This design comes from an exercise in tuning for small area and a short achievable clock period on the open sky130 flow, not from production work.
RTL that was checked went through simulation tests only; none was proved equivalent to the original.
Some runs may be left out. An edit can pass the tests and still lose a function that they never use.
The RTL of runs 6 to 18 was laid out without a check of its function.

[config.mk]
export PLATFORM = sky130hd
export DESIGN_NAME = AGU_top
export DESIGN_NICKNAME = AGU_top
export VERILOG_FILES = /design/flow/design.v
export SDC_FILE = /design/flow/constraint.sdc
export NUM_CORES = 4
export LEC_CHECK = 0
export CAP_MARGIN = 20
export CORE_MARGIN = 2
export CORE_UTILIZATION = 40
export SLEW_MARGIN = 20
[constraint.sdc]
create_clock -name core_clock -period 8.0 [get_ports {clk}]
set_input_delay 1.6000 -clock core_clock [delete_from_list [all_inputs] [get_ports {clk}]]
set_output_delay 1.6000 -clock core_clock [all_outputs]
set_load 0.01 [all_outputs]
[design.v]
`timescale 10ns / 1ps
module ModAdd(
	input [20-1:0] in_1,
	input [20-1:0] in_2,
	input [20-1:0] modulus,
	output logic [20-1:0] out
);
logic [20:0] ans;
logic [20:0] ans_tmp;
always_comb begin
	ans = in_1 + in_2;
	ans_tmp = ans - modulus;
	out = (ans >= modulus) ? ans_tmp : ans;
end
endmodule
module BitRev(
    input [20-1:0] input_idx,
    input BitRev_enable,
    input [2:0] l,
    input clk,
    input rst,
    output logic [20-1:0] BitRev_out
);
    logic [5:0] BitRev_width;
    logic [2:0] radix_k1 ;
    assign radix_k1= 4;
    assign BitRev_width = radix_k1 * l;
    always_ff @(posedge clk or posedge rst) begin
        integer i;
        if (rst) begin
            for (i = 0; i<20; i=i+1) begin
                BitRev_out[i] <= 'd0;
            end
        end else begin
            if (BitRev_enable) begin
                BitRev_out <= 'd0;
                for (i = 0; i < 20; i = i+1) begin
                    if (i < BitRev_width) begin
                        BitRev_out[BitRev_width - 'd1 - i] <= input_idx[i];
                    end
                end
            end 
        end
    end
endmodule
module AGU(
    input clk,
    input rst,
    input AGU_enable,
    output logic [20-1:0] Order_0,
    output logic [20-1:0] Order_1,
    output logic [20-1:0] Order_2,
    output logic [20-1:0] Order_3,
    output logic [20-1:0] Order_4,
    output logic [20-1:0] Order_5,
    output logic [20-1:0] Order_6,
    output logic [20-1:0] Order_7,
    output logic [20-1:0] Order_8,
    output logic [20-1:0] Order_9,
    output logic [20-1:0] Order_10,
    output logic [20-1:0] Order_11,
    output logic [20-1:0] Order_12,
    output logic [20-1:0] Order_13,
    output logic [20-1:0] Order_14,
    output logic [20-1:0] Order_15,
    output logic AGU_out_en,
    output logic AGU_done,
    output logic [2:0] l
);
    logic [20-1:0] j, i;
    logic [20-1:0] m0_pip, m1_pip, m2_pip, m3_pip, m4_pip, m5_pip, m6_pip, m7_pip, m8_pip, m9_pip, m10_pip,
                         m11_pip, m12_pip, m13_pip, m14_pip, m15_pip;
    logic [20-1:0] j_upper, i_upper;
    logic [20-1:0] tmp1, tmp2, BitRev_out_j;
    logic [20-1:0] tmp1_pip, tmp2_pip, i_pip;
    parameter l_upper = ( $clog2(8192) - 1) / 4 - 1;
    always_ff @(posedge clk or posedge rst) begin
        if (rst) begin
            i_upper <= 'd0;
        end else begin
            i_upper <= (1 << ($clog2(8192) - 4*(l+1)) ) - 'd1;
        end
    end
    always_ff @(posedge clk or posedge rst) begin
        if (rst) begin
            j_upper <= 'd0;
        end else begin
            j_upper <= (1 << (4*l) ) - 'd1;
        end
    end
    always_ff @( posedge clk or posedge rst ) begin
        if (rst) begin
            l <= 'd0;
            AGU_done <= 'd0;
        end else begin
            if (AGU_enable) begin
                if (j == j_upper && i == i_upper && l < l_upper) begin
                    l <= l + 'd1;
                    AGU_done <= 'd0;
                end else begin
                    if (i == i_upper && j == j_upper && l == l_upper) begin
                        l <= 'd0;
                        AGU_done <= 'd1;
                    end else begin
                        l <= l;
                        AGU_done <= 'd0;
                    end
                end
            end else begin
                l <= l;
                AGU_done <= 'd0;
            end
        end
    end
    always_ff @( posedge clk or posedge rst ) begin
        if (rst) begin
            j <= 'd0;
        end else begin
            if (AGU_enable) begin
                if (i == i_upper && j < j_upper) begin
                    j <= j + 'd1;
                end else begin
                    if (i == i_upper && j == j_upper) begin
                        j <= 'd0;
                    end else begin
                        j <= j;
                    end
                end
            end else begin
                j <= 'd0;
            end
        end
    end
    always_ff @( posedge clk or posedge rst ) begin
        if (rst) begin
            i <= 'd0;
        end else begin
            if (AGU_enable) begin
                if (i < i_upper) begin
                    i <= i + 'd1;
                end else begin
                    if (i == i_upper) begin
                        i <= 'd0;
                    end else begin
                        i <= i;
                    end
                end
            end else begin
                i <= 'd0;
            end
        end
    end
    BitRev BitRev1(
        .input_idx(j),
        .BitRev_enable(AGU_enable),
        .l(l),
        .clk(clk),
        .rst(rst),
        .BitRev_out(BitRev_out_j)
    );
    always_comb begin
        if (AGU_enable) begin
            tmp1 = 'd1 << (($clog2(8192)) - 4*l);
            tmp2 = 'd1 << (($clog2(8192)) - 4*(l+1));
        end else begin
            tmp1 = 'd0;
            tmp2 = 'd0;
        end
    end
    always_ff @( posedge clk or posedge rst ) begin
        if (rst) begin
            tmp1_pip <= 'd0;
            tmp2_pip <= 'd0;
            i_pip <= 'd0;
            AGU_out_en <= 'd0;
            m0_pip <= 'd0;
            m1_pip <= 'd0;
            m2_pip <= 'd0;
            m3_pip <= 'd0;
            m4_pip <= 'd0;
            m5_pip <= 'd0;
            m6_pip <= 'd0;
            m7_pip <= 'd0;
            m8_pip <= 'd0;
            m9_pip <= 'd0;
            m10_pip <= 'd0;
            m11_pip <= 'd0;
            m12_pip <= 'd0;
            m13_pip <= 'd0;
            m14_pip <= 'd0;
            m15_pip <= 'd0;
        end else begin
            tmp1_pip <= tmp1;
            tmp2_pip <= tmp2;
            i_pip <= i;
            AGU_out_en <= AGU_enable;
            m0_pip <= 'd0;
            m1_pip <= 'd1;
            m2_pip <= 'd2;
            m3_pip <= 'd3;
            m4_pip <= 'd4;
            m5_pip <= 'd5;
            m6_pip <= 'd6;
            m7_pip <= 'd7;
            m8_pip <= 'd8;
            m9_pip <= 'd9;
            m10_pip <= 'd10;
            m11_pip <= 'd11;
            m12_pip <= 'd12;
            m13_pip <= 'd13;
            m14_pip <= 'd14;
            m15_pip <= 'd15;
        end
    end
    always_comb begin
        Order_0 = (BitRev_out_j * tmp1_pip) + (m0_pip * tmp2_pip) + i_pip;
        Order_1 = (BitRev_out_j * tmp1_pip) + (m1_pip * tmp2_pip) + i_pip;
        Order_2 = (BitRev_out_j * tmp1_pip) + (m2_pip * tmp2_pip) + i_pip;
        Order_3 = (BitRev_out_j * tmp1_pip) + (m3_pip * tmp2_pip) + i_pip;
        Order_4 = (BitRev_out_j * tmp1_pip) + (m4_pip * tmp2_pip) + i_pip;
        Order_5 = (BitRev_out_j * tmp1_pip) + (m5_pip * tmp2_pip) + i_pip;
        Order_6 = (BitRev_out_j * tmp1_pip) + (m6_pip * tmp2_pip) + i_pip;
        Order_7 = (BitRev_out_j * tmp1_pip) + (m7_pip * tmp2_pip) + i_pip;
        Order_8 = (BitRev_out_j * tmp1_pip) + (m8_pip * tmp2_pip) + i_pip;
        Order_9 = (BitRev_out_j * tmp1_pip) + (m9_pip * tmp2_pip) + i_pip;
        Order_10 = (BitRev_out_j * tmp1_pip) + (m10_pip * tmp2_pip) + i_pip;
        Order_11 = (BitRev_out_j * tmp1_pip) + (m11_pip * tmp2_pip) + i_pip;
        Order_12 = (BitRev_out_j * tmp1_pip) + (m12_pip * tmp2_pip) + i_pip;
        Order_13 = (BitRev_out_j * tmp1_pip) + (m13_pip * tmp2_pip) + i_pip;
        Order_14 = (BitRev_out_j * tmp1_pip) + (m14_pip * tmp2_pip) + i_pip;
        Order_15 = (BitRev_out_j * tmp1_pip) + (m15_pip * tmp2_pip) + i_pip;
    end
endmodule
module Order_translate(
    input clk,
    input rst,
    input [20-1:0] Order_0, 
    input [20-1:0] Order_1, 
    input [20-1:0] Order_2, 
    input [20-1:0] Order_3, 
    input [20-1:0] Order_4, 
    input [20-1:0] Order_5, 
    input [20-1:0] Order_6, 
    input [20-1:0] Order_7, 
    input [20-1:0] Order_8, 
    input [20-1:0] Order_9, 
    input [20-1:0] Order_10, 
    input [20-1:0] Order_11, 
    input [20-1:0] Order_12, 
    input [20-1:0] Order_13, 
    input [20-1:0] Order_14, 
    input [20-1:0] Order_15, 
    input r_enable,
    input AGU_done,
    input [2:0] l,
    output logic [$clog2(8192/16)-1:0] MA0_idx,
    output logic [$clog2(16) + 1-1:0] BN0_idx,
    output logic [$clog2(8192/16)-1:0] MA1_idx,
    output logic [$clog2(16) + 1-1:0] BN1_idx,
    output logic [$clog2(8192/16)-1:0] MA2_idx,
    output logic [$clog2(16) + 1-1:0] BN2_idx,
    output logic [$clog2(8192/16)-1:0] MA3_idx,
    output logic [$clog2(16) + 1-1:0] BN3_idx,
    output logic [$clog2(8192/16)-1:0] MA4_idx,
    output logic [$clog2(16) + 1-1:0] BN4_idx,
    output logic [$clog2(8192/16)-1:0] MA5_idx,
    output logic [$clog2(16) + 1-1:0] BN5_idx,
    output logic [$clog2(8192/16)-1:0] MA6_idx,
    output logic [$clog2(16) + 1-1:0] BN6_idx,
    output logic [$clog2(8192/16)-1:0] MA7_idx,
    output logic [$clog2(16) + 1-1:0] BN7_idx,
    output logic [$clog2(8192/16)-1:0] MA8_idx,
    output logic [$clog2(16) + 1-1:0] BN8_idx,
    output logic [$clog2(8192/16)-1:0] MA9_idx,
    output logic [$clog2(16) + 1-1:0] BN9_idx,
    output logic [$clog2(8192/16)-1:0] MA10_idx,
    output logic [$clog2(16) + 1-1:0] BN10_idx,
    output logic [$clog2(8192/16)-1:0] MA11_idx,
    output logic [$clog2(16) + 1-1:0] BN11_idx,
    output logic [$clog2(8192/16)-1:0] MA12_idx,
    output logic [$clog2(16) + 1-1:0] BN12_idx,
    output logic [$clog2(8192/16)-1:0] MA13_idx,
    output logic [$clog2(16) + 1-1:0] BN13_idx,
    output logic [$clog2(8192/16)-1:0] MA14_idx,
    output logic [$clog2(16) + 1-1:0] BN14_idx,
    output logic [$clog2(8192/16)-1:0] MA15_idx,
    output logic [$clog2(16) + 1-1:0] BN15_idx,
    output logic AGU_done_out,
    output logic BN_MA_out_en,
    output logic [2:0] l_AGU_out
);
    logic [20-1:0] Order0_tmp0_pip0, Order0_tmp1_pip0, Order0_tmp2_pip0, Order0_tmp3_pip0;
    logic [20-1:0] Order0_tmp2_pip1, Order0_tmp3_pip1;
    logic [20-1:0] Order0_tmp3_pip2;
    logic [20-1:0] Order0_tmp_out_pip0, Order0_tmp_out_pip1;
    logic [20-1:0] Order0_pip0, Order0_pip1, Order0_pip2;
    logic [20-1:0] Order1_tmp0_pip0, Order1_tmp1_pip0, Order1_tmp2_pip0, Order1_tmp3_pip0;
    logic [20-1:0] Order1_tmp2_pip1, Order1_tmp3_pip1;
    logic [20-1:0] Order1_tmp3_pip2;
    logic [20-1:0] Order1_tmp_out_pip0, Order1_tmp_out_pip1;
    logic [20-1:0] Order1_pip0, Order1_pip1, Order1_pip2;
    logic [20-1:0] Order2_tmp0_pip0, Order2_tmp1_pip0, Order2_tmp2_pip0, Order2_tmp3_pip0;
    logic [20-1:0] Order2_tmp2_pip1, Order2_tmp3_pip1;
    logic [20-1:0] Order2_tmp3_pip2;
    logic [20-1:0] Order2_tmp_out_pip0, Order2_tmp_out_pip1;
    logic [20-1:0] Order2_pip0, Order2_pip1, Order2_pip2;
    logic [20-1:0] Order3_tmp0_pip0, Order3_tmp1_pip0, Order3_tmp2_pip0, Order3_tmp3_pip0;
    logic [20-1:0] Order3_tmp2_pip1, Order3_tmp3_pip1;
    logic [20-1:0] Order3_tmp3_pip2;
    logic [20-1:0] Order3_tmp_out_pip0, Order3_tmp_out_pip1;
    logic [20-1:0] Order3_pip0, Order3_pip1, Order3_pip2;
    logic [20-1:0] Order4_tmp0_pip0, Order4_tmp1_pip0, Order4_tmp2_pip0, Order4_tmp3_pip0;
    logic [20-1:0] Order4_tmp2_pip1, Order4_tmp3_pip1;
    logic [20-1:0] Order4_tmp3_pip2;
    logic [20-1:0] Order4_tmp_out_pip0, Order4_tmp_out_pip1;
    logic [20-1:0] Order4_pip0, Order4_pip1, Order4_pip2;
    logic [20-1:0] Order5_tmp0_pip0, Order5_tmp1_pip0, Order5_tmp2_pip0, Order5_tmp3_pip0;
    logic [20-1:0] Order5_tmp2_pip1, Order5_tmp3_pip1;
    logic [20-1:0] Order5_tmp3_pip2;
    logic [20-1:0] Order5_tmp_out_pip0, Order5_tmp_out_pip1;
    logic [20-1:0] Order5_pip0, Order5_pip1, Order5_pip2;
    logic [20-1:0] Order6_tmp0_pip0, Order6_tmp1_pip0, Order6_tmp2_pip0, Order6_tmp3_pip0;
    logic [20-1:0] Order6_tmp2_pip1, Order6_tmp3_pip1;
    logic [20-1:0] Order6_tmp3_pip2;
    logic [20-1:0] Order6_tmp_out_pip0, Order6_tmp_out_pip1;
    logic [20-1:0] Order6_pip0, Order6_pip1, Order6_pip2;
    logic [20-1:0] Order7_tmp0_pip0, Order7_tmp1_pip0, Order7_tmp2_pip0, Order7_tmp3_pip0;
    logic [20-1:0] Order7_tmp2_pip1, Order7_tmp3_pip1;
    logic [20-1:0] Order7_tmp3_pip2;
    logic [20-1:0] Order7_tmp_out_pip0, Order7_tmp_out_pip1;
    logic [20-1:0] Order7_pip0, Order7_pip1, Order7_pip2;
    logic [20-1:0] Order8_tmp0_pip0, Order8_tmp1_pip0, Order8_tmp2_pip0, Order8_tmp3_pip0;
    logic [20-1:0] Order8_tmp2_pip1, Order8_tmp3_pip1;
    logic [20-1:0] Order8_tmp3_pip2;
    logic [20-1:0] Order8_tmp_out_pip0, Order8_tmp_out_pip1;
    logic [20-1:0] Order8_pip0, Order8_pip1, Order8_pip2;
    logic [20-1:0] Order9_tmp0_pip0, Order9_tmp1_pip0, Order9_tmp2_pip0, Order9_tmp3_pip0;
    logic [20-1:0] Order9_tmp2_pip1, Order9_tmp3_pip1;
    logic [20-1:0] Order9_tmp3_pip2;
    logic [20-1:0] Order9_tmp_out_pip0, Order9_tmp_out_pip1;
    logic [20-1:0] Order9_pip0, Order9_pip1, Order9_pip2;
    logic [20-1:0] Order10_tmp0_pip0, Order10_tmp1_pip0, Order10_tmp2_pip0, Order10_tmp3_pip0;
    logic [20-1:0] Order10_tmp2_pip1, Order10_tmp3_pip1;
    logic [20-1:0] Order10_tmp3_pip2;
    logic [20-1:0] Order10_tmp_out_pip0, Order10_tmp_out_pip1;
    logic [20-1:0] Order10_pip0, Order10_pip1, Order10_pip2;
    logic [20-1:0] Order11_tmp0_pip0, Order11_tmp1_pip0, Order11_tmp2_pip0, Order11_tmp3_pip0;
    logic [20-1:0] Order11_tmp2_pip1, Order11_tmp3_pip1;
    logic [20-1:0] Order11_tmp3_pip2;
    logic [20-1:0] Order11_tmp_out_pip0, Order11_tmp_out_pip1;
    logic [20-1:0] Order11_pip0, Order11_pip1, Order11_pip2;
    logic [20-1:0] Order12_tmp0_pip0, Order12_tmp1_pip0, Order12_tmp2_pip0, Order12_tmp3_pip0;
    logic [20-1:0] Order12_tmp2_pip1, Order12_tmp3_pip1;
    logic [20-1:0] Order12_tmp3_pip2;
    logic [20-1:0] Order12_tmp_out_pip0, Order12_tmp_out_pip1;
    logic [20-1:0] Order12_pip0, Order12_pip1, Order12_pip2;
    logic [20-1:0] Order13_tmp0_pip0, Order13_tmp1_pip0, Order13_tmp2_pip0, Order13_tmp3_pip0;
    logic [20-1:0] Order13_tmp2_pip1, Order13_tmp3_pip1;
    logic [20-1:0] Order13_tmp3_pip2;
    logic [20-1:0] Order13_tmp_out_pip0, Order13_tmp_out_pip1;
    logic [20-1:0] Order13_pip0, Order13_pip1, Order13_pip2;
    logic [20-1:0] Order14_tmp0_pip0, Order14_tmp1_pip0, Order14_tmp2_pip0, Order14_tmp3_pip0;
    logic [20-1:0] Order14_tmp2_pip1, Order14_tmp3_pip1;
    logic [20-1:0] Order14_tmp3_pip2;
    logic [20-1:0] Order14_tmp_out_pip0, Order14_tmp_out_pip1;
    logic [20-1:0] Order14_pip0, Order14_pip1, Order14_pip2;
    logic [20-1:0] Order15_tmp0_pip0, Order15_tmp1_pip0, Order15_tmp2_pip0, Order15_tmp3_pip0;
    logic [20-1:0] Order15_tmp2_pip1, Order15_tmp3_pip1;
    logic [20-1:0] Order15_tmp3_pip2;
    logic [20-1:0] Order15_tmp_out_pip0, Order15_tmp_out_pip1;
    logic [20-1:0] Order15_pip0, Order15_pip1, Order15_pip2;
    logic r_enable_pip0, r_enable_pip1, r_enable_pip2;
    logic AGU_done_pip0, AGU_done_pip1, AGU_done_pip2;
    logic [20-1:0] Order0_tmp_out_stage0, Order0_tmp_out_stage1, Order0_tmp_out_stage2;
    logic [20-1:0] Order1_tmp_out_stage0, Order1_tmp_out_stage1, Order1_tmp_out_stage2;
    logic [20-1:0] Order2_tmp_out_stage0, Order2_tmp_out_stage1, Order2_tmp_out_stage2;
    logic [20-1:0] Order3_tmp_out_stage0, Order3_tmp_out_stage1, Order3_tmp_out_stage2;
    logic [20-1:0] Order4_tmp_out_stage0, Order4_tmp_out_stage1, Order4_tmp_out_stage2;
    logic [20-1:0] Order5_tmp_out_stage0, Order5_tmp_out_stage1, Order5_tmp_out_stage2;
    logic [20-1:0] Order6_tmp_out_stage0, Order6_tmp_out_stage1, Order6_tmp_out_stage2;
    logic [20-1:0] Order7_tmp_out_stage0, Order7_tmp_out_stage1, Order7_tmp_out_stage2;
    logic [20-1:0] Order8_tmp_out_stage0, Order8_tmp_out_stage1, Order8_tmp_out_stage2;
    logic [20-1:0] Order9_tmp_out_stage0, Order9_tmp_out_stage1, Order9_tmp_out_stage2;
    logic [20-1:0] Order10_tmp_out_stage0, Order10_tmp_out_stage1, Order10_tmp_out_stage2;
    logic [20-1:0] Order11_tmp_out_stage0, Order11_tmp_out_stage1, Order11_tmp_out_stage2;
    logic [20-1:0] Order12_tmp_out_stage0, Order12_tmp_out_stage1, Order12_tmp_out_stage2;
    logic [20-1:0] Order13_tmp_out_stage0, Order13_tmp_out_stage1, Order13_tmp_out_stage2;
    logic [20-1:0] Order14_tmp_out_stage0, Order14_tmp_out_stage1, Order14_tmp_out_stage2;
    logic [20-1:0] Order15_tmp_out_stage0, Order15_tmp_out_stage1, Order15_tmp_out_stage2;
    parameter difference_width = 20 - $clog2(8192);
    parameter DW_sub_4 = 20-4;
    parameter DW_sub_16 = 20-16;
    logic [2:0] l_pip0, l_pip1, l_pip2;
    always_ff @( posedge clk or posedge rst ) begin
        if (rst) begin
            Order0_tmp0_pip0 <= 20'd0;
            Order0_tmp1_pip0 <= 20'd0;
            Order0_tmp2_pip0 <= 20'd0;
            Order0_tmp3_pip0 <= 20'd0;
            Order0_pip0 <= 20'd0;
            Order1_tmp0_pip0 <= 20'd0;
            Order1_tmp1_pip0 <= 20'd0;
            Order1_tmp2_pip0 <= 20'd0;
            Order1_tmp3_pip0 <= 20'd0;
            Order1_pip0 <= 20'd0;
            Order2_tmp0_pip0 <= 20'd0;
            Order2_tmp1_pip0 <= 20'd0;
            Order2_tmp2_pip0 <= 20'd0;
            Order2_tmp3_pip0 <= 20'd0;
            Order2_pip0 <= 20'd0;
            Order3_tmp0_pip0 <= 20'd0;
            Order3_tmp1_pip0 <= 20'd0;
            Order3_tmp2_pip0 <= 20'd0;
            Order3_tmp3_pip0 <= 20'd0;
            Order3_pip0 <= 20'd0;
            Order4_tmp0_pip0 <= 20'd0;
            Order4_tmp1_pip0 <= 20'd0;
            Order4_tmp2_pip0 <= 20'd0;
            Order4_tmp3_pip0 <= 20'd0;
            Order4_pip0 <= 20'd0;
            Order5_tmp0_pip0 <= 20'd0;
            Order5_tmp1_pip0 <= 20'd0;
            Order5_tmp2_pip0 <= 20'd0;
            Order5_tmp3_pip0 <= 20'd0;
            Order5_pip0 <= 20'd0;
            Order6_tmp0_pip0 <= 20'd0;
            Order6_tmp1_pip0 <= 20'd0;
            Order6_tmp2_pip0 <= 20'd0;
            Order6_tmp3_pip0 <= 20'd0;
            Order6_pip0 <= 20'd0;
            Order7_tmp0_pip0 <= 20'd0;
            Order7_tmp1_pip0 <= 20'd0;
            Order7_tmp2_pip0 <= 20'd0;
            Order7_tmp3_pip0 <= 20'd0;
            Order7_pip0 <= 20'd0;
            Order8_tmp0_pip0 <= 20'd0;
            Order8_tmp1_pip0 <= 20'd0;
            Order8_tmp2_pip0 <= 20'd0;
            Order8_tmp3_pip0 <= 20'd0;
            Order8_pip0 <= 20'd0;
            Order9_tmp0_pip0 <= 20'd0;
            Order9_tmp1_pip0 <= 20'd0;
            Order9_tmp2_pip0 <= 20'd0;
            Order9_tmp3_pip0 <= 20'd0;
            Order9_pip0 <= 20'd0;
            Order10_tmp0_pip0 <= 20'd0;
            Order10_tmp1_pip0 <= 20'd0;
            Order10_tmp2_pip0 <= 20'd0;
            Order10_tmp3_pip0 <= 20'd0;
            Order10_pip0 <= 20'd0;
            Order11_tmp0_pip0 <= 20'd0;
            Order11_tmp1_pip0 <= 20'd0;
            Order11_tmp2_pip0 <= 20'd0;
            Order11_tmp3_pip0 <= 20'd0;
            Order11_pip0 <= 20'd0;
            Order12_tmp0_pip0 <= 20'd0;
            Order12_tmp1_pip0 <= 20'd0;
            Order12_tmp2_pip0 <= 20'd0;
            Order12_tmp3_pip0 <= 20'd0;
            Order12_pip0 <= 20'd0;
            Order13_tmp0_pip0 <= 20'd0;
            Order13_tmp1_pip0 <= 20'd0;
            Order13_tmp2_pip0 <= 20'd0;
            Order13_tmp3_pip0 <= 20'd0;
            Order13_pip0 <= 20'd0;
            Order14_tmp0_pip0 <= 20'd0;
            Order14_tmp1_pip0 <= 20'd0;
            Order14_tmp2_pip0 <= 20'd0;
            Order14_tmp3_pip0 <= 20'd0;
            Order14_pip0 <= 20'd0;
            Order15_tmp0_pip0 <= 20'd0;
            Order15_tmp1_pip0 <= 20'd0;
            Order15_tmp2_pip0 <= 20'd0;
            Order15_tmp3_pip0 <= 20'd0;
            Order15_pip0 <= 20'd0;
            r_enable_pip0 <= 1'd0;
            AGU_done_pip0 <= 1'd0;
            l_pip0 <= 'd0;
        end else begin
            Order0_tmp0_pip0 <= {{DW_sub_4{1'b0}}, Order_0[3:0]  };
            Order0_tmp1_pip0 <= {{DW_sub_4{1'b0}}, Order_0[7:4]  };
            Order0_tmp2_pip0 <= {{DW_sub_4{1'b0}}, Order_0[11:8] };
            Order0_tmp3_pip0 <= {{DW_sub_4{1'b0}}, Order_0[15:12]};
            Order0_pip0 <= Order_0;
            Order1_tmp0_pip0 <= {{DW_sub_4{1'b0}}, Order_1[3:0]       };
            Order1_tmp1_pip0 <= {{DW_sub_4{1'b0}}, Order_1[7:4]       };
            Order1_tmp2_pip0 <= {{DW_sub_4{1'b0}}, Order_1[11:8]      };
            Order1_tmp3_pip0 <= {{DW_sub_4{1'b0}}, Order_1[15:12]     };
            Order1_pip0 <= Order_1;
            Order2_tmp0_pip0 <= {{DW_sub_4{1'b0}}, Order_2[3:0]        };
            Order2_tmp1_pip0 <= {{DW_sub_4{1'b0}}, Order_2[7:4]        };
            Order2_tmp2_pip0 <= {{DW_sub_4{1'b0}}, Order_2[11:8]       };
            Order2_tmp3_pip0 <= {{DW_sub_4{1'b0}}, Order_2[15:12]      };
            Order2_pip0 <= Order_2;
            Order3_tmp0_pip0 <= {{DW_sub_4{1'b0}}, Order_3[3:0]        };
            Order3_tmp1_pip0 <= {{DW_sub_4{1'b0}}, Order_3[7:4]        };
            Order3_tmp2_pip0 <= {{DW_sub_4{1'b0}}, Order_3[11:8]       };
            Order3_tmp3_pip0 <= {{DW_sub_4{1'b0}}, Order_3[15:12]      };
            Order3_pip0 <= Order_3;
            Order4_tmp0_pip0 <= {{DW_sub_4{1'b0}}, Order_4[3:0]        };
            Order4_tmp1_pip0 <= {{DW_sub_4{1'b0}}, Order_4[7:4]        };
            Order4_tmp2_pip0 <= {{DW_sub_4{1'b0}}, Order_4[11:8]       };
            Order4_tmp3_pip0 <= {{DW_sub_4{1'b0}}, Order_4[15:12]      };
            Order4_pip0 <= Order_4;
            Order5_tmp0_pip0 <= {{DW_sub_4{1'b0}}, Order_5[3:0]        };
            Order5_tmp1_pip0 <= {{DW_sub_4{1'b0}}, Order_5[7:4]        };
            Order5_tmp2_pip0 <= {{DW_sub_4{1'b0}}, Order_5[11:8]       };
            Order5_tmp3_pip0 <= {{DW_sub_4{1'b0}}, Order_5[15:12]      };
            Order5_pip0 <= Order_5;
            Order6_tmp0_pip0 <= {{DW_sub_4{1'b0}}, Order_6[3:0]       };
            Order6_tmp1_pip0 <= {{DW_sub_4{1'b0}}, Order_6[7:4]       };
            Order6_tmp2_pip0 <= {{DW_sub_4{1'b0}}, Order_6[11:8]      };
            Order6_tmp3_pip0 <= {{DW_sub_4{1'b0}}, Order_6[15:12]     };
            Order6_pip0 <= Order_6;
            Order7_tmp0_pip0 <= {{DW_sub_4{1'b0}}, Order_7[3:0]        };
            Order7_tmp1_pip0 <= {{DW_sub_4{1'b0}}, Order_7[7:4]        };
            Order7_tmp2_pip0 <= {{DW_sub_4{1'b0}}, Order_7[11:8]       };
            Order7_tmp3_pip0 <= {{DW_sub_4{1'b0}}, Order_7[15:12]      };
            Order7_pip0 <= Order_7;
            Order8_tmp0_pip0 <= {{DW_sub_4{1'b0}}, Order_8[3:0]        };
            Order8_tmp1_pip0 <= {{DW_sub_4{1'b0}}, Order_8[7:4]        };
            Order8_tmp2_pip0 <= {{DW_sub_4{1'b0}}, Order_8[11:8]       };
            Order8_tmp3_pip0 <= {{DW_sub_4{1'b0}}, Order_8[15:12]      };
            Order8_pip0 <= Order_8;
            Order9_tmp0_pip0 <= {{DW_sub_4{1'b0}}, Order_9[3:0]        };
            Order9_tmp1_pip0 <= {{DW_sub_4{1'b0}}, Order_9[7:4]        };
            Order9_tmp2_pip0 <= {{DW_sub_4{1'b0}}, Order_9[11:8]       };
            Order9_tmp3_pip0 <= {{DW_sub_4{1'b0}}, Order_9[15:12]      };
            Order9_pip0 <= Order_9;
            Order10_tmp0_pip0 <= {{DW_sub_4{1'b0}}, Order_10[3:0]      };
            Order10_tmp1_pip0 <= {{DW_sub_4{1'b0}}, Order_10[7:4]      };
            Order10_tmp2_pip0 <= {{DW_sub_4{1'b0}}, Order_10[11:8]     };
            Order10_tmp3_pip0 <= {{DW_sub_4{1'b0}}, Order_10[15:12]    };
            Order10_pip0 <= Order_10;
            Order11_tmp0_pip0 <= {{DW_sub_4{1'b0}}, Order_11[3:0]      };
            Order11_tmp1_pip0 <= {{DW_sub_4{1'b0}}, Order_11[7:4]      };
            Order11_tmp2_pip0 <= {{DW_sub_4{1'b0}}, Order_11[11:8]     };
            Order11_tmp3_pip0 <= {{DW_sub_4{1'b0}}, Order_11[15:12]    };
            Order11_pip0 <= Order_11;
            Order12_tmp0_pip0 <= {{DW_sub_4{1'b0}}, Order_12[3:0]      };
            Order12_tmp1_pip0 <= {{DW_sub_4{1'b0}}, Order_12[7:4]      };
            Order12_tmp2_pip0 <= {{DW_sub_4{1'b0}}, Order_12[11:8]     };
            Order12_tmp3_pip0 <= {{DW_sub_4{1'b0}}, Order_12[15:12]    };
            Order12_pip0 <= Order_12;
            Order13_tmp0_pip0 <= {{DW_sub_4{1'b0}}, Order_13[3:0]      };
            Order13_tmp1_pip0 <= {{DW_sub_4{1'b0}}, Order_13[7:4]      };
            Order13_tmp2_pip0 <= {{DW_sub_4{1'b0}}, Order_13[11:8]     };
            Order13_tmp3_pip0 <= {{DW_sub_4{1'b0}}, Order_13[15:12]    };
            Order13_pip0 <= Order_13;
            Order14_tmp0_pip0 <= {{DW_sub_4{1'b0}}, Order_14[3:0]      };
            Order14_tmp1_pip0 <= {{DW_sub_4{1'b0}}, Order_14[7:4]      };
            Order14_tmp2_pip0 <= {{DW_sub_4{1'b0}}, Order_14[11:8]     };
            Order14_tmp3_pip0 <= {{DW_sub_4{1'b0}}, Order_14[15:12]    };
            Order14_pip0 <= Order_14;
            Order15_tmp0_pip0 <= {{DW_sub_4{1'b0}}, Order_15[3:0]      };
            Order15_tmp1_pip0 <= {{DW_sub_4{1'b0}}, Order_15[7:4]      };
            Order15_tmp2_pip0 <= {{DW_sub_4{1'b0}}, Order_15[11:8]     };
            Order15_tmp3_pip0 <= {{DW_sub_4{1'b0}}, Order_15[15:12]    };
            Order15_pip0 <= Order_15;
            r_enable_pip0 <= r_enable;
            AGU_done_pip0 <= AGU_done;
            l_pip0 <= l;
        end
    end
    ModAdd add0_0(
        .in_1({Order0_tmp0_pip0 }),
        .in_2({Order0_tmp1_pip0 }),
        .modulus(20'd16),
        .out(Order0_tmp_out_stage0)
    );
    ModAdd add0_1(
        .in_1({Order1_tmp0_pip0 }),
        .in_2({Order1_tmp1_pip0 }),
        .modulus(20'd16),
        .out(Order1_tmp_out_stage0)
    );
    ModAdd add0_2(
        .in_1({Order2_tmp0_pip0 }),
        .in_2({Order2_tmp1_pip0 }),
        .modulus(20'd16),
        .out(Order2_tmp_out_stage0)
    );
    ModAdd add0_3(
        .in_1({Order3_tmp0_pip0 }),
        .in_2({Order3_tmp1_pip0 }),
        .modulus(20'd16),
        .out(Order3_tmp_out_stage0)
    );
    ModAdd add0_4(
        .in_1({Order4_tmp0_pip0 }),
        .in_2({Order4_tmp1_pip0 }),
        .modulus(20'd16),
        .out(Order4_tmp_out_stage0)
    );
    ModAdd add0_5(
        .in_1({Order5_tmp0_pip0 }),
        .in_2({Order5_tmp1_pip0 }),
        .modulus(20'd16),
        .out(Order5_tmp_out_stage0)
    );
    ModAdd add0_6(
        .in_1({Order6_tmp0_pip0 }),
        .in_2({Order6_tmp1_pip0 }),
        .modulus(20'd16),
        .out(Order6_tmp_out_stage0)
    );
    ModAdd add0_7(
        .in_1({Order7_tmp0_pip0 }),
        .in_2({Order7_tmp1_pip0 }),
        .modulus(20'd16),
        .out(Order7_tmp_out_stage0)
    );
    ModAdd add0_8(
        .in_1({Order8_tmp0_pip0 }),
        .in_2({Order8_tmp1_pip0 }),
        .modulus(20'd16),
        .out(Order8_tmp_out_stage0)
    );
    ModAdd add0_9(
        .in_1({Order9_tmp0_pip0 }),
        .in_2({Order9_tmp1_pip0 }),
        .modulus(20'd16),
        .out(Order9_tmp_out_stage0)
    );
    ModAdd add0_10(
        .in_1({Order10_tmp0_pip0 }),
        .in_2({Order10_tmp1_pip0 }),
        .modulus(20'd16),
        .out(Order10_tmp_out_stage0)
    );
    ModAdd add0_11(
        .in_1({Order11_tmp0_pip0 }),
        .in_2({Order11_tmp1_pip0 }),
        .modulus(20'd16),
        .out(Order11_tmp_out_stage0)
    );
    ModAdd add0_12(
        .in_1({Order12_tmp0_pip0 }),
        .in_2({Order12_tmp1_pip0 }),
        .modulus(20'd16),
        .out(Order12_tmp_out_stage0)
    );
    ModAdd add0_13(
        .in_1({Order13_tmp0_pip0 }),
        .in_2({Order13_tmp1_pip0 }),
        .modulus(20'd16),
        .out(Order13_tmp_out_stage0)
    );
    ModAdd add0_14(
        .in_1({Order14_tmp0_pip0 }),
        .in_2({Order14_tmp1_pip0 }),
        .modulus(20'd16),
        .out(Order14_tmp_out_stage0)
    );
    ModAdd add0_15(
        .in_1({Order15_tmp0_pip0 }),
        .in_2({Order15_tmp1_pip0 }),
        .modulus(20'd16),
        .out(Order15_tmp_out_stage0)
    );
    always_ff @( posedge clk or posedge rst ) begin
        if (rst) begin
            Order0_tmp2_pip1 <= 20'd0;
            Order0_tmp3_pip1 <= 20'd0;
            Order0_pip1 <= 20'd0;
            Order0_tmp_out_pip0 <= 20'd0;
            Order1_tmp2_pip1 <= 20'd0;
            Order1_tmp3_pip1 <= 20'd0;
            Order1_pip1 <= 20'd0;
            Order1_tmp_out_pip0 <= 20'd0;
            Order2_tmp2_pip1 <= 20'd0;
            Order2_tmp3_pip1 <= 20'd0;
            Order2_pip1 <= 20'd0;
            Order2_tmp_out_pip0 <= 20'd0;
            Order3_tmp2_pip1 <= 20'd0;
            Order3_tmp3_pip1 <= 20'd0;
            Order3_pip1 <= 20'd0;
            Order3_tmp_out_pip0 <= 20'd0;
            Order4_tmp2_pip1 <= 20'd0;
            Order4_tmp3_pip1 <= 20'd0;
            Order4_pip1 <= 20'd0;
            Order4_tmp_out_pip0 <= 20'd0;
            Order5_tmp2_pip1 <= 20'd0;
            Order5_tmp3_pip1 <= 20'd0;
            Order5_pip1 <= 20'd0;
            Order5_tmp_out_pip0 <= 20'd0;
            Order6_tmp2_pip1 <= 20'd0;
            Order6_tmp3_pip1 <= 20'd0;
            Order6_pip1 <= 20'd0;
            Order6_tmp_out_pip0 <= 20'd0;
            Order7_tmp2_pip1 <= 20'd0;
            Order7_tmp3_pip1 <= 20'd0;
            Order7_pip1 <= 20'd0;
            Order7_tmp_out_pip0 <= 20'd0;
            Order8_tmp2_pip1 <= 20'd0;
            Order8_tmp3_pip1 <= 20'd0;
            Order8_pip1 <= 20'd0;
            Order8_tmp_out_pip0 <= 20'd0;
            Order9_tmp2_pip1 <= 20'd0;
            Order9_tmp3_pip1 <= 20'd0;
            Order9_pip1 <= 20'd0;
            Order9_tmp_out_pip0 <= 20'd0;
            Order10_tmp2_pip1 <= 20'd0;
            Order10_tmp3_pip1 <= 20'd0;
            Order10_pip1 <= 20'd0;
            Order10_tmp_out_pip0 <= 20'd0;
            Order11_tmp2_pip1 <= 20'd0;
            Order11_tmp3_pip1 <= 20'd0;
            Order11_pip1 <= 20'd0;
            Order11_tmp_out_pip0 <= 20'd0;
            Order12_tmp2_pip1 <= 20'd0;
            Order12_tmp3_pip1 <= 20'd0;
            Order12_pip1 <= 20'd0;
            Order12_tmp_out_pip0 <= 20'd0;
            Order13_tmp2_pip1 <= 20'd0;
            Order13_tmp3_pip1 <= 20'd0;
            Order13_pip1 <= 20'd0;
            Order13_tmp_out_pip0 <= 20'd0;
            Order14_tmp2_pip1 <= 20'd0;
            Order14_tmp3_pip1 <= 20'd0;
            Order14_pip1 <= 20'd0;
            Order14_tmp_out_pip0 <= 20'd0;
            Order15_tmp2_pip1 <= 20'd0;
            Order15_tmp3_pip1 <= 20'd0;
            Order15_pip1 <= 20'd0;
            Order15_tmp_out_pip0 <= 20'd0;
            r_enable_pip1 <= 1'd0;
            AGU_done_pip1 <= 1'd0;
            l_pip1 <= 'd0;
        end else begin
            Order0_tmp2_pip1 <= Order0_tmp2_pip0;
            Order0_tmp3_pip1 <= Order0_tmp3_pip0;
            Order0_pip1 <= Order0_pip0;
            Order0_tmp_out_pip0 <= {{DW_sub_16{1'b0}}, Order0_tmp_out_stage0[15:0]};
            Order1_tmp2_pip1 <= Order1_tmp2_pip0;
            Order1_tmp3_pip1 <= Order1_tmp3_pip0;
            Order1_pip1 <= Order1_pip0;
            Order1_tmp_out_pip0 <= {{DW_sub_16{1'b0}}, Order1_tmp_out_stage0[15:0]};
            Order2_tmp2_pip1 <= Order2_tmp2_pip0;
            Order2_tmp3_pip1 <= Order2_tmp3_pip0;
            Order2_pip1 <= Order2_pip0;
            Order2_tmp_out_pip0 <= {{DW_sub_16{1'b0}}, Order2_tmp_out_stage0[15:0]};
            Order3_tmp2_pip1 <= Order3_tmp2_pip0;
            Order3_tmp3_pip1 <= Order3_tmp3_pip0;
            Order3_pip1 <= Order3_pip0;
            Order3_tmp_out_pip0 <= {{DW_sub_16{1'b0}}, Order3_tmp_out_stage0[15:0]};
            Order4_tmp2_pip1 <= Order4_tmp2_pip0;
            Order4_tmp3_pip1 <= Order4_tmp3_pip0;
            Order4_pip1 <= Order4_pip0;
            Order4_tmp_out_pip0 <= {{DW_sub_16{1'b0}}, Order4_tmp_out_stage0[15:0]};
            Order5_tmp2_pip1 <= Order5_tmp2_pip0;
            Order5_tmp3_pip1 <= Order5_tmp3_pip0;
            Order5_pip1 <= Order5_pip0;
            Order5_tmp_out_pip0 <= {{DW_sub_16{1'b0}}, Order5_tmp_out_stage0[15:0]};
            Order6_tmp2_pip1 <= Order6_tmp2_pip0;
            Order6_tmp3_pip1 <= Order6_tmp3_pip0;
            Order6_pip1 <= Order6_pip0;
            Order6_tmp_out_pip0 <= {{DW_sub_16{1'b0}}, Order6_tmp_out_stage0[15:0]};
            Order7_tmp2_pip1 <= Order7_tmp2_pip0;
            Order7_tmp3_pip1 <= Order7_tmp3_pip0;
            Order7_pip1 <= Order7_pip0;
            Order7_tmp_out_pip0 <= {{DW_sub_16{1'b0}}, Order7_tmp_out_stage0[15:0]};
            Order8_tmp2_pip1 <= Order8_tmp2_pip0;
            Order8_tmp3_pip1 <= Order8_tmp3_pip0;
            Order8_pip1 <= Order8_pip0;
            Order8_tmp_out_pip0 <= {{DW_sub_16{1'b0}}, Order8_tmp_out_stage0[15:0]};
            Order9_tmp2_pip1 <= Order9_tmp2_pip0;
            Order9_tmp3_pip1 <= Order9_tmp3_pip0;
            Order9_pip1 <= Order9_pip0;
            Order9_tmp_out_pip0 <= {{DW_sub_16{1'b0}}, Order9_tmp_out_stage0[15:0]};
            Order10_tmp2_pip1 <= Order10_tmp2_pip0;
            Order10_tmp3_pip1 <= Order10_tmp3_pip0;
            Order10_pip1 <= Order10_pip0;
            Order10_tmp_out_pip0 <= {{DW_sub_16{1'b0}}, Order10_tmp_out_stage0[15:0]};
            Order11_tmp2_pip1 <= Order11_tmp2_pip0;
            Order11_tmp3_pip1 <= Order11_tmp3_pip0;
            Order11_pip1 <= Order11_pip0;
            Order11_tmp_out_pip0 <= {{DW_sub_16{1'b0}}, Order11_tmp_out_stage0[15:0]};
            Order12_tmp2_pip1 <= Order12_tmp2_pip0;
            Order12_tmp3_pip1 <= Order12_tmp3_pip0;
            Order12_pip1 <= Order12_pip0;
            Order12_tmp_out_pip0 <= {{DW_sub_16{1'b0}}, Order12_tmp_out_stage0[15:0]};
            Order13_tmp2_pip1 <= Order13_tmp2_pip0;
            Order13_tmp3_pip1 <= Order13_tmp3_pip0;
            Order13_pip1 <= Order13_pip0;
            Order13_tmp_out_pip0 <= {{DW_sub_16{1'b0}}, Order13_tmp_out_stage0[15:0]};
            Order14_tmp2_pip1 <= Order14_tmp2_pip0;
            Order14_tmp3_pip1 <= Order14_tmp3_pip0;
            Order14_pip1 <= Order14_pip0;
            Order14_tmp_out_pip0 <= {{DW_sub_16{1'b0}}, Order14_tmp_out_stage0[15:0]};
            Order15_tmp2_pip1 <= Order15_tmp2_pip0;
            Order15_tmp3_pip1 <= Order15_tmp3_pip0;
            Order15_pip1 <= Order15_pip0;
            Order15_tmp_out_pip0 <= {{DW_sub_16{1'b0}}, Order15_tmp_out_stage0[15:0]};
            r_enable_pip1 <= r_enable_pip0;
            AGU_done_pip1 <= AGU_done_pip0;
            l_pip1 <= l_pip0;
        end
    end
    ModAdd add1_0(
        .in_1({Order0_tmp_out_pip0}),
        .in_2({Order0_tmp2_pip1 }),
        .modulus(20'd16),
        .out(Order0_tmp_out_stage1)
    );
    ModAdd add1_1(
        .in_1({Order1_tmp_out_pip0}),
        .in_2({Order1_tmp2_pip1 }),
        .modulus(20'd16),
        .out(Order1_tmp_out_stage1)
    );
    ModAdd add1_2(
        .in_1({Order2_tmp_out_pip0}),
        .in_2({Order2_tmp2_pip1 }),
        .modulus(20'd16),
        .out(Order2_tmp_out_stage1)
    );
    ModAdd add1_3(
        .in_1({Order3_tmp_out_pip0}),
        .in_2({Order3_tmp2_pip1 }),
        .modulus(20'd16),
        .out(Order3_tmp_out_stage1)
    );
    ModAdd add1_4(
        .in_1({Order4_tmp_out_pip0}),
        .in_2({Order4_tmp2_pip1 }),
        .modulus(20'd16),
        .out(Order4_tmp_out_stage1)
    );
    ModAdd add1_5(
        .in_1({Order5_tmp_out_pip0}),
        .in_2({Order5_tmp2_pip1 }),
        .modulus(20'd16),
        .out(Order5_tmp_out_stage1)
    );
    ModAdd add1_6(
        .in_1({Order6_tmp_out_pip0}),
        .in_2({Order6_tmp2_pip1 }),
        .modulus(20'd16),
        .out(Order6_tmp_out_stage1)
    );
    ModAdd add1_7(
        .in_1({Order7_tmp_out_pip0}),
        .in_2({Order7_tmp2_pip1 }),
        .modulus(20'd16),
        .out(Order7_tmp_out_stage1)
    );
    ModAdd add1_8(
        .in_1({Order8_tmp_out_pip0}),
        .in_2({Order8_tmp2_pip1 }),
        .modulus(20'd16),
        .out(Order8_tmp_out_stage1)
    );
    ModAdd add1_9(
        .in_1({Order9_tmp_out_pip0}),
        .in_2({Order9_tmp2_pip1 }),
        .modulus(20'd16),
        .out(Order9_tmp_out_stage1)
    );
    ModAdd add1_10(
        .in_1({Order10_tmp_out_pip0}),
        .in_2({Order10_tmp2_pip1 }),
        .modulus(20'd16),
        .out(Order10_tmp_out_stage1)
    );
    ModAdd add1_11(
        .in_1({Order11_tmp_out_pip0}),
        .in_2({Order11_tmp2_pip1 }),
        .modulus(20'd16),
        .out(Order11_tmp_out_stage1)
    );
    ModAdd add1_12(
        .in_1({Order12_tmp_out_pip0}),
        .in_2({Order12_tmp2_pip1 }),
        .modulus(20'd16),
        .out(Order12_tmp_out_stage1)
    );
    ModAdd add1_13(
        .in_1({Order13_tmp_out_pip0}),
        .in_2({Order13_tmp2_pip1 }),
        .modulus(20'd16),
        .out(Order13_tmp_out_stage1)
    );
    ModAdd add1_14(
        .in_1({Order14_tmp_out_pip0}),
        .in_2({Order14_tmp2_pip1 }),
        .modulus(20'd16),
        .out(Order14_tmp_out_stage1)
    );
    ModAdd add1_15(
        .in_1({Order15_tmp_out_pip0}),
        .in_2({Order15_tmp2_pip1 }),
        .modulus(20'd16),
        .out(Order15_tmp_out_stage1)
    );
    always_ff @( posedge clk or posedge rst ) begin
        if (rst) begin
            Order0_tmp3_pip2 <= 20'd0;
            Order0_pip2 <= 20'd0;
            Order0_tmp_out_pip1 <= 20'd0;
            Order1_tmp3_pip2 <= 20'd0;
            Order1_pip2 <= 20'd0;
            Order1_tmp_out_pip1 <= 20'd0;
            Order2_tmp3_pip2 <= 20'd0;
            Order2_pip2 <= 20'd0;
            Order2_tmp_out_pip1 <= 20'd0;
            Order3_tmp3_pip2 <= 20'd0;
            Order3_pip2 <= 20'd0;
            Order3_tmp_out_pip1 <= 20'd0;
            Order4_tmp3_pip2 <= 20'd0;
            Order4_pip2 <= 20'd0;
            Order4_tmp_out_pip1 <= 20'd0;
            Order5_tmp3_pip2 <= 20'd0;
            Order5_pip2 <= 20'd0;
            Order5_tmp_out_pip1 <= 20'd0;
            Order6_tmp3_pip2 <= 20'd0;
            Order6_pip2 <= 20'd0;
            Order6_tmp_out_pip1 <= 20'd0;
            Order7_tmp3_pip2 <= 20'd0;
            Order7_pip2 <= 20'd0;
            Order7_tmp_out_pip1 <= 20'd0;
            Order8_tmp3_pip2 <= 20'd0;
            Order8_pip2 <= 20'd0;
            Order8_tmp_out_pip1 <= 20'd0;
            Order9_tmp3_pip2 <= 20'd0;
            Order9_pip2 <= 20'd0;
            Order9_tmp_out_pip1 <= 20'd0;
            Order10_tmp3_pip2 <= 20'd0;
            Order10_pip2 <= 20'd0;
            Order10_tmp_out_pip1 <= 20'd0;
            Order11_tmp3_pip2 <= 20'd0;
            Order11_pip2 <= 20'd0;
            Order11_tmp_out_pip1 <= 20'd0;
            Order12_tmp3_pip2 <= 20'd0;
            Order12_pip2 <= 20'd0;
            Order12_tmp_out_pip1 <= 20'd0;
            Order13_tmp3_pip2 <= 20'd0;
            Order13_pip2 <= 20'd0;
            Order13_tmp_out_pip1 <= 20'd0;
            Order14_tmp3_pip2 <= 20'd0;
            Order14_pip2 <= 20'd0;
            Order14_tmp_out_pip1 <= 20'd0;
            Order15_tmp3_pip2 <= 20'd0;
            Order15_pip2 <= 20'd0;
            Order15_tmp_out_pip1 <= 20'd0;
            r_enable_pip2 <= 1'd0;
            AGU_done_pip2 <= 1'd0;
            l_pip2 <= 'd0;
        end else begin
            Order0_tmp3_pip2    <= Order0_tmp3_pip1;
            Order0_pip2         <= Order0_pip1 >> $clog2(16);
            Order0_tmp_out_pip1 <= {{DW_sub_16{1'b0}}, Order0_tmp_out_stage1[15:0]};
            Order1_tmp3_pip2    <= Order1_tmp3_pip1;
            Order1_pip2         <= Order1_pip1 >> $clog2(16);
            Order1_tmp_out_pip1 <= {{DW_sub_16{1'b0}}, Order1_tmp_out_stage1[15:0]};
            Order2_tmp3_pip2    <= Order2_tmp3_pip1;
            Order2_pip2         <= Order2_pip1 >> $clog2(16);
            Order2_tmp_out_pip1 <= {{DW_sub_16{1'b0}}, Order2_tmp_out_stage1[15:0]};
            Order3_tmp3_pip2    <= Order3_tmp3_pip1;
            Order3_pip2         <= Order3_pip1 >> $clog2(16);
            Order3_tmp_out_pip1 <= {{DW_sub_16{1'b0}}, Order3_tmp_out_stage1[15:0]};
            Order4_tmp3_pip2    <= Order4_tmp3_pip1;
            Order4_pip2         <= Order4_pip1 >> $clog2(16);
            Order4_tmp_out_pip1 <= {{DW_sub_16{1'b0}}, Order4_tmp_out_stage1[15:0]};
            Order5_tmp3_pip2    <= Order5_tmp3_pip1;
            Order5_pip2         <= Order5_pip1 >> $clog2(16);
            Order5_tmp_out_pip1 <= {{DW_sub_16{1'b0}}, Order5_tmp_out_stage1[15:0]};
            Order6_tmp3_pip2    <= Order6_tmp3_pip1;
            Order6_pip2         <= Order6_pip1 >> $clog2(16);
            Order6_tmp_out_pip1 <= {{DW_sub_16{1'b0}}, Order6_tmp_out_stage1[15:0]};
            Order7_tmp3_pip2    <= Order7_tmp3_pip1;
            Order7_pip2         <= Order7_pip1 >> $clog2(16);
            Order7_tmp_out_pip1 <= {{DW_sub_16{1'b0}}, Order7_tmp_out_stage1[15:0]};
            Order8_tmp3_pip2    <= Order8_tmp3_pip1;
            Order8_pip2         <= Order8_pip1 >> $clog2(16);
            Order8_tmp_out_pip1 <= {{DW_sub_16{1'b0}}, Order8_tmp_out_stage1[15:0]};
            Order9_tmp3_pip2    <= Order9_tmp3_pip1;
            Order9_pip2         <= Order9_pip1 >> $clog2(16);
            Order9_tmp_out_pip1 <= {{DW_sub_16{1'b0}}, Order9_tmp_out_stage1[15:0]};
            Order10_tmp3_pip2    <= Order10_tmp3_pip1;
            Order10_pip2         <= Order10_pip1 >> $clog2(16);
            Order10_tmp_out_pip1 <= {{DW_sub_16{1'b0}}, Order10_tmp_out_stage1[15:0]};
            Order11_tmp3_pip2    <= Order11_tmp3_pip1;
            Order11_pip2         <= Order11_pip1 >> $clog2(16);
            Order11_tmp_out_pip1 <= {{DW_sub_16{1'b0}}, Order11_tmp_out_stage1[15:0]};
            Order12_tmp3_pip2    <= Order12_tmp3_pip1;
            Order12_pip2         <= Order12_pip1 >> $clog2(16);
            Order12_tmp_out_pip1 <= {{DW_sub_16{1'b0}}, Order12_tmp_out_stage1[15:0]};
            Order13_tmp3_pip2    <= Order13_tmp3_pip1;
            Order13_pip2         <= Order13_pip1 >> $clog2(16);
            Order13_tmp_out_pip1 <= {{DW_sub_16{1'b0}}, Order13_tmp_out_stage1[15:0]};
            Order14_tmp3_pip2    <= Order14_tmp3_pip1;
            Order14_pip2         <= Order14_pip1 >> $clog2(16);
            Order14_tmp_out_pip1 <= {{DW_sub_16{1'b0}}, Order14_tmp_out_stage1[15:0]};
            Order15_tmp3_pip2    <= Order15_tmp3_pip1;
            Order15_pip2         <= Order15_pip1 >> $clog2(16);
            Order15_tmp_out_pip1 <= {{DW_sub_16{1'b0}}, Order15_tmp_out_stage1[15:0]};
            r_enable_pip2 <= r_enable_pip1;
            AGU_done_pip2 <= AGU_done_pip1;
            l_pip2 <= l_pip1;
        end
    end
    ModAdd add2_0(
        .in_1({ Order0_tmp_out_pip1 }),
        .in_2({ Order0_tmp3_pip2 }),
        .modulus(20'd16),
        .out(Order0_tmp_out_stage2)
    );
    ModAdd add2_1(
        .in_1({ Order1_tmp_out_pip1 }),
        .in_2({ Order1_tmp3_pip2 }),
        .modulus(20'd16),
        .out(Order1_tmp_out_stage2)
    );
    ModAdd add2_2(
        .in_1({ Order2_tmp_out_pip1 }),
        .in_2({ Order2_tmp3_pip2 }),
        .modulus(20'd16),
        .out(Order2_tmp_out_stage2)
    );
    ModAdd add2_3(
        .in_1({ Order3_tmp_out_pip1 }),
        .in_2({ Order3_tmp3_pip2 }),
        .modulus(20'd16),
        .out(Order3_tmp_out_stage2)
    );
    ModAdd add2_4(
        .in_1({ Order4_tmp_out_pip1 }),
        .in_2({ Order4_tmp3_pip2 }),
        .modulus(20'd16),
        .out(Order4_tmp_out_stage2)
    );
    ModAdd add2_5(
        .in_1({ Order5_tmp_out_pip1 }),
        .in_2({ Order5_tmp3_pip2 }),
        .modulus(20'd16),
        .out(Order5_tmp_out_stage2)
    );
    ModAdd add2_6(
        .in_1({ Order6_tmp_out_pip1 }),
        .in_2({ Order6_tmp3_pip2 }),
        .modulus(20'd16),
        .out(Order6_tmp_out_stage2)
    );
    ModAdd add2_7(
        .in_1({ Order7_tmp_out_pip1 }),
        .in_2({ Order7_tmp3_pip2 }),
        .modulus(20'd16),
        .out(Order7_tmp_out_stage2)
    );
    ModAdd add2_8(
        .in_1({ Order8_tmp_out_pip1 }),
        .in_2({ Order8_tmp3_pip2 }),
        .modulus(20'd16),
        .out(Order8_tmp_out_stage2)
    );
    ModAdd add2_9(
        .in_1({ Order9_tmp_out_pip1 }),
        .in_2({ Order9_tmp3_pip2 }),
        .modulus(20'd16),
        .out(Order9_tmp_out_stage2)
    );
    ModAdd add2_10(
        .in_1({ Order10_tmp_out_pip1 }),
        .in_2({ Order10_tmp3_pip2 }),
        .modulus(20'd16),
        .out(Order10_tmp_out_stage2)
    );
    ModAdd add2_11(
        .in_1({ Order11_tmp_out_pip1 }),
        .in_2({ Order11_tmp3_pip2 }),
        .modulus(20'd16),
        .out(Order11_tmp_out_stage2)
    );
    ModAdd add2_12(
        .in_1({ Order12_tmp_out_pip1 }),
        .in_2({ Order12_tmp3_pip2 }),
        .modulus(20'd16),
        .out(Order12_tmp_out_stage2)
    );
    ModAdd add2_13(
        .in_1({ Order13_tmp_out_pip1 }),
        .in_2({ Order13_tmp3_pip2 }),
        .modulus(20'd16),
        .out(Order13_tmp_out_stage2)
    );
    ModAdd add2_14(
        .in_1({ Order14_tmp_out_pip1 }),
        .in_2({ Order14_tmp3_pip2 }),
        .modulus(20'd16),
        .out(Order14_tmp_out_stage2)
    );
    ModAdd add2_15(
        .in_1({ Order15_tmp_out_pip1 }),
        .in_2({ Order15_tmp3_pip2 }),
        .modulus(20'd16),
        .out(Order15_tmp_out_stage2)
    );
    always_ff @( posedge clk or posedge rst ) begin
        if (rst) begin
            MA0_idx <= {$clog2(8192/16){1'd0}};
            BN0_idx <= {$clog2(16) + 1{1'd0}};
            MA1_idx <= {$clog2(8192/16){1'd0}};
            BN1_idx <= {$clog2(16) + 1{1'd0}};
            MA2_idx <= {$clog2(8192/16){1'd0}};
            BN2_idx <= {$clog2(16) + 1{1'd0}};
            MA3_idx <= {$clog2(8192/16){1'd0}};
            BN3_idx <= {$clog2(16) + 1{1'd0}};
            MA4_idx <= {$clog2(8192/16){1'd0}};
            BN4_idx <= {$clog2(16) + 1{1'd0}};
            MA5_idx <= {$clog2(8192/16){1'd0}};
            BN5_idx <= {$clog2(16) + 1{1'd0}};
            MA6_idx <= {$clog2(8192/16){1'd0}};
            BN6_idx <= {$clog2(16) + 1{1'd0}};
            MA7_idx <= {$clog2(8192/16){1'd0}};
            BN7_idx <= {$clog2(16) + 1{1'd0}};
            MA8_idx <= {$clog2(8192/16){1'd0}};
            BN8_idx <= {$clog2(16) + 1{1'd0}};
            MA9_idx <= {$clog2(8192/16){1'd0}};
            BN9_idx <= {$clog2(16) + 1{1'd0}};
            MA10_idx <= {$clog2(8192/16){1'd0}};
            BN10_idx <= {$clog2(16) + 1{1'd0}};
            MA11_idx <= {$clog2(8192/16){1'd0}};
            BN11_idx <= {$clog2(16) + 1{1'd0}};
            MA12_idx <= {$clog2(8192/16){1'd0}};
            BN12_idx <= {$clog2(16) + 1{1'd0}};
            MA13_idx <= {$clog2(8192/16){1'd0}};
            BN13_idx <= {$clog2(16) + 1{1'd0}};
            MA14_idx <= {$clog2(8192/16){1'd0}};
            BN14_idx <= {$clog2(16) + 1{1'd0}};
            MA15_idx <= {$clog2(8192/16){1'd0}};
            BN15_idx <= {$clog2(16) + 1{1'd0}};
            AGU_done_out <= 1'd0;
            BN_MA_out_en <= 1'd0;
            l_AGU_out <= 'd0;
        end else begin
            if (r_enable_pip2) begin
                MA0_idx <= Order0_pip2[$clog2(8192/16)-1:0];
                BN0_idx <= Order0_tmp_out_stage2[$clog2(16) + 1-1:0];
                MA1_idx <= Order1_pip2[$clog2(8192/16)-1:0];
                BN1_idx <= Order1_tmp_out_stage2[$clog2(16) + 1-1:0];
                MA2_idx <= Order2_pip2[$clog2(8192/16)-1:0];
                BN2_idx <= Order2_tmp_out_stage2[$clog2(16) + 1-1:0];
                MA3_idx <= Order3_pip2[$clog2(8192/16)-1:0];
                BN3_idx <= Order3_tmp_out_stage2[$clog2(16) + 1-1:0];
                MA4_idx <= Order4_pip2[$clog2(8192/16)-1:0];
                BN4_idx <= Order4_tmp_out_stage2[$clog2(16) + 1-1:0];
                MA5_idx <= Order5_pip2[$clog2(8192/16)-1:0];
                BN5_idx <= Order5_tmp_out_stage2[$clog2(16) + 1-1:0];
                MA6_idx <= Order6_pip2[$clog2(8192/16)-1:0];
                BN6_idx <= Order6_tmp_out_stage2[$clog2(16) + 1-1:0];
                MA7_idx <= Order7_pip2[$clog2(8192/16)-1:0];
                BN7_idx <= Order7_tmp_out_stage2[$clog2(16) + 1-1:0];
                MA8_idx <= Order8_pip2[$clog2(8192/16)-1:0];
                BN8_idx <= Order8_tmp_out_stage2[$clog2(16) + 1-1:0];
                MA9_idx <= Order9_pip2[$clog2(8192/16)-1:0];
                BN9_idx <= Order9_tmp_out_stage2[$clog2(16) + 1-1:0];
                MA10_idx <= Order10_pip2[$clog2(8192/16)-1:0];
                BN10_idx <= Order10_tmp_out_stage2[$clog2(16) + 1-1:0];
                MA11_idx <= Order11_pip2[$clog2(8192/16)-1:0];
                BN11_idx <= Order11_tmp_out_stage2[$clog2(16) + 1-1:0];
                MA12_idx <= Order12_pip2[$clog2(8192/16)-1:0];
                BN12_idx <= Order12_tmp_out_stage2[$clog2(16) + 1-1:0];
                MA13_idx <= Order13_pip2[$clog2(8192/16)-1:0];
                BN13_idx <= Order13_tmp_out_stage2[$clog2(16) + 1-1:0];
                MA14_idx <= Order14_pip2[$clog2(8192/16)-1:0];
                BN14_idx <= Order14_tmp_out_stage2[$clog2(16) + 1-1:0];
                MA15_idx <= Order15_pip2[$clog2(8192/16)-1:0];
                BN15_idx <= Order15_tmp_out_stage2[$clog2(16) + 1-1:0];
                AGU_done_out <= AGU_done_pip2;
                BN_MA_out_en <= 1'd1;
                l_AGU_out <= l_pip2;
            end else begin
                MA0_idx <= {$clog2(8192/16){1'd0}};
                BN0_idx <= {$clog2(16) + 1{1'd0}};
                MA1_idx <= {$clog2(8192/16){1'd0}};
                BN1_idx <= {$clog2(16) + 1{1'd0}};
                MA2_idx <= {$clog2(8192/16){1'd0}};
                BN2_idx <= {$clog2(16) + 1{1'd0}};
                MA3_idx <= {$clog2(8192/16){1'd0}};
                BN3_idx <= {$clog2(16) + 1{1'd0}};
                MA4_idx <= {$clog2(8192/16){1'd0}};
                BN4_idx <= {$clog2(16) + 1{1'd0}};
                MA5_idx <= {$clog2(8192/16){1'd0}};
                BN5_idx <= {$clog2(16) + 1{1'd0}};
                MA6_idx <= {$clog2(8192/16){1'd0}};
                BN6_idx <= {$clog2(16) + 1{1'd0}};
                MA7_idx <= {$clog2(8192/16){1'd0}};
                BN7_idx <= {$clog2(16) + 1{1'd0}};
                MA8_idx <= {$clog2(8192/16){1'd0}};
                BN8_idx <= {$clog2(16) + 1{1'd0}};
                MA9_idx <= {$clog2(8192/16){1'd0}};
                BN9_idx <= {$clog2(16) + 1{1'd0}};
                MA10_idx <= {$clog2(8192/16){1'd0}};
                BN10_idx <= {$clog2(16) + 1{1'd0}};
                MA11_idx <= {$clog2(8192/16){1'd0}};
                BN11_idx <= {$clog2(16) + 1{1'd0}};
                MA12_idx <= {$clog2(8192/16){1'd0}};
                BN12_idx <= {$clog2(16) + 1{1'd0}};
                MA13_idx <= {$clog2(8192/16){1'd0}};
                BN13_idx <= {$clog2(16) + 1{1'd0}};
                MA14_idx <= {$clog2(8192/16){1'd0}};
                BN14_idx <= {$clog2(16) + 1{1'd0}};
                MA15_idx <= {$clog2(8192/16){1'd0}};
                BN15_idx <= {$clog2(16) + 1{1'd0}};
                AGU_done_out <= AGU_done_pip2;
                BN_MA_out_en <= 1'd0;
                l_AGU_out <= 'd0;
            end
        end
    end
endmodule
module AGU_top(
    input clk,
    input rst,
    input AGU_enable,
    output logic [$clog2(8192/16)-1:0] MA0_idx,
    output logic [$clog2(8192/16)-1:0] MA1_idx,
    output logic [$clog2(8192/16)-1:0] MA2_idx,
    output logic [$clog2(8192/16)-1:0] MA3_idx,
    output logic [$clog2(8192/16)-1:0] MA4_idx,
    output logic [$clog2(8192/16)-1:0] MA5_idx,
    output logic [$clog2(8192/16)-1:0] MA6_idx,
    output logic [$clog2(8192/16)-1:0] MA7_idx,
    output logic [$clog2(8192/16)-1:0] MA8_idx,
    output logic [$clog2(8192/16)-1:0] MA9_idx,
    output logic [$clog2(8192/16)-1:0] MA10_idx,
    output logic [$clog2(8192/16)-1:0] MA11_idx,
    output logic [$clog2(8192/16)-1:0] MA12_idx,
    output logic [$clog2(8192/16)-1:0] MA13_idx,
    output logic [$clog2(8192/16)-1:0] MA14_idx,
    output logic [$clog2(8192/16)-1:0] MA15_idx,
    output logic [$clog2(16) + 1-1:0] BN0_idx,
    output logic [$clog2(16) + 1-1:0] BN1_idx,
    output logic [$clog2(16) + 1-1:0] BN2_idx,
    output logic [$clog2(16) + 1-1:0] BN3_idx,
    output logic [$clog2(16) + 1-1:0] BN4_idx,
    output logic [$clog2(16) + 1-1:0] BN5_idx,
    output logic [$clog2(16) + 1-1:0] BN6_idx,
    output logic [$clog2(16) + 1-1:0] BN7_idx,
    output logic [$clog2(16) + 1-1:0] BN8_idx,
    output logic [$clog2(16) + 1-1:0] BN9_idx,
    output logic [$clog2(16) + 1-1:0] BN10_idx,
    output logic [$clog2(16) + 1-1:0] BN11_idx,
    output logic [$clog2(16) + 1-1:0] BN12_idx,
    output logic [$clog2(16) + 1-1:0] BN13_idx,
    output logic [$clog2(16) + 1-1:0] BN14_idx,
    output logic [$clog2(16) + 1-1:0] BN15_idx,
    output logic AGU_done_out,
    output logic BN_MA_out_en,
    output logic [2:0] l_AGU_out
);
    logic [20-1:0] AGU_order0_out;
    logic [20-1:0] AGU_order1_out;
    logic [20-1:0] AGU_order2_out;
    logic [20-1:0] AGU_order3_out;
    logic [20-1:0] AGU_order4_out;
    logic [20-1:0] AGU_order5_out;
    logic [20-1:0] AGU_order6_out;
    logic [20-1:0] AGU_order7_out;
    logic [20-1:0] AGU_order8_out;
    logic [20-1:0] AGU_order9_out;
    logic [20-1:0] AGU_order10_out;
    logic [20-1:0] AGU_order11_out;
    logic [20-1:0] AGU_order12_out;
    logic [20-1:0] AGU_order13_out;
    logic [20-1:0] AGU_order14_out;
    logic [20-1:0] AGU_order15_out;
    logic AGU_out_en;
    logic AGU_done;
    logic [20-1:0] AGU_order0_out_pip;
    logic [20-1:0] AGU_order1_out_pip;
    logic [20-1:0] AGU_order2_out_pip;
    logic [20-1:0] AGU_order3_out_pip;
    logic [20-1:0] AGU_order4_out_pip;
    logic [20-1:0] AGU_order5_out_pip;
    logic [20-1:0] AGU_order6_out_pip;
    logic [20-1:0] AGU_order7_out_pip;
    logic [20-1:0] AGU_order8_out_pip;
    logic [20-1:0] AGU_order9_out_pip;
    logic [20-1:0] AGU_order10_out_pip;
    logic [20-1:0] AGU_order11_out_pip;
    logic [20-1:0] AGU_order12_out_pip;
    logic [20-1:0] AGU_order13_out_pip;
    logic [20-1:0] AGU_order14_out_pip;
    logic [20-1:0] AGU_order15_out_pip;
    logic AGU_out_en_pip;
    logic AGU_done_pip;
    logic [2:0] l_out, l_out_pip;
    always_ff @( posedge clk or posedge rst ) begin
        if (rst) begin
            AGU_order0_out_pip <= 'd0;
            AGU_order1_out_pip <= 'd0;
            AGU_order2_out_pip <= 'd0;
            AGU_order3_out_pip <= 'd0;
            AGU_order4_out_pip <= 'd0;
            AGU_order5_out_pip <= 'd0;
            AGU_order6_out_pip <= 'd0;
            AGU_order7_out_pip <= 'd0;
            AGU_order8_out_pip <= 'd0;
            AGU_order9_out_pip <= 'd0;
            AGU_order10_out_pip <= 'd0;
            AGU_order11_out_pip <= 'd0;
            AGU_order12_out_pip <= 'd0;
            AGU_order13_out_pip <= 'd0;
            AGU_order14_out_pip <= 'd0;
            AGU_order15_out_pip <= 'd0;
            AGU_out_en_pip <= 'd0;
            AGU_done_pip <= 'd0;
            l_out_pip <= 'd0;
        end else begin
            AGU_order0_out_pip <= AGU_order0_out;
            AGU_order1_out_pip <= AGU_order1_out;
            AGU_order2_out_pip <= AGU_order2_out;
            AGU_order3_out_pip <= AGU_order3_out;
            AGU_order4_out_pip <= AGU_order4_out;
            AGU_order5_out_pip <= AGU_order5_out;
            AGU_order6_out_pip <= AGU_order6_out;
            AGU_order7_out_pip <= AGU_order7_out;
            AGU_order8_out_pip <= AGU_order8_out;
            AGU_order9_out_pip <= AGU_order9_out;
            AGU_order10_out_pip <= AGU_order10_out;
            AGU_order11_out_pip <= AGU_order11_out;
            AGU_order12_out_pip <= AGU_order12_out;
            AGU_order13_out_pip <= AGU_order13_out;
            AGU_order14_out_pip <= AGU_order14_out;
            AGU_order15_out_pip <= AGU_order15_out;
            AGU_out_en_pip <= AGU_out_en;
            AGU_done_pip <= AGU_done;
            l_out_pip <= l_out;
        end
    end
    AGU AGU1(
        .clk(clk),
        .rst(rst),
        .AGU_enable(AGU_enable),
        .Order_0(AGU_order0_out),
        .Order_1(AGU_order1_out),
        .Order_2(AGU_order2_out),
        .Order_3(AGU_order3_out),
        .Order_4(AGU_order4_out),
        .Order_5(AGU_order5_out),
        .Order_6(AGU_order6_out),
        .Order_7(AGU_order7_out),
        .Order_8(AGU_order8_out),
        .Order_9(AGU_order9_out),
        .Order_10(AGU_order10_out),
        .Order_11(AGU_order11_out),
        .Order_12(AGU_order12_out),
        .Order_13(AGU_order13_out),
        .Order_14(AGU_order14_out),
        .Order_15(AGU_order15_out),
        .AGU_out_en(AGU_out_en),
        .AGU_done(AGU_done),
        .l(l_out)
    );
    Order_translate Order_translate(
        .clk(clk),
        .rst(rst),
        .Order_0(AGU_order0_out_pip),
        .Order_1(AGU_order1_out_pip),
        .Order_2(AGU_order2_out_pip),
        .Order_3(AGU_order3_out_pip),
        .Order_4(AGU_order4_out_pip),
        .Order_5(AGU_order5_out_pip),
        .Order_6(AGU_order6_out_pip),
        .Order_7(AGU_order7_out_pip),
        .Order_8(AGU_order8_out_pip),
        .Order_9(AGU_order9_out_pip),
        .Order_10(AGU_order10_out_pip),
        .Order_11(AGU_order11_out_pip),
        .Order_12(AGU_order12_out_pip),
        .Order_13(AGU_order13_out_pip),
        .Order_14(AGU_order14_out_pip),
        .Order_15(AGU_order15_out_pip),
        .r_enable(AGU_out_en_pip),
        .AGU_done(AGU_done_pip),
        .l(l_out_pip),
        .MA0_idx(MA0_idx),
        .BN0_idx(BN0_idx),
        .MA1_idx(MA1_idx),
        .BN1_idx(BN1_idx),
        .MA2_idx(MA2_idx),
        .BN2_idx(BN2_idx),
        .MA3_idx(MA3_idx),
        .BN3_idx(BN3_idx),
        .MA4_idx(MA4_idx),
        .BN4_idx(BN4_idx),
        .MA5_idx(MA5_idx),
        .BN5_idx(BN5_idx),
        .MA6_idx(MA6_idx),
        .BN6_idx(BN6_idx),
        .MA7_idx(MA7_idx),
        .BN7_idx(BN7_idx),
        .MA8_idx(MA8_idx),
        .BN8_idx(BN8_idx),
        .MA9_idx(MA9_idx),
        .BN9_idx(BN9_idx),
        .MA10_idx(MA10_idx),
        .BN10_idx(BN10_idx),
        .MA11_idx(MA11_idx),
        .BN11_idx(BN11_idx),
        .MA12_idx(MA12_idx),
        .BN12_idx(BN12_idx),
        .MA13_idx(MA13_idx),
        .BN13_idx(BN13_idx),
        .MA14_idx(MA14_idx),
        .BN14_idx(BN14_idx),
        .MA15_idx(MA15_idx),
        .BN15_idx(BN15_idx),
        .AGU_done_out(AGU_done_out),
        .BN_MA_out_en(BN_MA_out_en),
        .l_AGU_out(l_AGU_out)
    );
endmodule
[run.sh]
#!/bin/bash
# synth_recipe.tcl (not shown) runs the flow's synth.tcl, then flattens the netlist and writes it again
# the make line also repeats each setting of config.mk as NAME=value (left out here)
make -C /OpenROAD-flow-scripts/flow DESIGN_CONFIG=/design/flow/config.mk WORK_HOME=/design/flow/orfs CLKGATE_MAP_FILE= SYNTH_SCRIPT=/design/flow/synth_recipe.tcl finish
### Clock wires, drivers and flops, run 1

Scale: 1.5 px per um.
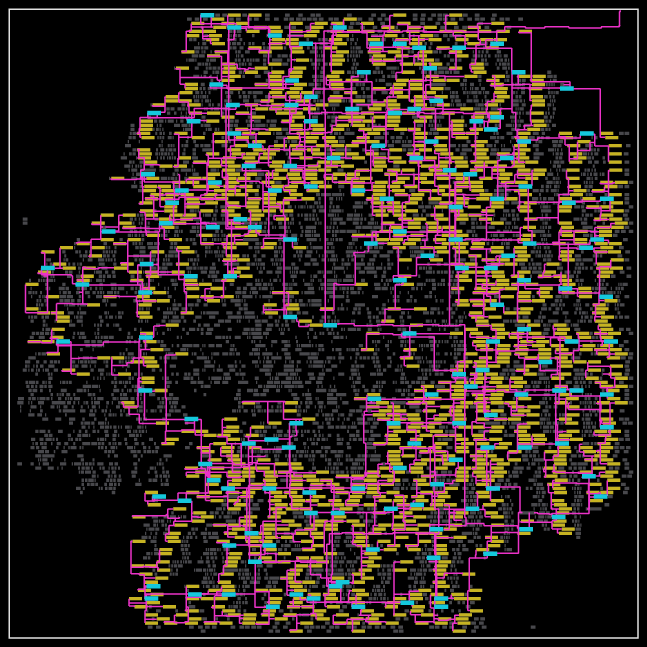
flip-flops -> yellow  # count 1,498
cells driving clock nets -> cyan  # count 157
clock wires -> magenta  # length 17,800 um
routed clock nets = 158
Fin Clk Skew: 0.02578 ns

### Wires at chosen ports, followed through buffers, run 1

Scale: 1 px per um.
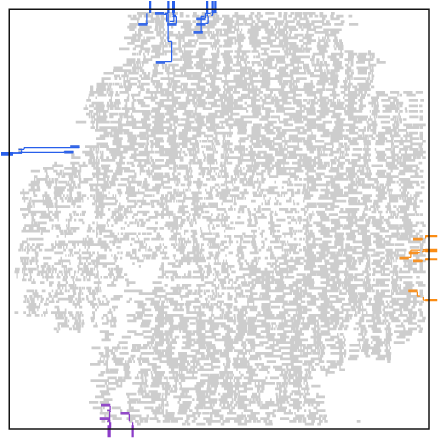
l_AGU_out -> purple  # bits 3, direction output, edge south, end cells 3, buffers 3, wire 47.9 um
BN8_idx -> orange  # bits 5, direction output, edge east, end cells 5, buffers 5, wire 55.0 um
MA0_idx -> blue  # bits 9, direction output, edge 7 north, 2 west, end cells 9, buffers 9, wire 322 um
number of buffer cells added on primary ports: 231
IO Count: 232

==> run summary, run 1 <==
----------------------------------------------------
[Floorplan]
  Placeable core region ... ~170,000 um2
  Die Footprint ... approximately 170,000 um2
  Die width ... around 420 um
  Tapcells inserted ... 2,233

[Clock tree]
  CTS H-Tree Depth ... 4
  CTS tree ... done
  Source-to-sink clock delay at the later pin of the worst-skew pair ... a little under 0.8 ns
  Clock root cell ... sky130_fd_sc_hd__clkbuf_16
  Cts-stage hold buffer count ... 0
  Buffers inserted during post-CTS setup optimization ... 0
  Clock-pin slew of the registers on the worst-case setup and hold paths ... 0.07 ns
  CTS sink count ... between 1,000 and 1,500

[Setup path]
  Critical-path top delay cell ... sky130_fd_sc_hd__fa_1
  Highest net fanout along the worst path ... 15
  Buffer and inverter count on the worst path ... 6
  Logic depth of the worst path, buffers included ... 22
  Family of cells with the greatest summed delay on the critical path ... adder cells

[Cells and area]
  Clock-cell share of area ... 6.784%
  Count of non-CTS buffers in the layout ... between 200 and 300
  #MultiIn Comb ... ~3,800
  Seq_cells ... 1,498
  Fraction of area in registers ... 47.31%
  P&R area growth vs syn ... 15.47%
  Multi-input gate share of the layout cell area ... 37.15%
  Area taken by flip-flops and latches ... around 37,000 um2
  Post-layout util ... a little under half
  Proportion of final cell area spent on non-clock buffers ... around 3.3%
  Largest registers in the final layout ... AGU1.i (20), AGU1.j (20)
  Number of nets at the end of the flow ... between 6,000 and 7,000
  Number of non-clock inverters ... slightly above 400
  Clock tree buffer count of the final layout ... around 200

[Min path]
  Worst Min Path Start ... Order_translate.Order12_tmp3_pip0[0]$_DFF_PP0_
  Type of the most critical hold path ... register to register

[STA]
  Part of the cycle the worst path needs ... ~78%
  Endpoints failing setup ... 0
  Actual slew at the worst max-slew pin ... 1.087 ns
  Worst hold slack across all endpoints ... ~0.33 ns
  RSZ-0062 raised after global routing ... no
  Fmax ... ~0.16 GHz
  Remaining max-slew budget at the tightest pin ... 27.53%
  Tmin final ... about 6.2 ns

[GRT]
  Layer carrying the most global-route usage ... met2
  Total global routing track utilization ... between 10% and 20%
  Met3 Resource Use GR ... under 10%
  Wire length of the first global-routing pass ... around 260 mm
  Number of antenna violations at the first check in global routing ... 6

[Logic synthesis]
  Synth Cell Area ... between 60,000 and 70,000 um2
  Post-synthesis register bit count ... 1,498
  Post-synth cell types ... 105
  Number of synthesized flops with an enable pin ... 0
  Most frequently used flop master after synthesis ... sky130_fd_sc_hd__dfrtp_1

[Status]
  Outcome ... complete, no violations

[Drt]
  Total DRC errors in the routed layout ... 0
  Final WL ... approximately 160 mm
  Mean routed wirelength per cell ... 19.33 um
  Total length of routed met2 wires ... 80.62 mm
  Vias/cell ... about 5.0
  Uppermost layer routed ... met4

[Place]
  Post-place setup slack ... 1.776 ns
  HPWL reported at the end of detailed placement ... ~120 mm
  Placed cell area ... about 74,000 um2

----------------------------------------------------
### Ports around the boundary, run 1

Scale: 1 px per um. Pins as bars across the die edge, other pins in grey.
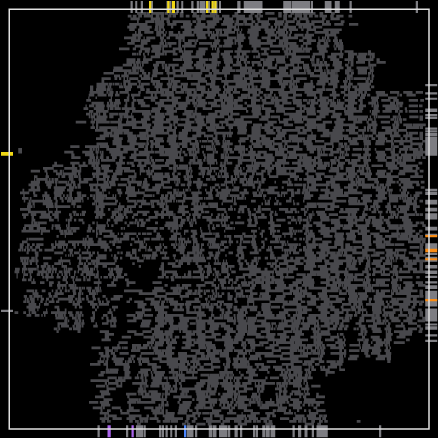
BN_MA_out_en -> blue  # pins 1, direction output, edge south
BN8_idx -> orange  # pins 5, direction output, edge east
MA0_idx -> yellow  # pins 9, direction output, edge 7 north, 2 west
l_AGU_out -> purple  # pins 3, direction output, edge south
all pins by edge = 83 north, 83 east, 63 south, 3 west

## run 1: cells by family (layout without fill, tap and decap cells)
family,count (synthesis),count (layout),synth area share [%]
and+or+nand+nor,1655,1655,12.96
other,2,84,0.01094
xor gates and xnor gates,479,479,6.173
muxes,30,30,0.4612
AOI/OAI and AO/OA,880,880,8.523
DFF,1498,1498,54.62
buffers and inverters,522,942,2.928
adders and majority gates,711,711,14.33
## run 1: synthesized netlist by cell type (all sizes together) (17+ instances only)
cell,n,area share (%)
dfrtp,1498,55
ha,586,11
inv,399,2.2
xnor2,316,4.1
nor2,300,1.6
nand2,278,1.5
and2,263,2.4
a21oi,217,1.6
o21ai,174,1.3
xor2,162,2.1
nand3,152,1.1
nor3,134,0.99
a21o,133,1.5
fa,125,3.6
nor2b,95,0.87
clkbuf,87,0.48
nand2b,86,0.78
or3,62,0.57
a31oi,56,0.51
nand4,53,0.48
nor4,44,0.43
and3,41,0.37
o21a,38,0.42
buf,30,0.24
nor3b,27,0.30
o21bai,27,0.30
nand3b,23,0.25
or2,21,0.20
or4,20,0.22
o22ai,19,0.17
a211oi,17,0.19
mux2i,17,0.25
o41ai,17,0.22
--- run 2 (changed files replaced; the others as in run 1) ---
removed: run.sh
==> design.v <==
`timescale 10ns / 1ps
module AGU_top(
    input clk,
    input rst,
    input AGU_enable,
    output logic [$clog2(8192/16)-1:0] MA0_idx,
    output logic [$clog2(8192/16)-1:0] MA1_idx,
    output logic [$clog2(8192/16)-1:0] MA2_idx,
    output logic [$clog2(8192/16)-1:0] MA3_idx,
    output logic [$clog2(8192/16)-1:0] MA4_idx,
    output logic [$clog2(8192/16)-1:0] MA5_idx,
    output logic [$clog2(8192/16)-1:0] MA6_idx,
    output logic [$clog2(8192/16)-1:0] MA7_idx,
    output logic [$clog2(8192/16)-1:0] MA8_idx,
    output logic [$clog2(8192/16)-1:0] MA9_idx,
    output logic [$clog2(8192/16)-1:0] MA10_idx,
    output logic [$clog2(8192/16)-1:0] MA11_idx,
    output logic [$clog2(8192/16)-1:0] MA12_idx,
    output logic [$clog2(8192/16)-1:0] MA13_idx,
    output logic [$clog2(8192/16)-1:0] MA14_idx,
    output logic [$clog2(8192/16)-1:0] MA15_idx,
    output logic [$clog2(16) + 1-1:0] BN0_idx,
    output logic [$clog2(16) + 1-1:0] BN1_idx,
    output logic [$clog2(16) + 1-1:0] BN2_idx,
    output logic [$clog2(16) + 1-1:0] BN3_idx,
    output logic [$clog2(16) + 1-1:0] BN4_idx,
    output logic [$clog2(16) + 1-1:0] BN5_idx,
    output logic [$clog2(16) + 1-1:0] BN6_idx,
    output logic [$clog2(16) + 1-1:0] BN7_idx,
    output logic [$clog2(16) + 1-1:0] BN8_idx,
    output logic [$clog2(16) + 1-1:0] BN9_idx,
    output logic [$clog2(16) + 1-1:0] BN10_idx,
    output logic [$clog2(16) + 1-1:0] BN11_idx,
    output logic [$clog2(16) + 1-1:0] BN12_idx,
    output logic [$clog2(16) + 1-1:0] BN13_idx,
    output logic [$clog2(16) + 1-1:0] BN14_idx,
    output logic [$clog2(16) + 1-1:0] BN15_idx,
    output logic AGU_done_out,
    output logic BN_MA_out_en,
    output logic [2:0] l_AGU_out
);
    logic [4:0] en_d;       
    logic [2:0] rcnt;       
    logic [1:0] L;          
    logic [8:0] C;          
    logic e, first, wrap;
    logic [1:0] L_nxt;
    logic [8:0] C_nxt;
    assign e     = en_d[4];
    assign first = (rcnt == 3'd5);
    assign wrap  = (&C) | first;
    always_comb begin
        if (!e) begin
            C_nxt = 9'd0;
            L_nxt = L;
        end else if (wrap) begin
            C_nxt = 9'd0;
            L_nxt = (L == 2'd2) ? 2'd0 : L + 2'd1;
        end else begin
            C_nxt = C + 9'd1;
            L_nxt = L;
        end
    end
    always_ff @(posedge clk or posedge rst) begin
        if (rst) begin
            en_d <= 5'd0;
            rcnt <= 3'd0;
            L    <= 2'd0;
            C    <= 9'd0;
        end else begin
            en_d <= {en_d[3:0], AGU_enable};
            rcnt <= rcnt + {2'd0, ~&rcnt};
            L    <= L_nxt;
            C    <= C_nxt;
        end
    end
    logic [8:0] ma_l1, ma_l2;
    assign ma_l1 = {C[5], C[6], C[7], C[8], 4'b0000, C[4]};
    assign ma_l2 = {C[1], C[2], C[3], C[4], C[5], C[6], C[7], C[8], 1'b0};
    logic [1:0] ma_d [0:8];
    always_comb begin
        for (int k = 0; k < 9; k++) begin
            for (int b = 0; b < 2; b++) begin
                if (!e)
                    ma_d[k][b] = 1'b0;
                else if (L == 2'd0)
                    ma_d[k][b] = (k >= 5) ? b[0] : C[k+4];
                else if (L == 2'd1)
                    ma_d[k][b] = (k >= 5 || k == 0) ? ma_l1[k] : b[0];
                else
                    ma_d[k][b] = (k >= 1) ? ma_l2[k] : b[0];
            end
        end
    end
    logic [3:0] S;
    always_comb begin
        case (L)
            2'd0:    S = C[3:0] + C[7:4] + {3'd0, C[8]};
            2'd1:    S = C[3:0] + {3'd0, C[4]} + {C[6], C[7], C[8], C[5]};
            default: S = {3'd0, C[0]} + {3'd0, C[1]} + {C[6], C[7], C[8], 1'b0} + {C[2], C[3], C[4], C[5]};
        endcase
    end
    logic [3:0] bsum [0:15];
    always_comb begin
        for (int c = 0; c < 16; c++)
            bsum[c] = e ? (S + c[3:0]) : 4'd0;
    end
    logic [1:0]  ma_r0, ma_r1, ma_r2, ma_r3, ma_r4, ma_r5, ma_r6, ma_r7, ma_r8;
    logic [1:0]  bn_r0;
    logic [3:0]  bn_r1;
    logic [7:0]  bn_r2;
    logic [15:0] bn_r3;
    always_ff @(posedge clk or posedge rst) begin
        if (rst) begin
            ma_r0 <= '0; ma_r1 <= '0; ma_r2 <= '0; ma_r3 <= '0; ma_r4 <= '0;
            ma_r5 <= '0; ma_r6 <= '0; ma_r7 <= '0; ma_r8 <= '0;
            bn_r0 <= '0; bn_r1 <= '0; bn_r2 <= '0; bn_r3 <= '0;
            AGU_done_out <= 1'b0;
            BN_MA_out_en <= 1'b0;
            l_AGU_out    <= 3'd0;
        end else begin
            ma_r0 <= ma_d[0]; ma_r1 <= ma_d[1]; ma_r2 <= ma_d[2];
            ma_r3 <= ma_d[3]; ma_r4 <= ma_d[4]; ma_r5 <= ma_d[5];
            ma_r6 <= ma_d[6]; ma_r7 <= ma_d[7]; ma_r8 <= ma_d[8];
            for (int c = 0; c < 2; c++)  bn_r0[c] <= bsum[c][0];
            for (int c = 0; c < 4; c++)  bn_r1[c] <= bsum[c][1];
            for (int c = 0; c < 8; c++)  bn_r2[c] <= bsum[c][2];
            for (int c = 0; c < 16; c++) bn_r3[c] <= bsum[c][3];
            AGU_done_out <= e & (&C) & (L == 2'd2);
            BN_MA_out_en <= e;
            l_AGU_out    <= e ? {1'b0, L_nxt} : 3'd0;
        end
    end
    assign MA0_idx = {ma_r8[0], ma_r7[0], ma_r6[0], ma_r5[0], ma_r4[0], ma_r3[0], ma_r2[0], ma_r1[0], ma_r0[0]};
    assign MA1_idx = {ma_r8[0], ma_r7[0], ma_r6[0], ma_r5[1], ma_r4[0], ma_r3[0], ma_r2[0], ma_r1[1], ma_r0[0]};
    assign MA2_idx = {ma_r8[0], ma_r7[0], ma_r6[1], ma_r5[0], ma_r4[0], ma_r3[0], ma_r2[1], ma_r1[0], ma_r0[0]};
    assign MA3_idx = {ma_r8[0], ma_r7[0], ma_r6[1], ma_r5[1], ma_r4[0], ma_r3[0], ma_r2[1], ma_r1[1], ma_r0[0]};
    assign MA4_idx = {ma_r8[0], ma_r7[1], ma_r6[0], ma_r5[0], ma_r4[0], ma_r3[1], ma_r2[0], ma_r1[0], ma_r0[0]};
    assign MA5_idx = {ma_r8[0], ma_r7[1], ma_r6[0], ma_r5[1], ma_r4[0], ma_r3[1], ma_r2[0], ma_r1[1], ma_r0[0]};
    assign MA6_idx = {ma_r8[0], ma_r7[1], ma_r6[1], ma_r5[0], ma_r4[0], ma_r3[1], ma_r2[1], ma_r1[0], ma_r0[0]};
    assign MA7_idx = {ma_r8[0], ma_r7[1], ma_r6[1], ma_r5[1], ma_r4[0], ma_r3[1], ma_r2[1], ma_r1[1], ma_r0[0]};
    assign MA8_idx = {ma_r8[1], ma_r7[0], ma_r6[0], ma_r5[0], ma_r4[1], ma_r3[0], ma_r2[0], ma_r1[0], ma_r0[1]};
    assign MA9_idx = {ma_r8[1], ma_r7[0], ma_r6[0], ma_r5[1], ma_r4[1], ma_r3[0], ma_r2[0], ma_r1[1], ma_r0[1]};
    assign MA10_idx = {ma_r8[1], ma_r7[0], ma_r6[1], ma_r5[0], ma_r4[1], ma_r3[0], ma_r2[1], ma_r1[0], ma_r0[1]};
    assign MA11_idx = {ma_r8[1], ma_r7[0], ma_r6[1], ma_r5[1], ma_r4[1], ma_r3[0], ma_r2[1], ma_r1[1], ma_r0[1]};
    assign MA12_idx = {ma_r8[1], ma_r7[1], ma_r6[0], ma_r5[0], ma_r4[1], ma_r3[1], ma_r2[0], ma_r1[0], ma_r0[1]};
    assign MA13_idx = {ma_r8[1], ma_r7[1], ma_r6[0], ma_r5[1], ma_r4[1], ma_r3[1], ma_r2[0], ma_r1[1], ma_r0[1]};
    assign MA14_idx = {ma_r8[1], ma_r7[1], ma_r6[1], ma_r5[0], ma_r4[1], ma_r3[1], ma_r2[1], ma_r1[0], ma_r0[1]};
    assign MA15_idx = {ma_r8[1], ma_r7[1], ma_r6[1], ma_r5[1], ma_r4[1], ma_r3[1], ma_r2[1], ma_r1[1], ma_r0[1]};
    assign BN0_idx = {1'b0, bn_r3[0], bn_r2[0], bn_r1[0], bn_r0[0]};
    assign BN1_idx = {1'b0, bn_r3[2], bn_r2[2], bn_r1[2], bn_r0[0]};
    assign BN2_idx = {1'b0, bn_r3[4], bn_r2[4], bn_r1[0], bn_r0[0]};
    assign BN3_idx = {1'b0, bn_r3[6], bn_r2[6], bn_r1[2], bn_r0[0]};
    assign BN4_idx = {1'b0, bn_r3[8], bn_r2[0], bn_r1[0], bn_r0[0]};
    assign BN5_idx = {1'b0, bn_r3[10], bn_r2[2], bn_r1[2], bn_r0[0]};
    assign BN6_idx = {1'b0, bn_r3[12], bn_r2[4], bn_r1[0], bn_r0[0]};
    assign BN7_idx = {1'b0, bn_r3[14], bn_r2[6], bn_r1[2], bn_r0[0]};
    assign BN8_idx = {1'b0, bn_r3[1], bn_r2[1], bn_r1[1], bn_r0[1]};
    assign BN9_idx = {1'b0, bn_r3[3], bn_r2[3], bn_r1[3], bn_r0[1]};
    assign BN10_idx = {1'b0, bn_r3[5], bn_r2[5], bn_r1[1], bn_r0[1]};
    assign BN11_idx = {1'b0, bn_r3[7], bn_r2[7], bn_r1[3], bn_r0[1]};
    assign BN12_idx = {1'b0, bn_r3[9], bn_r2[1], bn_r1[1], bn_r0[1]};
    assign BN13_idx = {1'b0, bn_r3[11], bn_r2[3], bn_r1[3], bn_r0[1]};
    assign BN14_idx = {1'b0, bn_r3[13], bn_r2[5], bn_r1[1], bn_r0[1]};
    assign BN15_idx = {1'b0, bn_r3[15], bn_r2[7], bn_r1[3], bn_r0[1]};
endmodule
==> flow/run.sh <==
#!/bin/bash
# Standard ORFS layout, with the smallest buffer (buf_1) on every input and
# output port instead of the default pick.
set -euo pipefail
export BUFFER_PORTS_ARGS="-buffer_cell sky130_fd_sc_hd__buf_1"
bash standard.sh > standard_flow.log 2>&1
==> standard.sh <==
#!/bin/bash
# synth_recipe.tcl (not shown) runs the flow's synth.tcl, then flattens the netlist and writes it again
# the make line also repeats each setting of config.mk as NAME=value (left out here)
make -C /OpenROAD-flow-scripts/flow DESIGN_CONFIG=/design/flow/config.mk WORK_HOME=/design/flow/orfs CLKGATE_MAP_FILE= SYNTH_SCRIPT=/design/flow/synth_recipe.tcl "${@:-finish}"
==> config.mk <==
export PLATFORM = sky130hd
export DESIGN_NAME = AGU_top
export DESIGN_NICKNAME = AGU_top
export VERILOG_FILES = /design/flow/design.v
export SDC_FILE = /design/flow/constraint.sdc
export NUM_CORES = 4
export LEC_CHECK = 0
export CAP_MARGIN = 20
export CORE_MARGIN = 2
export CORE_UTILIZATION = 65
export SLEW_MARGIN = 20
### Clock wires, drivers and flops, run 2

Scale: 6 px per um.
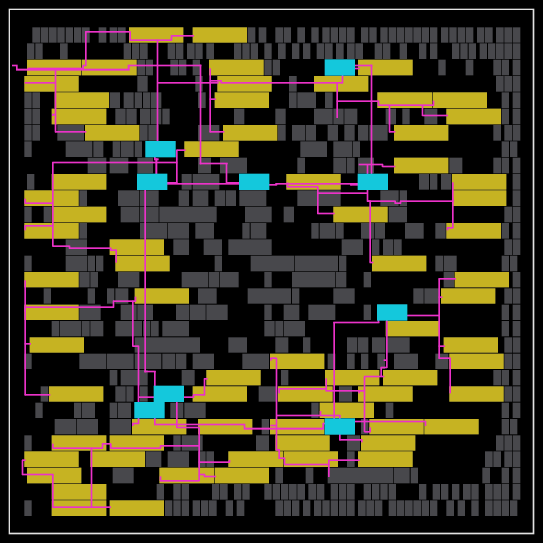
cells driving clock nets -> cyan  # count 9
flip-flops -> yellow  # count 71
clock wires -> magenta  # length 865 um
flops lie = spread over the die
routed clock nets = 10

### Ports around the boundary, run 2

Scale: 4 px per um. Pins as bars across the die edge, other pins in grey.
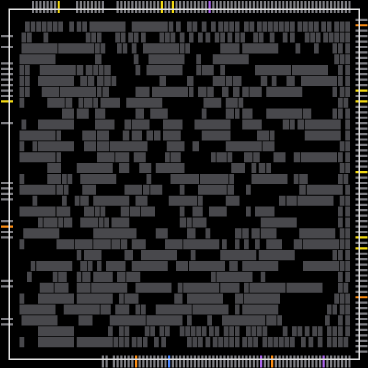
BN_MA_out_en -> blue  # pins 1, direction output, edge south
BN8_idx -> orange  # pins 5, direction output, edge 2 east, 2 south, 1 west
l_AGU_out -> purple  # pins 3, direction output, edge 2 south, 1 north
MA0_idx -> yellow  # pins 9, direction output, edge 5 east, 3 north, 1 west
all pins by edge = 80 north, 67 south, 62 east, 23 west

==> run 2 against run 1 <==
Sequential share of layout area decreased by 6.1 points. Critical endpoint is now bn_r3[3]$_DFF_PP0_. Die area is 96% lower. Count of clock-buffer cells in the layout down 196. First-iteration DRC count fell by 95%. Sequential cell count decreased by 1427. Still clean. Cell area is 95% lower. Highest routed layer unchanged. Worst hold slack improved by 0.030 ns. Critical path depth is 11 lower. Core utilization grew 17 points. Wire length down 95%.
==> run summary, run 2 <==
----------------------------------------------------
[GRT]
  Number of antenna violations at the first check in global routing ... 0
  Wire length of the first global-routing pass ... 12.48 mm

[Drt]
  Vias/cell ... 4.866
  Final WL ... between 8 and 9 mm
  Uppermost layer routed ... met4

[Clock tree]
  Clock root cell ... sky130_fd_sc_hd__clkbuf_8
  Source-to-sink clock delay at the later pin of the worst-skew pair ... ~0.35 ns
  Buffers inserted during post-CTS setup optimization ... 0
  CTS sink count ... 71
  Cts-stage hold buffer count ... 0

[Logic synthesis]
  Leading cell type by number of instances after synthesis ... sky130_fd_sc_hd__buf_4
  XOR/XNOR share of the synthesized area ... roughly 2.7%
  Number of synthesized flops with an enable pin ... 0
  Simple-gate share of the synthesized area ... between 8 and 9%
  Adder-cell share of the synthesized area ... between 7 and 8%
  Post-synth cell types ... 39
  Share of the synthesized area in compound gates (AO/OA/AOI/OAI) ... under 10%
  Post-synthesis register bit count ... 71
  Portion of netlist area occupied by mux cells ... ~4.3%
  Combinational family with the most area after synthesis ... buffers and inverters
  Cell accounting for the most synthesized area ... sky130_fd_sc_hd__dfrtp_1
  Synth top area share ... between 30% and 40%

[Setup path]
  Critical-path top delay cell ... sky130_fd_sc_hd__dfrtp_1
  Logic depth of the worst path, buffers included ... 11
  Highest net fanout along the worst path ... 7

[STA]
  Fmax ... ~0.32 GHz
  Endpoints failing setup ... 0
  RSZ-0062 raised after global routing ... no
  Worst hold slack across all endpoints ... about 0.36 ns
  Remaining max-slew budget at the tightest pin ... between 40% and 50%
  Fin Clk Skew ... about 0.0058 ns

[Min path]
  Worst Min Path Start ... en_d[2]$_DFF_PP0_

[Floorplan]
  Placeable core region ... roughly 6800 um2
  Die Footprint ... between 7000 and 8000 um2

[Place]
  Placed cell area ... slightly above 4000 um2
  HPWL reported at the end of detailed placement ... 6.138 mm

[Cells and area]
  P&R area growth vs syn ... -4.040%
  Largest registers in the final layout ... bn_r3 (16), C (9), bn_r2 (8)

[Status]
  Outcome ... complete, no violations

----------------------------------------------------
### Final layout, run 2

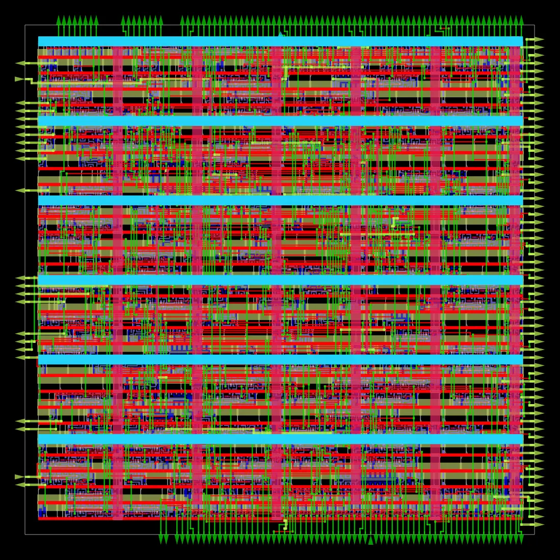
final non-filler cell total: 588
die width: 87.12 um
site row count: 30

### Wires at chosen ports, followed through buffers, run 2

Scale: 6 px per um.
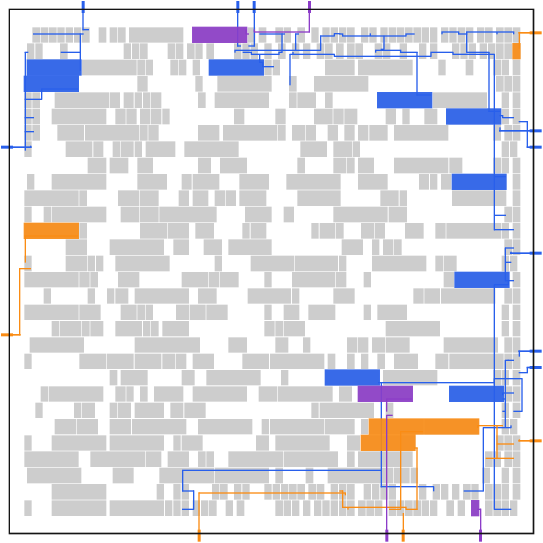
BN8_idx -> orange  # bits 5, direction output, edge 2 east, 2 south, 1 west, end cells 5, buffers 4, wire 131 um
MA0_idx -> blue  # bits 9, direction output, edge 5 east, 3 north, 1 west, end cells 9, buffers 9, wire 464 um
l_AGU_out -> purple  # bits 3, direction output, edge 2 south, 1 north, end cells 3, buffers 2, wire 44.2 um

run 2: changes by cell type after synthesis, moves of 129 or more:
cell                      previous run  this run
sky130_fd_sc_hd__a21o_1            133         4
sky130_fd_sc_hd__a21oi_1           216        12
sky130_fd_sc_hd__and2_1            263         5
sky130_fd_sc_hd__buf_4               3       177
sky130_fd_sc_hd__dfrtp_1          1498        71
sky130_fd_sc_hd__ha_1              586        17
sky130_fd_sc_hd__inv_1             398        17
sky130_fd_sc_hd__nand2_1           277        14
sky130_fd_sc_hd__nand3_1           152        10
sky130_fd_sc_hd__nor2_1            299        26
sky130_fd_sc_hd__o21ai_0           172         5
sky130_fd_sc_hd__xnor2_1           314         9
sky130_fd_sc_hd__xor2_1            162         5
run 2: final cells by class:
| cell class | count | area [um2] |
|---|---|---|
| clock inverter | 6 | 85.08 |
| sequential | 71 | 1777 |
| clock buffer | 10 | 127.6 |
| timing repair buffer | 218 | 833.3 |
| tap | 80 | 100.1 |
| fill | 553 | 2447 |
| multi-input combinational | 186 | 1323 |
| inverter | 17 | 63.81 |
==> run 2 -> run 3 <==
--- a/config.mk
+++ b/config.mk
@@ -8,4 +8,4 @@
 export CAP_MARGIN = 20
 export CORE_MARGIN = 2
-export CORE_UTILIZATION = 65
+export CORE_UTILIZATION = 40
 export SLEW_MARGIN = 20
### Clock wires, drivers and flops, run 3

Scale: 4 px per um.
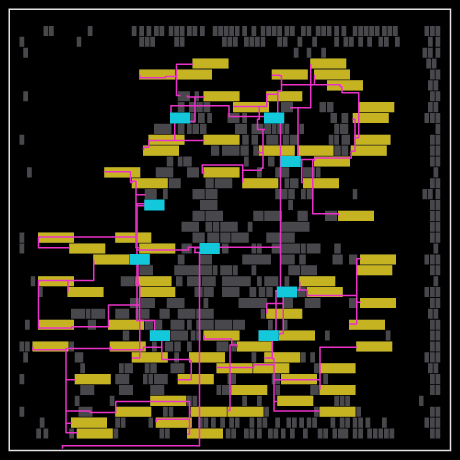
cells driving clock nets -> cyan  # count 9
clock wires -> magenta  # length 985 um
flip-flops -> yellow  # count 71
flops lie = spread over the die
source-to-sink clock delay at the later pin of the worst-skew pair: 0.36 ns
Fin Clk Skew: 0.01602 ns

### Wiring by layer, run 3

Scale: 4 px per um.
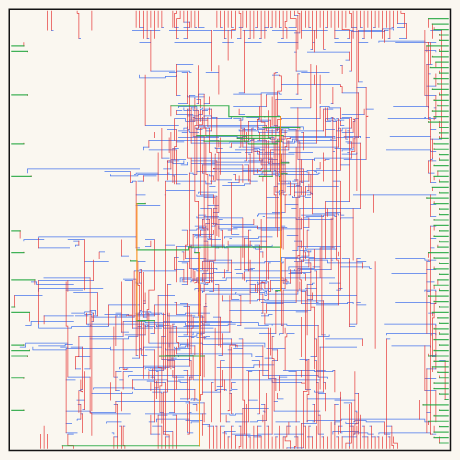
met4 -> orange  # wire length 121 um
met2 -> red  # wire length 4,440 um
met1 -> blue  # wire length 3,390 um
met3 -> green  # wire length 492 um

==> run 3 against run 2 <==
Via count is 1.5% lower. Non-clock buffer count fell by 2.
==> run summary, run 3 <==
----------------------------------------------------
[STA]
  Actual slew at the worst max-slew pin ... 0.9459 ns
  Worst hold slack across all endpoints ... ~0.34 ns
  Endpoints failing setup ... 0
  Fmax ... roughly 0.32 GHz
  Tmin final ... 3.120 ns
  Remaining max-slew budget at the tightest pin ... between 30% and 40%
  Part of the cycle the worst path needs ... 38.99%
  RSZ-0062 raised after global routing ... no

[Logic synthesis]
  Post-synth cell types ... 39
  Leading cell type by number of instances after synthesis ... sky130_fd_sc_hd__buf_4
  Synth top area share ... between 30% and 40%
  Post-synthesis register bit count ... 71
  Cell accounting for the most synthesized area ... sky130_fd_sc_hd__dfrtp_1
  Number of synthesized flops with an enable pin ... 0
  Main area contributors after synthesis ... sky130_fd_sc_hd__dfrtp_1 (40%), sky130_fd_sc_hd__buf_4 (30%), sky130_fd_sc_hd__ha_1 (4.7%)
  Most frequently used flop master after synthesis ... sky130_fd_sc_hd__dfrtp_1
  Most instantiated cells after synthesis ... sky130_fd_sc_hd__buf_4 (177), sky130_fd_sc_hd__dfrtp_1 (71), sky130_fd_sc_hd__nor2_1 (26)

[GRT]
  Number of antenna violations at the first check in global routing ... 0
  Wire length of the first global-routing pass ... around 12 mm

[Cells and area]
  Post-layout util ... ~40%
  Number of nets at the end of the flow ... 527
  Count of non-CTS buffers in the layout ... 216
  Area taken by flip-flops and latches ... roughly 1800 um2
  Proportion of final cell area spent on non-clock buffers ... about a fifth
  Clock tree buffer count of the final layout ... 10
  #MultiIn Comb ... ~190
  Clock-cell share of area ... 4.016%
  Multi-input gate share of the layout cell area ... a little under a third
  Seq_cells ... 71
  Cell type taking the most area ... flip-flops and latches
  Number of non-clock inverters ... 17
  P&R area growth vs syn ... -3.567%

[Setup path]
  Buffer and inverter count on the worst path ... 3
  Highest net fanout along the worst path ... 7
  Critical-path top delay cell ... sky130_fd_sc_hd__dfrtp_1
  Family of cells with the greatest summed delay on the critical path ... adder cells

[Floorplan]
  IO Count ... ~230
  Tapcells inserted ... 140
  Placeable core region ... between 10,000 and 15,000 um2

[Place]
  Post-place setup slack ... around 4.9 ns

[Clock tree]
  Clock root cell ... sky130_fd_sc_hd__clkbuf_8
  CTS sink count ... 71
  Cts-stage hold buffer count ... 0
  CTS tree ... done
  CTS H-Tree Depth ... 3
  Buffers inserted during post-CTS setup optimization ... 0

[Drt]
  Total DRC errors in the routed layout ... 0

[Status]
  Outcome ... complete, no violations

----------------------------------------------------
### Final layout, run 3

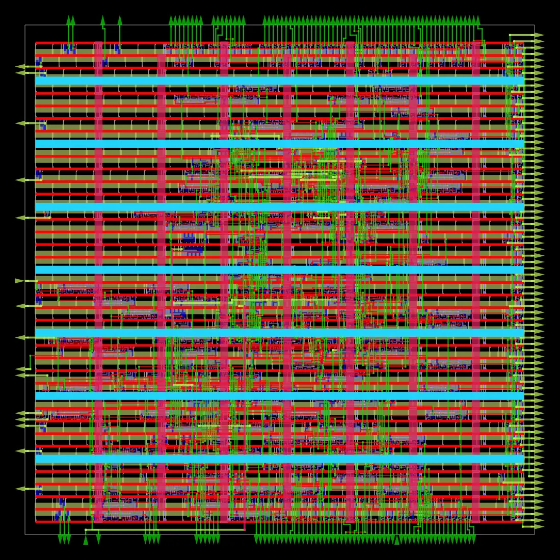
final WL: 8.435 mm
final non-filler cell total: 646
site row count: 38
die span in y: 110.0 um
Die Footprint: 12,090 um2

### Wires at chosen ports, followed through buffers, run 3

Scale: 4 px per um.
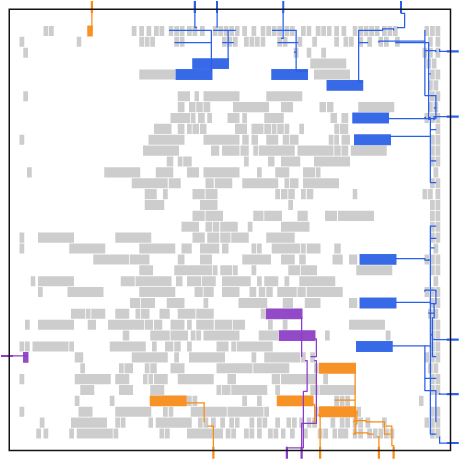
l_AGU_out -> purple  # bits 3, direction output, edge 2 south, 1 west, end cells 3, buffers 2, wire 73.7 um
MA0_idx -> blue  # bits 9, direction output, edge 5 east, 4 north, end cells 9, buffers 9, wire 382 um
BN8_idx -> orange  # bits 5, direction output, edge 4 south, 1 north, end cells 5, buffers 4, wire 89.1 um
number of buffer cells added on primary ports: 214

run 3: final timing paths:
kind                       cells after the start                  to         startpoint
min in group asynchronous                      3  bn_r1[1]$_DFF_PP0_                rst
min                                            0   en_d[2]$_DFF_PP0_  en_d[1]$_DFF_PP0_
max reg2reg                                   12  bn_r3[7]$_DFF_PP0_     C[0]$_DFF_PP0_
max in group asynchronous                      3   rcnt[2]$_DFF_PP0_                rst
max                                           12  bn_r3[7]$_DFF_PP0_     C[0]$_DFF_PP0_
min reg2reg                                    0   en_d[2]$_DFF_PP0_  en_d[1]$_DFF_PP0_
run 3: logic make-up (layout without fill, tap and decap cells):
family / after synthesis / count (layout) / synth area share [%]
buffers and inverters: 208 / 249 / 32.32
AND/OR/NAND/NOR: 81 / 81 / 8.693
flip-flops: 71 / 71 / 39.57
AO/OA/AOI/OAI: 32 / 32 / 4.904
adder cells (fa/ha/maj): 23 / 23 / 7.412
multiplexers: 19 / 19 / 4.291
XOR/XNOR: 14 / 14 / 2.731
other: 1 / 17 / 0.08351
run 3: routing by layer:
layer,GRT usage [%],wire length [um]
met5,0,0
met4,5.335,121
met3,2.667,491
met2,22.00,4436
met1,17.55,3386
==> run 3 -> run 4 <==
--- a/config.mk
+++ b/config.mk
@@ -9,3 +9,4 @@
 export CORE_MARGIN = 2
 export CORE_UTILIZATION = 40
+export SETUP_SLACK_MARGIN = 5
 export SLEW_MARGIN = 20
==> run 4 against run 3 <==
Cell area rose by 2.0%. Non-clock buffer count rose by 4. Synthesized cell count did not move. Highest routed layer unchanged.
==> run summary, run 4 <==
----------------------------------------------------
[Logic synthesis]
  Simple-gate share of the synthesized area ... slightly below 9%
  Most instantiated cells after synthesis ... sky130_fd_sc_hd__buf_4 (177), sky130_fd_sc_hd__dfrtp_1 (71), sky130_fd_sc_hd__nor2_1 (26)
  Most frequently used flop master after synthesis ... sky130_fd_sc_hd__dfrtp_1
  XOR/XNOR share of the synthesized area ... 2.731%
  Post-synth cell types ... 39
  Combinational family with the most area after synthesis ... buffers and inverters
  Leading cell type by number of instances after synthesis ... sky130_fd_sc_hd__buf_4
  Synth top area share ... between 30% and 40%
  Share of the synthesized area in compound gates (AO/OA/AOI/OAI) ... 4.904%
  Post-synthesis register bit count ... between 70 and 80
  Synth Cell Area ... roughly 4500 um2

[Clock tree]
  Cts-stage hold buffer count ... 0
  Clock-pin slew of the registers on the worst-case setup and hold paths ... approximately 0.08 ns
  Source-to-sink clock delay at the later pin of the worst-skew pair ... about 0.35 ns
  CTS sink count ... roughly 70
  CTS H-Tree Depth ... 3

[Cells and area]
  Number of nets at the end of the flow ... 531
  P&R area growth vs syn ... -1.644%
  Largest registers in the final layout ... bn_r3 (16), C (9), bn_r2 (8)
  Filler cells ... between 1,000 and 1,500

[GRT]
  Met3 Resource Use GR ... ~3.2%
  Number of antenna violations at the first check in global routing ... 0
  Layer carrying the most global-route usage ... met2
  Total global routing track utilization ... between 10 and 15%
  GRT met2 Usage ... 22.00%
  Wire length of the first global-routing pass ... ~12 mm

[STA]
  Actual slew at the worst max-slew pin ... ~0.97 ns
  Worst hold slack across all endpoints ... about 0.35 ns
  Remaining max-slew budget at the tightest pin ... between 30 and 40%
  Tmin final ... between 2 and 3 ns
  Part of the cycle the worst path needs ... 34.81%
  RSZ-0062 raised after global routing ... no
  Fmax ... around 0.36 GHz
  Fin Clk Skew ... 0.009031 ns

[Drt]
  Sum of routed wire segments on met1 ... 3.603 mm
  Total DRC errors in the routed layout ... 0
  Vias/cell ... roughly 4.4
  Met3 Wirelength ... about 490 um

[Floorplan]
  Site row count ... 38
  Die Footprint ... between 10,000 and 15,000 um2
  Placeable core region ... 10,890 um2

[Min path]
  Instance count along the most critical hold path ... 0
  Type of the most critical hold path ... register to register

[Place]
  Post-place setup slack ... between 4 and 5 ns
  Placed cell area ... approximately 4200 um2
  Number of buffer cells added on primary ports ... between 200 and 250

[Setup path]
  Number of cells on the worst reg-to-reg path ... 12
  Worst reg2reg endpoint ... bn_r3[7]$_DFF_PP0_
  Family of cells with the greatest summed delay on the critical path ... adder cells
  Highest net fanout along the worst path ... 6
  Critical-path top delay cell ... sky130_fd_sc_hd__dfrtp_2

[Status]
  Outcome ... complete, no violations

----------------------------------------------------
==> run 4: worst max path at each step <==
stage                              start             endpoint  cells after the start
after floorplan           C[0]$_DFF_PP0_  bn_r3[11]$_DFF_PP0_                     11
after global placement    C[0]$_DFF_PP0_   bn_r3[7]$_DFF_PP0_                     12
after detailed placement  C[0]$_DFF_PP0_   bn_r3[7]$_DFF_PP0_                     12
after CTS                 C[1]$_DFF_PP0_   bn_r3[5]$_DFF_PP0_                     11
after global routing      C[0]$_DFF_PP0_  bn_r3[15]$_DFF_PP0_                     12
final                     C[0]$_DFF_PP0_   bn_r3[7]$_DFF_PP0_                     12
==> run 4: area by class of cell <==
class	instances	area, um2	share of cell area (%)
clock buffers	12	165.2	3.739
clock inverters	4	51.30	1.161
inverters	17	67.56	1.530
multi-input cells	186	1328	30.06
flip-flops and latches	71	1782	40.34
well taps	140	175.2	3.966
repair buffers	220	848.3	19.21
==> run 4: kinds of logic after synthesis <==
group,after synthesis
fa+ha+maj,23
mux,19
buf+inv,208
simple gates,81
compound gates,32
other cells,1
flops,71
xor+xnor,14
### Wires at chosen ports, followed through buffers, run 4

Scale: 4 px per um.
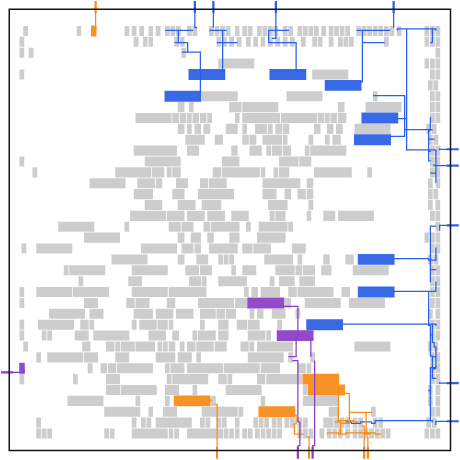
BN8_idx -> orange  # bits 5, direction output, edge 4 south, 1 north, end cells 5, buffers 4, wire 96.0 um
l_AGU_out -> purple  # bits 3, direction output, edge 2 south, 1 west, end cells 3, buffers 2, wire 73.9 um
MA0_idx -> blue  # bits 9, direction output, edge 5 east, 4 north, end cells 9, buffers 9, wire 389 um

### Clock wires, drivers and flops, run 4

Scale: 4 px per um.
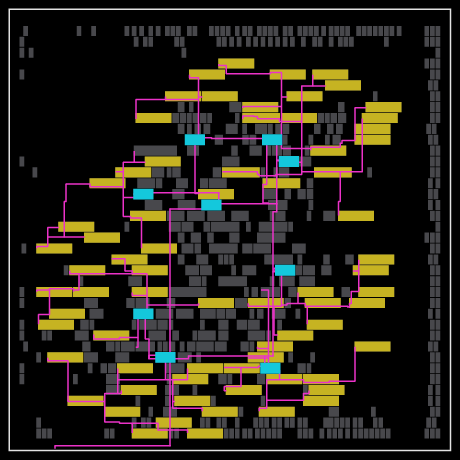
cells driving clock nets -> cyan  # count 9
clock wires -> magenta  # length 1,030 um
flip-flops -> yellow  # count 71
routed clock nets = 10

### Final layout, run 4

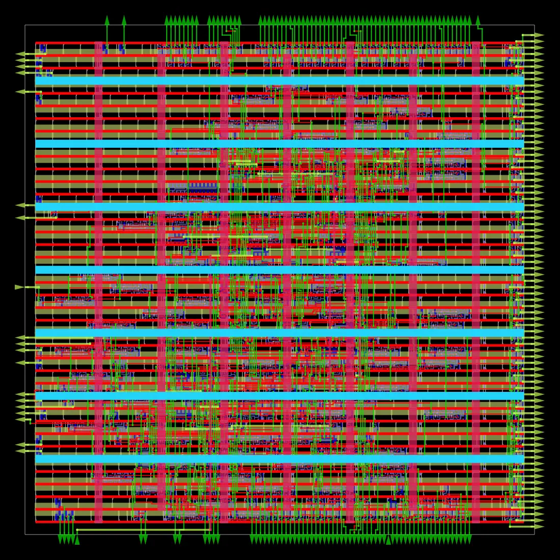
die width: 110.0 um
final WL: 8.505 mm
total non-filler cell area in the finished layout: 4417 um2
final non-filler cell total: 650

### Wiring by layer, run 4

Scale: 4 px per um.
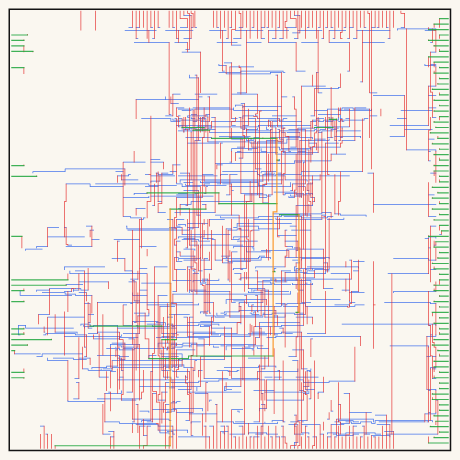
met4 -> orange  # wire length 139 um
met3 -> green  # wire length 494 um
met1 -> blue  # wire length 3,600 um
met2 -> red  # wire length 4,270 um

### Ports around the boundary, run 4

Scale: 3 px per um. Pins as bars across the die edge, other pins in grey.
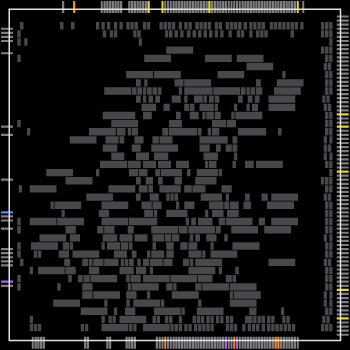

==> run 4 -> run 5 <==
==> run.sh (new file) <==
#!/bin/bash
# synth_recipe.tcl (not shown) runs the flow's synth.tcl, then flattens the netlist and writes it again
# the make line also repeats each setting of config.mk as NAME=value (left out here)
make -C /OpenROAD-flow-scripts/flow DESIGN_CONFIG=/design/flow/config.mk WORK_HOME=/design/flow/orfs CLKGATE_MAP_FILE= SYNTH_SCRIPT=/design/flow/synth_recipe.tcl finish
--- a/config.mk
+++ b/config.mk
@@ -9,4 +9,3 @@
 export CORE_MARGIN = 2
 export CORE_UTILIZATION = 40
-export SETUP_SLACK_MARGIN = 5
 export SLEW_MARGIN = 20
removed: flow/run.sh
removed: standard.sh
### Ports around the boundary, run 5

Scale: 3 px per um. Pins as bars across the die edge, other pins in grey.
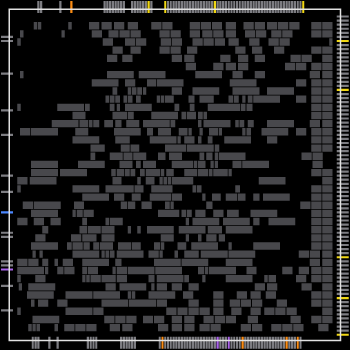
MA0_idx -> yellow  # pins 9, direction output, edge 5 east, 4 north
l_AGU_out -> purple  # pins 3, direction output, edge 2 south, 1 west
BN8_idx -> orange  # pins 5, direction output, edge 4 south, 1 north
BN_MA_out_en -> blue  # pins 1, direction output, edge west
all pins by edge = 79 east, 71 north, 67 south, 15 west

### Clock wires, drivers and flops, run 5

Scale: 4 px per um.
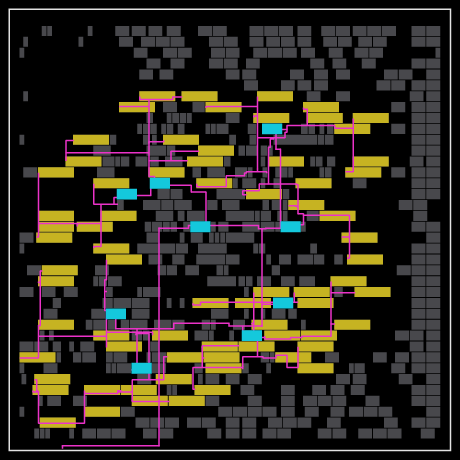
cells driving clock nets -> cyan  # count 9
flip-flops -> yellow  # count 71
clock wires -> magenta  # length 918 um
routed clock nets = 10
flops lie = spread over the die

### Final layout, run 5

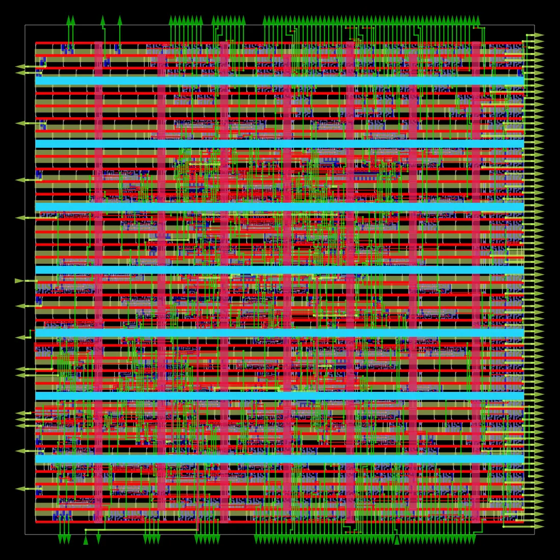
total non-filler cell area in the finished layout: 5685 um2
post-layout util: 52.22%
final WL: 9.177 mm

### Wiring by layer, run 5

Scale: 4 px per um.
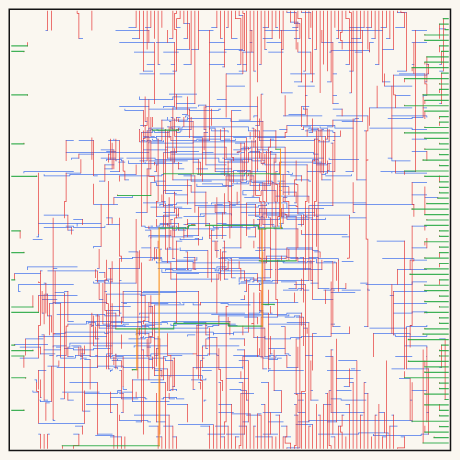
met3 -> green  # wire length 572 um
met4 -> orange  # wire length 109 um
met2 -> red  # wire length 4,860 um
met1 -> blue  # wire length 3,640 um
mean routed wirelength per cell: 14.21 um
total global routing track utilization: 14.71%
total vias in the final route: 2,863

==> run 5 against run 4 <==
Still clean on timing, DRC and antenna. First-iteration DRC count up 5.4%. Worst hold slack better by 0.0032 ns. Clock skew up 0.00084 ns. Register-to-register slack worse by 0.32 ns. Synthesized area unchanged. Die area unchanged. Critical path type unchanged. Critical endpoint is now bn_r3[11]$_DFF_PP0_. Highest routed layer unchanged.
==> run summary, run 5 <==
----------------------------------------------------
[Setup path]
  Beginning of the critical path ... C[0]$_DFF_PP0_
  Worst reg2reg endpoint ... bn_r3[11]$_DFF_PP0_
  FF-to-FF Start ... C[0]$_DFF_PP0_

[GRT]
  Met3 Resource Use GR ... between 3 and 4%
  Met1 Use GR ... around 18%
  Number of antenna violations at the first check in global routing ... 0
  Wire length of the first global-routing pass ... 13.43 mm

[Clock tree]
  Buffers inserted during post-CTS setup optimization ... 0
  Source-to-sink clock delay at the later pin of the worst-skew pair ... between 0.3 and 0.4 ns

[Min path]
  Worst Min Path Start ... en_d[3]$_DFF_PP0_
  Instance count along the most critical hold path ... 0
  Endpoint with the worst hold slack ... en_d[4]$_DFF_PP0_
  Type of the most critical hold path ... register to register

[STA]
  Remaining max-slew budget at the tightest pin ... 37.94%
  Actual slew at the worst max-slew pin ... around 0.93 ns
  Fin Clk Skew ... 0.009870 ns
  Worst hold slack across all endpoints ... 0.3494 ns
  Fmax ... around 0.32 GHz

[Status]
  Outcome ... complete, no violations

[Place]
  Number of buffer cells added on primary ports ... 214
  Post-place setup slack ... approximately 4.9 ns
  HPWL reported at the end of detailed placement ... approximately 7 mm

[Logic synthesis]
  Simple-gate share of the synthesized area ... around 8.7%
  Portion of netlist area occupied by mux cells ... roughly 4.3%
  Adder-cell share of the synthesized area ... under 10%
  Synth top area share ... between 30 and 40%
  Post-synthesis register bit count ... about 70
  Combinational family with the most area after synthesis ... buffers and inverters

[Cells and area]
  Multi-input gate share of the layout cell area ... a little under a quarter
  Filler cells ... roughly 940
  Clock tree buffer count of the final layout ... 12
  Number of nets at the end of the flow ... between 500 and 600
  Number of non-clock inverters ... 17
  Clock-cell share of area ... about 3.3%
  Area taken by flip-flops and latches ... approximately 1800 um2
  Largest registers in the final layout ... bn_r3 (16), C (9), bn_r2 (8)
  Final non-filler cell total ... 646
  P&R area growth vs syn ... 26.61%
  Fraction of area in registers ... between 30% and 40%

[Drt]
  Uppermost layer routed ... met4
  Total length of routed met2 wires ... a little under 5 mm
  Sum of routed wire segments on met1 ... around 3.6 mm

[Floorplan]
  Die span in y ... about 110 um
  Die width ... approximately 110 um
  Placeable core region ... 10,890 um2

----------------------------------------------------
-- run 5: cell types whose count changed in the layout (fill, tap and decap cells not counted), sizes merged --
cell,delta
buf,-218
clkinv,+2
clkinvlp,-2
clkdlybuf4s50,+214
-- run 5: worst max-delay path, cell delays in order (launching register included) --
cell	delay, ns
sky130_fd_sc_hd__dfrtp_1	0.49
sky130_fd_sc_hd__fa_1	0.48
sky130_fd_sc_hd__inv_1	0.09
sky130_fd_sc_hd__fa_1	0.41
sky130_fd_sc_hd__mux2i_1	0.14
sky130_fd_sc_hd__nor2_1	0.06
sky130_fd_sc_hd__a21oi_1	0.38
sky130_fd_sc_hd__inv_1	0.20
sky130_fd_sc_hd__ha_1	0.22
sky130_fd_sc_hd__a21o_1	0.16
sky130_fd_sc_hd__or2_2	0.28
sky130_fd_sc_hd__mux2i_1	0.13
-- run 5: logic make-up (layout without fill, tap and decap cells) --
logic type	Yosys count	after routing
AND/OR/NAND/NOR	81	81
XOR/XNOR	14	14
multiplexers	19	19
adder cells (fa/ha/maj)	23	23
flip-flops	71	71
other	1	17
AO/OA/AOI/OAI	32	32
buffers and inverters	208	249
==> run 5 -> run 6 <==
--- a/design.v
+++ b/design.v
@@ -93,11 +93,13 @@
         end
     end
-    logic [3:0] S;
+    logic [3:0] S, sa, sb;
+    logic       sc;
     always_comb begin
         case (L)
-            2'd0:    S = C[3:0] + C[7:4] + {3'd0, C[8]};
-            2'd1:    S = C[3:0] + {3'd0, C[4]} + {C[6], C[7], C[8], C[5]};
-            default: S = {3'd0, C[0]} + {3'd0, C[1]} + {C[6], C[7], C[8], 1'b0} + {C[2], C[3], C[4], C[5]};
+            2'd0:    begin sa = C[3:0];                   sb = C[7:4];                   sc = C[8]; end
+            2'd1:    begin sa = C[3:0];                   sb = {C[6], C[7], C[8], C[5]}; sc = C[4]; end
+            default: begin sa = {C[2], C[3], C[4], C[5]}; sb = {C[6], C[7], C[8], C[1]}; sc = C[0]; end
         endcase
+        S = sa + sb + {3'd0, sc};
     end
     logic [3:0] bsum [0:15];
==> flow/run.sh (new file) <==
#!/bin/bash
# Standard ORFS layout, with the smallest buffer (buf_1) on every input and
# output port instead of the default pick.
set -euo pipefail
export BUFFER_PORTS_ARGS="-buffer_cell sky130_fd_sc_hd__buf_1"
bash standard.sh > standard_flow.log 2>&1
==> standard.sh (new file) <==
#!/bin/bash
# synth_recipe.tcl (not shown) runs the flow's synth.tcl, then flattens the netlist and writes it again
# the make line also repeats each setting of config.mk as NAME=value (left out here)
make -C /OpenROAD-flow-scripts/flow DESIGN_CONFIG=/design/flow/config.mk WORK_HOME=/design/flow/orfs CLKGATE_MAP_FILE= SYNTH_SCRIPT=/design/flow/synth_recipe.tcl "${@:-finish}"
--- a/config.mk
+++ b/config.mk
@@ -6,4 +6,5 @@
 export NUM_CORES = 4
 export LEC_CHECK = 0
+export ABC_CLOCK_PERIOD_IN_PS = 2000
 export CAP_MARGIN = 20
 export CORE_MARGIN = 2
removed: run.sh
### Clock wires, drivers and flops, run 6

Scale: 6 px per um.
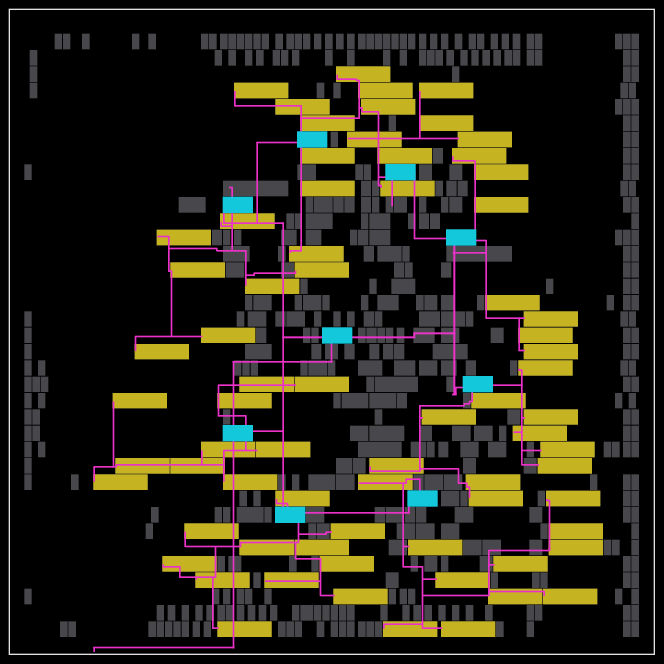
cells driving clock nets -> cyan  # count 9
flip-flops -> yellow  # count 71
clock wires -> magenta  # length 886 um
routed clock nets = 10
source-to-sink clock delay at the later pin of the worst-skew pair: 0.35 ns
Fin Clk Skew: 0.01425 ns

### Final layout, run 6

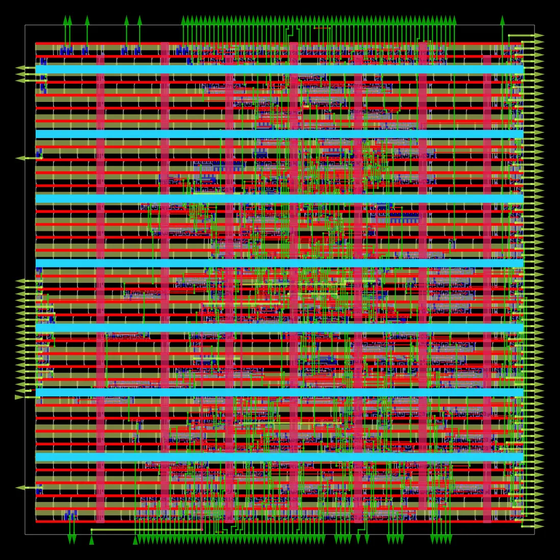
final WL: 7.342 mm
final non-filler cell total: 627
site row count: 37
Die Footprint: 11,510 um2
die width: 107.3 um

### Wires at chosen ports, followed through buffers, run 6

Scale: 4 px per um.
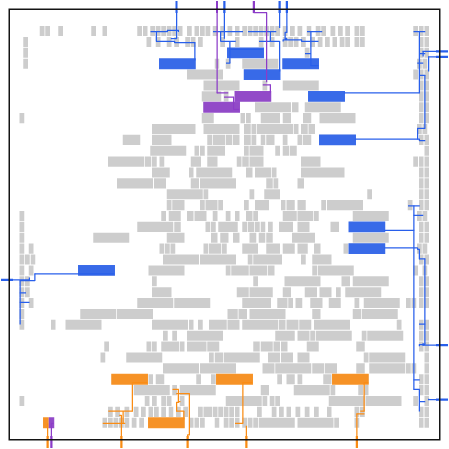
BN8_idx -> orange  # bits 5, direction output, edge south, end cells 5, buffers 4, wire 95.4 um
MA0_idx -> blue  # bits 9, direction output, edge 4 north, 4 east, 1 west, end cells 9, buffers 9, wire 370 um
l_AGU_out -> purple  # bits 3, direction output, edge 2 north, 1 south, end cells 3, buffers 2, wire 59.0 um

### Ports around the boundary, run 6

Scale: 3 px per um. Pins as bars across the die edge, other pins in grey.
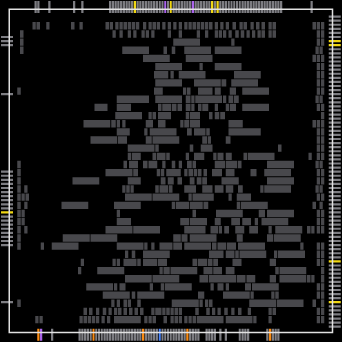
BN_MA_out_en -> blue  # pins 1, direction output, edge south
MA0_idx -> yellow  # pins 9, direction output, edge 4 north, 4 east, 1 west
BN8_idx -> orange  # pins 5, direction output, edge south
l_AGU_out -> purple  # pins 3, direction output, edge 2 north, 1 south
all pins by edge = 77 east, 69 north, 62 south, 24 west
die span in y: 107.3 um

==> run 6 against run 5 <==
Highest routed layer unchanged. Critical path depth down 3. First-iteration DRC count down 56%. Worst hold slack about the same. Largest cell class is now flip-flops and latches.
==> run summary, run 6 <==
----------------------------------------------------
[Logic synthesis]
  Post-synth cell types ... 33
  Portion of netlist area occupied by mux cells ... about 2.0%
  Number of synthesized flops with an enable pin ... 0
  XOR/XNOR share of the synthesized area ... about 5.5%
  Cell accounting for the most synthesized area ... sky130_fd_sc_hd__dfrtp_1
  Adder-cell share of the synthesized area ... ~3.3%
  Most instantiated cells after synthesis ... sky130_fd_sc_hd__buf_4 (177), sky130_fd_sc_hd__dfrtp_1 (71), sky130_fd_sc_hd__nor2_1 (41), sky130_fd_sc_hd__xnor2_1 (20), sky130_fd_sc_hd__nand2_1 (15)
  Simple-gate share of the synthesized area ... 9.856%
  Most frequently used flop master after synthesis ... sky130_fd_sc_hd__dfrtp_1
  Post-synthesis register bit count ... 71
  Synth top area share ... around two fifths
  Main area contributors after synthesis ... sky130_fd_sc_hd__dfrtp_1 (42%), sky130_fd_sc_hd__buf_4 (31%), sky130_fd_sc_hd__xnor2_1 (4.1%)
  Share of the synthesized area in compound gates (AO/OA/AOI/OAI) ... roughly 3.6%
  Mean Syn Cell Area ... between 9 and 10 um2
  Synth Cell Area ... around 4300 um2
  Leading cell type by number of instances after synthesis ... sky130_fd_sc_hd__buf_4
  Combinational family with the most area after synthesis ... buffers and inverters

[STA]
  Number of hold violations in the final report ... 0
  Worst hold slack across all endpoints ... approximately 0.35 ns
  Actual slew at the worst max-slew pin ... 0.8500 ns
  Part of the cycle the worst path needs ... ~44%
  Remaining max-slew budget at the tightest pin ... between 40% and 50%
  Fmax ... 0.2840 GHz
  Endpoints failing setup ... 0
  Tmin final ... roughly 3.5 ns
  RSZ-0062 raised after global routing ... no

[Cells and area]
  Seq_cells ... 71
  Total area of multi-input combinational cells ... between 1000 and 1500 um2
  Fraction of layout instances using a drive strength above 1 ... around 4.5%
  Max reg flops ... 16
  Multi-input gate share of the layout cell area ... between 20% and 30%
  Fraction of area in registers ... approximately 43%
  Cell type taking the most area ... flip-flops and latches
  #MultiIn Comb ... between 150 and 200
  Filler cells ... approximately 1,000
  Clock tree buffer count of the final layout ... 12
  P&R area growth vs syn ... -3.579%
  Most frequent standard cell in the layout excluding fill and tap cells ... sky130_fd_sc_hd__buf_1
  Clock-cell share of area ... 4.959%
  Post-layout util ... 39.84%
  Biggest register ... bn_r3
  Number of nets at the end of the flow ... 500
  Area taken by flip-flops and latches ... approximately 1800 um2
  Count of non-CTS buffers in the layout ... about 220
  Number of non-clock inverters ... 12
  Total non-filler cell area in the finished layout ... between 4000 and 5000 um2
  Largest registers in the final layout ... bn_r3 (16), C (9), bn_r2 (8)
  Proportion of final cell area spent on non-clock buffers ... 19.90%

[GRT]
  Met1 Use GR ... between 10% and 20%
  Total global routing track utilization ... ~12%
  Layer carrying the most global-route usage ... met2
  Wire length of the first global-routing pass ... about 11 mm
  Number of antenna violations at the first check in global routing ... 0
  GRT met2 Usage ... roughly 21%
  Met3 Resource Use GR ... between 2 and 3%

[Drt]
  Total DRC errors in the routed layout ... 0
  DRT Pass-1 Iters ... 4
  Detailed router's first-iteration violation count ... 52
  Total vias in the final route ... around 2,600
  Vias/cell ... between 4 and 5
  Final antenna-violating net count ... 0
  Mean routed wirelength per cell ... about 12 um

[Place]
  Placed cell area ... roughly 3900 um2
  Post-place setup slack ... approximately 4.5 ns
  Number of buffer cells added on primary ports ... ~210
  HPWL reported at the end of detailed placement ... 5.486 mm
  Inst Count DP ... 612

[Min path]
  Type of the most critical hold path ... register to register

[Clock tree]
  Clock-pin slew of the registers on the worst-case setup and hold paths ... 0.07 ns
  Clock root cell ... sky130_fd_sc_hd__clkbuf_8
  Cts-stage hold buffer count ... 0
  CTS H-Tree Depth ... 3
  CTS sink count ... 71
  Buffers inserted during post-CTS setup optimization ... 0
  CTS tree ... done
  TritonCTS buffer count ... 9

[Floorplan]
  IO Count ... 232
  Placeable core region ... a little over 10,000 um2
  Tapcells inserted ... 136

[Setup path]
  Buffer and inverter count on the worst path ... 0
  Highest net fanout along the worst path ... 23
  Critical-path top delay cell ... sky130_fd_sc_hd__dfrtp_1
  Cells along the critical path ... o21ai_0 -> fa_1 -> fa_1 -> xor2_1 -> o21ai_0 -> xnor2_1 -> xnor2_1 -> and2_1
  Family of cells with the greatest summed delay on the critical path ... XOR/XNOR gates
  Stage delay of the slowest cell on the critical path ... 0.80 ns

[Status]
  Outcome ... complete, no violations

----------------------------------------------------
==> run 6: cell count changes in the layout (fill, tap and decap cells not counted), sizes merged, moves of 9 or more <==
cell / before / now
clkdlybuf4s50: 214 / 0
mux2i: 17 / 5
buf: 2 / 216
nor2: 26 / 41
xnor2: 9 / 20
ha: 17 / 8
==> run 6: per-layer routing <==
metal,wire length (um),up-vias
met2,3869,115
met5,0,-
li1,-,1266
met3,455,11
met1,2873,1241
met4,143,0
==> run 6: worst paths after layout <==
path                              startpoint                  end  slack [ns]  depth (start not counted)
min in group asynchronous                rst    en_d[0]$_DFF_PP0_        1.34                          2
hold reg to reg            en_d[3]$_DFF_PP0_    en_d[4]$_DFF_PP0_        0.35                          0
max in group asynchronous                rst   ma_r5[1]$_DFF_PP0_        5.74                          3
setup reg to reg              L[1]$_DFF_PP0_  bn_r3[13]$_DFF_PP0_        4.48                          8
hold / removal             en_d[3]$_DFF_PP0_    en_d[4]$_DFF_PP0_        0.35                          0
setup / recovery              L[1]$_DFF_PP0_  bn_r3[13]$_DFF_PP0_        4.48                          8
==> run 6 -> run 7 <==
--- a/config.mk
+++ b/config.mk
@@ -6,5 +6,5 @@
 export NUM_CORES = 4
 export LEC_CHECK = 0
-export ABC_CLOCK_PERIOD_IN_PS = 2000
+export ABC_CLOCK_PERIOD_IN_PS = 1200
 export CAP_MARGIN = 20
 export CORE_MARGIN = 2
### Wiring by layer, run 7

Scale: 4 px per um.
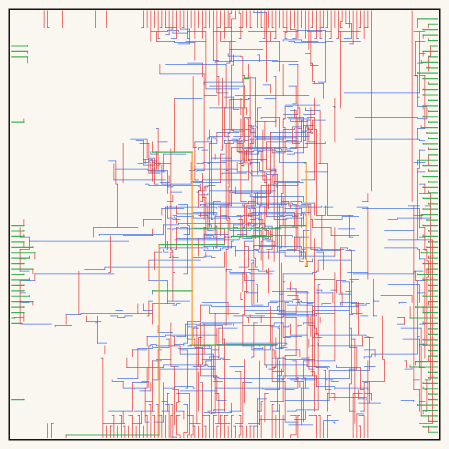
met2 -> red  # wire length 3,870 um
met3 -> green  # wire length 456 um
met4 -> orange  # wire length 144 um
met1 -> blue  # wire length 2,870 um
total global routing track utilization: 12.34%
mean routed wirelength per cell: 11.71 um
total vias in the final route: 2,633

==> run 7 against run 6 <==
Highest routed layer unchanged. Critical path depth did not move. Final cell count unchanged. Register-to-register slack barely moved. Synthesized area is the same. Synthesized cell count stayed put. Count of clock-buffer cells in the layout unchanged. First-iteration DRC count unchanged. Core utilization unchanged.
==> run summary, run 7 <==
----------------------------------------------------
[Drt]
  Total length of routed met2 wires ... slightly below 4 mm
  Detailed router's first-iteration violation count ... between 50 and 60
  Met3 Wirelength ... between 400 and 500 um
  Vias/cell ... between 4 and 5
  Uppermost layer routed ... met4
  Total DRC errors in the routed layout ... 0
  DRT Pass-1 Iters ... 4
  Final WL ... about 7.3 mm
  Sum of routed wire segments on met1 ... 2.873 mm

[Cells and area]
  Number of nets at the end of the flow ... 500
  Fraction of layout instances using a drive strength above 1 ... between 4 and 5%
  Total area of multi-input combinational cells ... 1099 um2
  Proportion of final cell area spent on non-clock buffers ... roughly 20%
  Number of non-clock inverters ... 12
  Multi-input gate share of the layout cell area ... between 20% and 30%
  Area taken by flip-flops and latches ... between 1500 and 2000 um2
  Filler cells ... approximately 1,000
  Post-layout util ... around two fifths
  #MultiIn Comb ... 177
  Clock tree buffer count of the final layout ... 12
  Max reg flops ... 16
  Final non-filler cell total ... around 630
  Most frequent standard cell in the layout excluding fill and tap cells ... sky130_fd_sc_hd__buf_1
  Biggest register ... bn_r3
  Largest registers in the final layout ... bn_r3 (16), C (9), bn_r2 (8)
  Seq_cells ... 71
  Clock-cell share of area ... under 10%
  Cell type taking the most area ... flip-flops and latches

[GRT]
  Layer carrying the most global-route usage ... met2
  Met1 Use GR ... ~15%
  Wire length of the first global-routing pass ... roughly 11 mm
  GRT met2 Usage ... between 20% and 30%

[Place]
  HPWL reported at the end of detailed placement ... 5.486 mm
  Placed cell area ... between 3000 and 4000 um2
  Inst Count DP ... around 610
  Post-place setup slack ... approximately 4.5 ns
  Number of buffer cells added on primary ports ... ~210

[Setup path]
  Cells along the critical path ... o21ai_0 -> fa_1 -> fa_1 -> xor2_1 -> o21ai_0 -> xnor2_1 -> xnor2_1 -> and2_1
  Family of cells with the greatest summed delay on the critical path ... XOR/XNOR gates
  Highest net fanout along the worst path ... 23
  Endpoint of the most critical setup path ... bn_r3[13]$_DFF_PP0_
  Beginning of the critical path ... L[1]$_DFF_PP0_
  Buffer and inverter count on the worst path ... 0
  Logic depth of the worst path, buffers included ... 8
  Worst reg2reg endpoint ... bn_r3[13]$_DFF_PP0_
  Critical-path top delay cell ... sky130_fd_sc_hd__dfrtp_1
  Number of cells on the worst reg-to-reg path ... 8

[STA]
  RSZ-0062 raised after global routing ... no
  Number of hold violations in the final report ... 0
  Tmin final ... between 3 and 4 ns
  Worst hold slack across all endpoints ... approximately 0.35 ns
  Endpoints failing setup ... 0
  Fin Clk Skew ... between 0.01 and 0.015 ns
  Remaining max-slew budget at the tightest pin ... a little over two fifths
  Actual slew at the worst max-slew pin ... ~0.85 ns
  Fmax ... 0.2840 GHz

[Clock tree]
  CTS tree ... done
  TritonCTS buffer count ... 9
  Number of cells upsized or downsized after cts ... 0
  CTS H-Tree Depth ... 3
  CTS sink count ... about 70
  Cts-stage hold buffer count ... 0
  Source-to-sink clock delay at the later pin of the worst-skew pair ... between 0.3 and 0.4 ns
  Clock-pin slew of the registers on the worst-case setup and hold paths ... approximately 0.07 ns

[Floorplan]
  Tapcells inserted ... 136
  Die span in y ... 107.3 um
  Placeable core region ... a little over 10,000 um2
  Die Footprint ... roughly 12,000 um2
  IO Count ... 232
  Die width ... 107.3 um

[Logic synthesis]
  Synth top area share ... a little over two fifths
  Portion of netlist area occupied by mux cells ... ~2.0%
  Cell accounting for the most synthesized area ... sky130_fd_sc_hd__dfrtp_1
  Synth Cell Area ... 4265 um2
  XOR/XNOR share of the synthesized area ... ~5.5%
  Most frequently used flop master after synthesis ... sky130_fd_sc_hd__dfrtp_1
  Number of synthesized flops with an enable pin ... 0
  Main area contributors after synthesis ... sky130_fd_sc_hd__dfrtp_1 (42%), sky130_fd_sc_hd__buf_4 (31%), sky130_fd_sc_hd__xnor2_1 (4.1%)
  Leading cell type by number of instances after synthesis ... sky130_fd_sc_hd__buf_4

[Status]
  Outcome ... complete, no violations

[Min path]
  Type of the most critical hold path ... register to register

----------------------------------------------------
==> run 7: worst register-to-register path, cell delays in order (launching register included) <==
cell                      delay [ns]
sky130_fd_sc_hd__dfrtp_1        0.80
sky130_fd_sc_hd__o21ai_0        0.27
sky130_fd_sc_hd__fa_1           0.51
sky130_fd_sc_hd__fa_1           0.40
sky130_fd_sc_hd__xor2_1         0.70
sky130_fd_sc_hd__o21ai_0        0.25
sky130_fd_sc_hd__xnor2_1        0.19
sky130_fd_sc_hd__xnor2_1        0.15
sky130_fd_sc_hd__and2_1         0.17
==> run 7: how the worst min path moves through the flow <==
stage	startpoint	end	cells past startpoint
6_report	en_d[3]$_DFF_PP0_	en_d[4]$_DFF_PP0_	0
5_1_grt	en_d[1]$_DFF_PP0_	en_d[2]$_DFF_PP0_	0
4_1_cts	en_d[1]$_DFF_PP0_	en_d[2]$_DFF_PP0_	0
3_5_place_dp	en_d[1]$_DFF_PP0_	en_d[2]$_DFF_PP0_	0
3_3_place_gp	en_d[3]$_DFF_PP0_	en_d[4]$_DFF_PP0_	0
2_1_floorplan	en_d[0]$_DFF_PP0_	en_d[1]$_DFF_PP0_	0
==> run 7 -> run 8 <==
--- a/config.mk
+++ b/config.mk
@@ -6,7 +6,7 @@
 export NUM_CORES = 4
 export LEC_CHECK = 0
-export ABC_CLOCK_PERIOD_IN_PS = 1200
 export CAP_MARGIN = 20
 export CORE_MARGIN = 2
 export CORE_UTILIZATION = 40
+export SETUP_SLACK_MARGIN = 5
 export SLEW_MARGIN = 20
### Ports around the boundary, run 8

Scale: 3 px per um. Pins as bars across the die edge, other pins in grey.
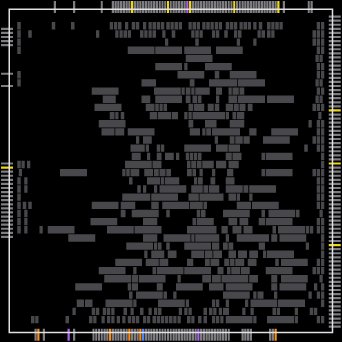
MA0_idx -> yellow  # pins 9, direction output, edge 5 north, 3 east, 1 west
BN_MA_out_en -> blue  # pins 1, direction output, edge south
BN8_idx -> orange  # pins 5, direction output, edge south
l_AGU_out -> purple  # pins 3, direction output, edge 2 south, 1 north
all pins by edge = 77 east, 67 north, 62 south, 26 west

### Wiring by layer, run 8

Scale: 4 px per um.
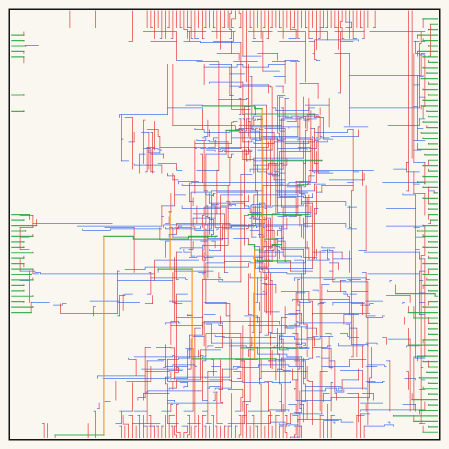
met4 -> orange  # wire length 149 um
met3 -> green  # wire length 553 um
met1 -> blue  # wire length 2,930 um
met2 -> red  # wire length 3,750 um

==> run 8 against run 7 <==
Still clean. Clock skew decreased by 0.0055 ns. Die area unchanged. First-iteration DRC count increased by 88%.
==> run summary, run 8 <==
----------------------------------------------------
[Setup path]
  Critical-path top delay cell ... sky130_fd_sc_hd__fa_2
  Buffer and inverter count on the worst path ... 2
  Stage delay of the slowest cell on the critical path ... just over 0.5 ns
  Cells along the critical path ... inv_1 -> o21ai_0 -> o21ai_0 -> fa_2 -> fa_2 -> inv_1 -> or2b_1 -> xnor2_1 -> xnor2_1 -> and2_1
  Family of cells with the greatest summed delay on the critical path ... adder cells
  Highest net fanout along the worst path ... 8
  Setup crit end kind ... register

[Cells and area]
  Clock-cell share of area ... 5.429%
  Count of non-CTS buffers in the layout ... 221
  Multi-input gate share of the layout cell area ... a little over a quarter
  Biggest register ... bn_r3
  Max reg flops ... 16
  Filler cells ... about 1,000
  Post-layout util ... about two fifths
  #MultiIn Comb ... approximately 180
  Clock tree buffer count of the final layout ... 10
  Proportion of final cell area spent on non-clock buffers ... around a fifth
  Cell type taking the most area ... flip-flops and latches
  P&R area growth vs syn ... -1.115%
  Fraction of layout instances using a drive strength above 1 ... under 10%
  Area taken by flip-flops and latches ... 1780 um2
  Seq_cells ... 71
  Final non-filler cell total ... about 630
  Number of nets at the end of the flow ... 505
  Antenna diode count ... 0
  Fraction of area in registers ... 42.21%
  Largest registers in the final layout ... bn_r3 (16), C (9), bn_r2 (8)
  Number of non-clock inverters ... 12
  Total area of multi-input combinational cells ... 1130 um2
  Most frequent standard cell in the layout excluding fill and tap cells ... sky130_fd_sc_hd__buf_1

[STA]
  Fin Clk Skew ... 0.008761 ns
  Part of the cycle the worst path needs ... a little over a third
  Remaining max-slew budget at the tightest pin ... between 40% and 50%
  Worst hold slack across all endpoints ... 0.3508 ns
  Actual slew at the worst max-slew pin ... just under 0.9 ns
  Endpoints failing setup ... 0
  RSZ-0062 raised after global routing ... no
  Fmax ... 0.3543 GHz
  Tmin final ... roughly 2.8 ns
  Number of hold violations in the final report ... 0

[Drt]
  Mean routed wirelength per cell ... between 10 and 15 um
  Detailed router's first-iteration violation count ... 98
  Uppermost layer routed ... met4
  Total DRC errors in the routed layout ... 0
  Vias/cell ... 4.185
  Total length of routed met2 wires ... 3.748 mm
  Met3 Wirelength ... roughly 550 um
  Total vias in the final route ... between 2,000 and 3,000
  Sum of routed wire segments on met1 ... between 2 and 3 mm
  DRT Pass-1 Iters ... 4
  Final antenna-violating net count ... 0

[Floorplan]
  Tapcells inserted ... between 100 and 150
  Die Footprint ... approximately 12,000 um2
  Die width ... 107.3 um
  IO Count ... 232
  Site row count ... 37
  Die span in y ... 107.3 um
  Placeable core region ... just over 10,000 um2

[Place]
  Number of buffer cells added on primary ports ... between 200 and 250
  Post-place setup slack ... around 4.5 ns
  Placed cell area ... slightly below 4000 um2
  Inst Count DP ... 611
  HPWL reported at the end of detailed placement ... roughly 5.2 mm

[Logic synthesis]
  Number of synthesized flops with an enable pin ... 0
  Synth Cell Area ... ~4300 um2
  Synth top area share ... roughly two fifths
  Cell accounting for the most synthesized area ... sky130_fd_sc_hd__dfrtp_1
  Portion of netlist area occupied by mux cells ... 1.965%
  XOR/XNOR share of the synthesized area ... roughly 5.5%
  Main area contributors after synthesis ... sky130_fd_sc_hd__dfrtp_1 (42%), sky130_fd_sc_hd__buf_4 (31%), sky130_fd_sc_hd__xnor2_1 (4.1%)
  Most instantiated cells after synthesis ... sky130_fd_sc_hd__buf_4 (177), sky130_fd_sc_hd__dfrtp_1 (71), sky130_fd_sc_hd__nor2_1 (41), sky130_fd_sc_hd__xnor2_1 (20), sky130_fd_sc_hd__nand2_1 (15)
  Simple-gate share of the synthesized area ... approximately a tenth
  Most frequently used flop master after synthesis ... sky130_fd_sc_hd__dfrtp_1
  Combinational family with the most area after synthesis ... buffers and inverters
  Post-synthesis register bit count ... between 70 and 80
  Post-synth ARST share ... 100.0%
  Leading cell type by number of instances after synthesis ... sky130_fd_sc_hd__buf_4
  Mean Syn Cell Area ... ~9.8 um2
  Post-synth cell types ... 33
  Adder-cell share of the synthesized area ... 3.285%
  Share of the synthesized area in compound gates (AO/OA/AOI/OAI) ... around 3.6%

[GRT]
  Met1 Use GR ... 15.69%
  GRT met2 Usage ... 19.17%
  Wire length of the first global-routing pass ... 10.74 mm
  Number of antenna violations at the first check in global routing ... 0
  Total global routing track utilization ... between 10% and 20%
  Met3 Resource Use GR ... between 3 and 4%
  Layer carrying the most global-route usage ... met2

[Clock tree]
  CTS tree ... done
  CTS H-Tree Depth ... 3
  Clock root cell ... sky130_fd_sc_hd__clkbuf_8
  Buffers inserted during post-CTS setup optimization ... 0
  Cts-stage hold buffer count ... 0
  Clock-pin slew of the registers on the worst-case setup and hold paths ... around 0.070 ns
  Source-to-sink clock delay at the later pin of the worst-skew pair ... between 0.3 and 0.4 ns
  CTS sink count ... slightly above 70
  TritonCTS buffer count ... 9
  Number of cells upsized or downsized after cts ... 5

[Status]
  Outcome ... complete, no violations

[Min path]
  Type of the most critical hold path ... register to register

----------------------------------------------------
### Wires at chosen ports, followed through buffers, run 8

Scale: 4 px per um.
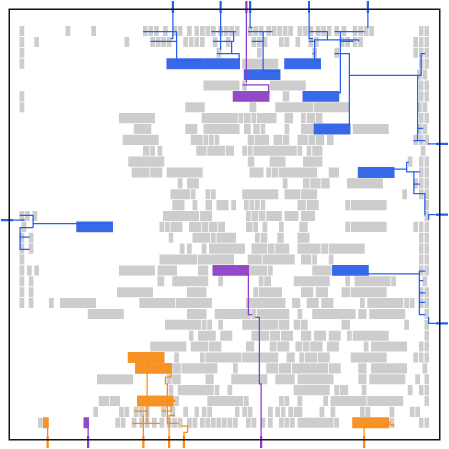
BN8_idx -> orange  # bits 5, direction output, edge south, end cells 5, buffers 4, wire 87.1 um
MA0_idx -> blue  # bits 9, direction output, edge 5 north, 3 east, 1 west, end cells 9, buffers 9, wire 334 um
l_AGU_out -> purple  # bits 3, direction output, edge 2 south, 1 north, end cells 3, buffers 2, wire 72.5 um

### Final layout, run 8

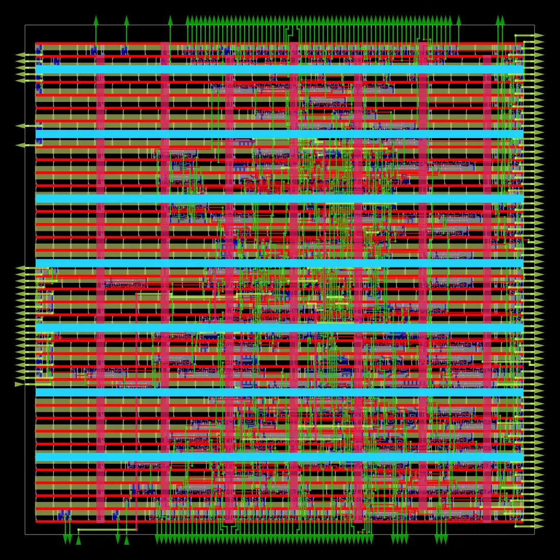
total non-filler cell area in the finished layout: 4218 um2
final WL: 7.375 mm

-- run 8: cell counts after synthesis --
No cell type changed its count.
-- run 8: worst paths after layout --
check                                   from            endpoint  slack [ns]  depth (start not counted)
min in group asynchronous                rst  bn_r1[3]$_DFF_PP0_        1.51                          3
min reg2reg                en_d[3]$_DFF_PP0_   en_d[4]$_DFF_PP0_        0.35                          0
max reg2reg                   C[4]$_DFF_PP0_  bn_r3[2]$_DFF_PP0_        5.18                         10
min                        en_d[3]$_DFF_PP0_   en_d[4]$_DFF_PP0_        0.35                          0
max                           C[4]$_DFF_PP0_  bn_r3[2]$_DFF_PP0_        5.18                         10
max in group asynchronous                rst      L[1]$_DFF_PP0_        5.86                          3
-- run 8: logic make-up after synthesis --
family	Yosys count
flops	71
compound gates	23
mux	8
buf+inv	203
simple gates	92
other cells	1
fa+ha+maj	10
xor+xnor	27
### Clock wires, drivers and flops, run 8

Scale: 6 px per um.
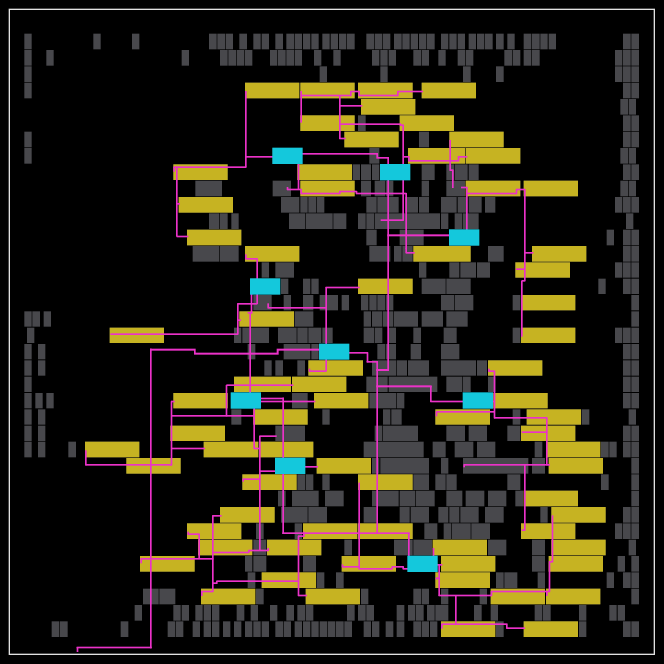

==> run 8 -> run 9 <==
--- a/config.mk
+++ b/config.mk
@@ -6,4 +6,5 @@
 export NUM_CORES = 4
 export LEC_CHECK = 0
+export ABC_AREA = 1
 export CAP_MARGIN = 20
 export CORE_MARGIN = 2
### Clock wires, drivers and flops, run 9

Scale: 4 px per um.
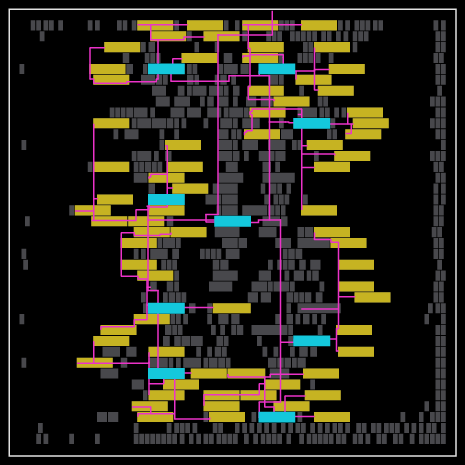
flip-flops -> yellow  # count 71
clock wires -> magenta  # length 886 um
cells driving clock nets -> cyan  # count 9
routed clock nets = 10

### Wiring by layer, run 9

Scale: 4 px per um.
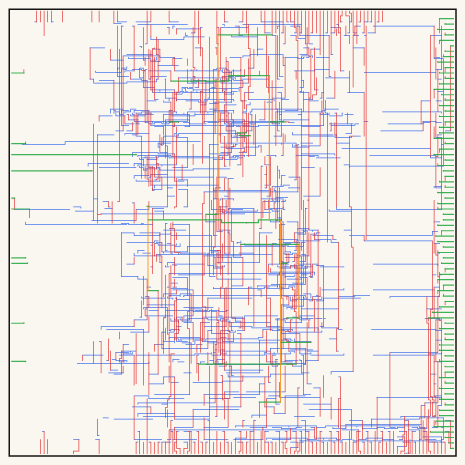
met1 -> blue  # wire length 3,730 um
met2 -> red  # wire length 4,390 um
met3 -> green  # wire length 468 um
met4 -> orange  # wire length 166 um
mean routed wirelength per cell: 12.24 um
total vias in the final route: 3,060

### Final layout, run 9

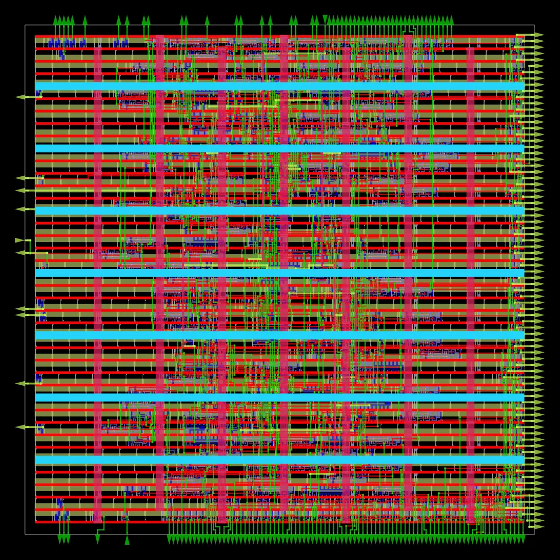
site row count: 39
post-layout util: 41.17%

### Wires at chosen ports, followed through buffers, run 9

Scale: 4 px per um.
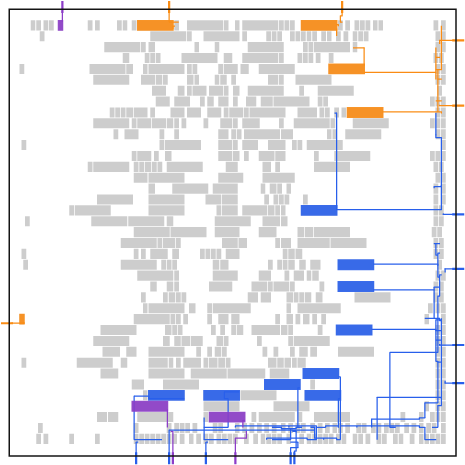
BN8_idx -> orange  # bits 5, direction output, edge 2 east, 2 north, 1 west, end cells 5, buffers 4, wire 97.5 um
l_AGU_out -> purple  # bits 3, direction output, edge 2 south, 1 north, end cells 3, buffers 2, wire 23.8 um
MA0_idx -> blue  # bits 9, direction output, edge 5 south, 4 east, end cells 9, buffers 9, wire 578 um

==> run 9 against run 8 <==
Critical path depth is 3 higher. Core utilization up 0.31 points. Sequential cell count is the same. Clock skew decreased by 0.0044 ns. Final cell count is 13% higher. Count of clock-buffer cells in the layout grew 3. First-iteration DRC count fell by 2.0%. Worst hold slack lost 0.0034 ns.
==> run summary, run 9 <==
----------------------------------------------------
[Status]
  Outcome ... complete, no violations

[Clock tree]
  TritonCTS buffer count ... 9
  Cts-stage hold buffer count ... 0
  Source-to-sink clock delay at the later pin of the worst-skew pair ... about 0.33 ns
  CTS tree ... done
  CTS H-Tree Depth ... 3

[Logic synthesis]
  Synth top area share ... between 30% and 40%
  Portion of netlist area occupied by mux cells ... 0%
  Simple-gate share of the synthesized area ... about a fifth
  Post-synth ARST share ... 100.0%
  Main area contributors after synthesis ... sky130_fd_sc_hd__dfrtp_1 (39%), sky130_fd_sc_hd__buf_4 (29%), sky130_fd_sc_hd__nand3_2 (4.1%)
  Post-synthesis register bit count ... 71
  Share of the synthesized area in compound gates (AO/OA/AOI/OAI) ... 3.587%
  Synth Cell Area ... around 4600 um2
  Number of synthesized flops with an enable pin ... 0
  Combinational family with the most area after synthesis ... buffers and inverters
  XOR/XNOR share of the synthesized area ... less than 1%
  Most instantiated cells after synthesis ... sky130_fd_sc_hd__buf_4 (177), sky130_fd_sc_hd__dfrtp_1 (71), sky130_fd_sc_hd__nor2_1 (48), sky130_fd_sc_hd__inv_1 (41), sky130_fd_sc_hd__nand2_1 (41)
  Adder-cell share of the synthesized area ... 3.043%
  Leading cell type by number of instances after synthesis ... sky130_fd_sc_hd__buf_4
  Cell accounting for the most synthesized area ... sky130_fd_sc_hd__dfrtp_1

[Setup path]
  Beginning of the critical path ... L[1]$_DFF_PP0_
  Number of cells on the worst reg-to-reg path ... 13
  Buffer and inverter count on the worst path ... 3
  R2R Setup Slk ... just over 5 ns
  Logic depth of the worst path, buffers included ... 13
  Endpoint of the most critical setup path ... bn_r3[15]$_DFF_PP0_
  Worst reg2reg endpoint ... bn_r3[15]$_DFF_PP0_
  Critical-path top delay cell ... sky130_fd_sc_hd__fa_2
  Cells along the critical path ... inv_6 -> nor2_1 -> a21oi_1 -> o21ai_0 -> fa_2 -> fa_2 -> inv_1 -> nor2_4 -> nand2_1 -> inv_1 -> nand3_2 -> nand2_1 -> nor2_1
  FF-to-FF Start ... L[1]$_DFF_PP0_

[Min path]
  Worst Min Path Start ... en_d[0]$_DFF_PP0_
  Instance count along the most critical hold path ... 0
  Type of the most critical hold path ... register to register
  Endpoint with the worst hold slack ... en_d[1]$_DFF_PP0_

[Drt]
  Final antenna-violating net count ... 0
  Vias/cell ... 4.280
  DRT Pass-1 Iters ... 4
  Final WL ... about 8.8 mm
  Total DRC errors in the routed layout ... 0
  Uppermost layer routed ... met4

[Cells and area]
  P&R area growth vs syn ... 1.223%
  Max reg flops ... 16
  Most frequent standard cell in the layout excluding fill and tap cells ... sky130_fd_sc_hd__buf_1
  Biggest register ... bn_r3
  Number of nets at the end of the flow ... 580
  Total non-filler cell area in the finished layout ... roughly 4700 um2
  Antenna diode count ... 0
  Largest registers in the final layout ... bn_r3 (16), C (9), bn_r2 (8)
  Fraction of layout instances using a drive strength above 1 ... 13.11%
  Filler cells ... about 1,100

[Place]
  Post-place setup slack ... around 4.7 ns
  Placed cell area ... 4250 um2
  HPWL reported at the end of detailed placement ... 6.358 mm
  Inst Count DP ... roughly 690

[STA]
  Actual slew at the worst max-slew pin ... around 0.86 ns
  Part of the cycle the worst path needs ... 35.30%
  Worst hold slack across all endpoints ... 0.3474 ns
  Fmax ... between 0.3 and 0.4 GHz
  Remaining max-slew budget at the tightest pin ... approximately 43%
  Endpoints failing setup ... 0
  Number of hold violations in the final report ... 0

[Floorplan]
  Die Footprint ... 12,390 um2
  Placeable core region ... about 11,000 um2
  IO Count ... between 200 and 250
  Die span in y ... between 100 and 150 um

[GRT]
  Number of antenna violations at the first check in global routing ... 0
  Met3 Resource Use GR ... 2.460%
  Met1 Use GR ... ~17%
  Wire length of the first global-routing pass ... 13.16 mm
  Total global routing track utilization ... ~14%

----------------------------------------------------
[run 9: cell types whose count changed in the layout (fill, tap and decap cells not counted), moves of 7 or more]
cell	previous run	this run
sky130_fd_sc_hd__inv_1	9	39
sky130_fd_sc_hd__nand2_1	15	40
sky130_fd_sc_hd__nand3_2	0	19
sky130_fd_sc_hd__xnor2_1	20	3
sky130_fd_sc_hd__and2_1	12	0
sky130_fd_sc_hd__nand3_1	5	15
sky130_fd_sc_hd__clkbuf_16	0	9
sky130_fd_sc_hd__clkbuf_8	10	3
sky130_fd_sc_hd__nor2_1	40	47
[run 9: final cells by class]
| type | count | area (um2) | share of cell area [%] |
|---|---|---|---|
| clock inverters | 3 | 40.04 | 0.8591 |
| well taps | 143 | 178.9 | 3.839 |
| multi-input cells | 218 | 1348 | 28.91 |
| repair buffers | 223 | 870.8 | 18.68 |
| inverters | 44 | 173.9 | 3.732 |
| clock buffers | 13 | 270.3 | 5.799 |
| flip-flops and latches | 71 | 1779 | 38.17 |
[run 9: repair_timing]
item                       4_1_cts  5_1_grt
pin swaps                        2        3
resized for setup                7       10
buffers inserted                 3        5
setup endpoints to repair       16       15
==> run 9 -> run 10 <==
--- a/config.mk
+++ b/config.mk
@@ -6,8 +6,10 @@
 export NUM_CORES = 4
 export LEC_CHECK = 0
-export ABC_AREA = 1
 export CAP_MARGIN = 20
 export CORE_MARGIN = 2
 export CORE_UTILIZATION = 40
+export CTS_BUF_LIST = sky130_fd_sc_hd__clkbuf_16
+export CTS_CLUSTER_DIAMETER = 500
+export CTS_CLUSTER_SIZE = 100
 export SETUP_SLACK_MARGIN = 5
 export SLEW_MARGIN = 20
### Clock wires, drivers and flops, run 10

Scale: 6 px per um.
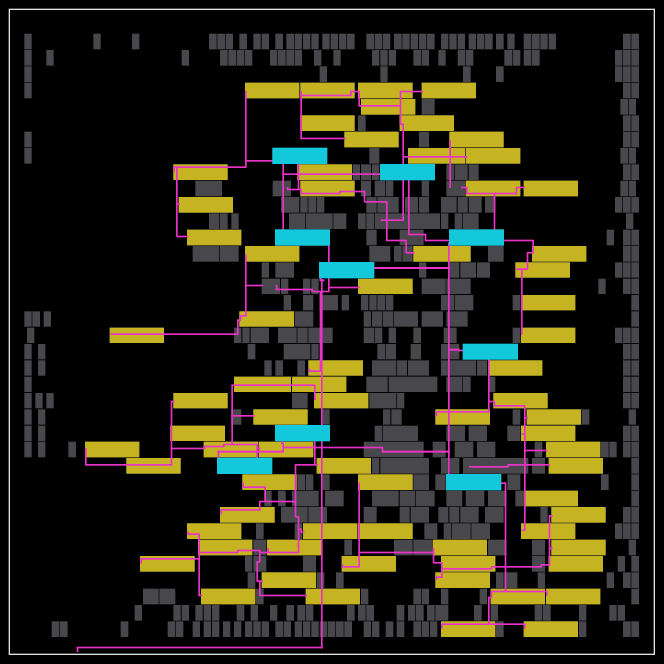
cells driving clock nets -> cyan  # count 9
clock wires -> magenta  # length 930 um
flip-flops -> yellow  # count 71
routed clock nets = 10
source-to-sink clock delay at the later pin of the worst-skew pair: 0.33 ns

### Wires at chosen ports, followed through buffers, run 10

Scale: 4 px per um.
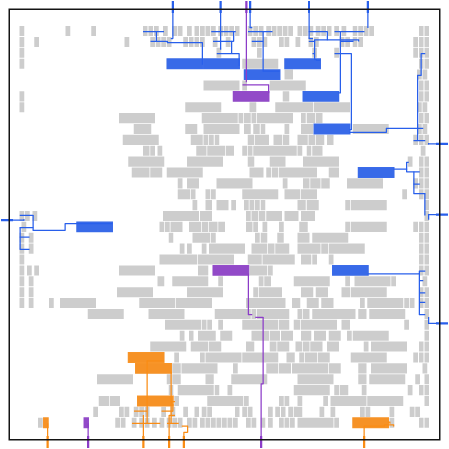
MA0_idx -> blue  # bits 9, direction output, edge 5 north, 3 east, 1 west, end cells 9, buffers 9, wire 339 um
BN8_idx -> orange  # bits 5, direction output, edge south, end cells 5, buffers 4, wire 84.0 um
l_AGU_out -> purple  # bits 3, direction output, edge 2 south, 1 north, end cells 3, buffers 2, wire 73.4 um

### Final layout, run 10

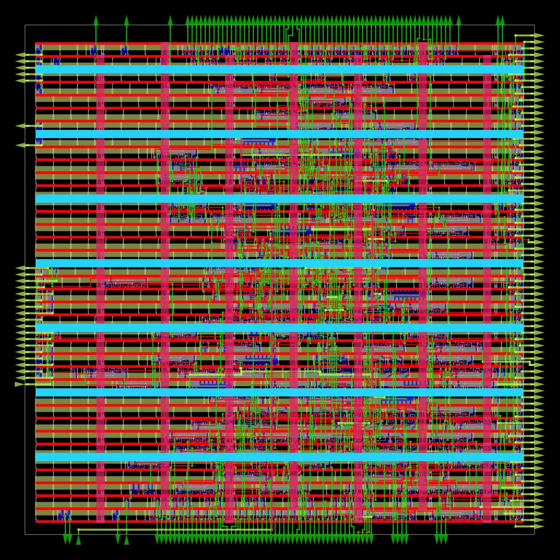
site row count: 37
post-layout util: 41.74%
total non-filler cell area in the finished layout: 4309 um2
final non-filler cell total: 633
final WL: 7.366 mm

### Ports around the boundary, run 10

Scale: 3 px per um. Pins as bars across the die edge, other pins in grey.
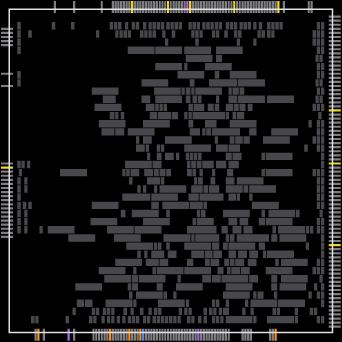
BN_MA_out_en -> blue  # pins 1, direction output, edge south
BN8_idx -> orange  # pins 5, direction output, edge south
MA0_idx -> yellow  # pins 9, direction output, edge 5 north, 3 east, 1 west
l_AGU_out -> purple  # pins 3, direction output, edge 2 south, 1 north
all pins by edge = 77 east, 67 north, 62 south, 26 west

==> run 10 against run 9 <==
Core utilization up 0.57 points. First-iteration DRC count up 2.1%. Still clean. Largest cell class unchanged. Clock skew up 0.0030 ns.
==> run summary, run 10 <==
----------------------------------------------------
[Status]
  Outcome ... complete, no violations

[Place]
  Post-place setup slack ... approximately 4.5 ns
  Inst Count DP ... 611
  HPWL reported at the end of detailed placement ... 5.248 mm
  Placed cell area ... ~3900 um2
  Number of buffer cells added on primary ports ... 214

[Setup path]
  Setup crit end kind ... register
  Critical-path top delay cell ... sky130_fd_sc_hd__fa_2
  Family of cells with the greatest summed delay on the critical path ... adder cells
  R2R Setup Slk ... 5.18 ns
  Beginning of the critical path ... C[4]$_DFF_PP0_
  FF-to-FF Start ... C[4]$_DFF_PP0_
  Endpoint of the most critical setup path ... bn_r3[2]$_DFF_PP0_
  Highest net fanout along the worst path ... 8
  Worst reg2reg endpoint ... bn_r3[2]$_DFF_PP0_
  Stage delay of the slowest cell on the critical path ... 0.51 ns
  Cells along the critical path ... inv_1 -> o21ai_0 -> o21ai_0 -> fa_2 -> fa_2 -> inv_1 -> or2b_1 -> xnor2_1 -> xnor2_1 -> and2_1
  Number of cells on the worst reg-to-reg path ... 10
  Buffer and inverter count on the worst path ... 2

[Drt]
  Detailed router's first-iteration violation count ... just under 100
  Uppermost layer routed ... met4
  Final antenna-violating net count ... 0
  Total vias in the final route ... between 2,000 and 3,000
  Mean routed wirelength per cell ... 11.64 um
  Total DRC errors in the routed layout ... 0
  Sum of routed wire segments on met1 ... 2.925 mm
  Total length of routed met2 wires ... ~3.8 mm
  Vias/cell ... approximately 4.2
  Met3 Wirelength ... about 530 um
  DRT Pass-1 Iters ... 4

[Logic synthesis]
  Leading cell type by number of instances after synthesis ... sky130_fd_sc_hd__buf_4
  Synth Cell Area ... ~4300 um2
  Most instantiated cells after synthesis ... sky130_fd_sc_hd__buf_4 (177), sky130_fd_sc_hd__dfrtp_1 (71), sky130_fd_sc_hd__nor2_1 (41), sky130_fd_sc_hd__xnor2_1 (20), sky130_fd_sc_hd__nand2_1 (15)
  Main area contributors after synthesis ... sky130_fd_sc_hd__dfrtp_1 (42%), sky130_fd_sc_hd__buf_4 (31%), sky130_fd_sc_hd__xnor2_1 (4.1%)
  Warning count from the yosys run ... 3
  Cell accounting for the most synthesized area ... sky130_fd_sc_hd__dfrtp_1
  Post-synthesis register bit count ... 71
  Post-synth cell types ... 33
  Synth top area share ... a little over two fifths
  Number of synthesized flops with an enable pin ... 0
  Post-synth ARST share ... 100.0%
  Mean Syn Cell Area ... just under 10 um2
  Most frequently used flop master after synthesis ... sky130_fd_sc_hd__dfrtp_1

[Min path]
  Endpoint with the worst hold slack ... en_d[4]$_DFF_PP0_
  Worst Min Path Start ... en_d[3]$_DFF_PP0_
  Type of the most critical hold path ... register to register
  Instance count along the most critical hold path ... 0

[Floorplan]
  Placeable core region ... 10,320 um2
  IO Count ... between 200 and 250
  Die width ... about 110 um
  Die span in y ... 107.3 um
  Die Footprint ... 11,510 um2

[Cells and area]
  Fraction of layout instances using a drive strength above 1 ... between 7 and 8%
  Number of nets at the end of the flow ... between 500 and 600
  Most frequent standard cell in the layout excluding fill and tap cells ... sky130_fd_sc_hd__buf_1
  Biggest register ... bn_r3
  Antenna diode count ... 0
  Filler cells ... roughly 1,000
  Max reg flops ... 16
  P&R area growth vs syn ... 1.027%
  Largest registers in the final layout ... bn_r3 (16), C (9), bn_r2 (8)

[GRT]
  Number of antenna violations at the first check in global routing ... 0
  Wire length of the first global-routing pass ... 10.81 mm
  Total global routing track utilization ... between 10% and 20%

[STA]
  Fin Clk Skew ... approximately 0.0074 ns
  Worst hold slack across all endpoints ... roughly 0.35 ns
  RSZ-0062 raised after global routing ... no
  Actual slew at the worst max-slew pin ... just under 0.9 ns
  Remaining max-slew budget at the tightest pin ... roughly 41%
  Fmax ... 0.3549 GHz
  Endpoints failing setup ... 0
  Part of the cycle the worst path needs ... about a third
  Tmin final ... 2.818 ns
  Number of hold violations in the final report ... 0

[Clock tree]
  CTS H-Tree Depth ... 3
  CTS tree ... done
  TritonCTS buffer count ... 9
  Clock root cell ... sky130_fd_sc_hd__clkbuf_16
  CTS sink count ... 71
  Clock-pin slew of the registers on the worst-case setup and hold paths ... 0.05 ns

----------------------------------------------------
==> run 10: cell type report <==
class | count | area [um2] | share of cell area (%)
clock buffers | 9 | 225.2 | 5.226
clock inverters | 7 | 95.09 | 2.207
inverters | 12 | 52.55 | 1.220
multi-input cells | 177 | 1130 | 26.22
flip-flops and latches | 71 | 1780 | 41.32
well taps | 136 | 170.2 | 3.949
repair buffers | 221 | 855.8 | 19.86
==> run 10: cells by family (layout without fill, tap and decap cells) <==
group	count (synthesis)	after routing	share of synthesized area, %
buf+inv	203	249	34.00
compound gates	23	23	3.608
flops	71	71	41.65
other cells	1	17	0.08792
mux	8	8	1.965
fa+ha+maj	10	10	3.286
simple gates	92	92	9.856
xor+xnor	27	27	5.544
==> run 10: repair_timing <==
item	CTS	global route
endpoints found under the setup margin	20	23
gates resized for setup	5	5
buffers inserted	0	6
pin swaps	0	1
hold buffers	0	0
==> run 10: routing by layer <==
layer,track usage (%),up-vias
met4,5.009,0
met5,0,-
met2,19.44,128
met3,3.208,10
met1,15.81,1248
li1,-,1278
### Wiring by layer, run 10

Scale: 4 px per um.
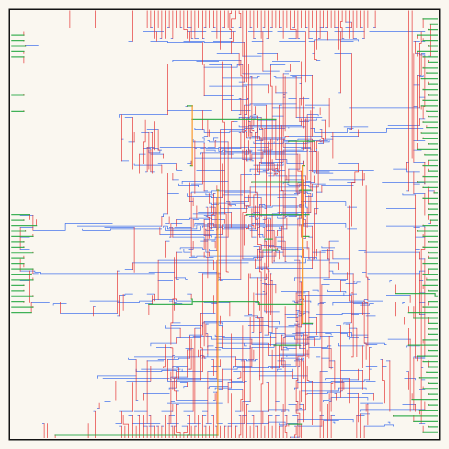

==> run 10 -> run 11 <==
--- a/design.v
+++ b/design.v
@@ -75,36 +75,58 @@
         end
     end
-    logic [8:0] ma_l1, ma_l2;
-    assign ma_l1 = {C[5], C[6], C[7], C[8], 4'b0000, C[4]};
-    assign ma_l2 = {C[1], C[2], C[3], C[4], C[5], C[6], C[7], C[8], 1'b0};
-    logic [1:0] ma_d [0:8];
+    logic [2:0] G;
+    always_ff @(posedge clk or posedge rst) begin
+        if (rst) G <= 3'd0;
+        else     G <= {en_d[3] & (L_nxt == 2'd2), en_d[3] & (L_nxt == 2'd1), en_d[3] & (L_nxt == 2'd0)};
+    end
+    logic [8:0] ma_d0, ma_d1;
     always_comb begin
-        for (int k = 0; k < 9; k++) begin
-            for (int b = 0; b < 2; b++) begin
-                if (!e)
-                    ma_d[k][b] = 1'b0;
-                else if (L == 2'd0)
-                    ma_d[k][b] = (k >= 5) ? b[0] : C[k+4];
-                else if (L == 2'd1)
-                    ma_d[k][b] = (k >= 5 || k == 0) ? ma_l1[k] : b[0];
-                else
-                    ma_d[k][b] = (k >= 1) ? ma_l2[k] : b[0];
-            end
+        for (int k = 5; k < 9; k++) begin
+            ma_d0[k] = (G[1] & C[13-k]) | (G[2] & C[9-k]);
+            ma_d1[k] = ma_d0[k] | G[0];
         end
+        for (int k = 1; k < 5; k++) begin
+            ma_d0[k] = (G[0] & C[k+4]) | (G[2] & C[9-k]);
+            ma_d1[k] = ma_d0[k] | G[1];
+        end
+        ma_d0[0] = (G[0] | G[1]) & C[4];
+        ma_d1[0] = ma_d0[0] | G[2];
     end
     logic [3:0] S, sa, sb;
     logic       sc;
     always_comb begin
-        case (L)
-            2'd0:    begin sa = C[3:0];                   sb = C[7:4];                   sc = C[8]; end
-            2'd1:    begin sa = C[3:0];                   sb = {C[6], C[7], C[8], C[5]}; sc = C[4]; end
-            default: begin sa = {C[2], C[3], C[4], C[5]}; sb = {C[6], C[7], C[8], C[1]}; sc = C[0]; end
-        endcase
+        sa = G[2] ? {C[2], C[3], C[4], C[5]} : C[3:0];
+        sb = ({4{G[0]}} & C[7:4]) | ({4{G[1]}} & {C[6], C[7], C[8], C[5]}) | ({4{G[2]}} & {C[6], C[7], C[8], C[1]});
+        sc = (G[0] & C[8]) | (G[1] & C[4]) | (G[2] & C[0]);
         S = sa + sb + {3'd0, sc};
     end
-    logic [3:0] bsum [0:15];
+    logic eS0, eS0n, eS1, eS1n, eS2, eS2n, eS3, eS3n, x10;
+    logic [3:0] cy2;
+    logic [7:0] cy3;
+    logic [1:0] bn_d0;
+    logic [3:0] bn_d1;
+    logic [7:0] bn_d2;
+    logic [15:0] bn_d3;
     always_comb begin
-        for (int c = 0; c < 16; c++)
-            bsum[c] = e ? (S + c[3:0]) : 4'd0;
+        eS0 = e & S[0]; eS0n = e & ~S[0];
+        eS1 = e & S[1]; eS1n = e & ~S[1];
+        eS2 = e & S[2]; eS2n = e & ~S[2];
+        eS3 = e & S[3]; eS3n = e & ~S[3];
+        bn_d0[0] = eS0;
+        bn_d0[1] = eS0n;
+        bn_d1[0] = eS1;
+        bn_d1[1] = S[0] ? eS1n : eS1;
+        bn_d1[2] = eS1n;
+        bn_d1[3] = S[0] ? eS1 : eS1n;
+        for (int v = 0; v < 4; v++) begin
+            cy2[v] = ({1'b0, S[1:0]} + v) >= 3'd4;
+            bn_d2[v]     = cy2[v] ? eS2n : eS2;
+            bn_d2[v + 4] = cy2[v] ? eS2 : eS2n;
+        end
+        for (int v = 0; v < 8; v++) begin
+            cy3[v] = ({1'b0, S[2:0]} + v) >= 4'd8;
+            bn_d3[v]     = cy3[v] ? eS3n : eS3;
+            bn_d3[v + 8] = cy3[v] ? eS3 : eS3n;
+        end
     end
     logic [1:0]  ma_r0, ma_r1, ma_r2, ma_r3, ma_r4, ma_r5, ma_r6, ma_r7, ma_r8;
@@ -122,12 +144,11 @@
             l_AGU_out    <= 3'd0;
         end else begin
-            ma_r0 <= ma_d[0]; ma_r1 <= ma_d[1]; ma_r2 <= ma_d[2];
-            ma_r3 <= ma_d[3]; ma_r4 <= ma_d[4]; ma_r5 <= ma_d[5];
-            ma_r6 <= ma_d[6]; ma_r7 <= ma_d[7]; ma_r8 <= ma_d[8];
-            for (int c = 0; c < 2; c++)  bn_r0[c] <= bsum[c][0];
-            for (int c = 0; c < 4; c++)  bn_r1[c] <= bsum[c][1];
-            for (int c = 0; c < 8; c++)  bn_r2[c] <= bsum[c][2];
-            for (int c = 0; c < 16; c++) bn_r3[c] <= bsum[c][3];
-            AGU_done_out <= e & (&C) & (L == 2'd2);
+            ma_r0 <= {ma_d1[0], ma_d0[0]}; ma_r1 <= {ma_d1[1], ma_d0[1]};
+            ma_r2 <= {ma_d1[2], ma_d0[2]}; ma_r3 <= {ma_d1[3], ma_d0[3]};
+            ma_r4 <= {ma_d1[4], ma_d0[4]}; ma_r5 <= {ma_d1[5], ma_d0[5]};
+            ma_r6 <= {ma_d1[6], ma_d0[6]}; ma_r7 <= {ma_d1[7], ma_d0[7]};
+            ma_r8 <= {ma_d1[8], ma_d0[8]};
+            bn_r0 <= bn_d0; bn_r1 <= bn_d1; bn_r2 <= bn_d2; bn_r3 <= bn_d3;
+            AGU_done_out <= G[2] & (&C);
             BN_MA_out_en <= e;
             l_AGU_out    <= e ? {1'b0, L_nxt} : 3'd0;
--- a/config.mk
+++ b/config.mk
@@ -6,10 +6,8 @@
 export NUM_CORES = 4
 export LEC_CHECK = 0
+export ABC_AREA = 1
 export CAP_MARGIN = 20
 export CORE_MARGIN = 2
 export CORE_UTILIZATION = 40
-export CTS_BUF_LIST = sky130_fd_sc_hd__clkbuf_16
-export CTS_CLUSTER_DIAMETER = 500
-export CTS_CLUSTER_SIZE = 100
 export SETUP_SLACK_MARGIN = 5
 export SLEW_MARGIN = 20
### Wiring by layer, run 11

Scale: 4 px per um.
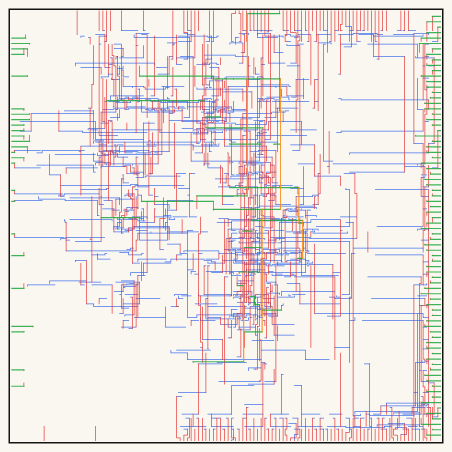
met3 -> green  # wire length 532 um
met1 -> blue  # wire length 3,180 um
met2 -> red  # wire length 4,180 um
met4 -> orange  # wire length 146 um
total global routing track utilization: 13.28%
mean routed wirelength per cell: 11.65 um
total vias in the final route: 2,956

### Ports around the boundary, run 11

Scale: 3 px per um. Pins as bars across the die edge, other pins in grey.
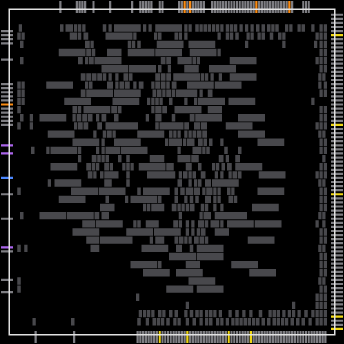
BN_MA_out_en -> blue  # pins 1, direction output, edge west
MA0_idx -> yellow  # pins 9, direction output, edge 5 east, 4 south
BN8_idx -> orange  # pins 5, direction output, edge 4 north, 1 west
l_AGU_out -> purple  # pins 3, direction output, edge west
all pins by edge = 78 east, 71 south, 58 north, 25 west
die span in y: 108 um
die width: 108 um

==> run 11 against run 10 <==
Core utilization decreased by 0.89 points. Sequential share of layout area increased by 2.2 points. Clock skew about the same. Critical path type unchanged. Largest cell class unchanged.
==> run summary, run 11 <==
----------------------------------------------------
[Status]
  Outcome ... complete, no violations

[Min path]
  Type of the most critical hold path ... register to register
  Endpoint with the worst hold slack ... en_d[3]$_DFF_PP0_
  Instance count along the most critical hold path ... 0

[Clock tree]
  Clock root cell ... sky130_fd_sc_hd__clkbuf_8
  CTS H-Tree Depth ... 3
  Cts-stage hold buffer count ... 0
  CTS sink count ... 74
  CTS tree ... done
  Clock-pin slew of the registers on the worst-case setup and hold paths ... 0.08 ns
  Number of cells upsized or downsized after cts ... 1
  Buffers inserted during post-CTS setup optimization ... 0
  TritonCTS buffer count ... 9

[GRT]
  Met1 Use GR ... between 10% and 20%
  Number of antenna violations at the first check in global routing ... 0
  Met3 Resource Use GR ... between 2 and 3%
  Layer carrying the most global-route usage ... met2
  GRT met2 Usage ... between 20% and 30%
  Wire length of the first global-routing pass ... between 10 and 15 mm

[STA]
  Fmax ... about 0.37 GHz
  Part of the cycle the worst path needs ... approximately 34%
  Number of hold violations in the final report ... 0
  Tmin final ... approximately 2.7 ns
  RSZ-0062 raised after global routing ... no

[Place]
  Post-place setup slack ... roughly 5 ns
  Number of buffer cells added on primary ports ... 214
  Placed cell area ... about 4000 um2
  HPWL reported at the end of detailed placement ... roughly 6 mm

[Setup path]
  Cells along the critical path ... inv_1 -> o22ai_1 -> a21oi_1 -> fa_1 -> fa_2 -> or2_2 -> nand2_2 -> inv_2 -> nor2_2 -> inv_1 -> nand3_1 -> nand2_1
  Stage delay of the slowest cell on the critical path ... ~0.45 ns
  Family of cells with the greatest summed delay on the critical path ... adder cells
  R2R Setup Slk ... between 5 and 6 ns
  Buffer and inverter count on the worst path ... 3
  Highest net fanout along the worst path ... 8
  Logic depth of the worst path, buffers included ... 12
  Number of cells on the worst reg-to-reg path ... 12
  FF-to-FF Start ... G[1]$_DFF_PP0_
  Beginning of the critical path ... G[1]$_DFF_PP0_
  Most used cell along the critical path ... sky130_fd_sc_hd__inv_1
  Endpoint of the most critical setup path ... bn_r3[2]$_DFF_PP0_
  Setup crit end kind ... register

[Cells and area]
  Max reg flops ... 16
  Antenna diode count ... 0
  P&R area growth vs syn ... -1.648%
  Number of nets at the end of the flow ... approximately 560
  Biggest register ... bn_r3
  Fraction of layout instances using a drive strength above 1 ... between 5 and 6%
  Largest registers in the final layout ... bn_r3 (16), C (9), bn_r2 (8)
  Most frequent standard cell in the layout excluding fill and tap cells ... sky130_fd_sc_hd__buf_1

[Drt]
  Detailed router's first-iteration violation count ... approximately 160
  Vias/cell ... 4.284
  Total DRC errors in the routed layout ... 0
  DRT Pass-1 Iters ... 4
  Final antenna-violating net count ... 0

[Logic synthesis]
  Synth Cell Area ... between 4000 and 5000 um2
  Leading cell type by number of instances after synthesis ... sky130_fd_sc_hd__buf_4
  Most instantiated cells after synthesis ... sky130_fd_sc_hd__buf_4 (178), sky130_fd_sc_hd__dfrtp_1 (74), sky130_fd_sc_hd__nand2_1 (73), sky130_fd_sc_hd__nand3_1 (42), sky130_fd_sc_hd__inv_1 (40)
  Post-synth cell types ... 27
  Most frequently used flop master after synthesis ... sky130_fd_sc_hd__dfrtp_1
  Cell accounting for the most synthesized area ... sky130_fd_sc_hd__dfrtp_1
  Synth top area share ... a little over two fifths
  Number of synthesized flops with an enable pin ... 0
  Post-synthesis register bit count ... 74
  Mean Syn Cell Area ... a little under 9 um2
  Main area contributors after synthesis ... sky130_fd_sc_hd__dfrtp_1 (43%), sky130_fd_sc_hd__buf_4 (31%), sky130_fd_sc_hd__nand2_1 (6.3%)

[Floorplan]
  Site row count ... 37
  Placeable core region ... approximately 10,000 um2
  Die Footprint ... approximately 12,000 um2

----------------------------------------------------
### Clock wires, drivers and flops, run 11

Scale: 6 px per um.
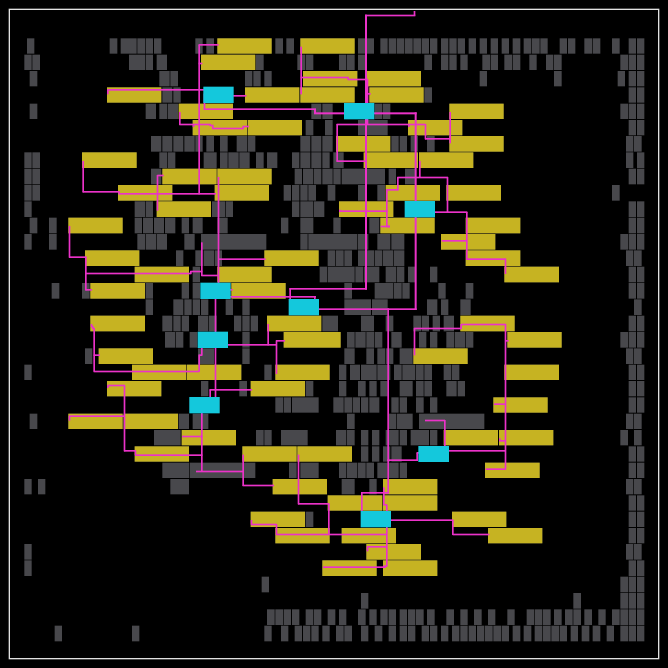
clock wires -> magenta  # length 849 um
cells driving clock nets -> cyan  # count 9
flip-flops -> yellow  # count 74
routed clock nets = 10
Fin Clk Skew: 0.007828 ns
source-to-sink clock delay at the later pin of the worst-skew pair: 0.35 ns

### Final layout, run 11

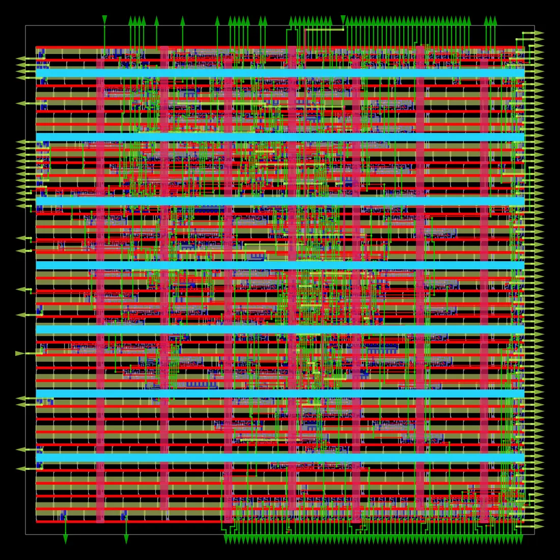
total non-filler cell area in the finished layout: 4255 um2
final WL: 8.039 mm
final non-filler cell total: 690
post-layout util: 40.85%

-- run 11: cell count changes after synthesis, moves of 12 or more --
| cell | change |
|---|---|
| sky130_fd_sc_hd__xnor2_1 | -19 |
| sky130_fd_sc_hd__nand3_1 | +37 |
| sky130_fd_sc_hd__and2_1 | -12 |
| sky130_fd_sc_hd__inv_1 | +30 |
| sky130_fd_sc_hd__nand2_1 | +58 |
| sky130_fd_sc_hd__nor2_1 | -14 |
-- run 11: cell families after synthesis --
| logic type | synth area share (%) |
|---|---|
| xor+xnor | 0.6074 |
| simple gates | 15.76 |
| buf+inv | 35.66 |
| compound gates | 2.429 |
| flops | 42.80 |
| other cells | 0.08667 |
| fa+ha+maj | 2.660 |
-- run 11: area by class of cell --
cell class	count	area [um2]
Clock buffer	10	137.6
Sequential cell	74	1853
Inverter	42	161.4
Multi-Input combinational cell	205	997.2
Tap cell	136	170.2
Timing Repair Buffer	218	833.3
Clock inverter	5	102.6
Fill cell	1025	6161
-- run 11: layer usage --
layer	up-vias	routed length, um
li1	1440	-
met1	1363	3184
met2	139	4177
met3	14	531
met4	0	146
met5	-	0
==> run 11 -> run 12 <==
--- a/config.mk
+++ b/config.mk
@@ -6,5 +6,4 @@
 export NUM_CORES = 4
 export LEC_CHECK = 0
-export ABC_AREA = 1
 export CAP_MARGIN = 20
 export CORE_MARGIN = 2
### Final layout, run 12

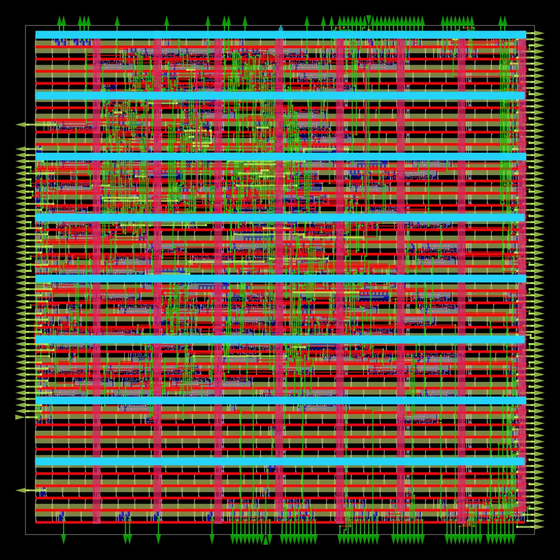
site row count: 40
final non-filler cell total: 688
Die Footprint: 12,900 um2
total non-filler cell area in the finished layout: 4748 um2

### Clock wires, drivers and flops, run 12

Scale: 4 px per um.
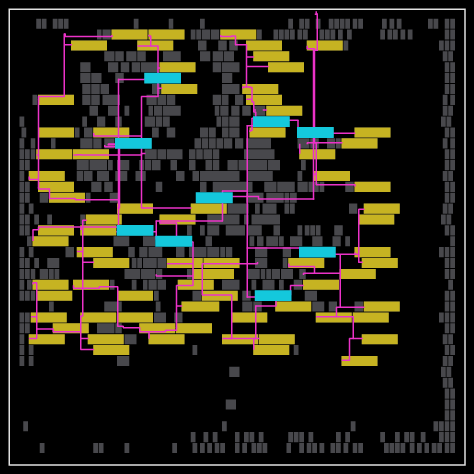
clock wires -> magenta  # length 949 um
flip-flops -> yellow  # count 74
cells driving clock nets -> cyan  # count 9
flops lie = spread over the die
Fin Clk Skew: 0.008183 ns
source-to-sink clock delay at the later pin of the worst-skew pair: 0.34 ns

==> run 12 against run 11 <==
Still clean on timing, DRC and antenna. Via count rose by 13%. Synthesized cell count rose by 0.81%. Setup slack got worse by 0.11 ns. First-iteration DRC count rose by 3.7%. Cell area rose by 12%. Core utilization fell by 0.82 points. Sequential cell count did not move. Critical path depth fell by 4. Worst hold slack got worse by 0.0026 ns. Clock skew barely moved. Critical path type unchanged.
==> run summary, run 12 <==
----------------------------------------------------
[Clock tree]
  Number of cells upsized or downsized after cts ... 7
  Buffers inserted during post-CTS setup optimization ... 0
  CTS sink count ... 74
  CTS H-Tree Depth ... 3
  Clock-pin slew of the registers on the worst-case setup and hold paths ... ~0.060 ns

[Setup path]
  Highest net fanout along the worst path ... 17
  R2R Setup Slk ... between 5 and 6 ns
  Cells along the critical path ... a22o_1 -> a21oi_1 -> fa_1 -> fa_2 -> nor2_1 -> nor4_1 -> o21ai_0 -> nand4_1
  Worst reg2reg endpoint ... bn_r3[13]$_DFF_PP0_
  Stage delay of the slowest cell on the critical path ... ~0.73 ns
  Number of cells on the worst reg-to-reg path ... 8
  Buffer and inverter count on the worst path ... 0

[Logic synthesis]
  Synth top area share ... between 30 and 40%
  Post-synth cell types ... slightly above 50
  Most frequently used flop master after synthesis ... sky130_fd_sc_hd__dfrtp_1
  Leading cell type by number of instances after synthesis ... sky130_fd_sc_hd__buf_4
  Share of the synthesized area in compound gates (AO/OA/AOI/OAI) ... 8.492%
  Adder-cell share of the synthesized area ... approximately 2.4%
  Mean Syn Cell Area ... between 9 and 10 um2
  Number of synthesized flops with an enable pin ... 0

[Cells and area]
  Largest registers in the final layout ... bn_r3 (16), C (9), bn_r2 (8)
  Number of nets at the end of the flow ... around 550
  Antenna diode count ... 0

[Drt]
  Vias/cell ... between 4 and 5
  Final antenna-violating net count ... 0
  DRT Pass-1 Iters ... 4
  Total DRC errors in the routed layout ... 0
  Total vias in the final route ... about 3,300
  Detailed router's first-iteration violation count ... roughly 170

[STA]
  Fmax ... 0.3548 GHz
  Number of hold violations in the final report ... 0
  RSZ-0062 raised after global routing ... no
  Remaining max-slew budget at the tightest pin ... between 30 and 40%
  Endpoints failing setup ... 0

[Status]
  Outcome ... complete, no violations

[GRT]
  Number of antenna violations at the first check in global routing ... 0
  Met3 Resource Use GR ... 2.869%
  Met1 Use GR ... 18.32%
  GRT met2 Usage ... between 20% and 30%

[Min path]
  Type of the most critical hold path ... register to register
  Worst Min Path Start ... en_d[1]$_DFF_PP0_

[Floorplan]
  Placeable core region ... approximately 12,000 um2
  Die span in y ... around 110 um

----------------------------------------------------
### Wiring by layer, run 12

Scale: 4 px per um.
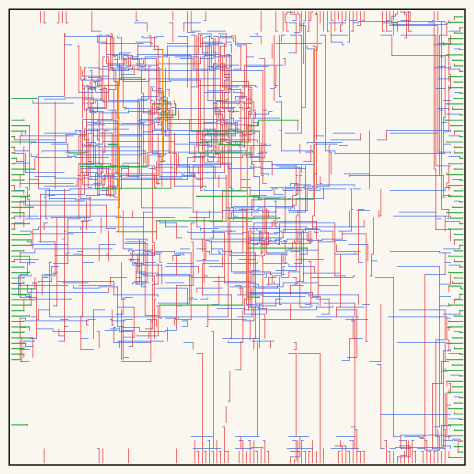
met1 -> blue  # wire length 4,150 um
met4 -> orange  # wire length 161 um
met3 -> green  # wire length 616 um
met2 -> red  # wire length 4,640 um
total global routing track utilization: 14.07%
final WL: 9.564 mm

### Wires at chosen ports, followed through buffers, run 12

Scale: 4 px per um.
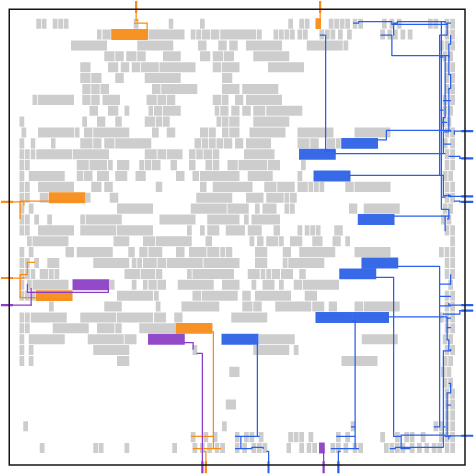
MA0_idx -> blue  # bits 9, direction output, edge 7 east, 2 south, end cells 9, buffers 9, wire 675 um
BN8_idx -> orange  # bits 5, direction output, edge 2 west, 2 north, 1 south, end cells 5, buffers 4, wire 110 um
l_AGU_out -> purple  # bits 3, direction output, edge 2 south, 1 west, end cells 3, buffers 2, wire 68.7 um

## run 12: routing by layer
metal / vias to the layer above / part of all wire [%]
met5: - / 0
met4: 0 / 1.7
met3: 13 / 6.4
met2: 187 / 48
met1: 1572 / 43
li1: 1566 / -
## run 12: worst max-delay path by stage
stage / to / cells after the start / startpoint
global route: bn_r3[1]$_DFF_PP0_ / 8 / G[2]$_DFF_PP0_
finish: bn_r3[13]$_DFF_PP0_ / 8 / G[2]$_DFF_PP0_
floorplan: bn_r3[15]$_DFF_PP0_ / 9 / G[2]$_DFF_PP0_
CTS: bn_r3[8]$_DFF_PP0_ / 7 / G[2]$_DFF_PP0_
detailed placement: bn_r3[14]$_DFF_PP0_ / 8 / G[2]$_DFF_PP0_
global placement: bn_r3[14]$_DFF_PP0_ / 8 / G[2]$_DFF_PP0_
## run 12: layout make-up
class / count / area [um2]
Multi-Input combinational cell: 224 / 1559
Sequential cell: 74 / 1857
Clock inverter: 7 / 52.55
Timing Repair Buffer: 218 / 833.3
Tap cell: 147 / 183.9
Clock buffer: 9 / 225.2
Inverter: 9 / 37.54
Fill cell: 1152 / 7113
### Ports around the boundary, run 12

Scale: 3 px per um. Pins as bars across the die edge, other pins in grey.
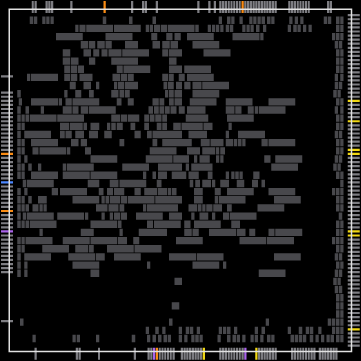

==> run 12 -> run 13 <==
==> flow/run.sh (replaced) <==
#!/bin/bash
# Standard ORFS layout, with the smallest buffer (buf_1) on every input and
# output port, and clock tree synthesis without dummy loads.
set -euo pipefail
export BUFFER_PORTS_ARGS="-buffer_cell sky130_fd_sc_hd__buf_1"
export CTS_ARGS="-sink_clustering_enable -repair_clock_nets -dont_use_dummy_load"
bash standard.sh > standard_flow.log 2>&1
--- a/config.mk
+++ b/config.mk
@@ -6,4 +6,5 @@
 export NUM_CORES = 4
 export LEC_CHECK = 0
+export ABC_AREA = 1
 export CAP_MARGIN = 20
 export CORE_MARGIN = 2
### Ports around the boundary, run 13

Scale: 3 px per um. Pins as bars across the die edge, other pins in grey.
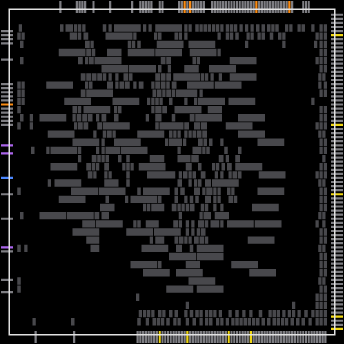
BN8_idx -> orange  # pins 5, direction output, edge 4 north, 1 west
BN_MA_out_en -> blue  # pins 1, direction output, edge west
l_AGU_out -> purple  # pins 3, direction output, edge west
MA0_idx -> yellow  # pins 9, direction output, edge 5 east, 4 south
all pins by edge = 78 east, 71 south, 58 north, 25 west

### Wires at chosen ports, followed through buffers, run 13

Scale: 4 px per um.
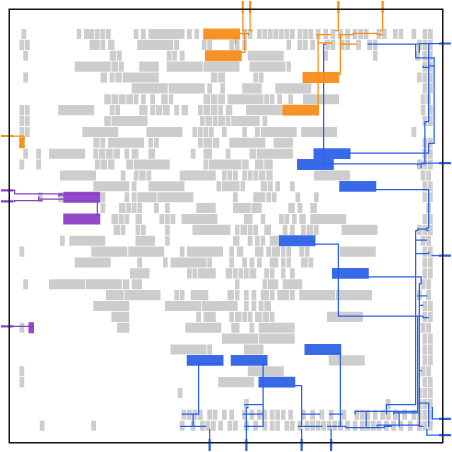
l_AGU_out -> purple  # bits 3, direction output, edge west, end cells 3, buffers 2, wire 57.5 um
BN8_idx -> orange  # bits 5, direction output, edge 4 north, 1 west, end cells 5, buffers 4, wire 89.8 um
MA0_idx -> blue  # bits 9, direction output, edge 5 east, 4 south, end cells 9, buffers 9, wire 587 um

### Wiring by layer, run 13

Scale: 4 px per um.
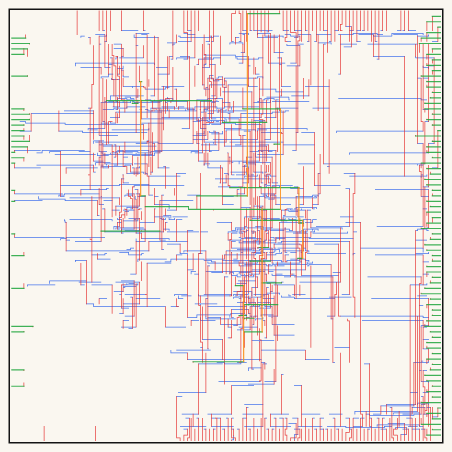
met2 -> red  # wire length 4,140 um
met4 -> orange  # wire length 167 um
met1 -> blue  # wire length 3,120 um
met3 -> green  # wire length 505 um
total global routing track utilization: 13.19%
total vias in the final route: 2,933
final WL: 7.935 mm
mean routed wirelength per cell: 11.65 um

### Clock wires, drivers and flops, run 13

Scale: 6 px per um.
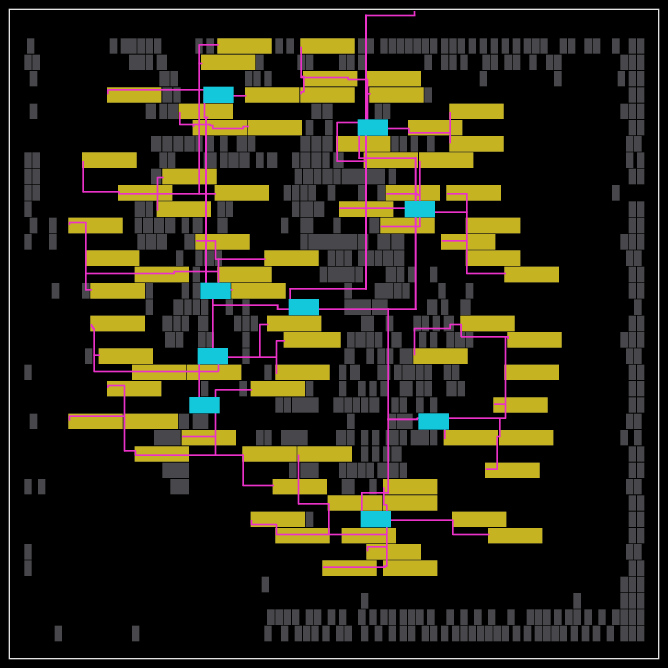
clock wires -> magenta  # length 831 um
flip-flops -> yellow  # count 74
cells driving clock nets -> cyan  # count 9
routed clock nets = 10

==> run 13 against run 12 <==
Still clean on timing, DRC and antenna. Critical path depth is 2 higher. Synthesized area is 9.9% lower. Sequential cell count stayed put. Non-clock buffer count is 3 lower. Critical endpoint is now bn_r3[7]$_DFF_PP0_. Largest cell class unchanged.
==> run summary, run 13 <==
----------------------------------------------------
[Clock tree]
  Clock root cell ... sky130_fd_sc_hd__clkbuf_8
  TritonCTS buffer count ... 9
  Source-to-sink clock delay at the later pin of the worst-skew pair ... between 0.3 and 0.4 ns
  Cts-stage hold buffer count ... 0
  CTS sink count ... between 70 and 80
  Clock-pin slew of the registers on the worst-case setup and hold paths ... ~0.050 ns
  Buffers inserted during post-CTS setup optimization ... 0

[Cells and area]
  Cell type taking the most area ... flip-flops and latches
  Antenna diode count ... 0
  Proportion of final cell area spent on non-clock buffers ... 19.71%
  Number of non-clock inverters ... between 40 and 50
  #MultiIn Comb ... around 210
  Total area of multi-input combinational cells ... between 900 and 1000 um2
  Clock-cell share of area ... under 10%
  Largest registers in the final layout ... bn_r3 (16), C (9), bn_r2 (8)
  Biggest register ... bn_r3
  Fraction of layout instances using a drive strength above 1 ... under 10%
  Post-layout util ... ~40%
  Seq_cells ... between 70 and 80
  Fraction of area in registers ... a little under half
  Count of non-CTS buffers in the layout ... around 220
  Total non-filler cell area in the finished layout ... between 4000 and 5000 um2
  Filler cells ... roughly 1,000
  Multi-input gate share of the layout cell area ... about 24%
  Number of nets at the end of the flow ... approximately 560

[GRT]
  Number of antenna violations at the first check in global routing ... 0
  Met3 Resource Use GR ... 2.230%
  Met1 Use GR ... 15.63%

[STA]
  Endpoints failing setup ... 0
  Number of hold violations in the final report ... 0
  Remaining max-slew budget at the tightest pin ... between 30% and 40%
  RSZ-0062 raised after global routing ... no
  Actual slew at the worst max-slew pin ... ~1.0 ns
  Fmax ... approximately 0.35 GHz
  Fin Clk Skew ... between 0.02 and 0.025 ns

[Floorplan]
  Die Footprint ... approximately 12,000 um2
  IO Count ... around 230
  Die span in y ... approximately 110 um
  Placeable core region ... 10,420 um2
  Tapcells inserted ... 136

[Min path]
  Type of the most critical hold path ... register to register
  Endpoint with the worst hold slack ... en_d[3]$_DFF_PP0_
  Instance count along the most critical hold path ... 0
  Worst Min Path Start ... en_d[2]$_DFF_PP0_

[Drt]
  Detailed router's first-iteration violation count ... 190
  Vias/cell ... around 4.3
  DRT Pass-1 Iters ... 4
  Total length of routed met2 wires ... a little over 4 mm
  Final antenna-violating net count ... 0
  Met3 Wirelength ... roughly 500 um

[Setup path]
  R2R Setup Slk ... roughly 5.2 ns
  Endpoint of the most critical setup path ... bn_r3[7]$_DFF_PP0_
  FF-to-FF Start ... G[2]$_DFF_PP0_
  Setup crit end kind ... register
  Beginning of the critical path ... G[2]$_DFF_PP0_
  Highest net fanout along the worst path ... 12

[Place]
  HPWL reported at the end of detailed placement ... 6.077 mm
  Post-place setup slack ... approximately 5.0 ns
  Number of buffer cells added on primary ports ... approximately 210

[Logic synthesis]
  Post-synth cell types ... 27
  Synth Cell Area ... about 4300 um2
  Share of the synthesized area in compound gates (AO/OA/AOI/OAI) ... roughly 2.4%
  Simple-gate share of the synthesized area ... 15.76%
  Adder-cell share of the synthesized area ... between 2 and 3%
  Post-synthesis register bit count ... 74
  Cell accounting for the most synthesized area ... sky130_fd_sc_hd__dfrtp_1
  Warning count from the yosys run ... 1
  Post-synth ARST share ... 100.0%
  XOR/XNOR share of the synthesized area ... less than 1%
  Mean Syn Cell Area ... between 8 and 9 um2
  Synth top area share ... between 40% and 50%
  Leading cell type by number of instances after synthesis ... sky130_fd_sc_hd__buf_4
  Most instantiated cells after synthesis ... sky130_fd_sc_hd__buf_4 (178), sky130_fd_sc_hd__dfrtp_1 (74), sky130_fd_sc_hd__nand2_1 (73), sky130_fd_sc_hd__nand3_1 (42), sky130_fd_sc_hd__inv_1 (40)

[Status]
  Outcome ... complete, no violations

----------------------------------------------------
## run 13: changes by cell type after synthesis, sizes merged, moves of 6 or more
cell | before | now
and2 | 6 | 0
and3 | 6 | 0
buf | 194 | 183
clkbuf | 11 | 3
inv | 9 | 42
nand2 | 20 | 77
nand3 | 10 | 42
nand4 | 36 | 2
o211ai | 22 | 0
o21ai | 12 | 5
## run 13: critical path, cell delays in order, from the launching register on
cell and delay (ns):
sky130_fd_sc_hd__dfrtp_2 0.48, sky130_fd_sc_hd__inv_1 0.15, sky130_fd_sc_hd__o22ai_1 0.21, sky130_fd_sc_hd__a21oi_1 0.11, sky130_fd_sc_hd__fa_1 0.45, sky130_fd_sc_hd__fa_2 0.63
sky130_fd_sc_hd__nand2_1 0.14, sky130_fd_sc_hd__nor2_1 0.26, sky130_fd_sc_hd__inv_1 0.12, sky130_fd_sc_hd__nand3_1 0.09, sky130_fd_sc_hd__nand2_1 0.07
## run 13: stage by stage
step / hold WS (ns) / std cells
floorplan: 0.3312 / 507
global placement: 0.3335 / 672
detailed placement: 0.3347 / 672
CTS: 0.3471 / 681
global route: 0.3568 / 681
finish: 0.3467 / 681
==> run 13 -> run 14 <==
--- a/flow/run.sh
+++ b/flow/run.sh
@@ -4,4 +4,4 @@
 set -euo pipefail
 export BUFFER_PORTS_ARGS="-buffer_cell sky130_fd_sc_hd__buf_1"
-export CTS_ARGS="-sink_clustering_enable -repair_clock_nets -dont_use_dummy_load"
+export CTS_ARGS="-sink_clustering_enable -repair_clock_nets -dont_use_dummy_load -sink_clustering_size 100 -sink_clustering_max_diameter 500 -buf_list sky130_fd_sc_hd__clkbuf_16 -root_buf sky130_fd_sc_hd__clkbuf_16"
 bash standard.sh > standard_flow.log 2>&1
### Final layout, run 14

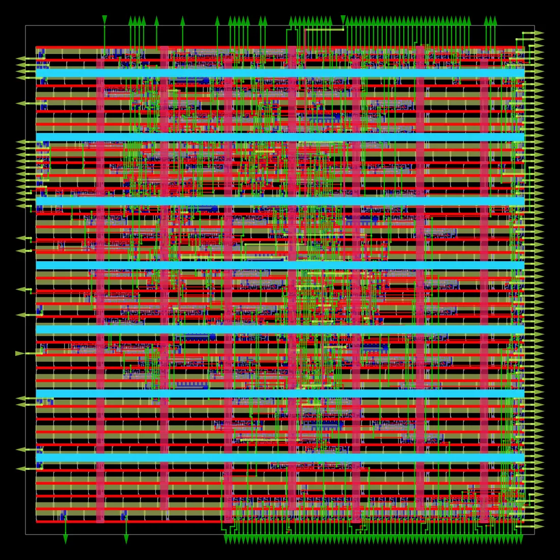
post-layout util: 40.49%
site row count: 37
Die Footprint: 11,660 um2

### Clock wires, drivers and flops, run 14

Scale: 6 px per um.
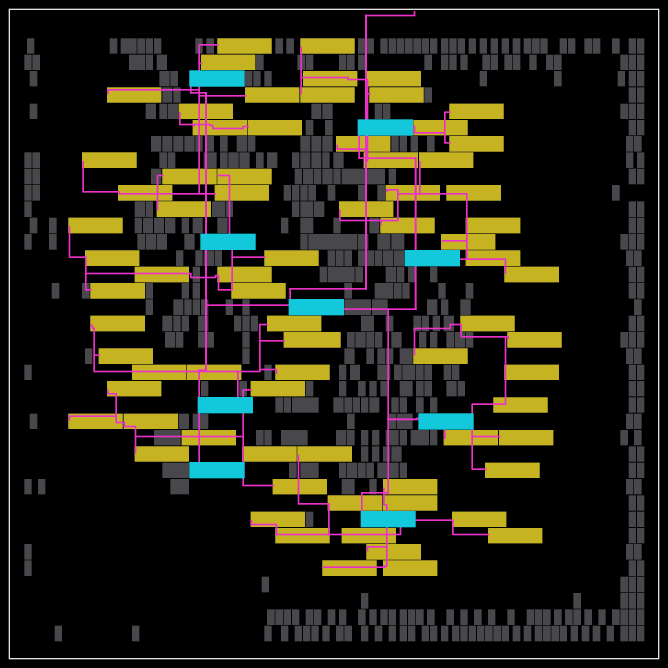
clock wires -> magenta  # length 842 um
flip-flops -> yellow  # count 74
cells driving clock nets -> cyan  # count 9
routed clock nets = 10
source-to-sink clock delay at the later pin of the worst-skew pair: 0.33 ns
Fin Clk Skew: 0.01493 ns

==> run 14 against run 13 <==
Clock skew is 0.0060 ns lower. Count of clock-buffer cells in the layout did not move. Non-clock buffer count unchanged. First-iteration DRC count is 17% lower. Global-route usage up 0.11 points. Final cell count unchanged. Die area unchanged. Fmax grew 2.0%. Wire length is 0.78% higher. Worst hold slack got worse by 0.0021 ns. Critical path type unchanged. Highest routed layer unchanged.
==> run summary, run 14 <==
----------------------------------------------------
[Drt]
  Final WL ... 7.997 mm
  Total length of routed met2 wires ... approximately 4.1 mm
  Total DRC errors in the routed layout ... 0
  Detailed router's first-iteration violation count ... between 150 and 200
  Total vias in the final route ... between 2,000 and 3,000
  Met3 Wirelength ... ~460 um
  DRT Pass-1 Iters ... 4
  Vias/cell ... between 4 and 5
  Sum of routed wire segments on met1 ... between 3 and 4 mm
  Mean routed wirelength per cell ... between 10 and 15 um
  Final antenna-violating net count ... 0
  Uppermost layer routed ... met4

[Setup path]
  Endpoint of the most critical setup path ... bn_r3[7]$_DFF_PP0_
  Buffer and inverter count on the worst path ... 2
  Beginning of the critical path ... G[2]$_DFF_PP0_
  Stage delay of the slowest cell on the critical path ... about 0.63 ns
  Number of cells on the worst reg-to-reg path ... 10
  FF-to-FF Start ... G[2]$_DFF_PP0_
  Logic depth of the worst path, buffers included ... 10
  Setup crit end kind ... register
  Highest net fanout along the worst path ... 12
  Worst reg2reg endpoint ... bn_r3[7]$_DFF_PP0_
  R2R Setup Slk ... 5.23 ns
  Category of the most critical setup path ... register to register
  Cells along the critical path ... inv_1 -> o22ai_1 -> a21oi_1 -> fa_1 -> fa_2 -> nand2_1 -> nor2_2 -> inv_1 -> nand3_1 -> nand2_1
  Critical-path top delay cell ... sky130_fd_sc_hd__fa_2
  Family of cells with the greatest summed delay on the critical path ... adder cells

[Logic synthesis]
  Number of synthesized flops with an enable pin ... 0
  Warning count from the yosys run ... 1
  Post-synth ARST share ... 100.0%
  Cell accounting for the most synthesized area ... sky130_fd_sc_hd__dfrtp_1
  Most instantiated cells after synthesis ... sky130_fd_sc_hd__buf_4 (178), sky130_fd_sc_hd__dfrtp_1 (74), sky130_fd_sc_hd__nand2_1 (73), sky130_fd_sc_hd__nand3_1 (42), sky130_fd_sc_hd__inv_1 (40)
  Part of the Yosys area used for sequential elements ... between 40% and 50%
  Synthesized instance count ... around 500
  Post-synthesis register bit count ... 74
  Synth top area share ... between 40 and 50%
  Synth Cell Area ... 4327 um2
  Leading cell type by number of instances after synthesis ... sky130_fd_sc_hd__buf_4
  Post-synth cell types ... 27
  Main area contributors after synthesis ... sky130_fd_sc_hd__dfrtp_1 (43%), sky130_fd_sc_hd__buf_4 (31%), sky130_fd_sc_hd__nand2_1 (6.3%)
  Most frequently used flop master after synthesis ... sky130_fd_sc_hd__dfrtp_1

[Cells and area]
  P&R area growth vs syn ... -2.516%
  Max reg flops ... 16
  Total non-filler cell area in the finished layout ... about 4200 um2
  Number of nets at the end of the flow ... approximately 560
  Fraction of layout instances using a drive strength above 1 ... ~4.4%
  Final non-filler cell total ... 681
  Area taken by flip-flops and latches ... approximately 1900 um2
  Antenna diode count ... 0
  Biggest register ... bn_r3
  Total area of multi-input combinational cells ... approximately 1000 um2
  Most frequent standard cell in the layout excluding fill and tap cells ... sky130_fd_sc_hd__buf_1
  Filler cells ... about 1,000

[Place]
  Number of buffer cells added on primary ports ... ~210
  Placed cell area ... 3986 um2
  HPWL reported at the end of detailed placement ... approximately 6.1 mm
  Post-place setup slack ... about 5 ns
  Inst Count DP ... between 600 and 700

[Clock tree]
  Clock-pin slew of the registers on the worst-case setup and hold paths ... ~0.050 ns
  Clock root cell ... sky130_fd_sc_hd__clkbuf_16
  Buffers inserted during post-CTS setup optimization ... 0
  CTS H-Tree Depth ... 3
  TritonCTS buffer count ... 9
  Cts-stage hold buffer count ... 0
  CTS sink count ... between 70 and 80
  CTS tree ... done

[Min path]
  Worst Min Path Start ... en_d[2]$_DFF_PP0_
  Type of the most critical hold path ... register to register
  Instance count along the most critical hold path ... 0
  Endpoint with the worst hold slack ... en_d[3]$_DFF_PP0_

[GRT]
  Met1 Use GR ... about 16%
  Layer carrying the most global-route usage ... met2
  Congestion Overflow GR ... 0
  GRT met2 Usage ... about 23%
  Wire length of the first global-routing pass ... approximately 12 mm
  Total global routing track utilization ... 13.31%
  Number of antenna violations at the first check in global routing ... 0
  Met3 Resource Use GR ... roughly 2.2%

[STA]
  Worst hold slack across all endpoints ... ~0.34 ns
  Endpoints failing setup ... 0
  Number of hold violations in the final report ... 0
  Tmin final ... between 2 and 3 ns
  Remaining max-slew budget at the tightest pin ... 32.43%
  Part of the cycle the worst path needs ... 34.58%
  Actual slew at the worst max-slew pin ... slightly above 1 ns
  RSZ-0062 raised after global routing ... no
  Fmax ... between 0.3 and 0.4 GHz

[Floorplan]
  Die width ... roughly 110 um
  Die span in y ... roughly 110 um
  IO Count ... approximately 230
  Initial standard-cell utilization of the core ... 41.54%
  Placeable core region ... roughly 10,000 um2

[Status]
  Outcome ... complete, no violations

----------------------------------------------------
### Wiring by layer, run 14

Scale: 4 px per um.
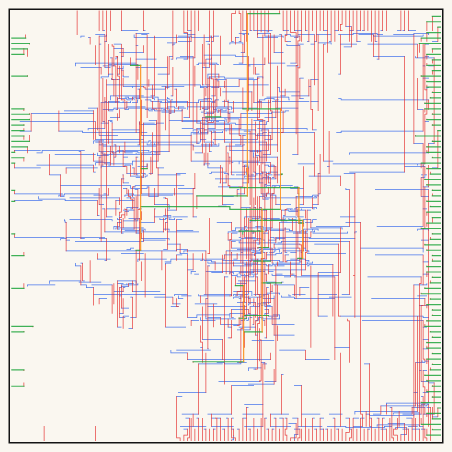
met1 -> blue  # wire length 3,230 um
met2 -> red  # wire length 4,120 um
met3 -> green  # wire length 460 um
met4 -> orange  # wire length 185 um

### Ports around the boundary, run 14

Scale: 3 px per um. Pins as bars across the die edge, other pins in grey.
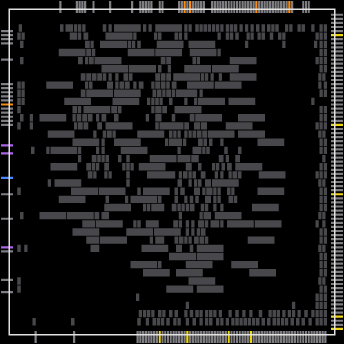
l_AGU_out -> purple  # pins 3, direction output, edge west
MA0_idx -> yellow  # pins 9, direction output, edge 5 east, 4 south
BN8_idx -> orange  # pins 5, direction output, edge 4 north, 1 west
BN_MA_out_en -> blue  # pins 1, direction output, edge west

[run 14: cells by family (layout without fill, tap and decap cells)]
| kind of cell | after synthesis | after routing | share of synthesized area, % |
|---|---|---|---|
| buffers and inverters | 228 | 266 | 35.66 |
| DFF | 74 | 74 | 42.80 |
| xor gates and xnor gates | 3 | 3 | 0.6074 |
| and+or+nand+nor | 158 | 158 | 15.76 |
| other | 1 | 17 | 0.08667 |
| adders and majority gates | 8 | 8 | 2.660 |
| AOI/OAI and AO/OA | 19 | 19 | 2.429 |
[run 14: final cells by class]
| cell class | instances | area share (%) |
|---|---|---|
| Timing Repair Buffer | 215 | 19.22 |
| Inverter | 42 | 3.827 |
| Tap cell | 136 | 4.034 |
| Multi-Input combinational cell | 205 | 23.64 |
| Clock buffer | 9 | 5.340 |
| Sequential cell | 74 | 43.93 |
[run 14: what timing repair did]
item	in CTS	in global routing
resized for setup	1	2
setup endpoints to repair	1	8
gates cloned	0	0
[run 14: worst register-to-register path, delay by kind of cell, from the launching register on]
family / cells / cell delay, ns
adder cells (fa/ha/maj): 2 / 1.08
AND/OR/NAND/NOR: 4 / 0.53
AO/OA/AOI/OAI: 2 / 0.32
buffers and inverters: 2 / 0.25
flip-flops: 1 / 0.47
==> run 14 -> run 15 <==
--- a/design.v
+++ b/design.v
@@ -93,11 +93,22 @@
         ma_d1[0] = ma_d0[0] | G[2];
     end
-    logic [3:0] S, sa, sb;
-    logic       sc;
-    always_comb begin
-        sa = G[2] ? {C[2], C[3], C[4], C[5]} : C[3:0];
-        sb = ({4{G[0]}} & C[7:4]) | ({4{G[1]}} & {C[6], C[7], C[8], C[5]}) | ({4{G[2]}} & {C[6], C[7], C[8], C[1]});
-        sc = (G[0] & C[8]) | (G[1] & C[4]) | (G[2] & C[0]);
-        S = sa + sb + {3'd0, sc};
+    logic [3:0] S, dS;
+    always_comb begin
+        casez (C[7:0])
+            8'b???????0: dS = 4'd1;
+            8'b??????01: dS = (L == 2'd2) ? 4'd0  : 4'd1;
+            8'b?????011: dS = (L == 2'd2) ? 4'd6  : 4'd1;
+            8'b????0111: dS = (L == 2'd2) ? 4'd10 : 4'd1;
+            8'b???01111: dS = (L == 2'd2) ? 4'd4  : 4'd2;
+            8'b??011111: dS = (L == 2'd0) ? 4'd2  : 4'd1;
+            8'b?0111111: dS = (L == 2'd0) ? 4'd2  : 4'd7;
+            8'b01111111: dS = (L == 2'd0) ? 4'd2  : 4'd11;
+            default:     dS = (L == 2'd0) ? 4'd3  : 4'd5;
+        endcase
+    end
+    always_ff @(posedge clk or posedge rst) begin
+        if (rst)               S <= 4'd0;
+        else if (!e || wrap)   S <= 4'd0;
+        else                   S <= S + dS;
     end
     logic eS0, eS0n, eS1, eS1n, eS2, eS2n, eS3, eS3n, x10;
==> flow/run.sh (replaced) <==
#!/bin/bash
# Standard ORFS layout, with the smallest buffer (buf_1) on every input and
# output port, and clock tree synthesis without dummy loads.
set -euo pipefail
export BUFFER_PORTS_ARGS="-buffer_cell sky130_fd_sc_hd__buf_1"
export CTS_ARGS="-sink_clustering_enable -repair_clock_nets -dont_use_dummy_load"
bash standard.sh > standard_flow.log 2>&1
### Final layout, run 15

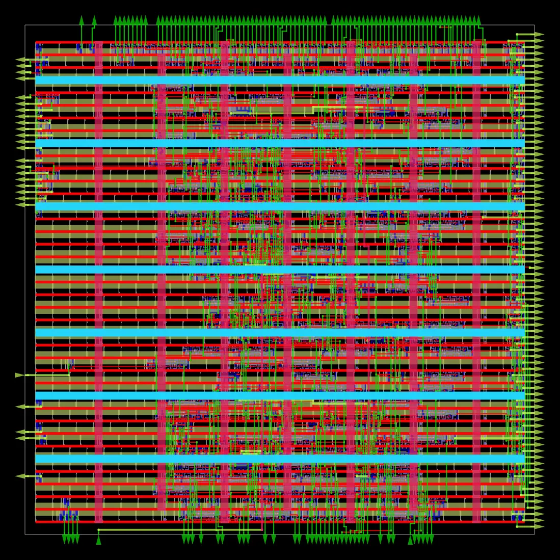
final non-filler cell total: 675
die span in y: 109.8 um

### Ports around the boundary, run 15

Scale: 3 px per um. Pins as bars across the die edge, other pins in grey.
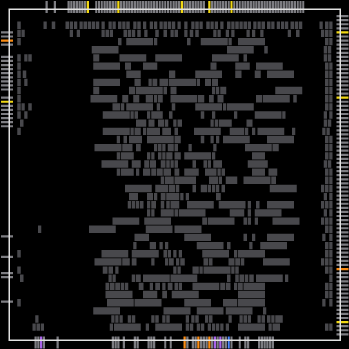
l_AGU_out -> purple  # pins 3, direction output, edge south
BN_MA_out_en -> blue  # pins 1, direction output, edge south
BN8_idx -> orange  # pins 5, direction output, edge 3 south, 1 east, 1 west
MA0_idx -> yellow  # pins 9, direction output, edge 5 north, 3 east, 1 west

==> run 15 against run 14 <==
Largest cell class unchanged. First-iteration DRC count down 16%. Die area up 3.4%. Synthesized area up 3.5%. Global-route usage down 1.0 points. Sequential share of layout area up 1.4 points. Non-clock buffer count up 1. Final cell count down 0.88%. Critical path type is now register to primary output. Fmax up 5.3%.
==> run summary, run 15 <==
----------------------------------------------------
[Cells and area]
  Number of nets at the end of the flow ... ~550
  Total non-filler cell area in the finished layout ... ~4300 um2
  Max reg flops ... 16
  Most frequent standard cell in the layout excluding fill and tap cells ... sky130_fd_sc_hd__buf_1
  Fraction of layout instances using a drive strength above 1 ... about 8.8%
  Antenna diode count ... 0
  Biggest register ... bn_r3
  Post-layout util ... about 40%
  P&R area growth vs syn ... -3.912%

[Clock tree]
  CTS tree ... done
  Cts-stage hold buffer count ... 0
  Source-to-sink clock delay at the later pin of the worst-skew pair ... 0.35 ns
  CTS H-Tree Depth ... 3
  CTS sink count ... between 70 and 80
  Number of cells upsized or downsized after cts ... 0

[Setup path]
  R2R Setup Slk ... 5.53 ns
  Stage delay of the slowest cell on the critical path ... roughly 0.44 ns
  Cells along the critical path ... buf_1
  Beginning of the critical path ... ma_r1[1]$_DFF_PP0_
  Critical-path top delay cell ... sky130_fd_sc_hd__dfrtp_1
  Number of cells on the worst reg-to-reg path ... 14
  Family of cells with the greatest summed delay on the critical path ... flip-flops
  Highest net fanout along the worst path ... 8
  Setup crit end kind ... primary output
  Category of the most critical setup path ... register to primary output
  Worst reg2reg endpoint ... S[2]$_DFF_PP0_

[Logic synthesis]
  Leading cell type by number of instances after synthesis ... sky130_fd_sc_hd__buf_4
  Synth top area share ... a little over two fifths
  Warning count from the yosys run ... 1
  Main area contributors after synthesis ... sky130_fd_sc_hd__dfrtp_1 (44%), sky130_fd_sc_hd__buf_4 (30%), sky130_fd_sc_hd__nand2_1 (3.7%)
  Most frequently used flop master after synthesis ... sky130_fd_sc_hd__dfrtp_1
  Mean Syn Cell Area ... about 9.4 um2
  Post-synthesis register bit count ... just under 80
  Synthesized instance count ... 477
  Post-synth cell types ... 34
  Post-synth ARST share ... 100.0%
  Cell accounting for the most synthesized area ... sky130_fd_sc_hd__dfrtp_1
  Part of the Yosys area used for sequential elements ... between 40% and 50%
  Number of synthesized flops with an enable pin ... 0

[Drt]
  Total vias in the final route ... between 2,000 and 3,000
  Mean routed wirelength per cell ... approximately 11 um
  Final antenna-violating net count ... 0
  Detailed router's first-iteration violation count ... around 130
  Final WL ... between 7 and 8 mm

[GRT]
  Congestion Overflow GR ... 0
  Total global routing track utilization ... 12.28%
  Wire length of the first global-routing pass ... around 11 mm

[Min path]
  Worst Min Path Start ... en_d[0]$_DFF_PP0_
  Endpoint with the worst hold slack ... en_d[1]$_DFF_PP0_

[Place]
  Inst Count DP ... about 670
  Number of buffer cells added on primary ports ... 214
  Placed cell area ... slightly above 4000 um2

[STA]
  Tmin final ... around 2.6 ns
  Fin Clk Skew ... between 0.015 and 0.02 ns
  Fmax ... around 0.38 GHz
  Worst hold slack across all endpoints ... 0.3480 ns
  Endpoints failing setup ... 0
  Part of the cycle the worst path needs ... 32.84%
  Number of hold violations in the final report ... 0

[Status]
  Outcome ... complete, no violations

[Floorplan]
  Die Footprint ... 12,060 um2
  Placeable core region ... approximately 11,000 um2
  Die width ... 109.8 um
  Initial standard-cell utilization of the core ... ~41%

----------------------------------------------------
### Clock wires, drivers and flops, run 15

Scale: 4 px per um.
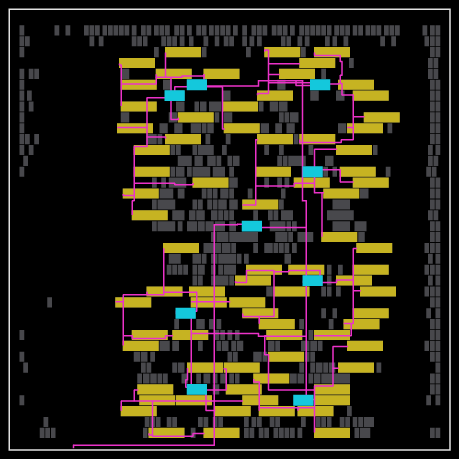
cells driving clock nets -> cyan  # count 9
clock wires -> magenta  # length 951 um
flip-flops -> yellow  # count 78
routed clock nets = 10

### Wires at chosen ports, followed through buffers, run 15

Scale: 4 px per um.
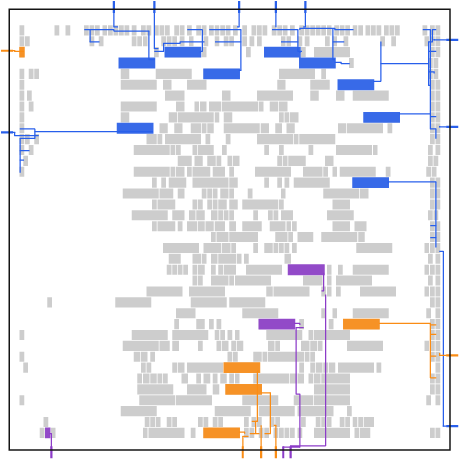
BN8_idx -> orange  # bits 5, direction output, edge 3 south, 1 east, 1 west, end cells 5, buffers 4, wire 89.1 um
l_AGU_out -> purple  # bits 3, direction output, edge south, end cells 3, buffers 2, wire 94.6 um
MA0_idx -> blue  # bits 9, direction output, edge 5 north, 3 east, 1 west, end cells 9, buffers 9, wire 378 um

run 15: cell type report:
class	instances	area, um2
well taps	140	175.2
flip-flops and latches	78	1952
fillers	1083	6585
clock buffers	9	123.9
inverters	41	157.7
multi-input cells	191	1064
repair buffers	216	830.8
run 15: kinds of logic (layout without fill, tap and decap cells):
kind of cell / count (synthesis) / count (layout) / synth area share [%]
DFF: 78 / 78 / 43.59
buffers and inverters: 224 / 266 / 34.00
xor gates and xnor gates: 3 / 3 / 0.5869
other: 1 / 17 / 0.08374
AOI/OAI and AO/OA: 41 / 41 / 5.840
and+or+nand+nor: 119 / 119 / 12.66
adders and majority gates: 11 / 11 / 3.241
run 15: layer usage:
metal  share of wire (%)  up-vias  GRT usage (%)
met5                   0        -              0
met4                 1.8        0          6.239
met3                 5.6        8          3.201
met2                  51      120          19.89
met1                  42     1309          15.04
li1                    -     1393              -
==> run 15 -> run 16 <==
--- a/config.mk
+++ b/config.mk
@@ -6,5 +6,4 @@
 export NUM_CORES = 4
 export LEC_CHECK = 0
-export ABC_AREA = 1
 export CAP_MARGIN = 20
 export CORE_MARGIN = 2
==> run 16 against run 15 <==
Still clean on timing, DRC and antenna. Non-clock buffer count fell by 1. Via count fell by 4.5%. Sequential cell count did not move. Count of clock-buffer cells in the layout did not move. Wire length rose by 1.9%. Worst hold slack got worse by 0.013 ns. Fmax fell by 5.7%. Synthesized area fell by 0.70%. Cell area fell by 1.7%. Critical endpoint is now S[3]$_DFF_PP0_. Largest cell class unchanged.
==> run summary, run 16 <==
----------------------------------------------------
[GRT]
  Total global routing track utilization ... approximately 12%
  Met1 Use GR ... around 16%
  Wire length of the first global-routing pass ... 11.19 mm
  Number of antenna violations at the first check in global routing ... 0
  Layer carrying the most global-route usage ... met2
  GRT met2 Usage ... between 10% and 20%
  Met3 Resource Use GR ... around 3.5%

[Clock tree]
  Source-to-sink clock delay at the later pin of the worst-skew pair ... about 0.34 ns
  CTS sink count ... 78
  Number of cells upsized or downsized after cts ... 0
  Buffers inserted during post-CTS setup optimization ... 0
  TritonCTS buffer count ... 9
  CTS H-Tree Depth ... 3
  Cts-stage hold buffer count ... 0
  Clock-pin slew of the registers on the worst-case setup and hold paths ... 0.07 ns

[Min path]
  Endpoint with the worst hold slack ... en_d[2]$_DFF_PP0_
  Type of the most critical hold path ... register to register
  Instance count along the most critical hold path ... 0

[Floorplan]
  Initial standard-cell utilization of the core ... slightly above 40%
  Die Footprint ... around 12,000 um2
  Site row count ... 38

[Logic synthesis]
  Main area contributors after synthesis ... sky130_fd_sc_hd__dfrtp_1 (44%), sky130_fd_sc_hd__buf_4 (30%), sky130_fd_sc_hd__nor2_1 (3.2%)
  Most instantiated cells after synthesis ... sky130_fd_sc_hd__buf_4 (179), sky130_fd_sc_hd__dfrtp_1 (78), sky130_fd_sc_hd__nor2_1 (38), sky130_fd_sc_hd__and2_1 (13)
  Synth top area share ... ~44%
  Number of synthesized flops with an enable pin ... 0
  Synth Cell Area ... 4447 um2
  Cell accounting for the most synthesized area ... sky130_fd_sc_hd__dfrtp_1
  Part of the Yosys area used for sequential elements ... a little over two fifths
  Most frequently used flop master after synthesis ... sky130_fd_sc_hd__dfrtp_1
  Warning count from the yosys run ... 1
  Synthesized instance count ... 439

[Drt]
  Total DRC errors in the routed layout ... 0
  Mean routed wirelength per cell ... ~12 um
  Total vias in the final route ... ~2,700
  Sum of routed wire segments on met1 ... ~3.2 mm
  Detailed router's first-iteration violation count ... between 300 and 400
  Total length of routed met2 wires ... 3.949 mm

[Cells and area]
  Antenna diode count ... 0
  Largest registers in the final layout ... bn_r3 (16), C (9), bn_r2 (8)
  Biggest register ... bn_r3
  Number of nets at the end of the flow ... 503
  Filler cells ... around 1,100
  Total area of multi-input combinational cells ... around 1100 um2
  Max reg flops ... 16

[STA]
  Remaining max-slew budget at the tightest pin ... ~37%
  Number of hold violations in the final report ... 0
  Actual slew at the worst max-slew pin ... around 0.95 ns
  Fin Clk Skew ... ~0.017 ns
  Endpoints failing setup ... 0

[Setup path]
  R2R Setup Slk ... around 5.2 ns
  Worst reg2reg endpoint ... S[3]$_DFF_PP0_
  FF-to-FF Start ... C[0]$_DFF_PP0_
  Category of the most critical setup path ... register to register
  Setup crit end kind ... register
  Stage delay of the slowest cell on the critical path ... ~0.43 ns
  Highest net fanout along the worst path ... 6
  Cells along the critical path ... ha_2 -> nand3_2 -> inv_1 -> ha_1 -> nor2_2 -> o2111ai_2 -> a221o_1 -> o21ai_0 -> ha_1 -> a21oi_1 -> and3_1 -> a211o_1 -> a21oi_1

[Place]
  HPWL reported at the end of detailed placement ... roughly 5.7 mm
  Number of buffer cells added on primary ports ... 214
  Inst Count DP ... slightly above 600

[Status]
  Outcome ... complete, no violations

----------------------------------------------------
==> run 16: logic make-up after synthesis <==
kind of cell	after synthesis	synth area share, %
buffers and inverters	202	32.39
and+or+nand+nor	96	11.06
DFF	78	43.89
AOI/OAI and AO/OA	31	5.290
xor gates and xnor gates	17	3.349
adders and majority gates	11	3.264
muxes	3	0.6753
other	1	0.08433
==> run 16: metrics by stage <==
step	hold slack, ns	instance area [um2]	setup slack (ns)
after floorplan	0.3312	4511	5.389
after global placement	0.3372	4094	5.259
after detailed placement	0.3371	4094	5.075
after CTS	0.3413	4218	5.056
after global routing	0.3432	4228	5.016
final	0.3345	4228	5.213
==> run 16: final cells by class <==
| class | instances | share of cell area, % |
|---|---|---|
| repair buffers | 215 | 19.18 |
| inverters | 10 | 0.9766 |
| multi-input cells | 175 | 26.61 |
| well taps | 140 | 4.143 |
| clock buffers | 9 | 2.930 |
| flip-flops and latches | 78 | 46.17 |
### Ports around the boundary, run 16

Scale: 3 px per um. Pins as bars across the die edge, other pins in grey.
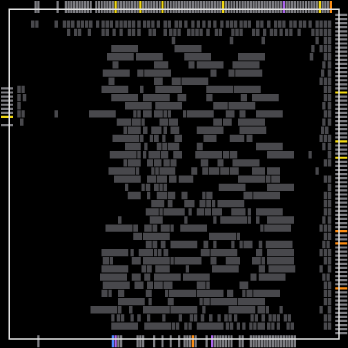
BN_MA_out_en -> blue  # pins 1, direction output, edge south
MA0_idx -> yellow  # pins 9, direction output, edge 5 north, 3 east, 1 west
l_AGU_out -> purple  # pins 3, direction output, edge 2 south, 1 north
BN8_idx -> orange  # pins 5, direction output, edge 3 east, 1 south, 1 north
die width: 109.4 um
die span in y: 109.4 um

### Clock wires, drivers and flops, run 16

Scale: 4 px per um.
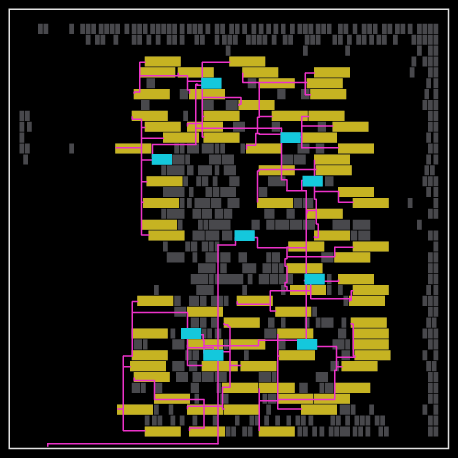
cells driving clock nets -> cyan  # count 9
flip-flops -> yellow  # count 78
clock wires -> magenta  # length 888 um
routed clock nets = 10

### Wiring by layer, run 16

Scale: 4 px per um.
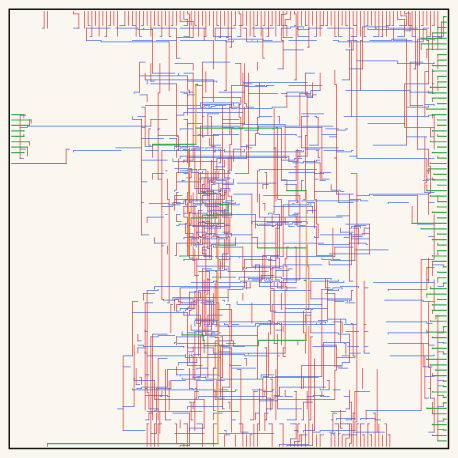
met1 -> blue  # wire length 3,230 um
met2 -> red  # wire length 3,950 um
met3 -> green  # wire length 437 um
met4 -> orange  # wire length 129 um

### Final layout, run 16

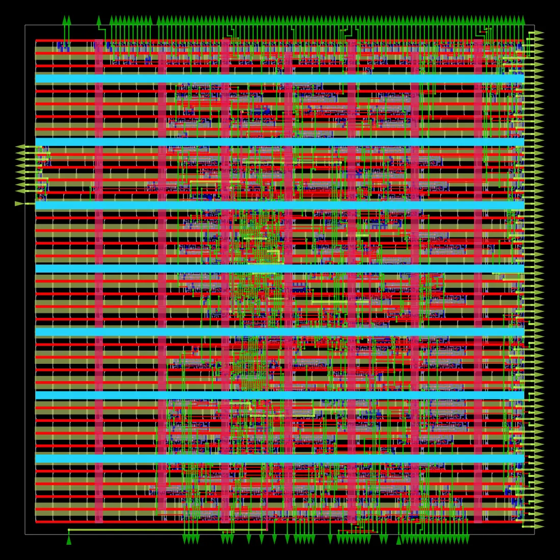
total non-filler cell area in the finished layout: 4228 um2
final non-filler cell total: 627
final WL: 7.742 mm
post-layout util: 39.00%

==> run 16 -> run 17 <==
--- a/design.v
+++ b/design.v
@@ -41,5 +41,6 @@
 );
     logic [4:0] en_d;       
-    logic [2:0] rcnt;       
+    logic       started;    
+    logic       qpend;      
     logic [1:0] L;          
     logic [8:0] C;          
@@ -48,5 +49,5 @@
     logic [8:0] C_nxt;
     assign e     = en_d[4];
-    assign first = (rcnt == 3'd5);
+    assign first = qpend;
     assign wrap  = (&C) | first;
     always_comb begin
@@ -65,10 +66,12 @@
         if (rst) begin
             en_d <= 5'd0;
-            rcnt <= 3'd0;
+            started <= 1'b0;
+            qpend   <= 1'b0;
             L    <= 2'd0;
             C    <= 9'd0;
         end else begin
             en_d <= {en_d[3:0], AGU_enable};
-            rcnt <= rcnt + {2'd0, ~&rcnt};
+            started <= 1'b1;
+            qpend   <= (~started & AGU_enable) | (qpend & ~e);
             L    <= L_nxt;
             C    <= C_nxt;
--- a/flow/run.sh
+++ b/flow/run.sh
@@ -5,3 +5,4 @@
 export BUFFER_PORTS_ARGS="-buffer_cell sky130_fd_sc_hd__buf_1"
 export CTS_ARGS="-sink_clustering_enable -repair_clock_nets -dont_use_dummy_load"
+export SETUP_SLACK_MARGIN=5.6
 bash standard.sh > standard_flow.log 2>&1
--- a/config.mk
+++ b/config.mk
@@ -6,7 +6,7 @@
 export NUM_CORES = 4
 export LEC_CHECK = 0
+export ABC_AREA = 1
 export CAP_MARGIN = 20
 export CORE_MARGIN = 2
 export CORE_UTILIZATION = 40
-export SETUP_SLACK_MARGIN = 5
 export SLEW_MARGIN = 20
==> run 17 against run 16 <==
Critical path type is now register to primary output. Cell area is 19% higher. Synthesized cell count is 11% higher. Register-to-register slack better by 0.46 ns. Setup slack better by 0.20 ns. Largest cell class unchanged. Clock skew is 0.0073 ns higher. Critical path depth is 12 lower. Core utilization is 7.7 points higher.
==> run summary, run 17 <==
----------------------------------------------------
[Drt]
  Final WL ... 8.229 mm
  Mean routed wirelength per cell ... around 12 um
  Total vias in the final route ... ~3,000
  Final antenna-violating net count ... 0
  Vias/cell ... roughly 4.3

[Setup path]
  Critical-path top delay cell ... sky130_fd_sc_hd__dfrtp_2
  Setup crit end kind ... primary output
  Highest net fanout along the worst path ... 8
  Endpoint of the most critical setup path ... MA3_idx[5]
  R2R Setup Slk ... ~5.7 ns
  Cells along the critical path ... buf_2
  Beginning of the critical path ... ma_r5[1]$_DFF_PP0_
  Number of cells on the worst reg-to-reg path ... 13
  Stage delay of the slowest cell on the critical path ... about 0.48 ns
  Logic depth of the worst path, buffers included ... 1
  Worst reg2reg endpoint ... S[1]$_DFF_PP0_

[Clock tree]
  Clock root cell ... sky130_fd_sc_hd__clkbuf_8
  Clock-pin slew of the registers on the worst-case setup and hold paths ... roughly 0.07 ns
  CTS tree ... done
  CTS sink count ... 77
  TritonCTS buffer count ... 9
  Cts-stage hold buffer count ... 0

[Logic synthesis]
  Main area contributors after synthesis ... sky130_fd_sc_hd__dfrtp_1 (44%), sky130_fd_sc_hd__buf_4 (30%), sky130_fd_sc_hd__nand2_1 (4.7%)
  Part of the Yosys area used for sequential elements ... a little over two fifths
  Post-synth cell types ... 27
  Most instantiated cells after synthesis ... sky130_fd_sc_hd__buf_4 (178), sky130_fd_sc_hd__dfrtp_1 (77), sky130_fd_sc_hd__nand2_1 (55), sky130_fd_sc_hd__inv_1 (46), sky130_fd_sc_hd__nor2_1 (36)
  Synthesized instance count ... ~490
  Adder-cell share of the synthesized area ... under 10%
  Leading cell type by number of instances after synthesis ... sky130_fd_sc_hd__buf_4
  Synth Cell Area ... about 4400 um2
  Post-synthesis register bit count ... 77
  Number of synthesized flops with an enable pin ... 0

[GRT]
  Met3 Resource Use GR ... under 10%
  GRT met2 Usage ... between 20% and 30%
  Layer carrying the most global-route usage ... met2

[Cells and area]
  Biggest register ... bn_r3
  Max reg flops ... 16
  Antenna diode count ... 0
  Total area of multi-input combinational cells ... ~1100 um2

[Place]
  Number of buffer cells added on primary ports ... between 200 and 250
  Post-place setup slack ... around 5.4 ns

[Status]
  Outcome ... complete, no violations

[Floorplan]
  Die width ... around 110 um
  IO Count ... ~230

[Min path]
  Endpoint with the worst hold slack ... en_d[3]$_DFF_PP0_
  Worst Min Path Start ... en_d[2]$_DFF_PP0_

[STA]
  Endpoints failing setup ... 0
  Final WS setup ... between 5 and 6 ns
  Fmax ... between 0.3 and 0.4 GHz

----------------------------------------------------
-- run 17: cells by family (layout without fill, tap and decap cells) --
group,after synthesis,after routing
DFF,77,77
and+or+nand+nor,126,126
xor gates and xnor gates,3,3
AOI/OAI and AO/OA,39,39
buffers and inverters,229,279
adders and majority gates,10,10
other,2,18
-- run 17: per-layer routing --
layer  part of all wire, %  wire length [um]
met5                     0                 0
met4                   1.2                99
met3                   6.1               505
met2                    53              4358
met1                    40              3265
-- run 17: timing repair --
| action | 4_1_cts | 5_1_grt |
|---|---|---|
| gates resized for setup | 107 | 229 |
| endpoints found under the setup margin | 215 | 256 |
| cloned | 0 | 0 |
| pin swaps | 2 | 6 |
| buffers inserted | 5 | 3 |
-- run 17: cell type report --
class	count	area share, %
Sequential cell	77	38.71
Tap cell	140	3.474
Inverter	47	3.573
Multi-Input combinational cell	196	20.99
Timing Repair Buffer	223	30.79
Clock buffer	9	2.457
### Final layout, run 17

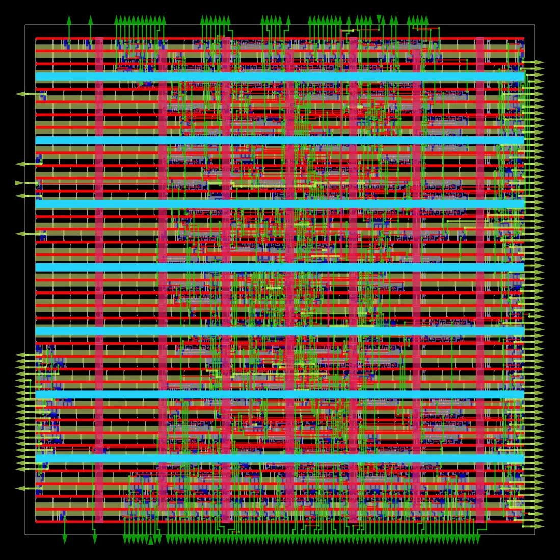
Die Footprint: 11,870 um2
final non-filler cell total: 692

### Wires at chosen ports, followed through buffers, run 17

Scale: 4 px per um.
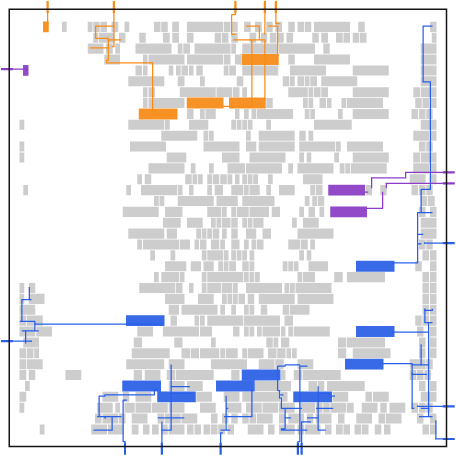
l_AGU_out -> purple  # bits 3, direction output, edge 2 east, 1 west, end cells 3, buffers 2, wire 51.3 um
BN8_idx -> orange  # bits 5, direction output, edge north, end cells 5, buffers 4, wire 148 um
MA0_idx -> blue  # bits 9, direction output, edge 5 south, 3 east, 1 west, end cells 9, buffers 9, wire 445 um

### Ports around the boundary, run 17

Scale: 3 px per um. Pins as bars across the die edge, other pins in grey.
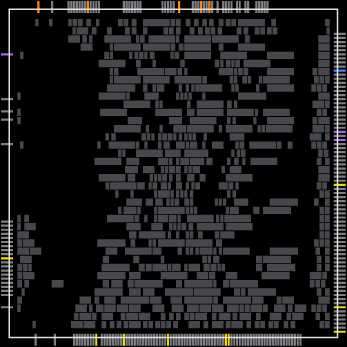
BN8_idx -> orange  # pins 5, direction output, edge north
MA0_idx -> yellow  # pins 9, direction output, edge 5 south, 3 east, 1 west
l_AGU_out -> purple  # pins 3, direction output, edge 2 east, 1 west
BN_MA_out_en -> blue  # pins 1, direction output, edge east
all pins by edge = 84 south, 74 east, 49 north, 25 west

### Clock wires, drivers and flops, run 17

Scale: 4 px per um.
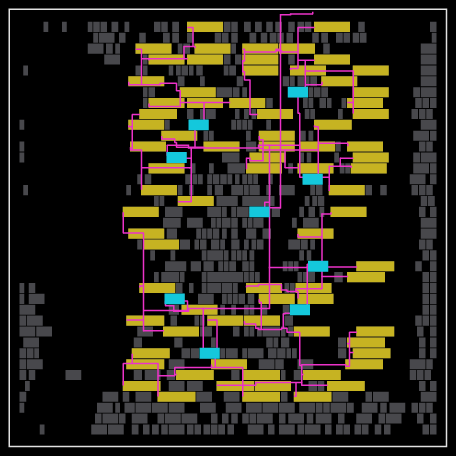
cells driving clock nets -> cyan  # count 9
flip-flops -> yellow  # count 77
clock wires -> magenta  # length 875 um
routed clock nets = 10
Fin Clk Skew: 0.02455 ns
source-to-sink clock delay at the later pin of the worst-skew pair: 0.35 ns

### Wiring by layer, run 17

Scale: 4 px per um.
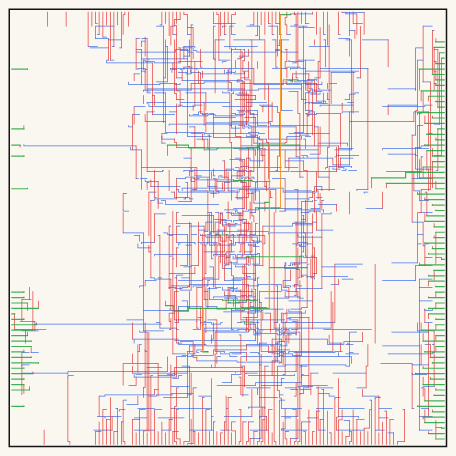

==> run 17 -> run 18 <==
--- a/flow/run.sh
+++ b/flow/run.sh
@@ -5,4 +5,4 @@
 export BUFFER_PORTS_ARGS="-buffer_cell sky130_fd_sc_hd__buf_1"
 export CTS_ARGS="-sink_clustering_enable -repair_clock_nets -dont_use_dummy_load"
-export SETUP_SLACK_MARGIN=5.6
+export SKIP_REPAIR_TIE_FANOUT=1
 bash standard.sh > standard_flow.log 2>&1
--- a/config.mk
+++ b/config.mk
@@ -10,3 +10,4 @@
 export CORE_MARGIN = 2
 export CORE_UTILIZATION = 40
+export SETUP_SLACK_MARGIN = 5
 export SLEW_MARGIN = 20
### Wiring by layer, run 18

Scale: 4 px per um.
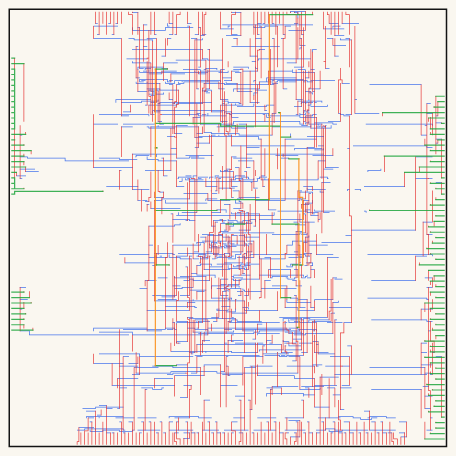
met4 -> orange  # wire length 220 um
met1 -> blue  # wire length 3,150 um
met3 -> green  # wire length 454 um
met2 -> red  # wire length 3,590 um

### Clock wires, drivers and flops, run 18

Scale: 4 px per um.
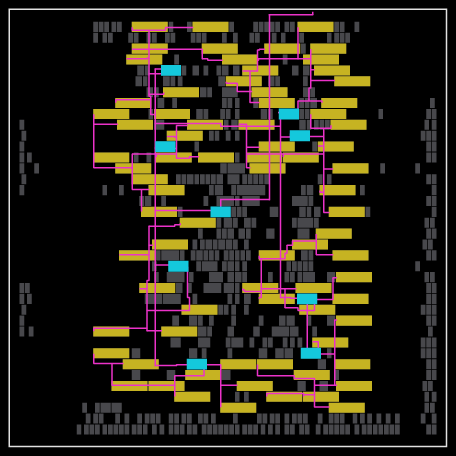
clock wires -> magenta  # length 921 um
flip-flops -> yellow  # count 77
cells driving clock nets -> cyan  # count 9
routed clock nets = 10
Fin Clk Skew: 0.01287 ns

==> run 18 against run 17 <==
Highest routed layer unchanged. Still clean on timing, DRC and antenna. Sequential share of layout area is 7.5 points higher. Core utilization is 8.1 points lower. Die area stayed put. Critical endpoint is now S[2]$_DFF_PP0_. Critical path depth is 13 higher.
==> run summary, run 18 <==
----------------------------------------------------
[Cells and area]
  Biggest register ... bn_r3
  Number of nets at the end of the flow ... around 540
  Max reg flops ... 16
  Post-layout util ... a little under 40%
  Most frequent standard cell in the layout excluding fill and tap cells ... sky130_fd_sc_hd__buf_1
  Antenna diode count ... 0
  P&R area growth vs syn ... -5.425%
  Fraction of layout instances using a drive strength above 1 ... about 5.7%
  Largest registers in the final layout ... bn_r3 (16), C (9), bn_r2 (8)

[Logic synthesis]
  Warning count from the yosys run ... 1
  Synth Cell Area ... 4405 um2
  XOR/XNOR share of the synthesized area ... less than 1%
  Leading cell type by number of instances after synthesis ... sky130_fd_sc_hd__buf_4
  Post-synth cell types ... 27
  Share of the synthesized area in compound gates (AO/OA/AOI/OAI) ... between 4 and 5%
  Combinational family with the most area after synthesis ... buffers and inverters
  Number of synthesized flops with an enable pin ... 0
  Synthesized instance count ... roughly 490
  Post-synthesis register bit count ... 77
  Most instantiated cells after synthesis ... sky130_fd_sc_hd__buf_4 (178), sky130_fd_sc_hd__dfrtp_1 (77), sky130_fd_sc_hd__nand2_1 (55), sky130_fd_sc_hd__inv_1 (46), sky130_fd_sc_hd__nor2_1 (36)
  Simple-gate share of the synthesized area ... 12.78%
  Portion of netlist area occupied by mux cells ... 0%
  Adder-cell share of the synthesized area ... around 3.0%
  Cell accounting for the most synthesized area ... sky130_fd_sc_hd__dfrtp_1
  Most frequently used flop master after synthesis ... sky130_fd_sc_hd__dfrtp_1
  Post-synth ARST share ... 100.0%
  Synth top area share ... a little over two fifths
  Mean Syn Cell Area ... ~9 um2
  Part of the Yosys area used for sequential elements ... a little over two fifths

[Setup path]
  Logic depth of the worst path, buffers included ... 14
  Cells along the critical path ... ha_1 -> nand2_1 -> nor2_4 -> ha_1 -> nor2_1 -> nand3_1 -> nor2_1 -> nand2_1 -> nand4_1 -> ha_1 -> inv_1 -> fa_1 -> xor2_1 -> nor2_1
  Family of cells with the greatest summed delay on the critical path ... adder cells
  Setup crit end kind ... register
  Endpoint of the most critical setup path ... S[2]$_DFF_PP0_
  Number of cells on the worst reg-to-reg path ... 14
  Category of the most critical setup path ... register to register
  Critical-path top delay cell ... sky130_fd_sc_hd__dfrtp_1
  Worst reg2reg endpoint ... S[2]$_DFF_PP0_
  Stage delay of the slowest cell on the critical path ... 0.44 ns
  FF-to-FF Start ... C[0]$_DFF_PP0_
  R2R Setup Slk ... 5.38 ns
  Buffer and inverter count on the worst path ... 1
  Highest net fanout along the worst path ... 7
  Beginning of the critical path ... C[0]$_DFF_PP0_

[Clock tree]
  Clock-pin slew of the registers on the worst-case setup and hold paths ... approximately 0.070 ns
  Source-to-sink clock delay at the later pin of the worst-skew pair ... 0.35 ns
  Clock root cell ... sky130_fd_sc_hd__clkbuf_8
  Cts-stage hold buffer count ... 0
  TritonCTS buffer count ... 9
  CTS H-Tree Depth ... 3
  Number of cells upsized or downsized after cts ... 0
  CTS tree ... done
  Buffers inserted during post-CTS setup optimization ... 0
  CTS sink count ... 77

[Drt]
  DRT Pass-1 Iters ... 4
  Sum of routed wire segments on met1 ... roughly 3.2 mm
  Total DRC errors in the routed layout ... 0
  Uppermost layer routed ... met4
  Detailed router's first-iteration violation count ... ~130
  Total vias in the final route ... about 2,800
  Mean routed wirelength per cell ... between 10 and 15 um
  Total length of routed met2 wires ... roughly 3.6 mm
  Final antenna-violating net count ... 0

[GRT]
  Congestion Overflow GR ... 0
  GRT met2 Usage ... approximately a fifth
  Wire length of the first global-routing pass ... roughly 11 mm
  Total global routing track utilization ... about an eighth
  Number of antenna violations at the first check in global routing ... 0
  Met1 Use GR ... between 10% and 20%
  Met3 Resource Use GR ... 2.212%
  Layer carrying the most global-route usage ... met2

[Floorplan]
  Initial standard-cell utilization of the core ... 40.82%
  Site row count ... 38
  Placeable core region ... roughly 11,000 um2
  IO Count ... around 230
  Die Footprint ... around 12,000 um2

[Place]
  HPWL reported at the end of detailed placement ... 5.558 mm
  Number of buffer cells added on primary ports ... about 210
  Inst Count DP ... ~660

[STA]
  Endpoints failing setup ... 0
  Tmin final ... between 2 and 3 ns
  Fmax ... roughly 0.38 GHz
  RSZ-0062 raised after global routing ... no
  Worst hold slack across all endpoints ... 0.3475 ns
  Actual slew at the worst max-slew pin ... about 0.96 ns
  Part of the cycle the worst path needs ... between 30% and 40%
  Number of hold violations in the final report ... 0

[Status]
  Outcome ... complete, no violations

[Min path]
  Type of the most critical hold path ... register to register
  Endpoint with the worst hold slack ... en_d[3]$_DFF_PP0_
  Instance count along the most critical hold path ... 0

----------------------------------------------------
### Ports around the boundary, run 18

Scale: 3 px per um. Pins as bars across the die edge, other pins in grey.
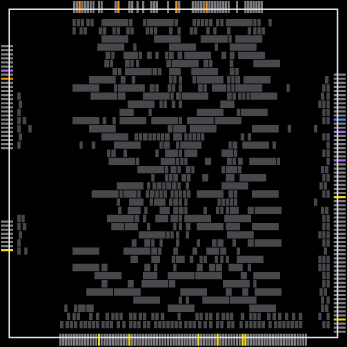
BN8_idx -> orange  # pins 5, direction output, edge 4 north, 1 west
BN_MA_out_en -> blue  # pins 1, direction output, edge east
MA0_idx -> yellow  # pins 9, direction output, edge 6 south, 2 east, 1 west
l_AGU_out -> purple  # pins 3, direction output, edge 2 east, 1 west

### Final layout, run 18

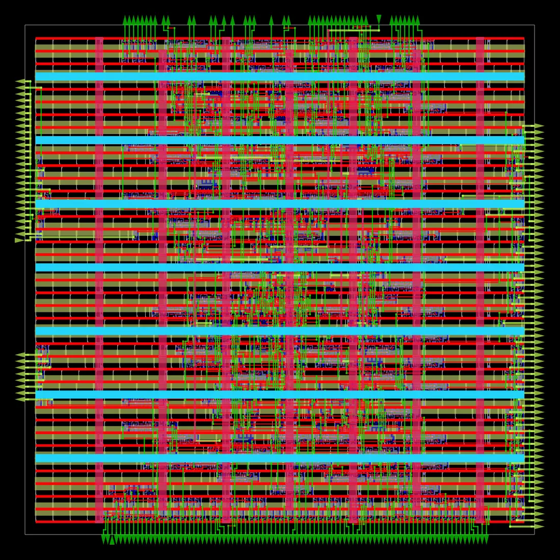
final non-filler cell total: 668
total non-filler cell area in the finished layout: 4167 um2
die width: 108.9 um
final WL: 7.410 mm

-- run 18: kinds of logic (layout without fill, tap and decap cells) --
family / count (synthesis) / count (layout)
other: 2 / 2
adders and majority gates: 10 / 10
xor gates and xnor gates: 3 / 3
AOI/OAI and AO/OA: 39 / 39
DFF: 77 / 77
buffers and inverters: 229 / 271
and+or+nand+nor: 126 / 126
-- run 18: per-stage QoR --
stage | cell area [um2] | setup WS, ns
6_report | 4167 | 5.378
3_5_place_dp | 4043 | 5.349
3_3_place_gp | 4043 | 5.421
5_1_grt | 4167 | 5.094
4_1_cts | 4167 | 5.355
2_1_floorplan | 4409 | 5.532
-- run 18: cell type report --
| class | instances | area (um2) |
|---|---|---|
| inverters | 47 | 180.2 |
| fillers | 1060 | 6626 |
| repair buffers | 215 | 810.8 |
| clock buffers | 9 | 123.9 |
| multi-input cells | 180 | 949.7 |
| flip-flops and latches | 77 | 1927 |
| well taps | 140 | 175.2 |

==> notes/layouts.md <==
Pictures saved along the way, in no particular order.

Wires at chosen ports, followed through buffers.
Scale: 4 px per um.
(a)
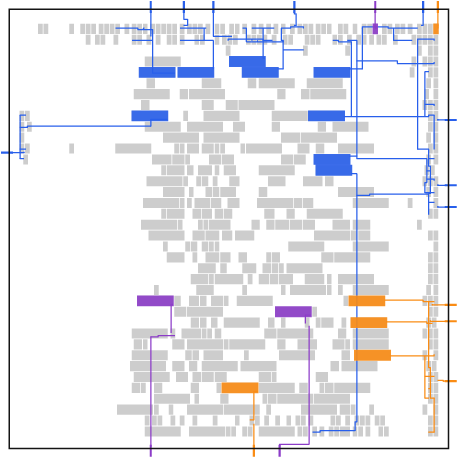
(b)
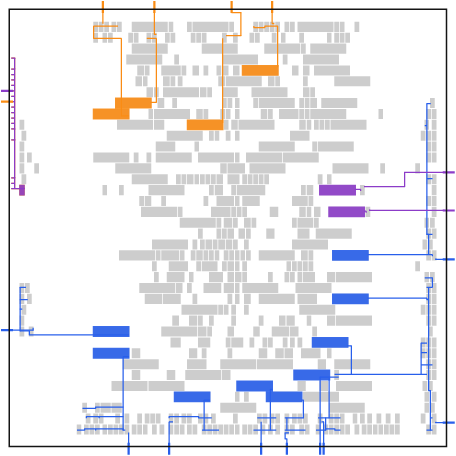
(c)
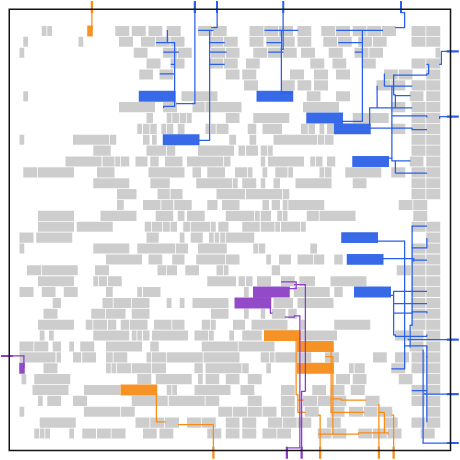
(d)
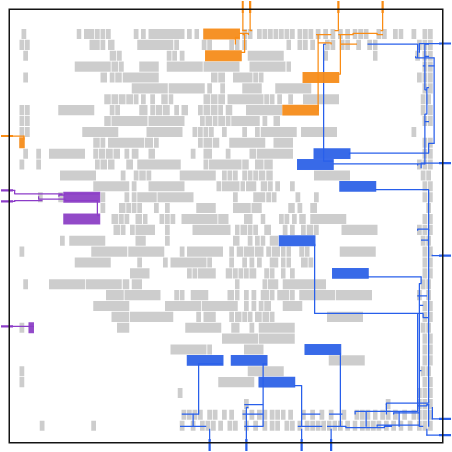
(d) is run 11.
(b) is run 18.
(c) is run 5.
(a) is run 16.

Key to (c):
BN8_idx -> orange  # bits 5, direction output, edge 4 south, 1 north, end cells 5, buffers 4, wire 160 um
l_AGU_out -> purple  # bits 3, direction output, edge 2 south, 1 west, end cells 3, buffers 2, wire 100 um
MA0_idx -> blue  # bits 9, direction output, edge 5 east, 4 north, end cells 9, buffers 9, wire 549 um

## afterwards: timing with drivers on the ports
No port has a modelled driver above. Below, the same layouts with a new extraction and two added sets of constraints.
Step 1 sets driving cells, clkbuf_16 on the clock port and buf_2 on the other inputs (assumed; they add their load-dependent delay and slew).
Step 2 also shifts input and output timing later by t, the mid clock arrival at the registers, as if the neighbouring blocks saw the same clock.
a / b / c = ideal / step 1 / step 2; a / b = the first two.
run	t, ns	setup slack, ns	hold WS [ns]	worst register clock-pin slew, ns
run 1	0.871	1.760 / 1.760 / 1.760	0.328 / 0.328 / 0.328	0.07 / 0.07
run 2	0.372	4.852 / 4.852 / 4.852	0.359 / 0.359 / 0.359	0.08 / 0.08
run 3	0.381	4.880 / 4.880 / 4.880	0.345 / 0.345 / 0.345	0.09 / 0.09
run 4	0.376	5.215 / 5.215 / 5.215	0.346 / 0.346 / 0.346	0.08 / 0.08
run 5	0.373	4.896 / 4.896 / 4.896	0.349 / 0.349 / 0.349	0.08 / 0.08
run 6	0.374	4.479 / 4.479 / 4.479	0.349 / 0.349 / 0.349	0.08 / 0.08
run 7	0.374	4.479 / 4.479 / 4.479	0.349 / 0.349 / 0.349	0.08 / 0.08
run 8	0.388	5.177 / 5.177 / 5.177	0.351 / 0.351 / 0.351	0.08 / 0.08
run 9	0.365	5.176 / 5.176 / 5.176	0.347 / 0.347 / 0.347	0.05 / 0.05
run 10	0.365	5.182 / 5.182 / 5.182	0.347 / 0.347 / 0.347	0.06 / 0.06
run 11	0.372	5.289 / 5.289 / 5.289	0.350 / 0.350 / 0.350	0.08 / 0.08
run 12	0.367	5.181 / 5.181 / 5.181	0.348 / 0.348 / 0.348	0.06 / 0.06
run 13	0.365	5.178 / 5.178 / 5.178	0.347 / 0.347 / 0.347	0.08 / 0.08
run 14	0.360	5.234 / 5.234 / 5.234	0.345 / 0.345 / 0.345	0.06 / 0.06
run 15	0.373	5.373 / 5.340 / 5.532	0.348 / 0.348 / 0.348	0.08 / 0.08
run 16	0.366	5.213 / 5.213 / 5.213	0.335 / 0.335 / 0.335	0.08 / 0.08
run 17	0.364	5.410 / 5.383 / 5.671	0.342 / 0.342 / 0.342	0.08 / 0.08
run 18	0.372	5.378 / 5.378 / 5.378	0.347 / 0.347 / 0.347	0.07 / 0.07
After both steps setup and hold are still met in every run listed.
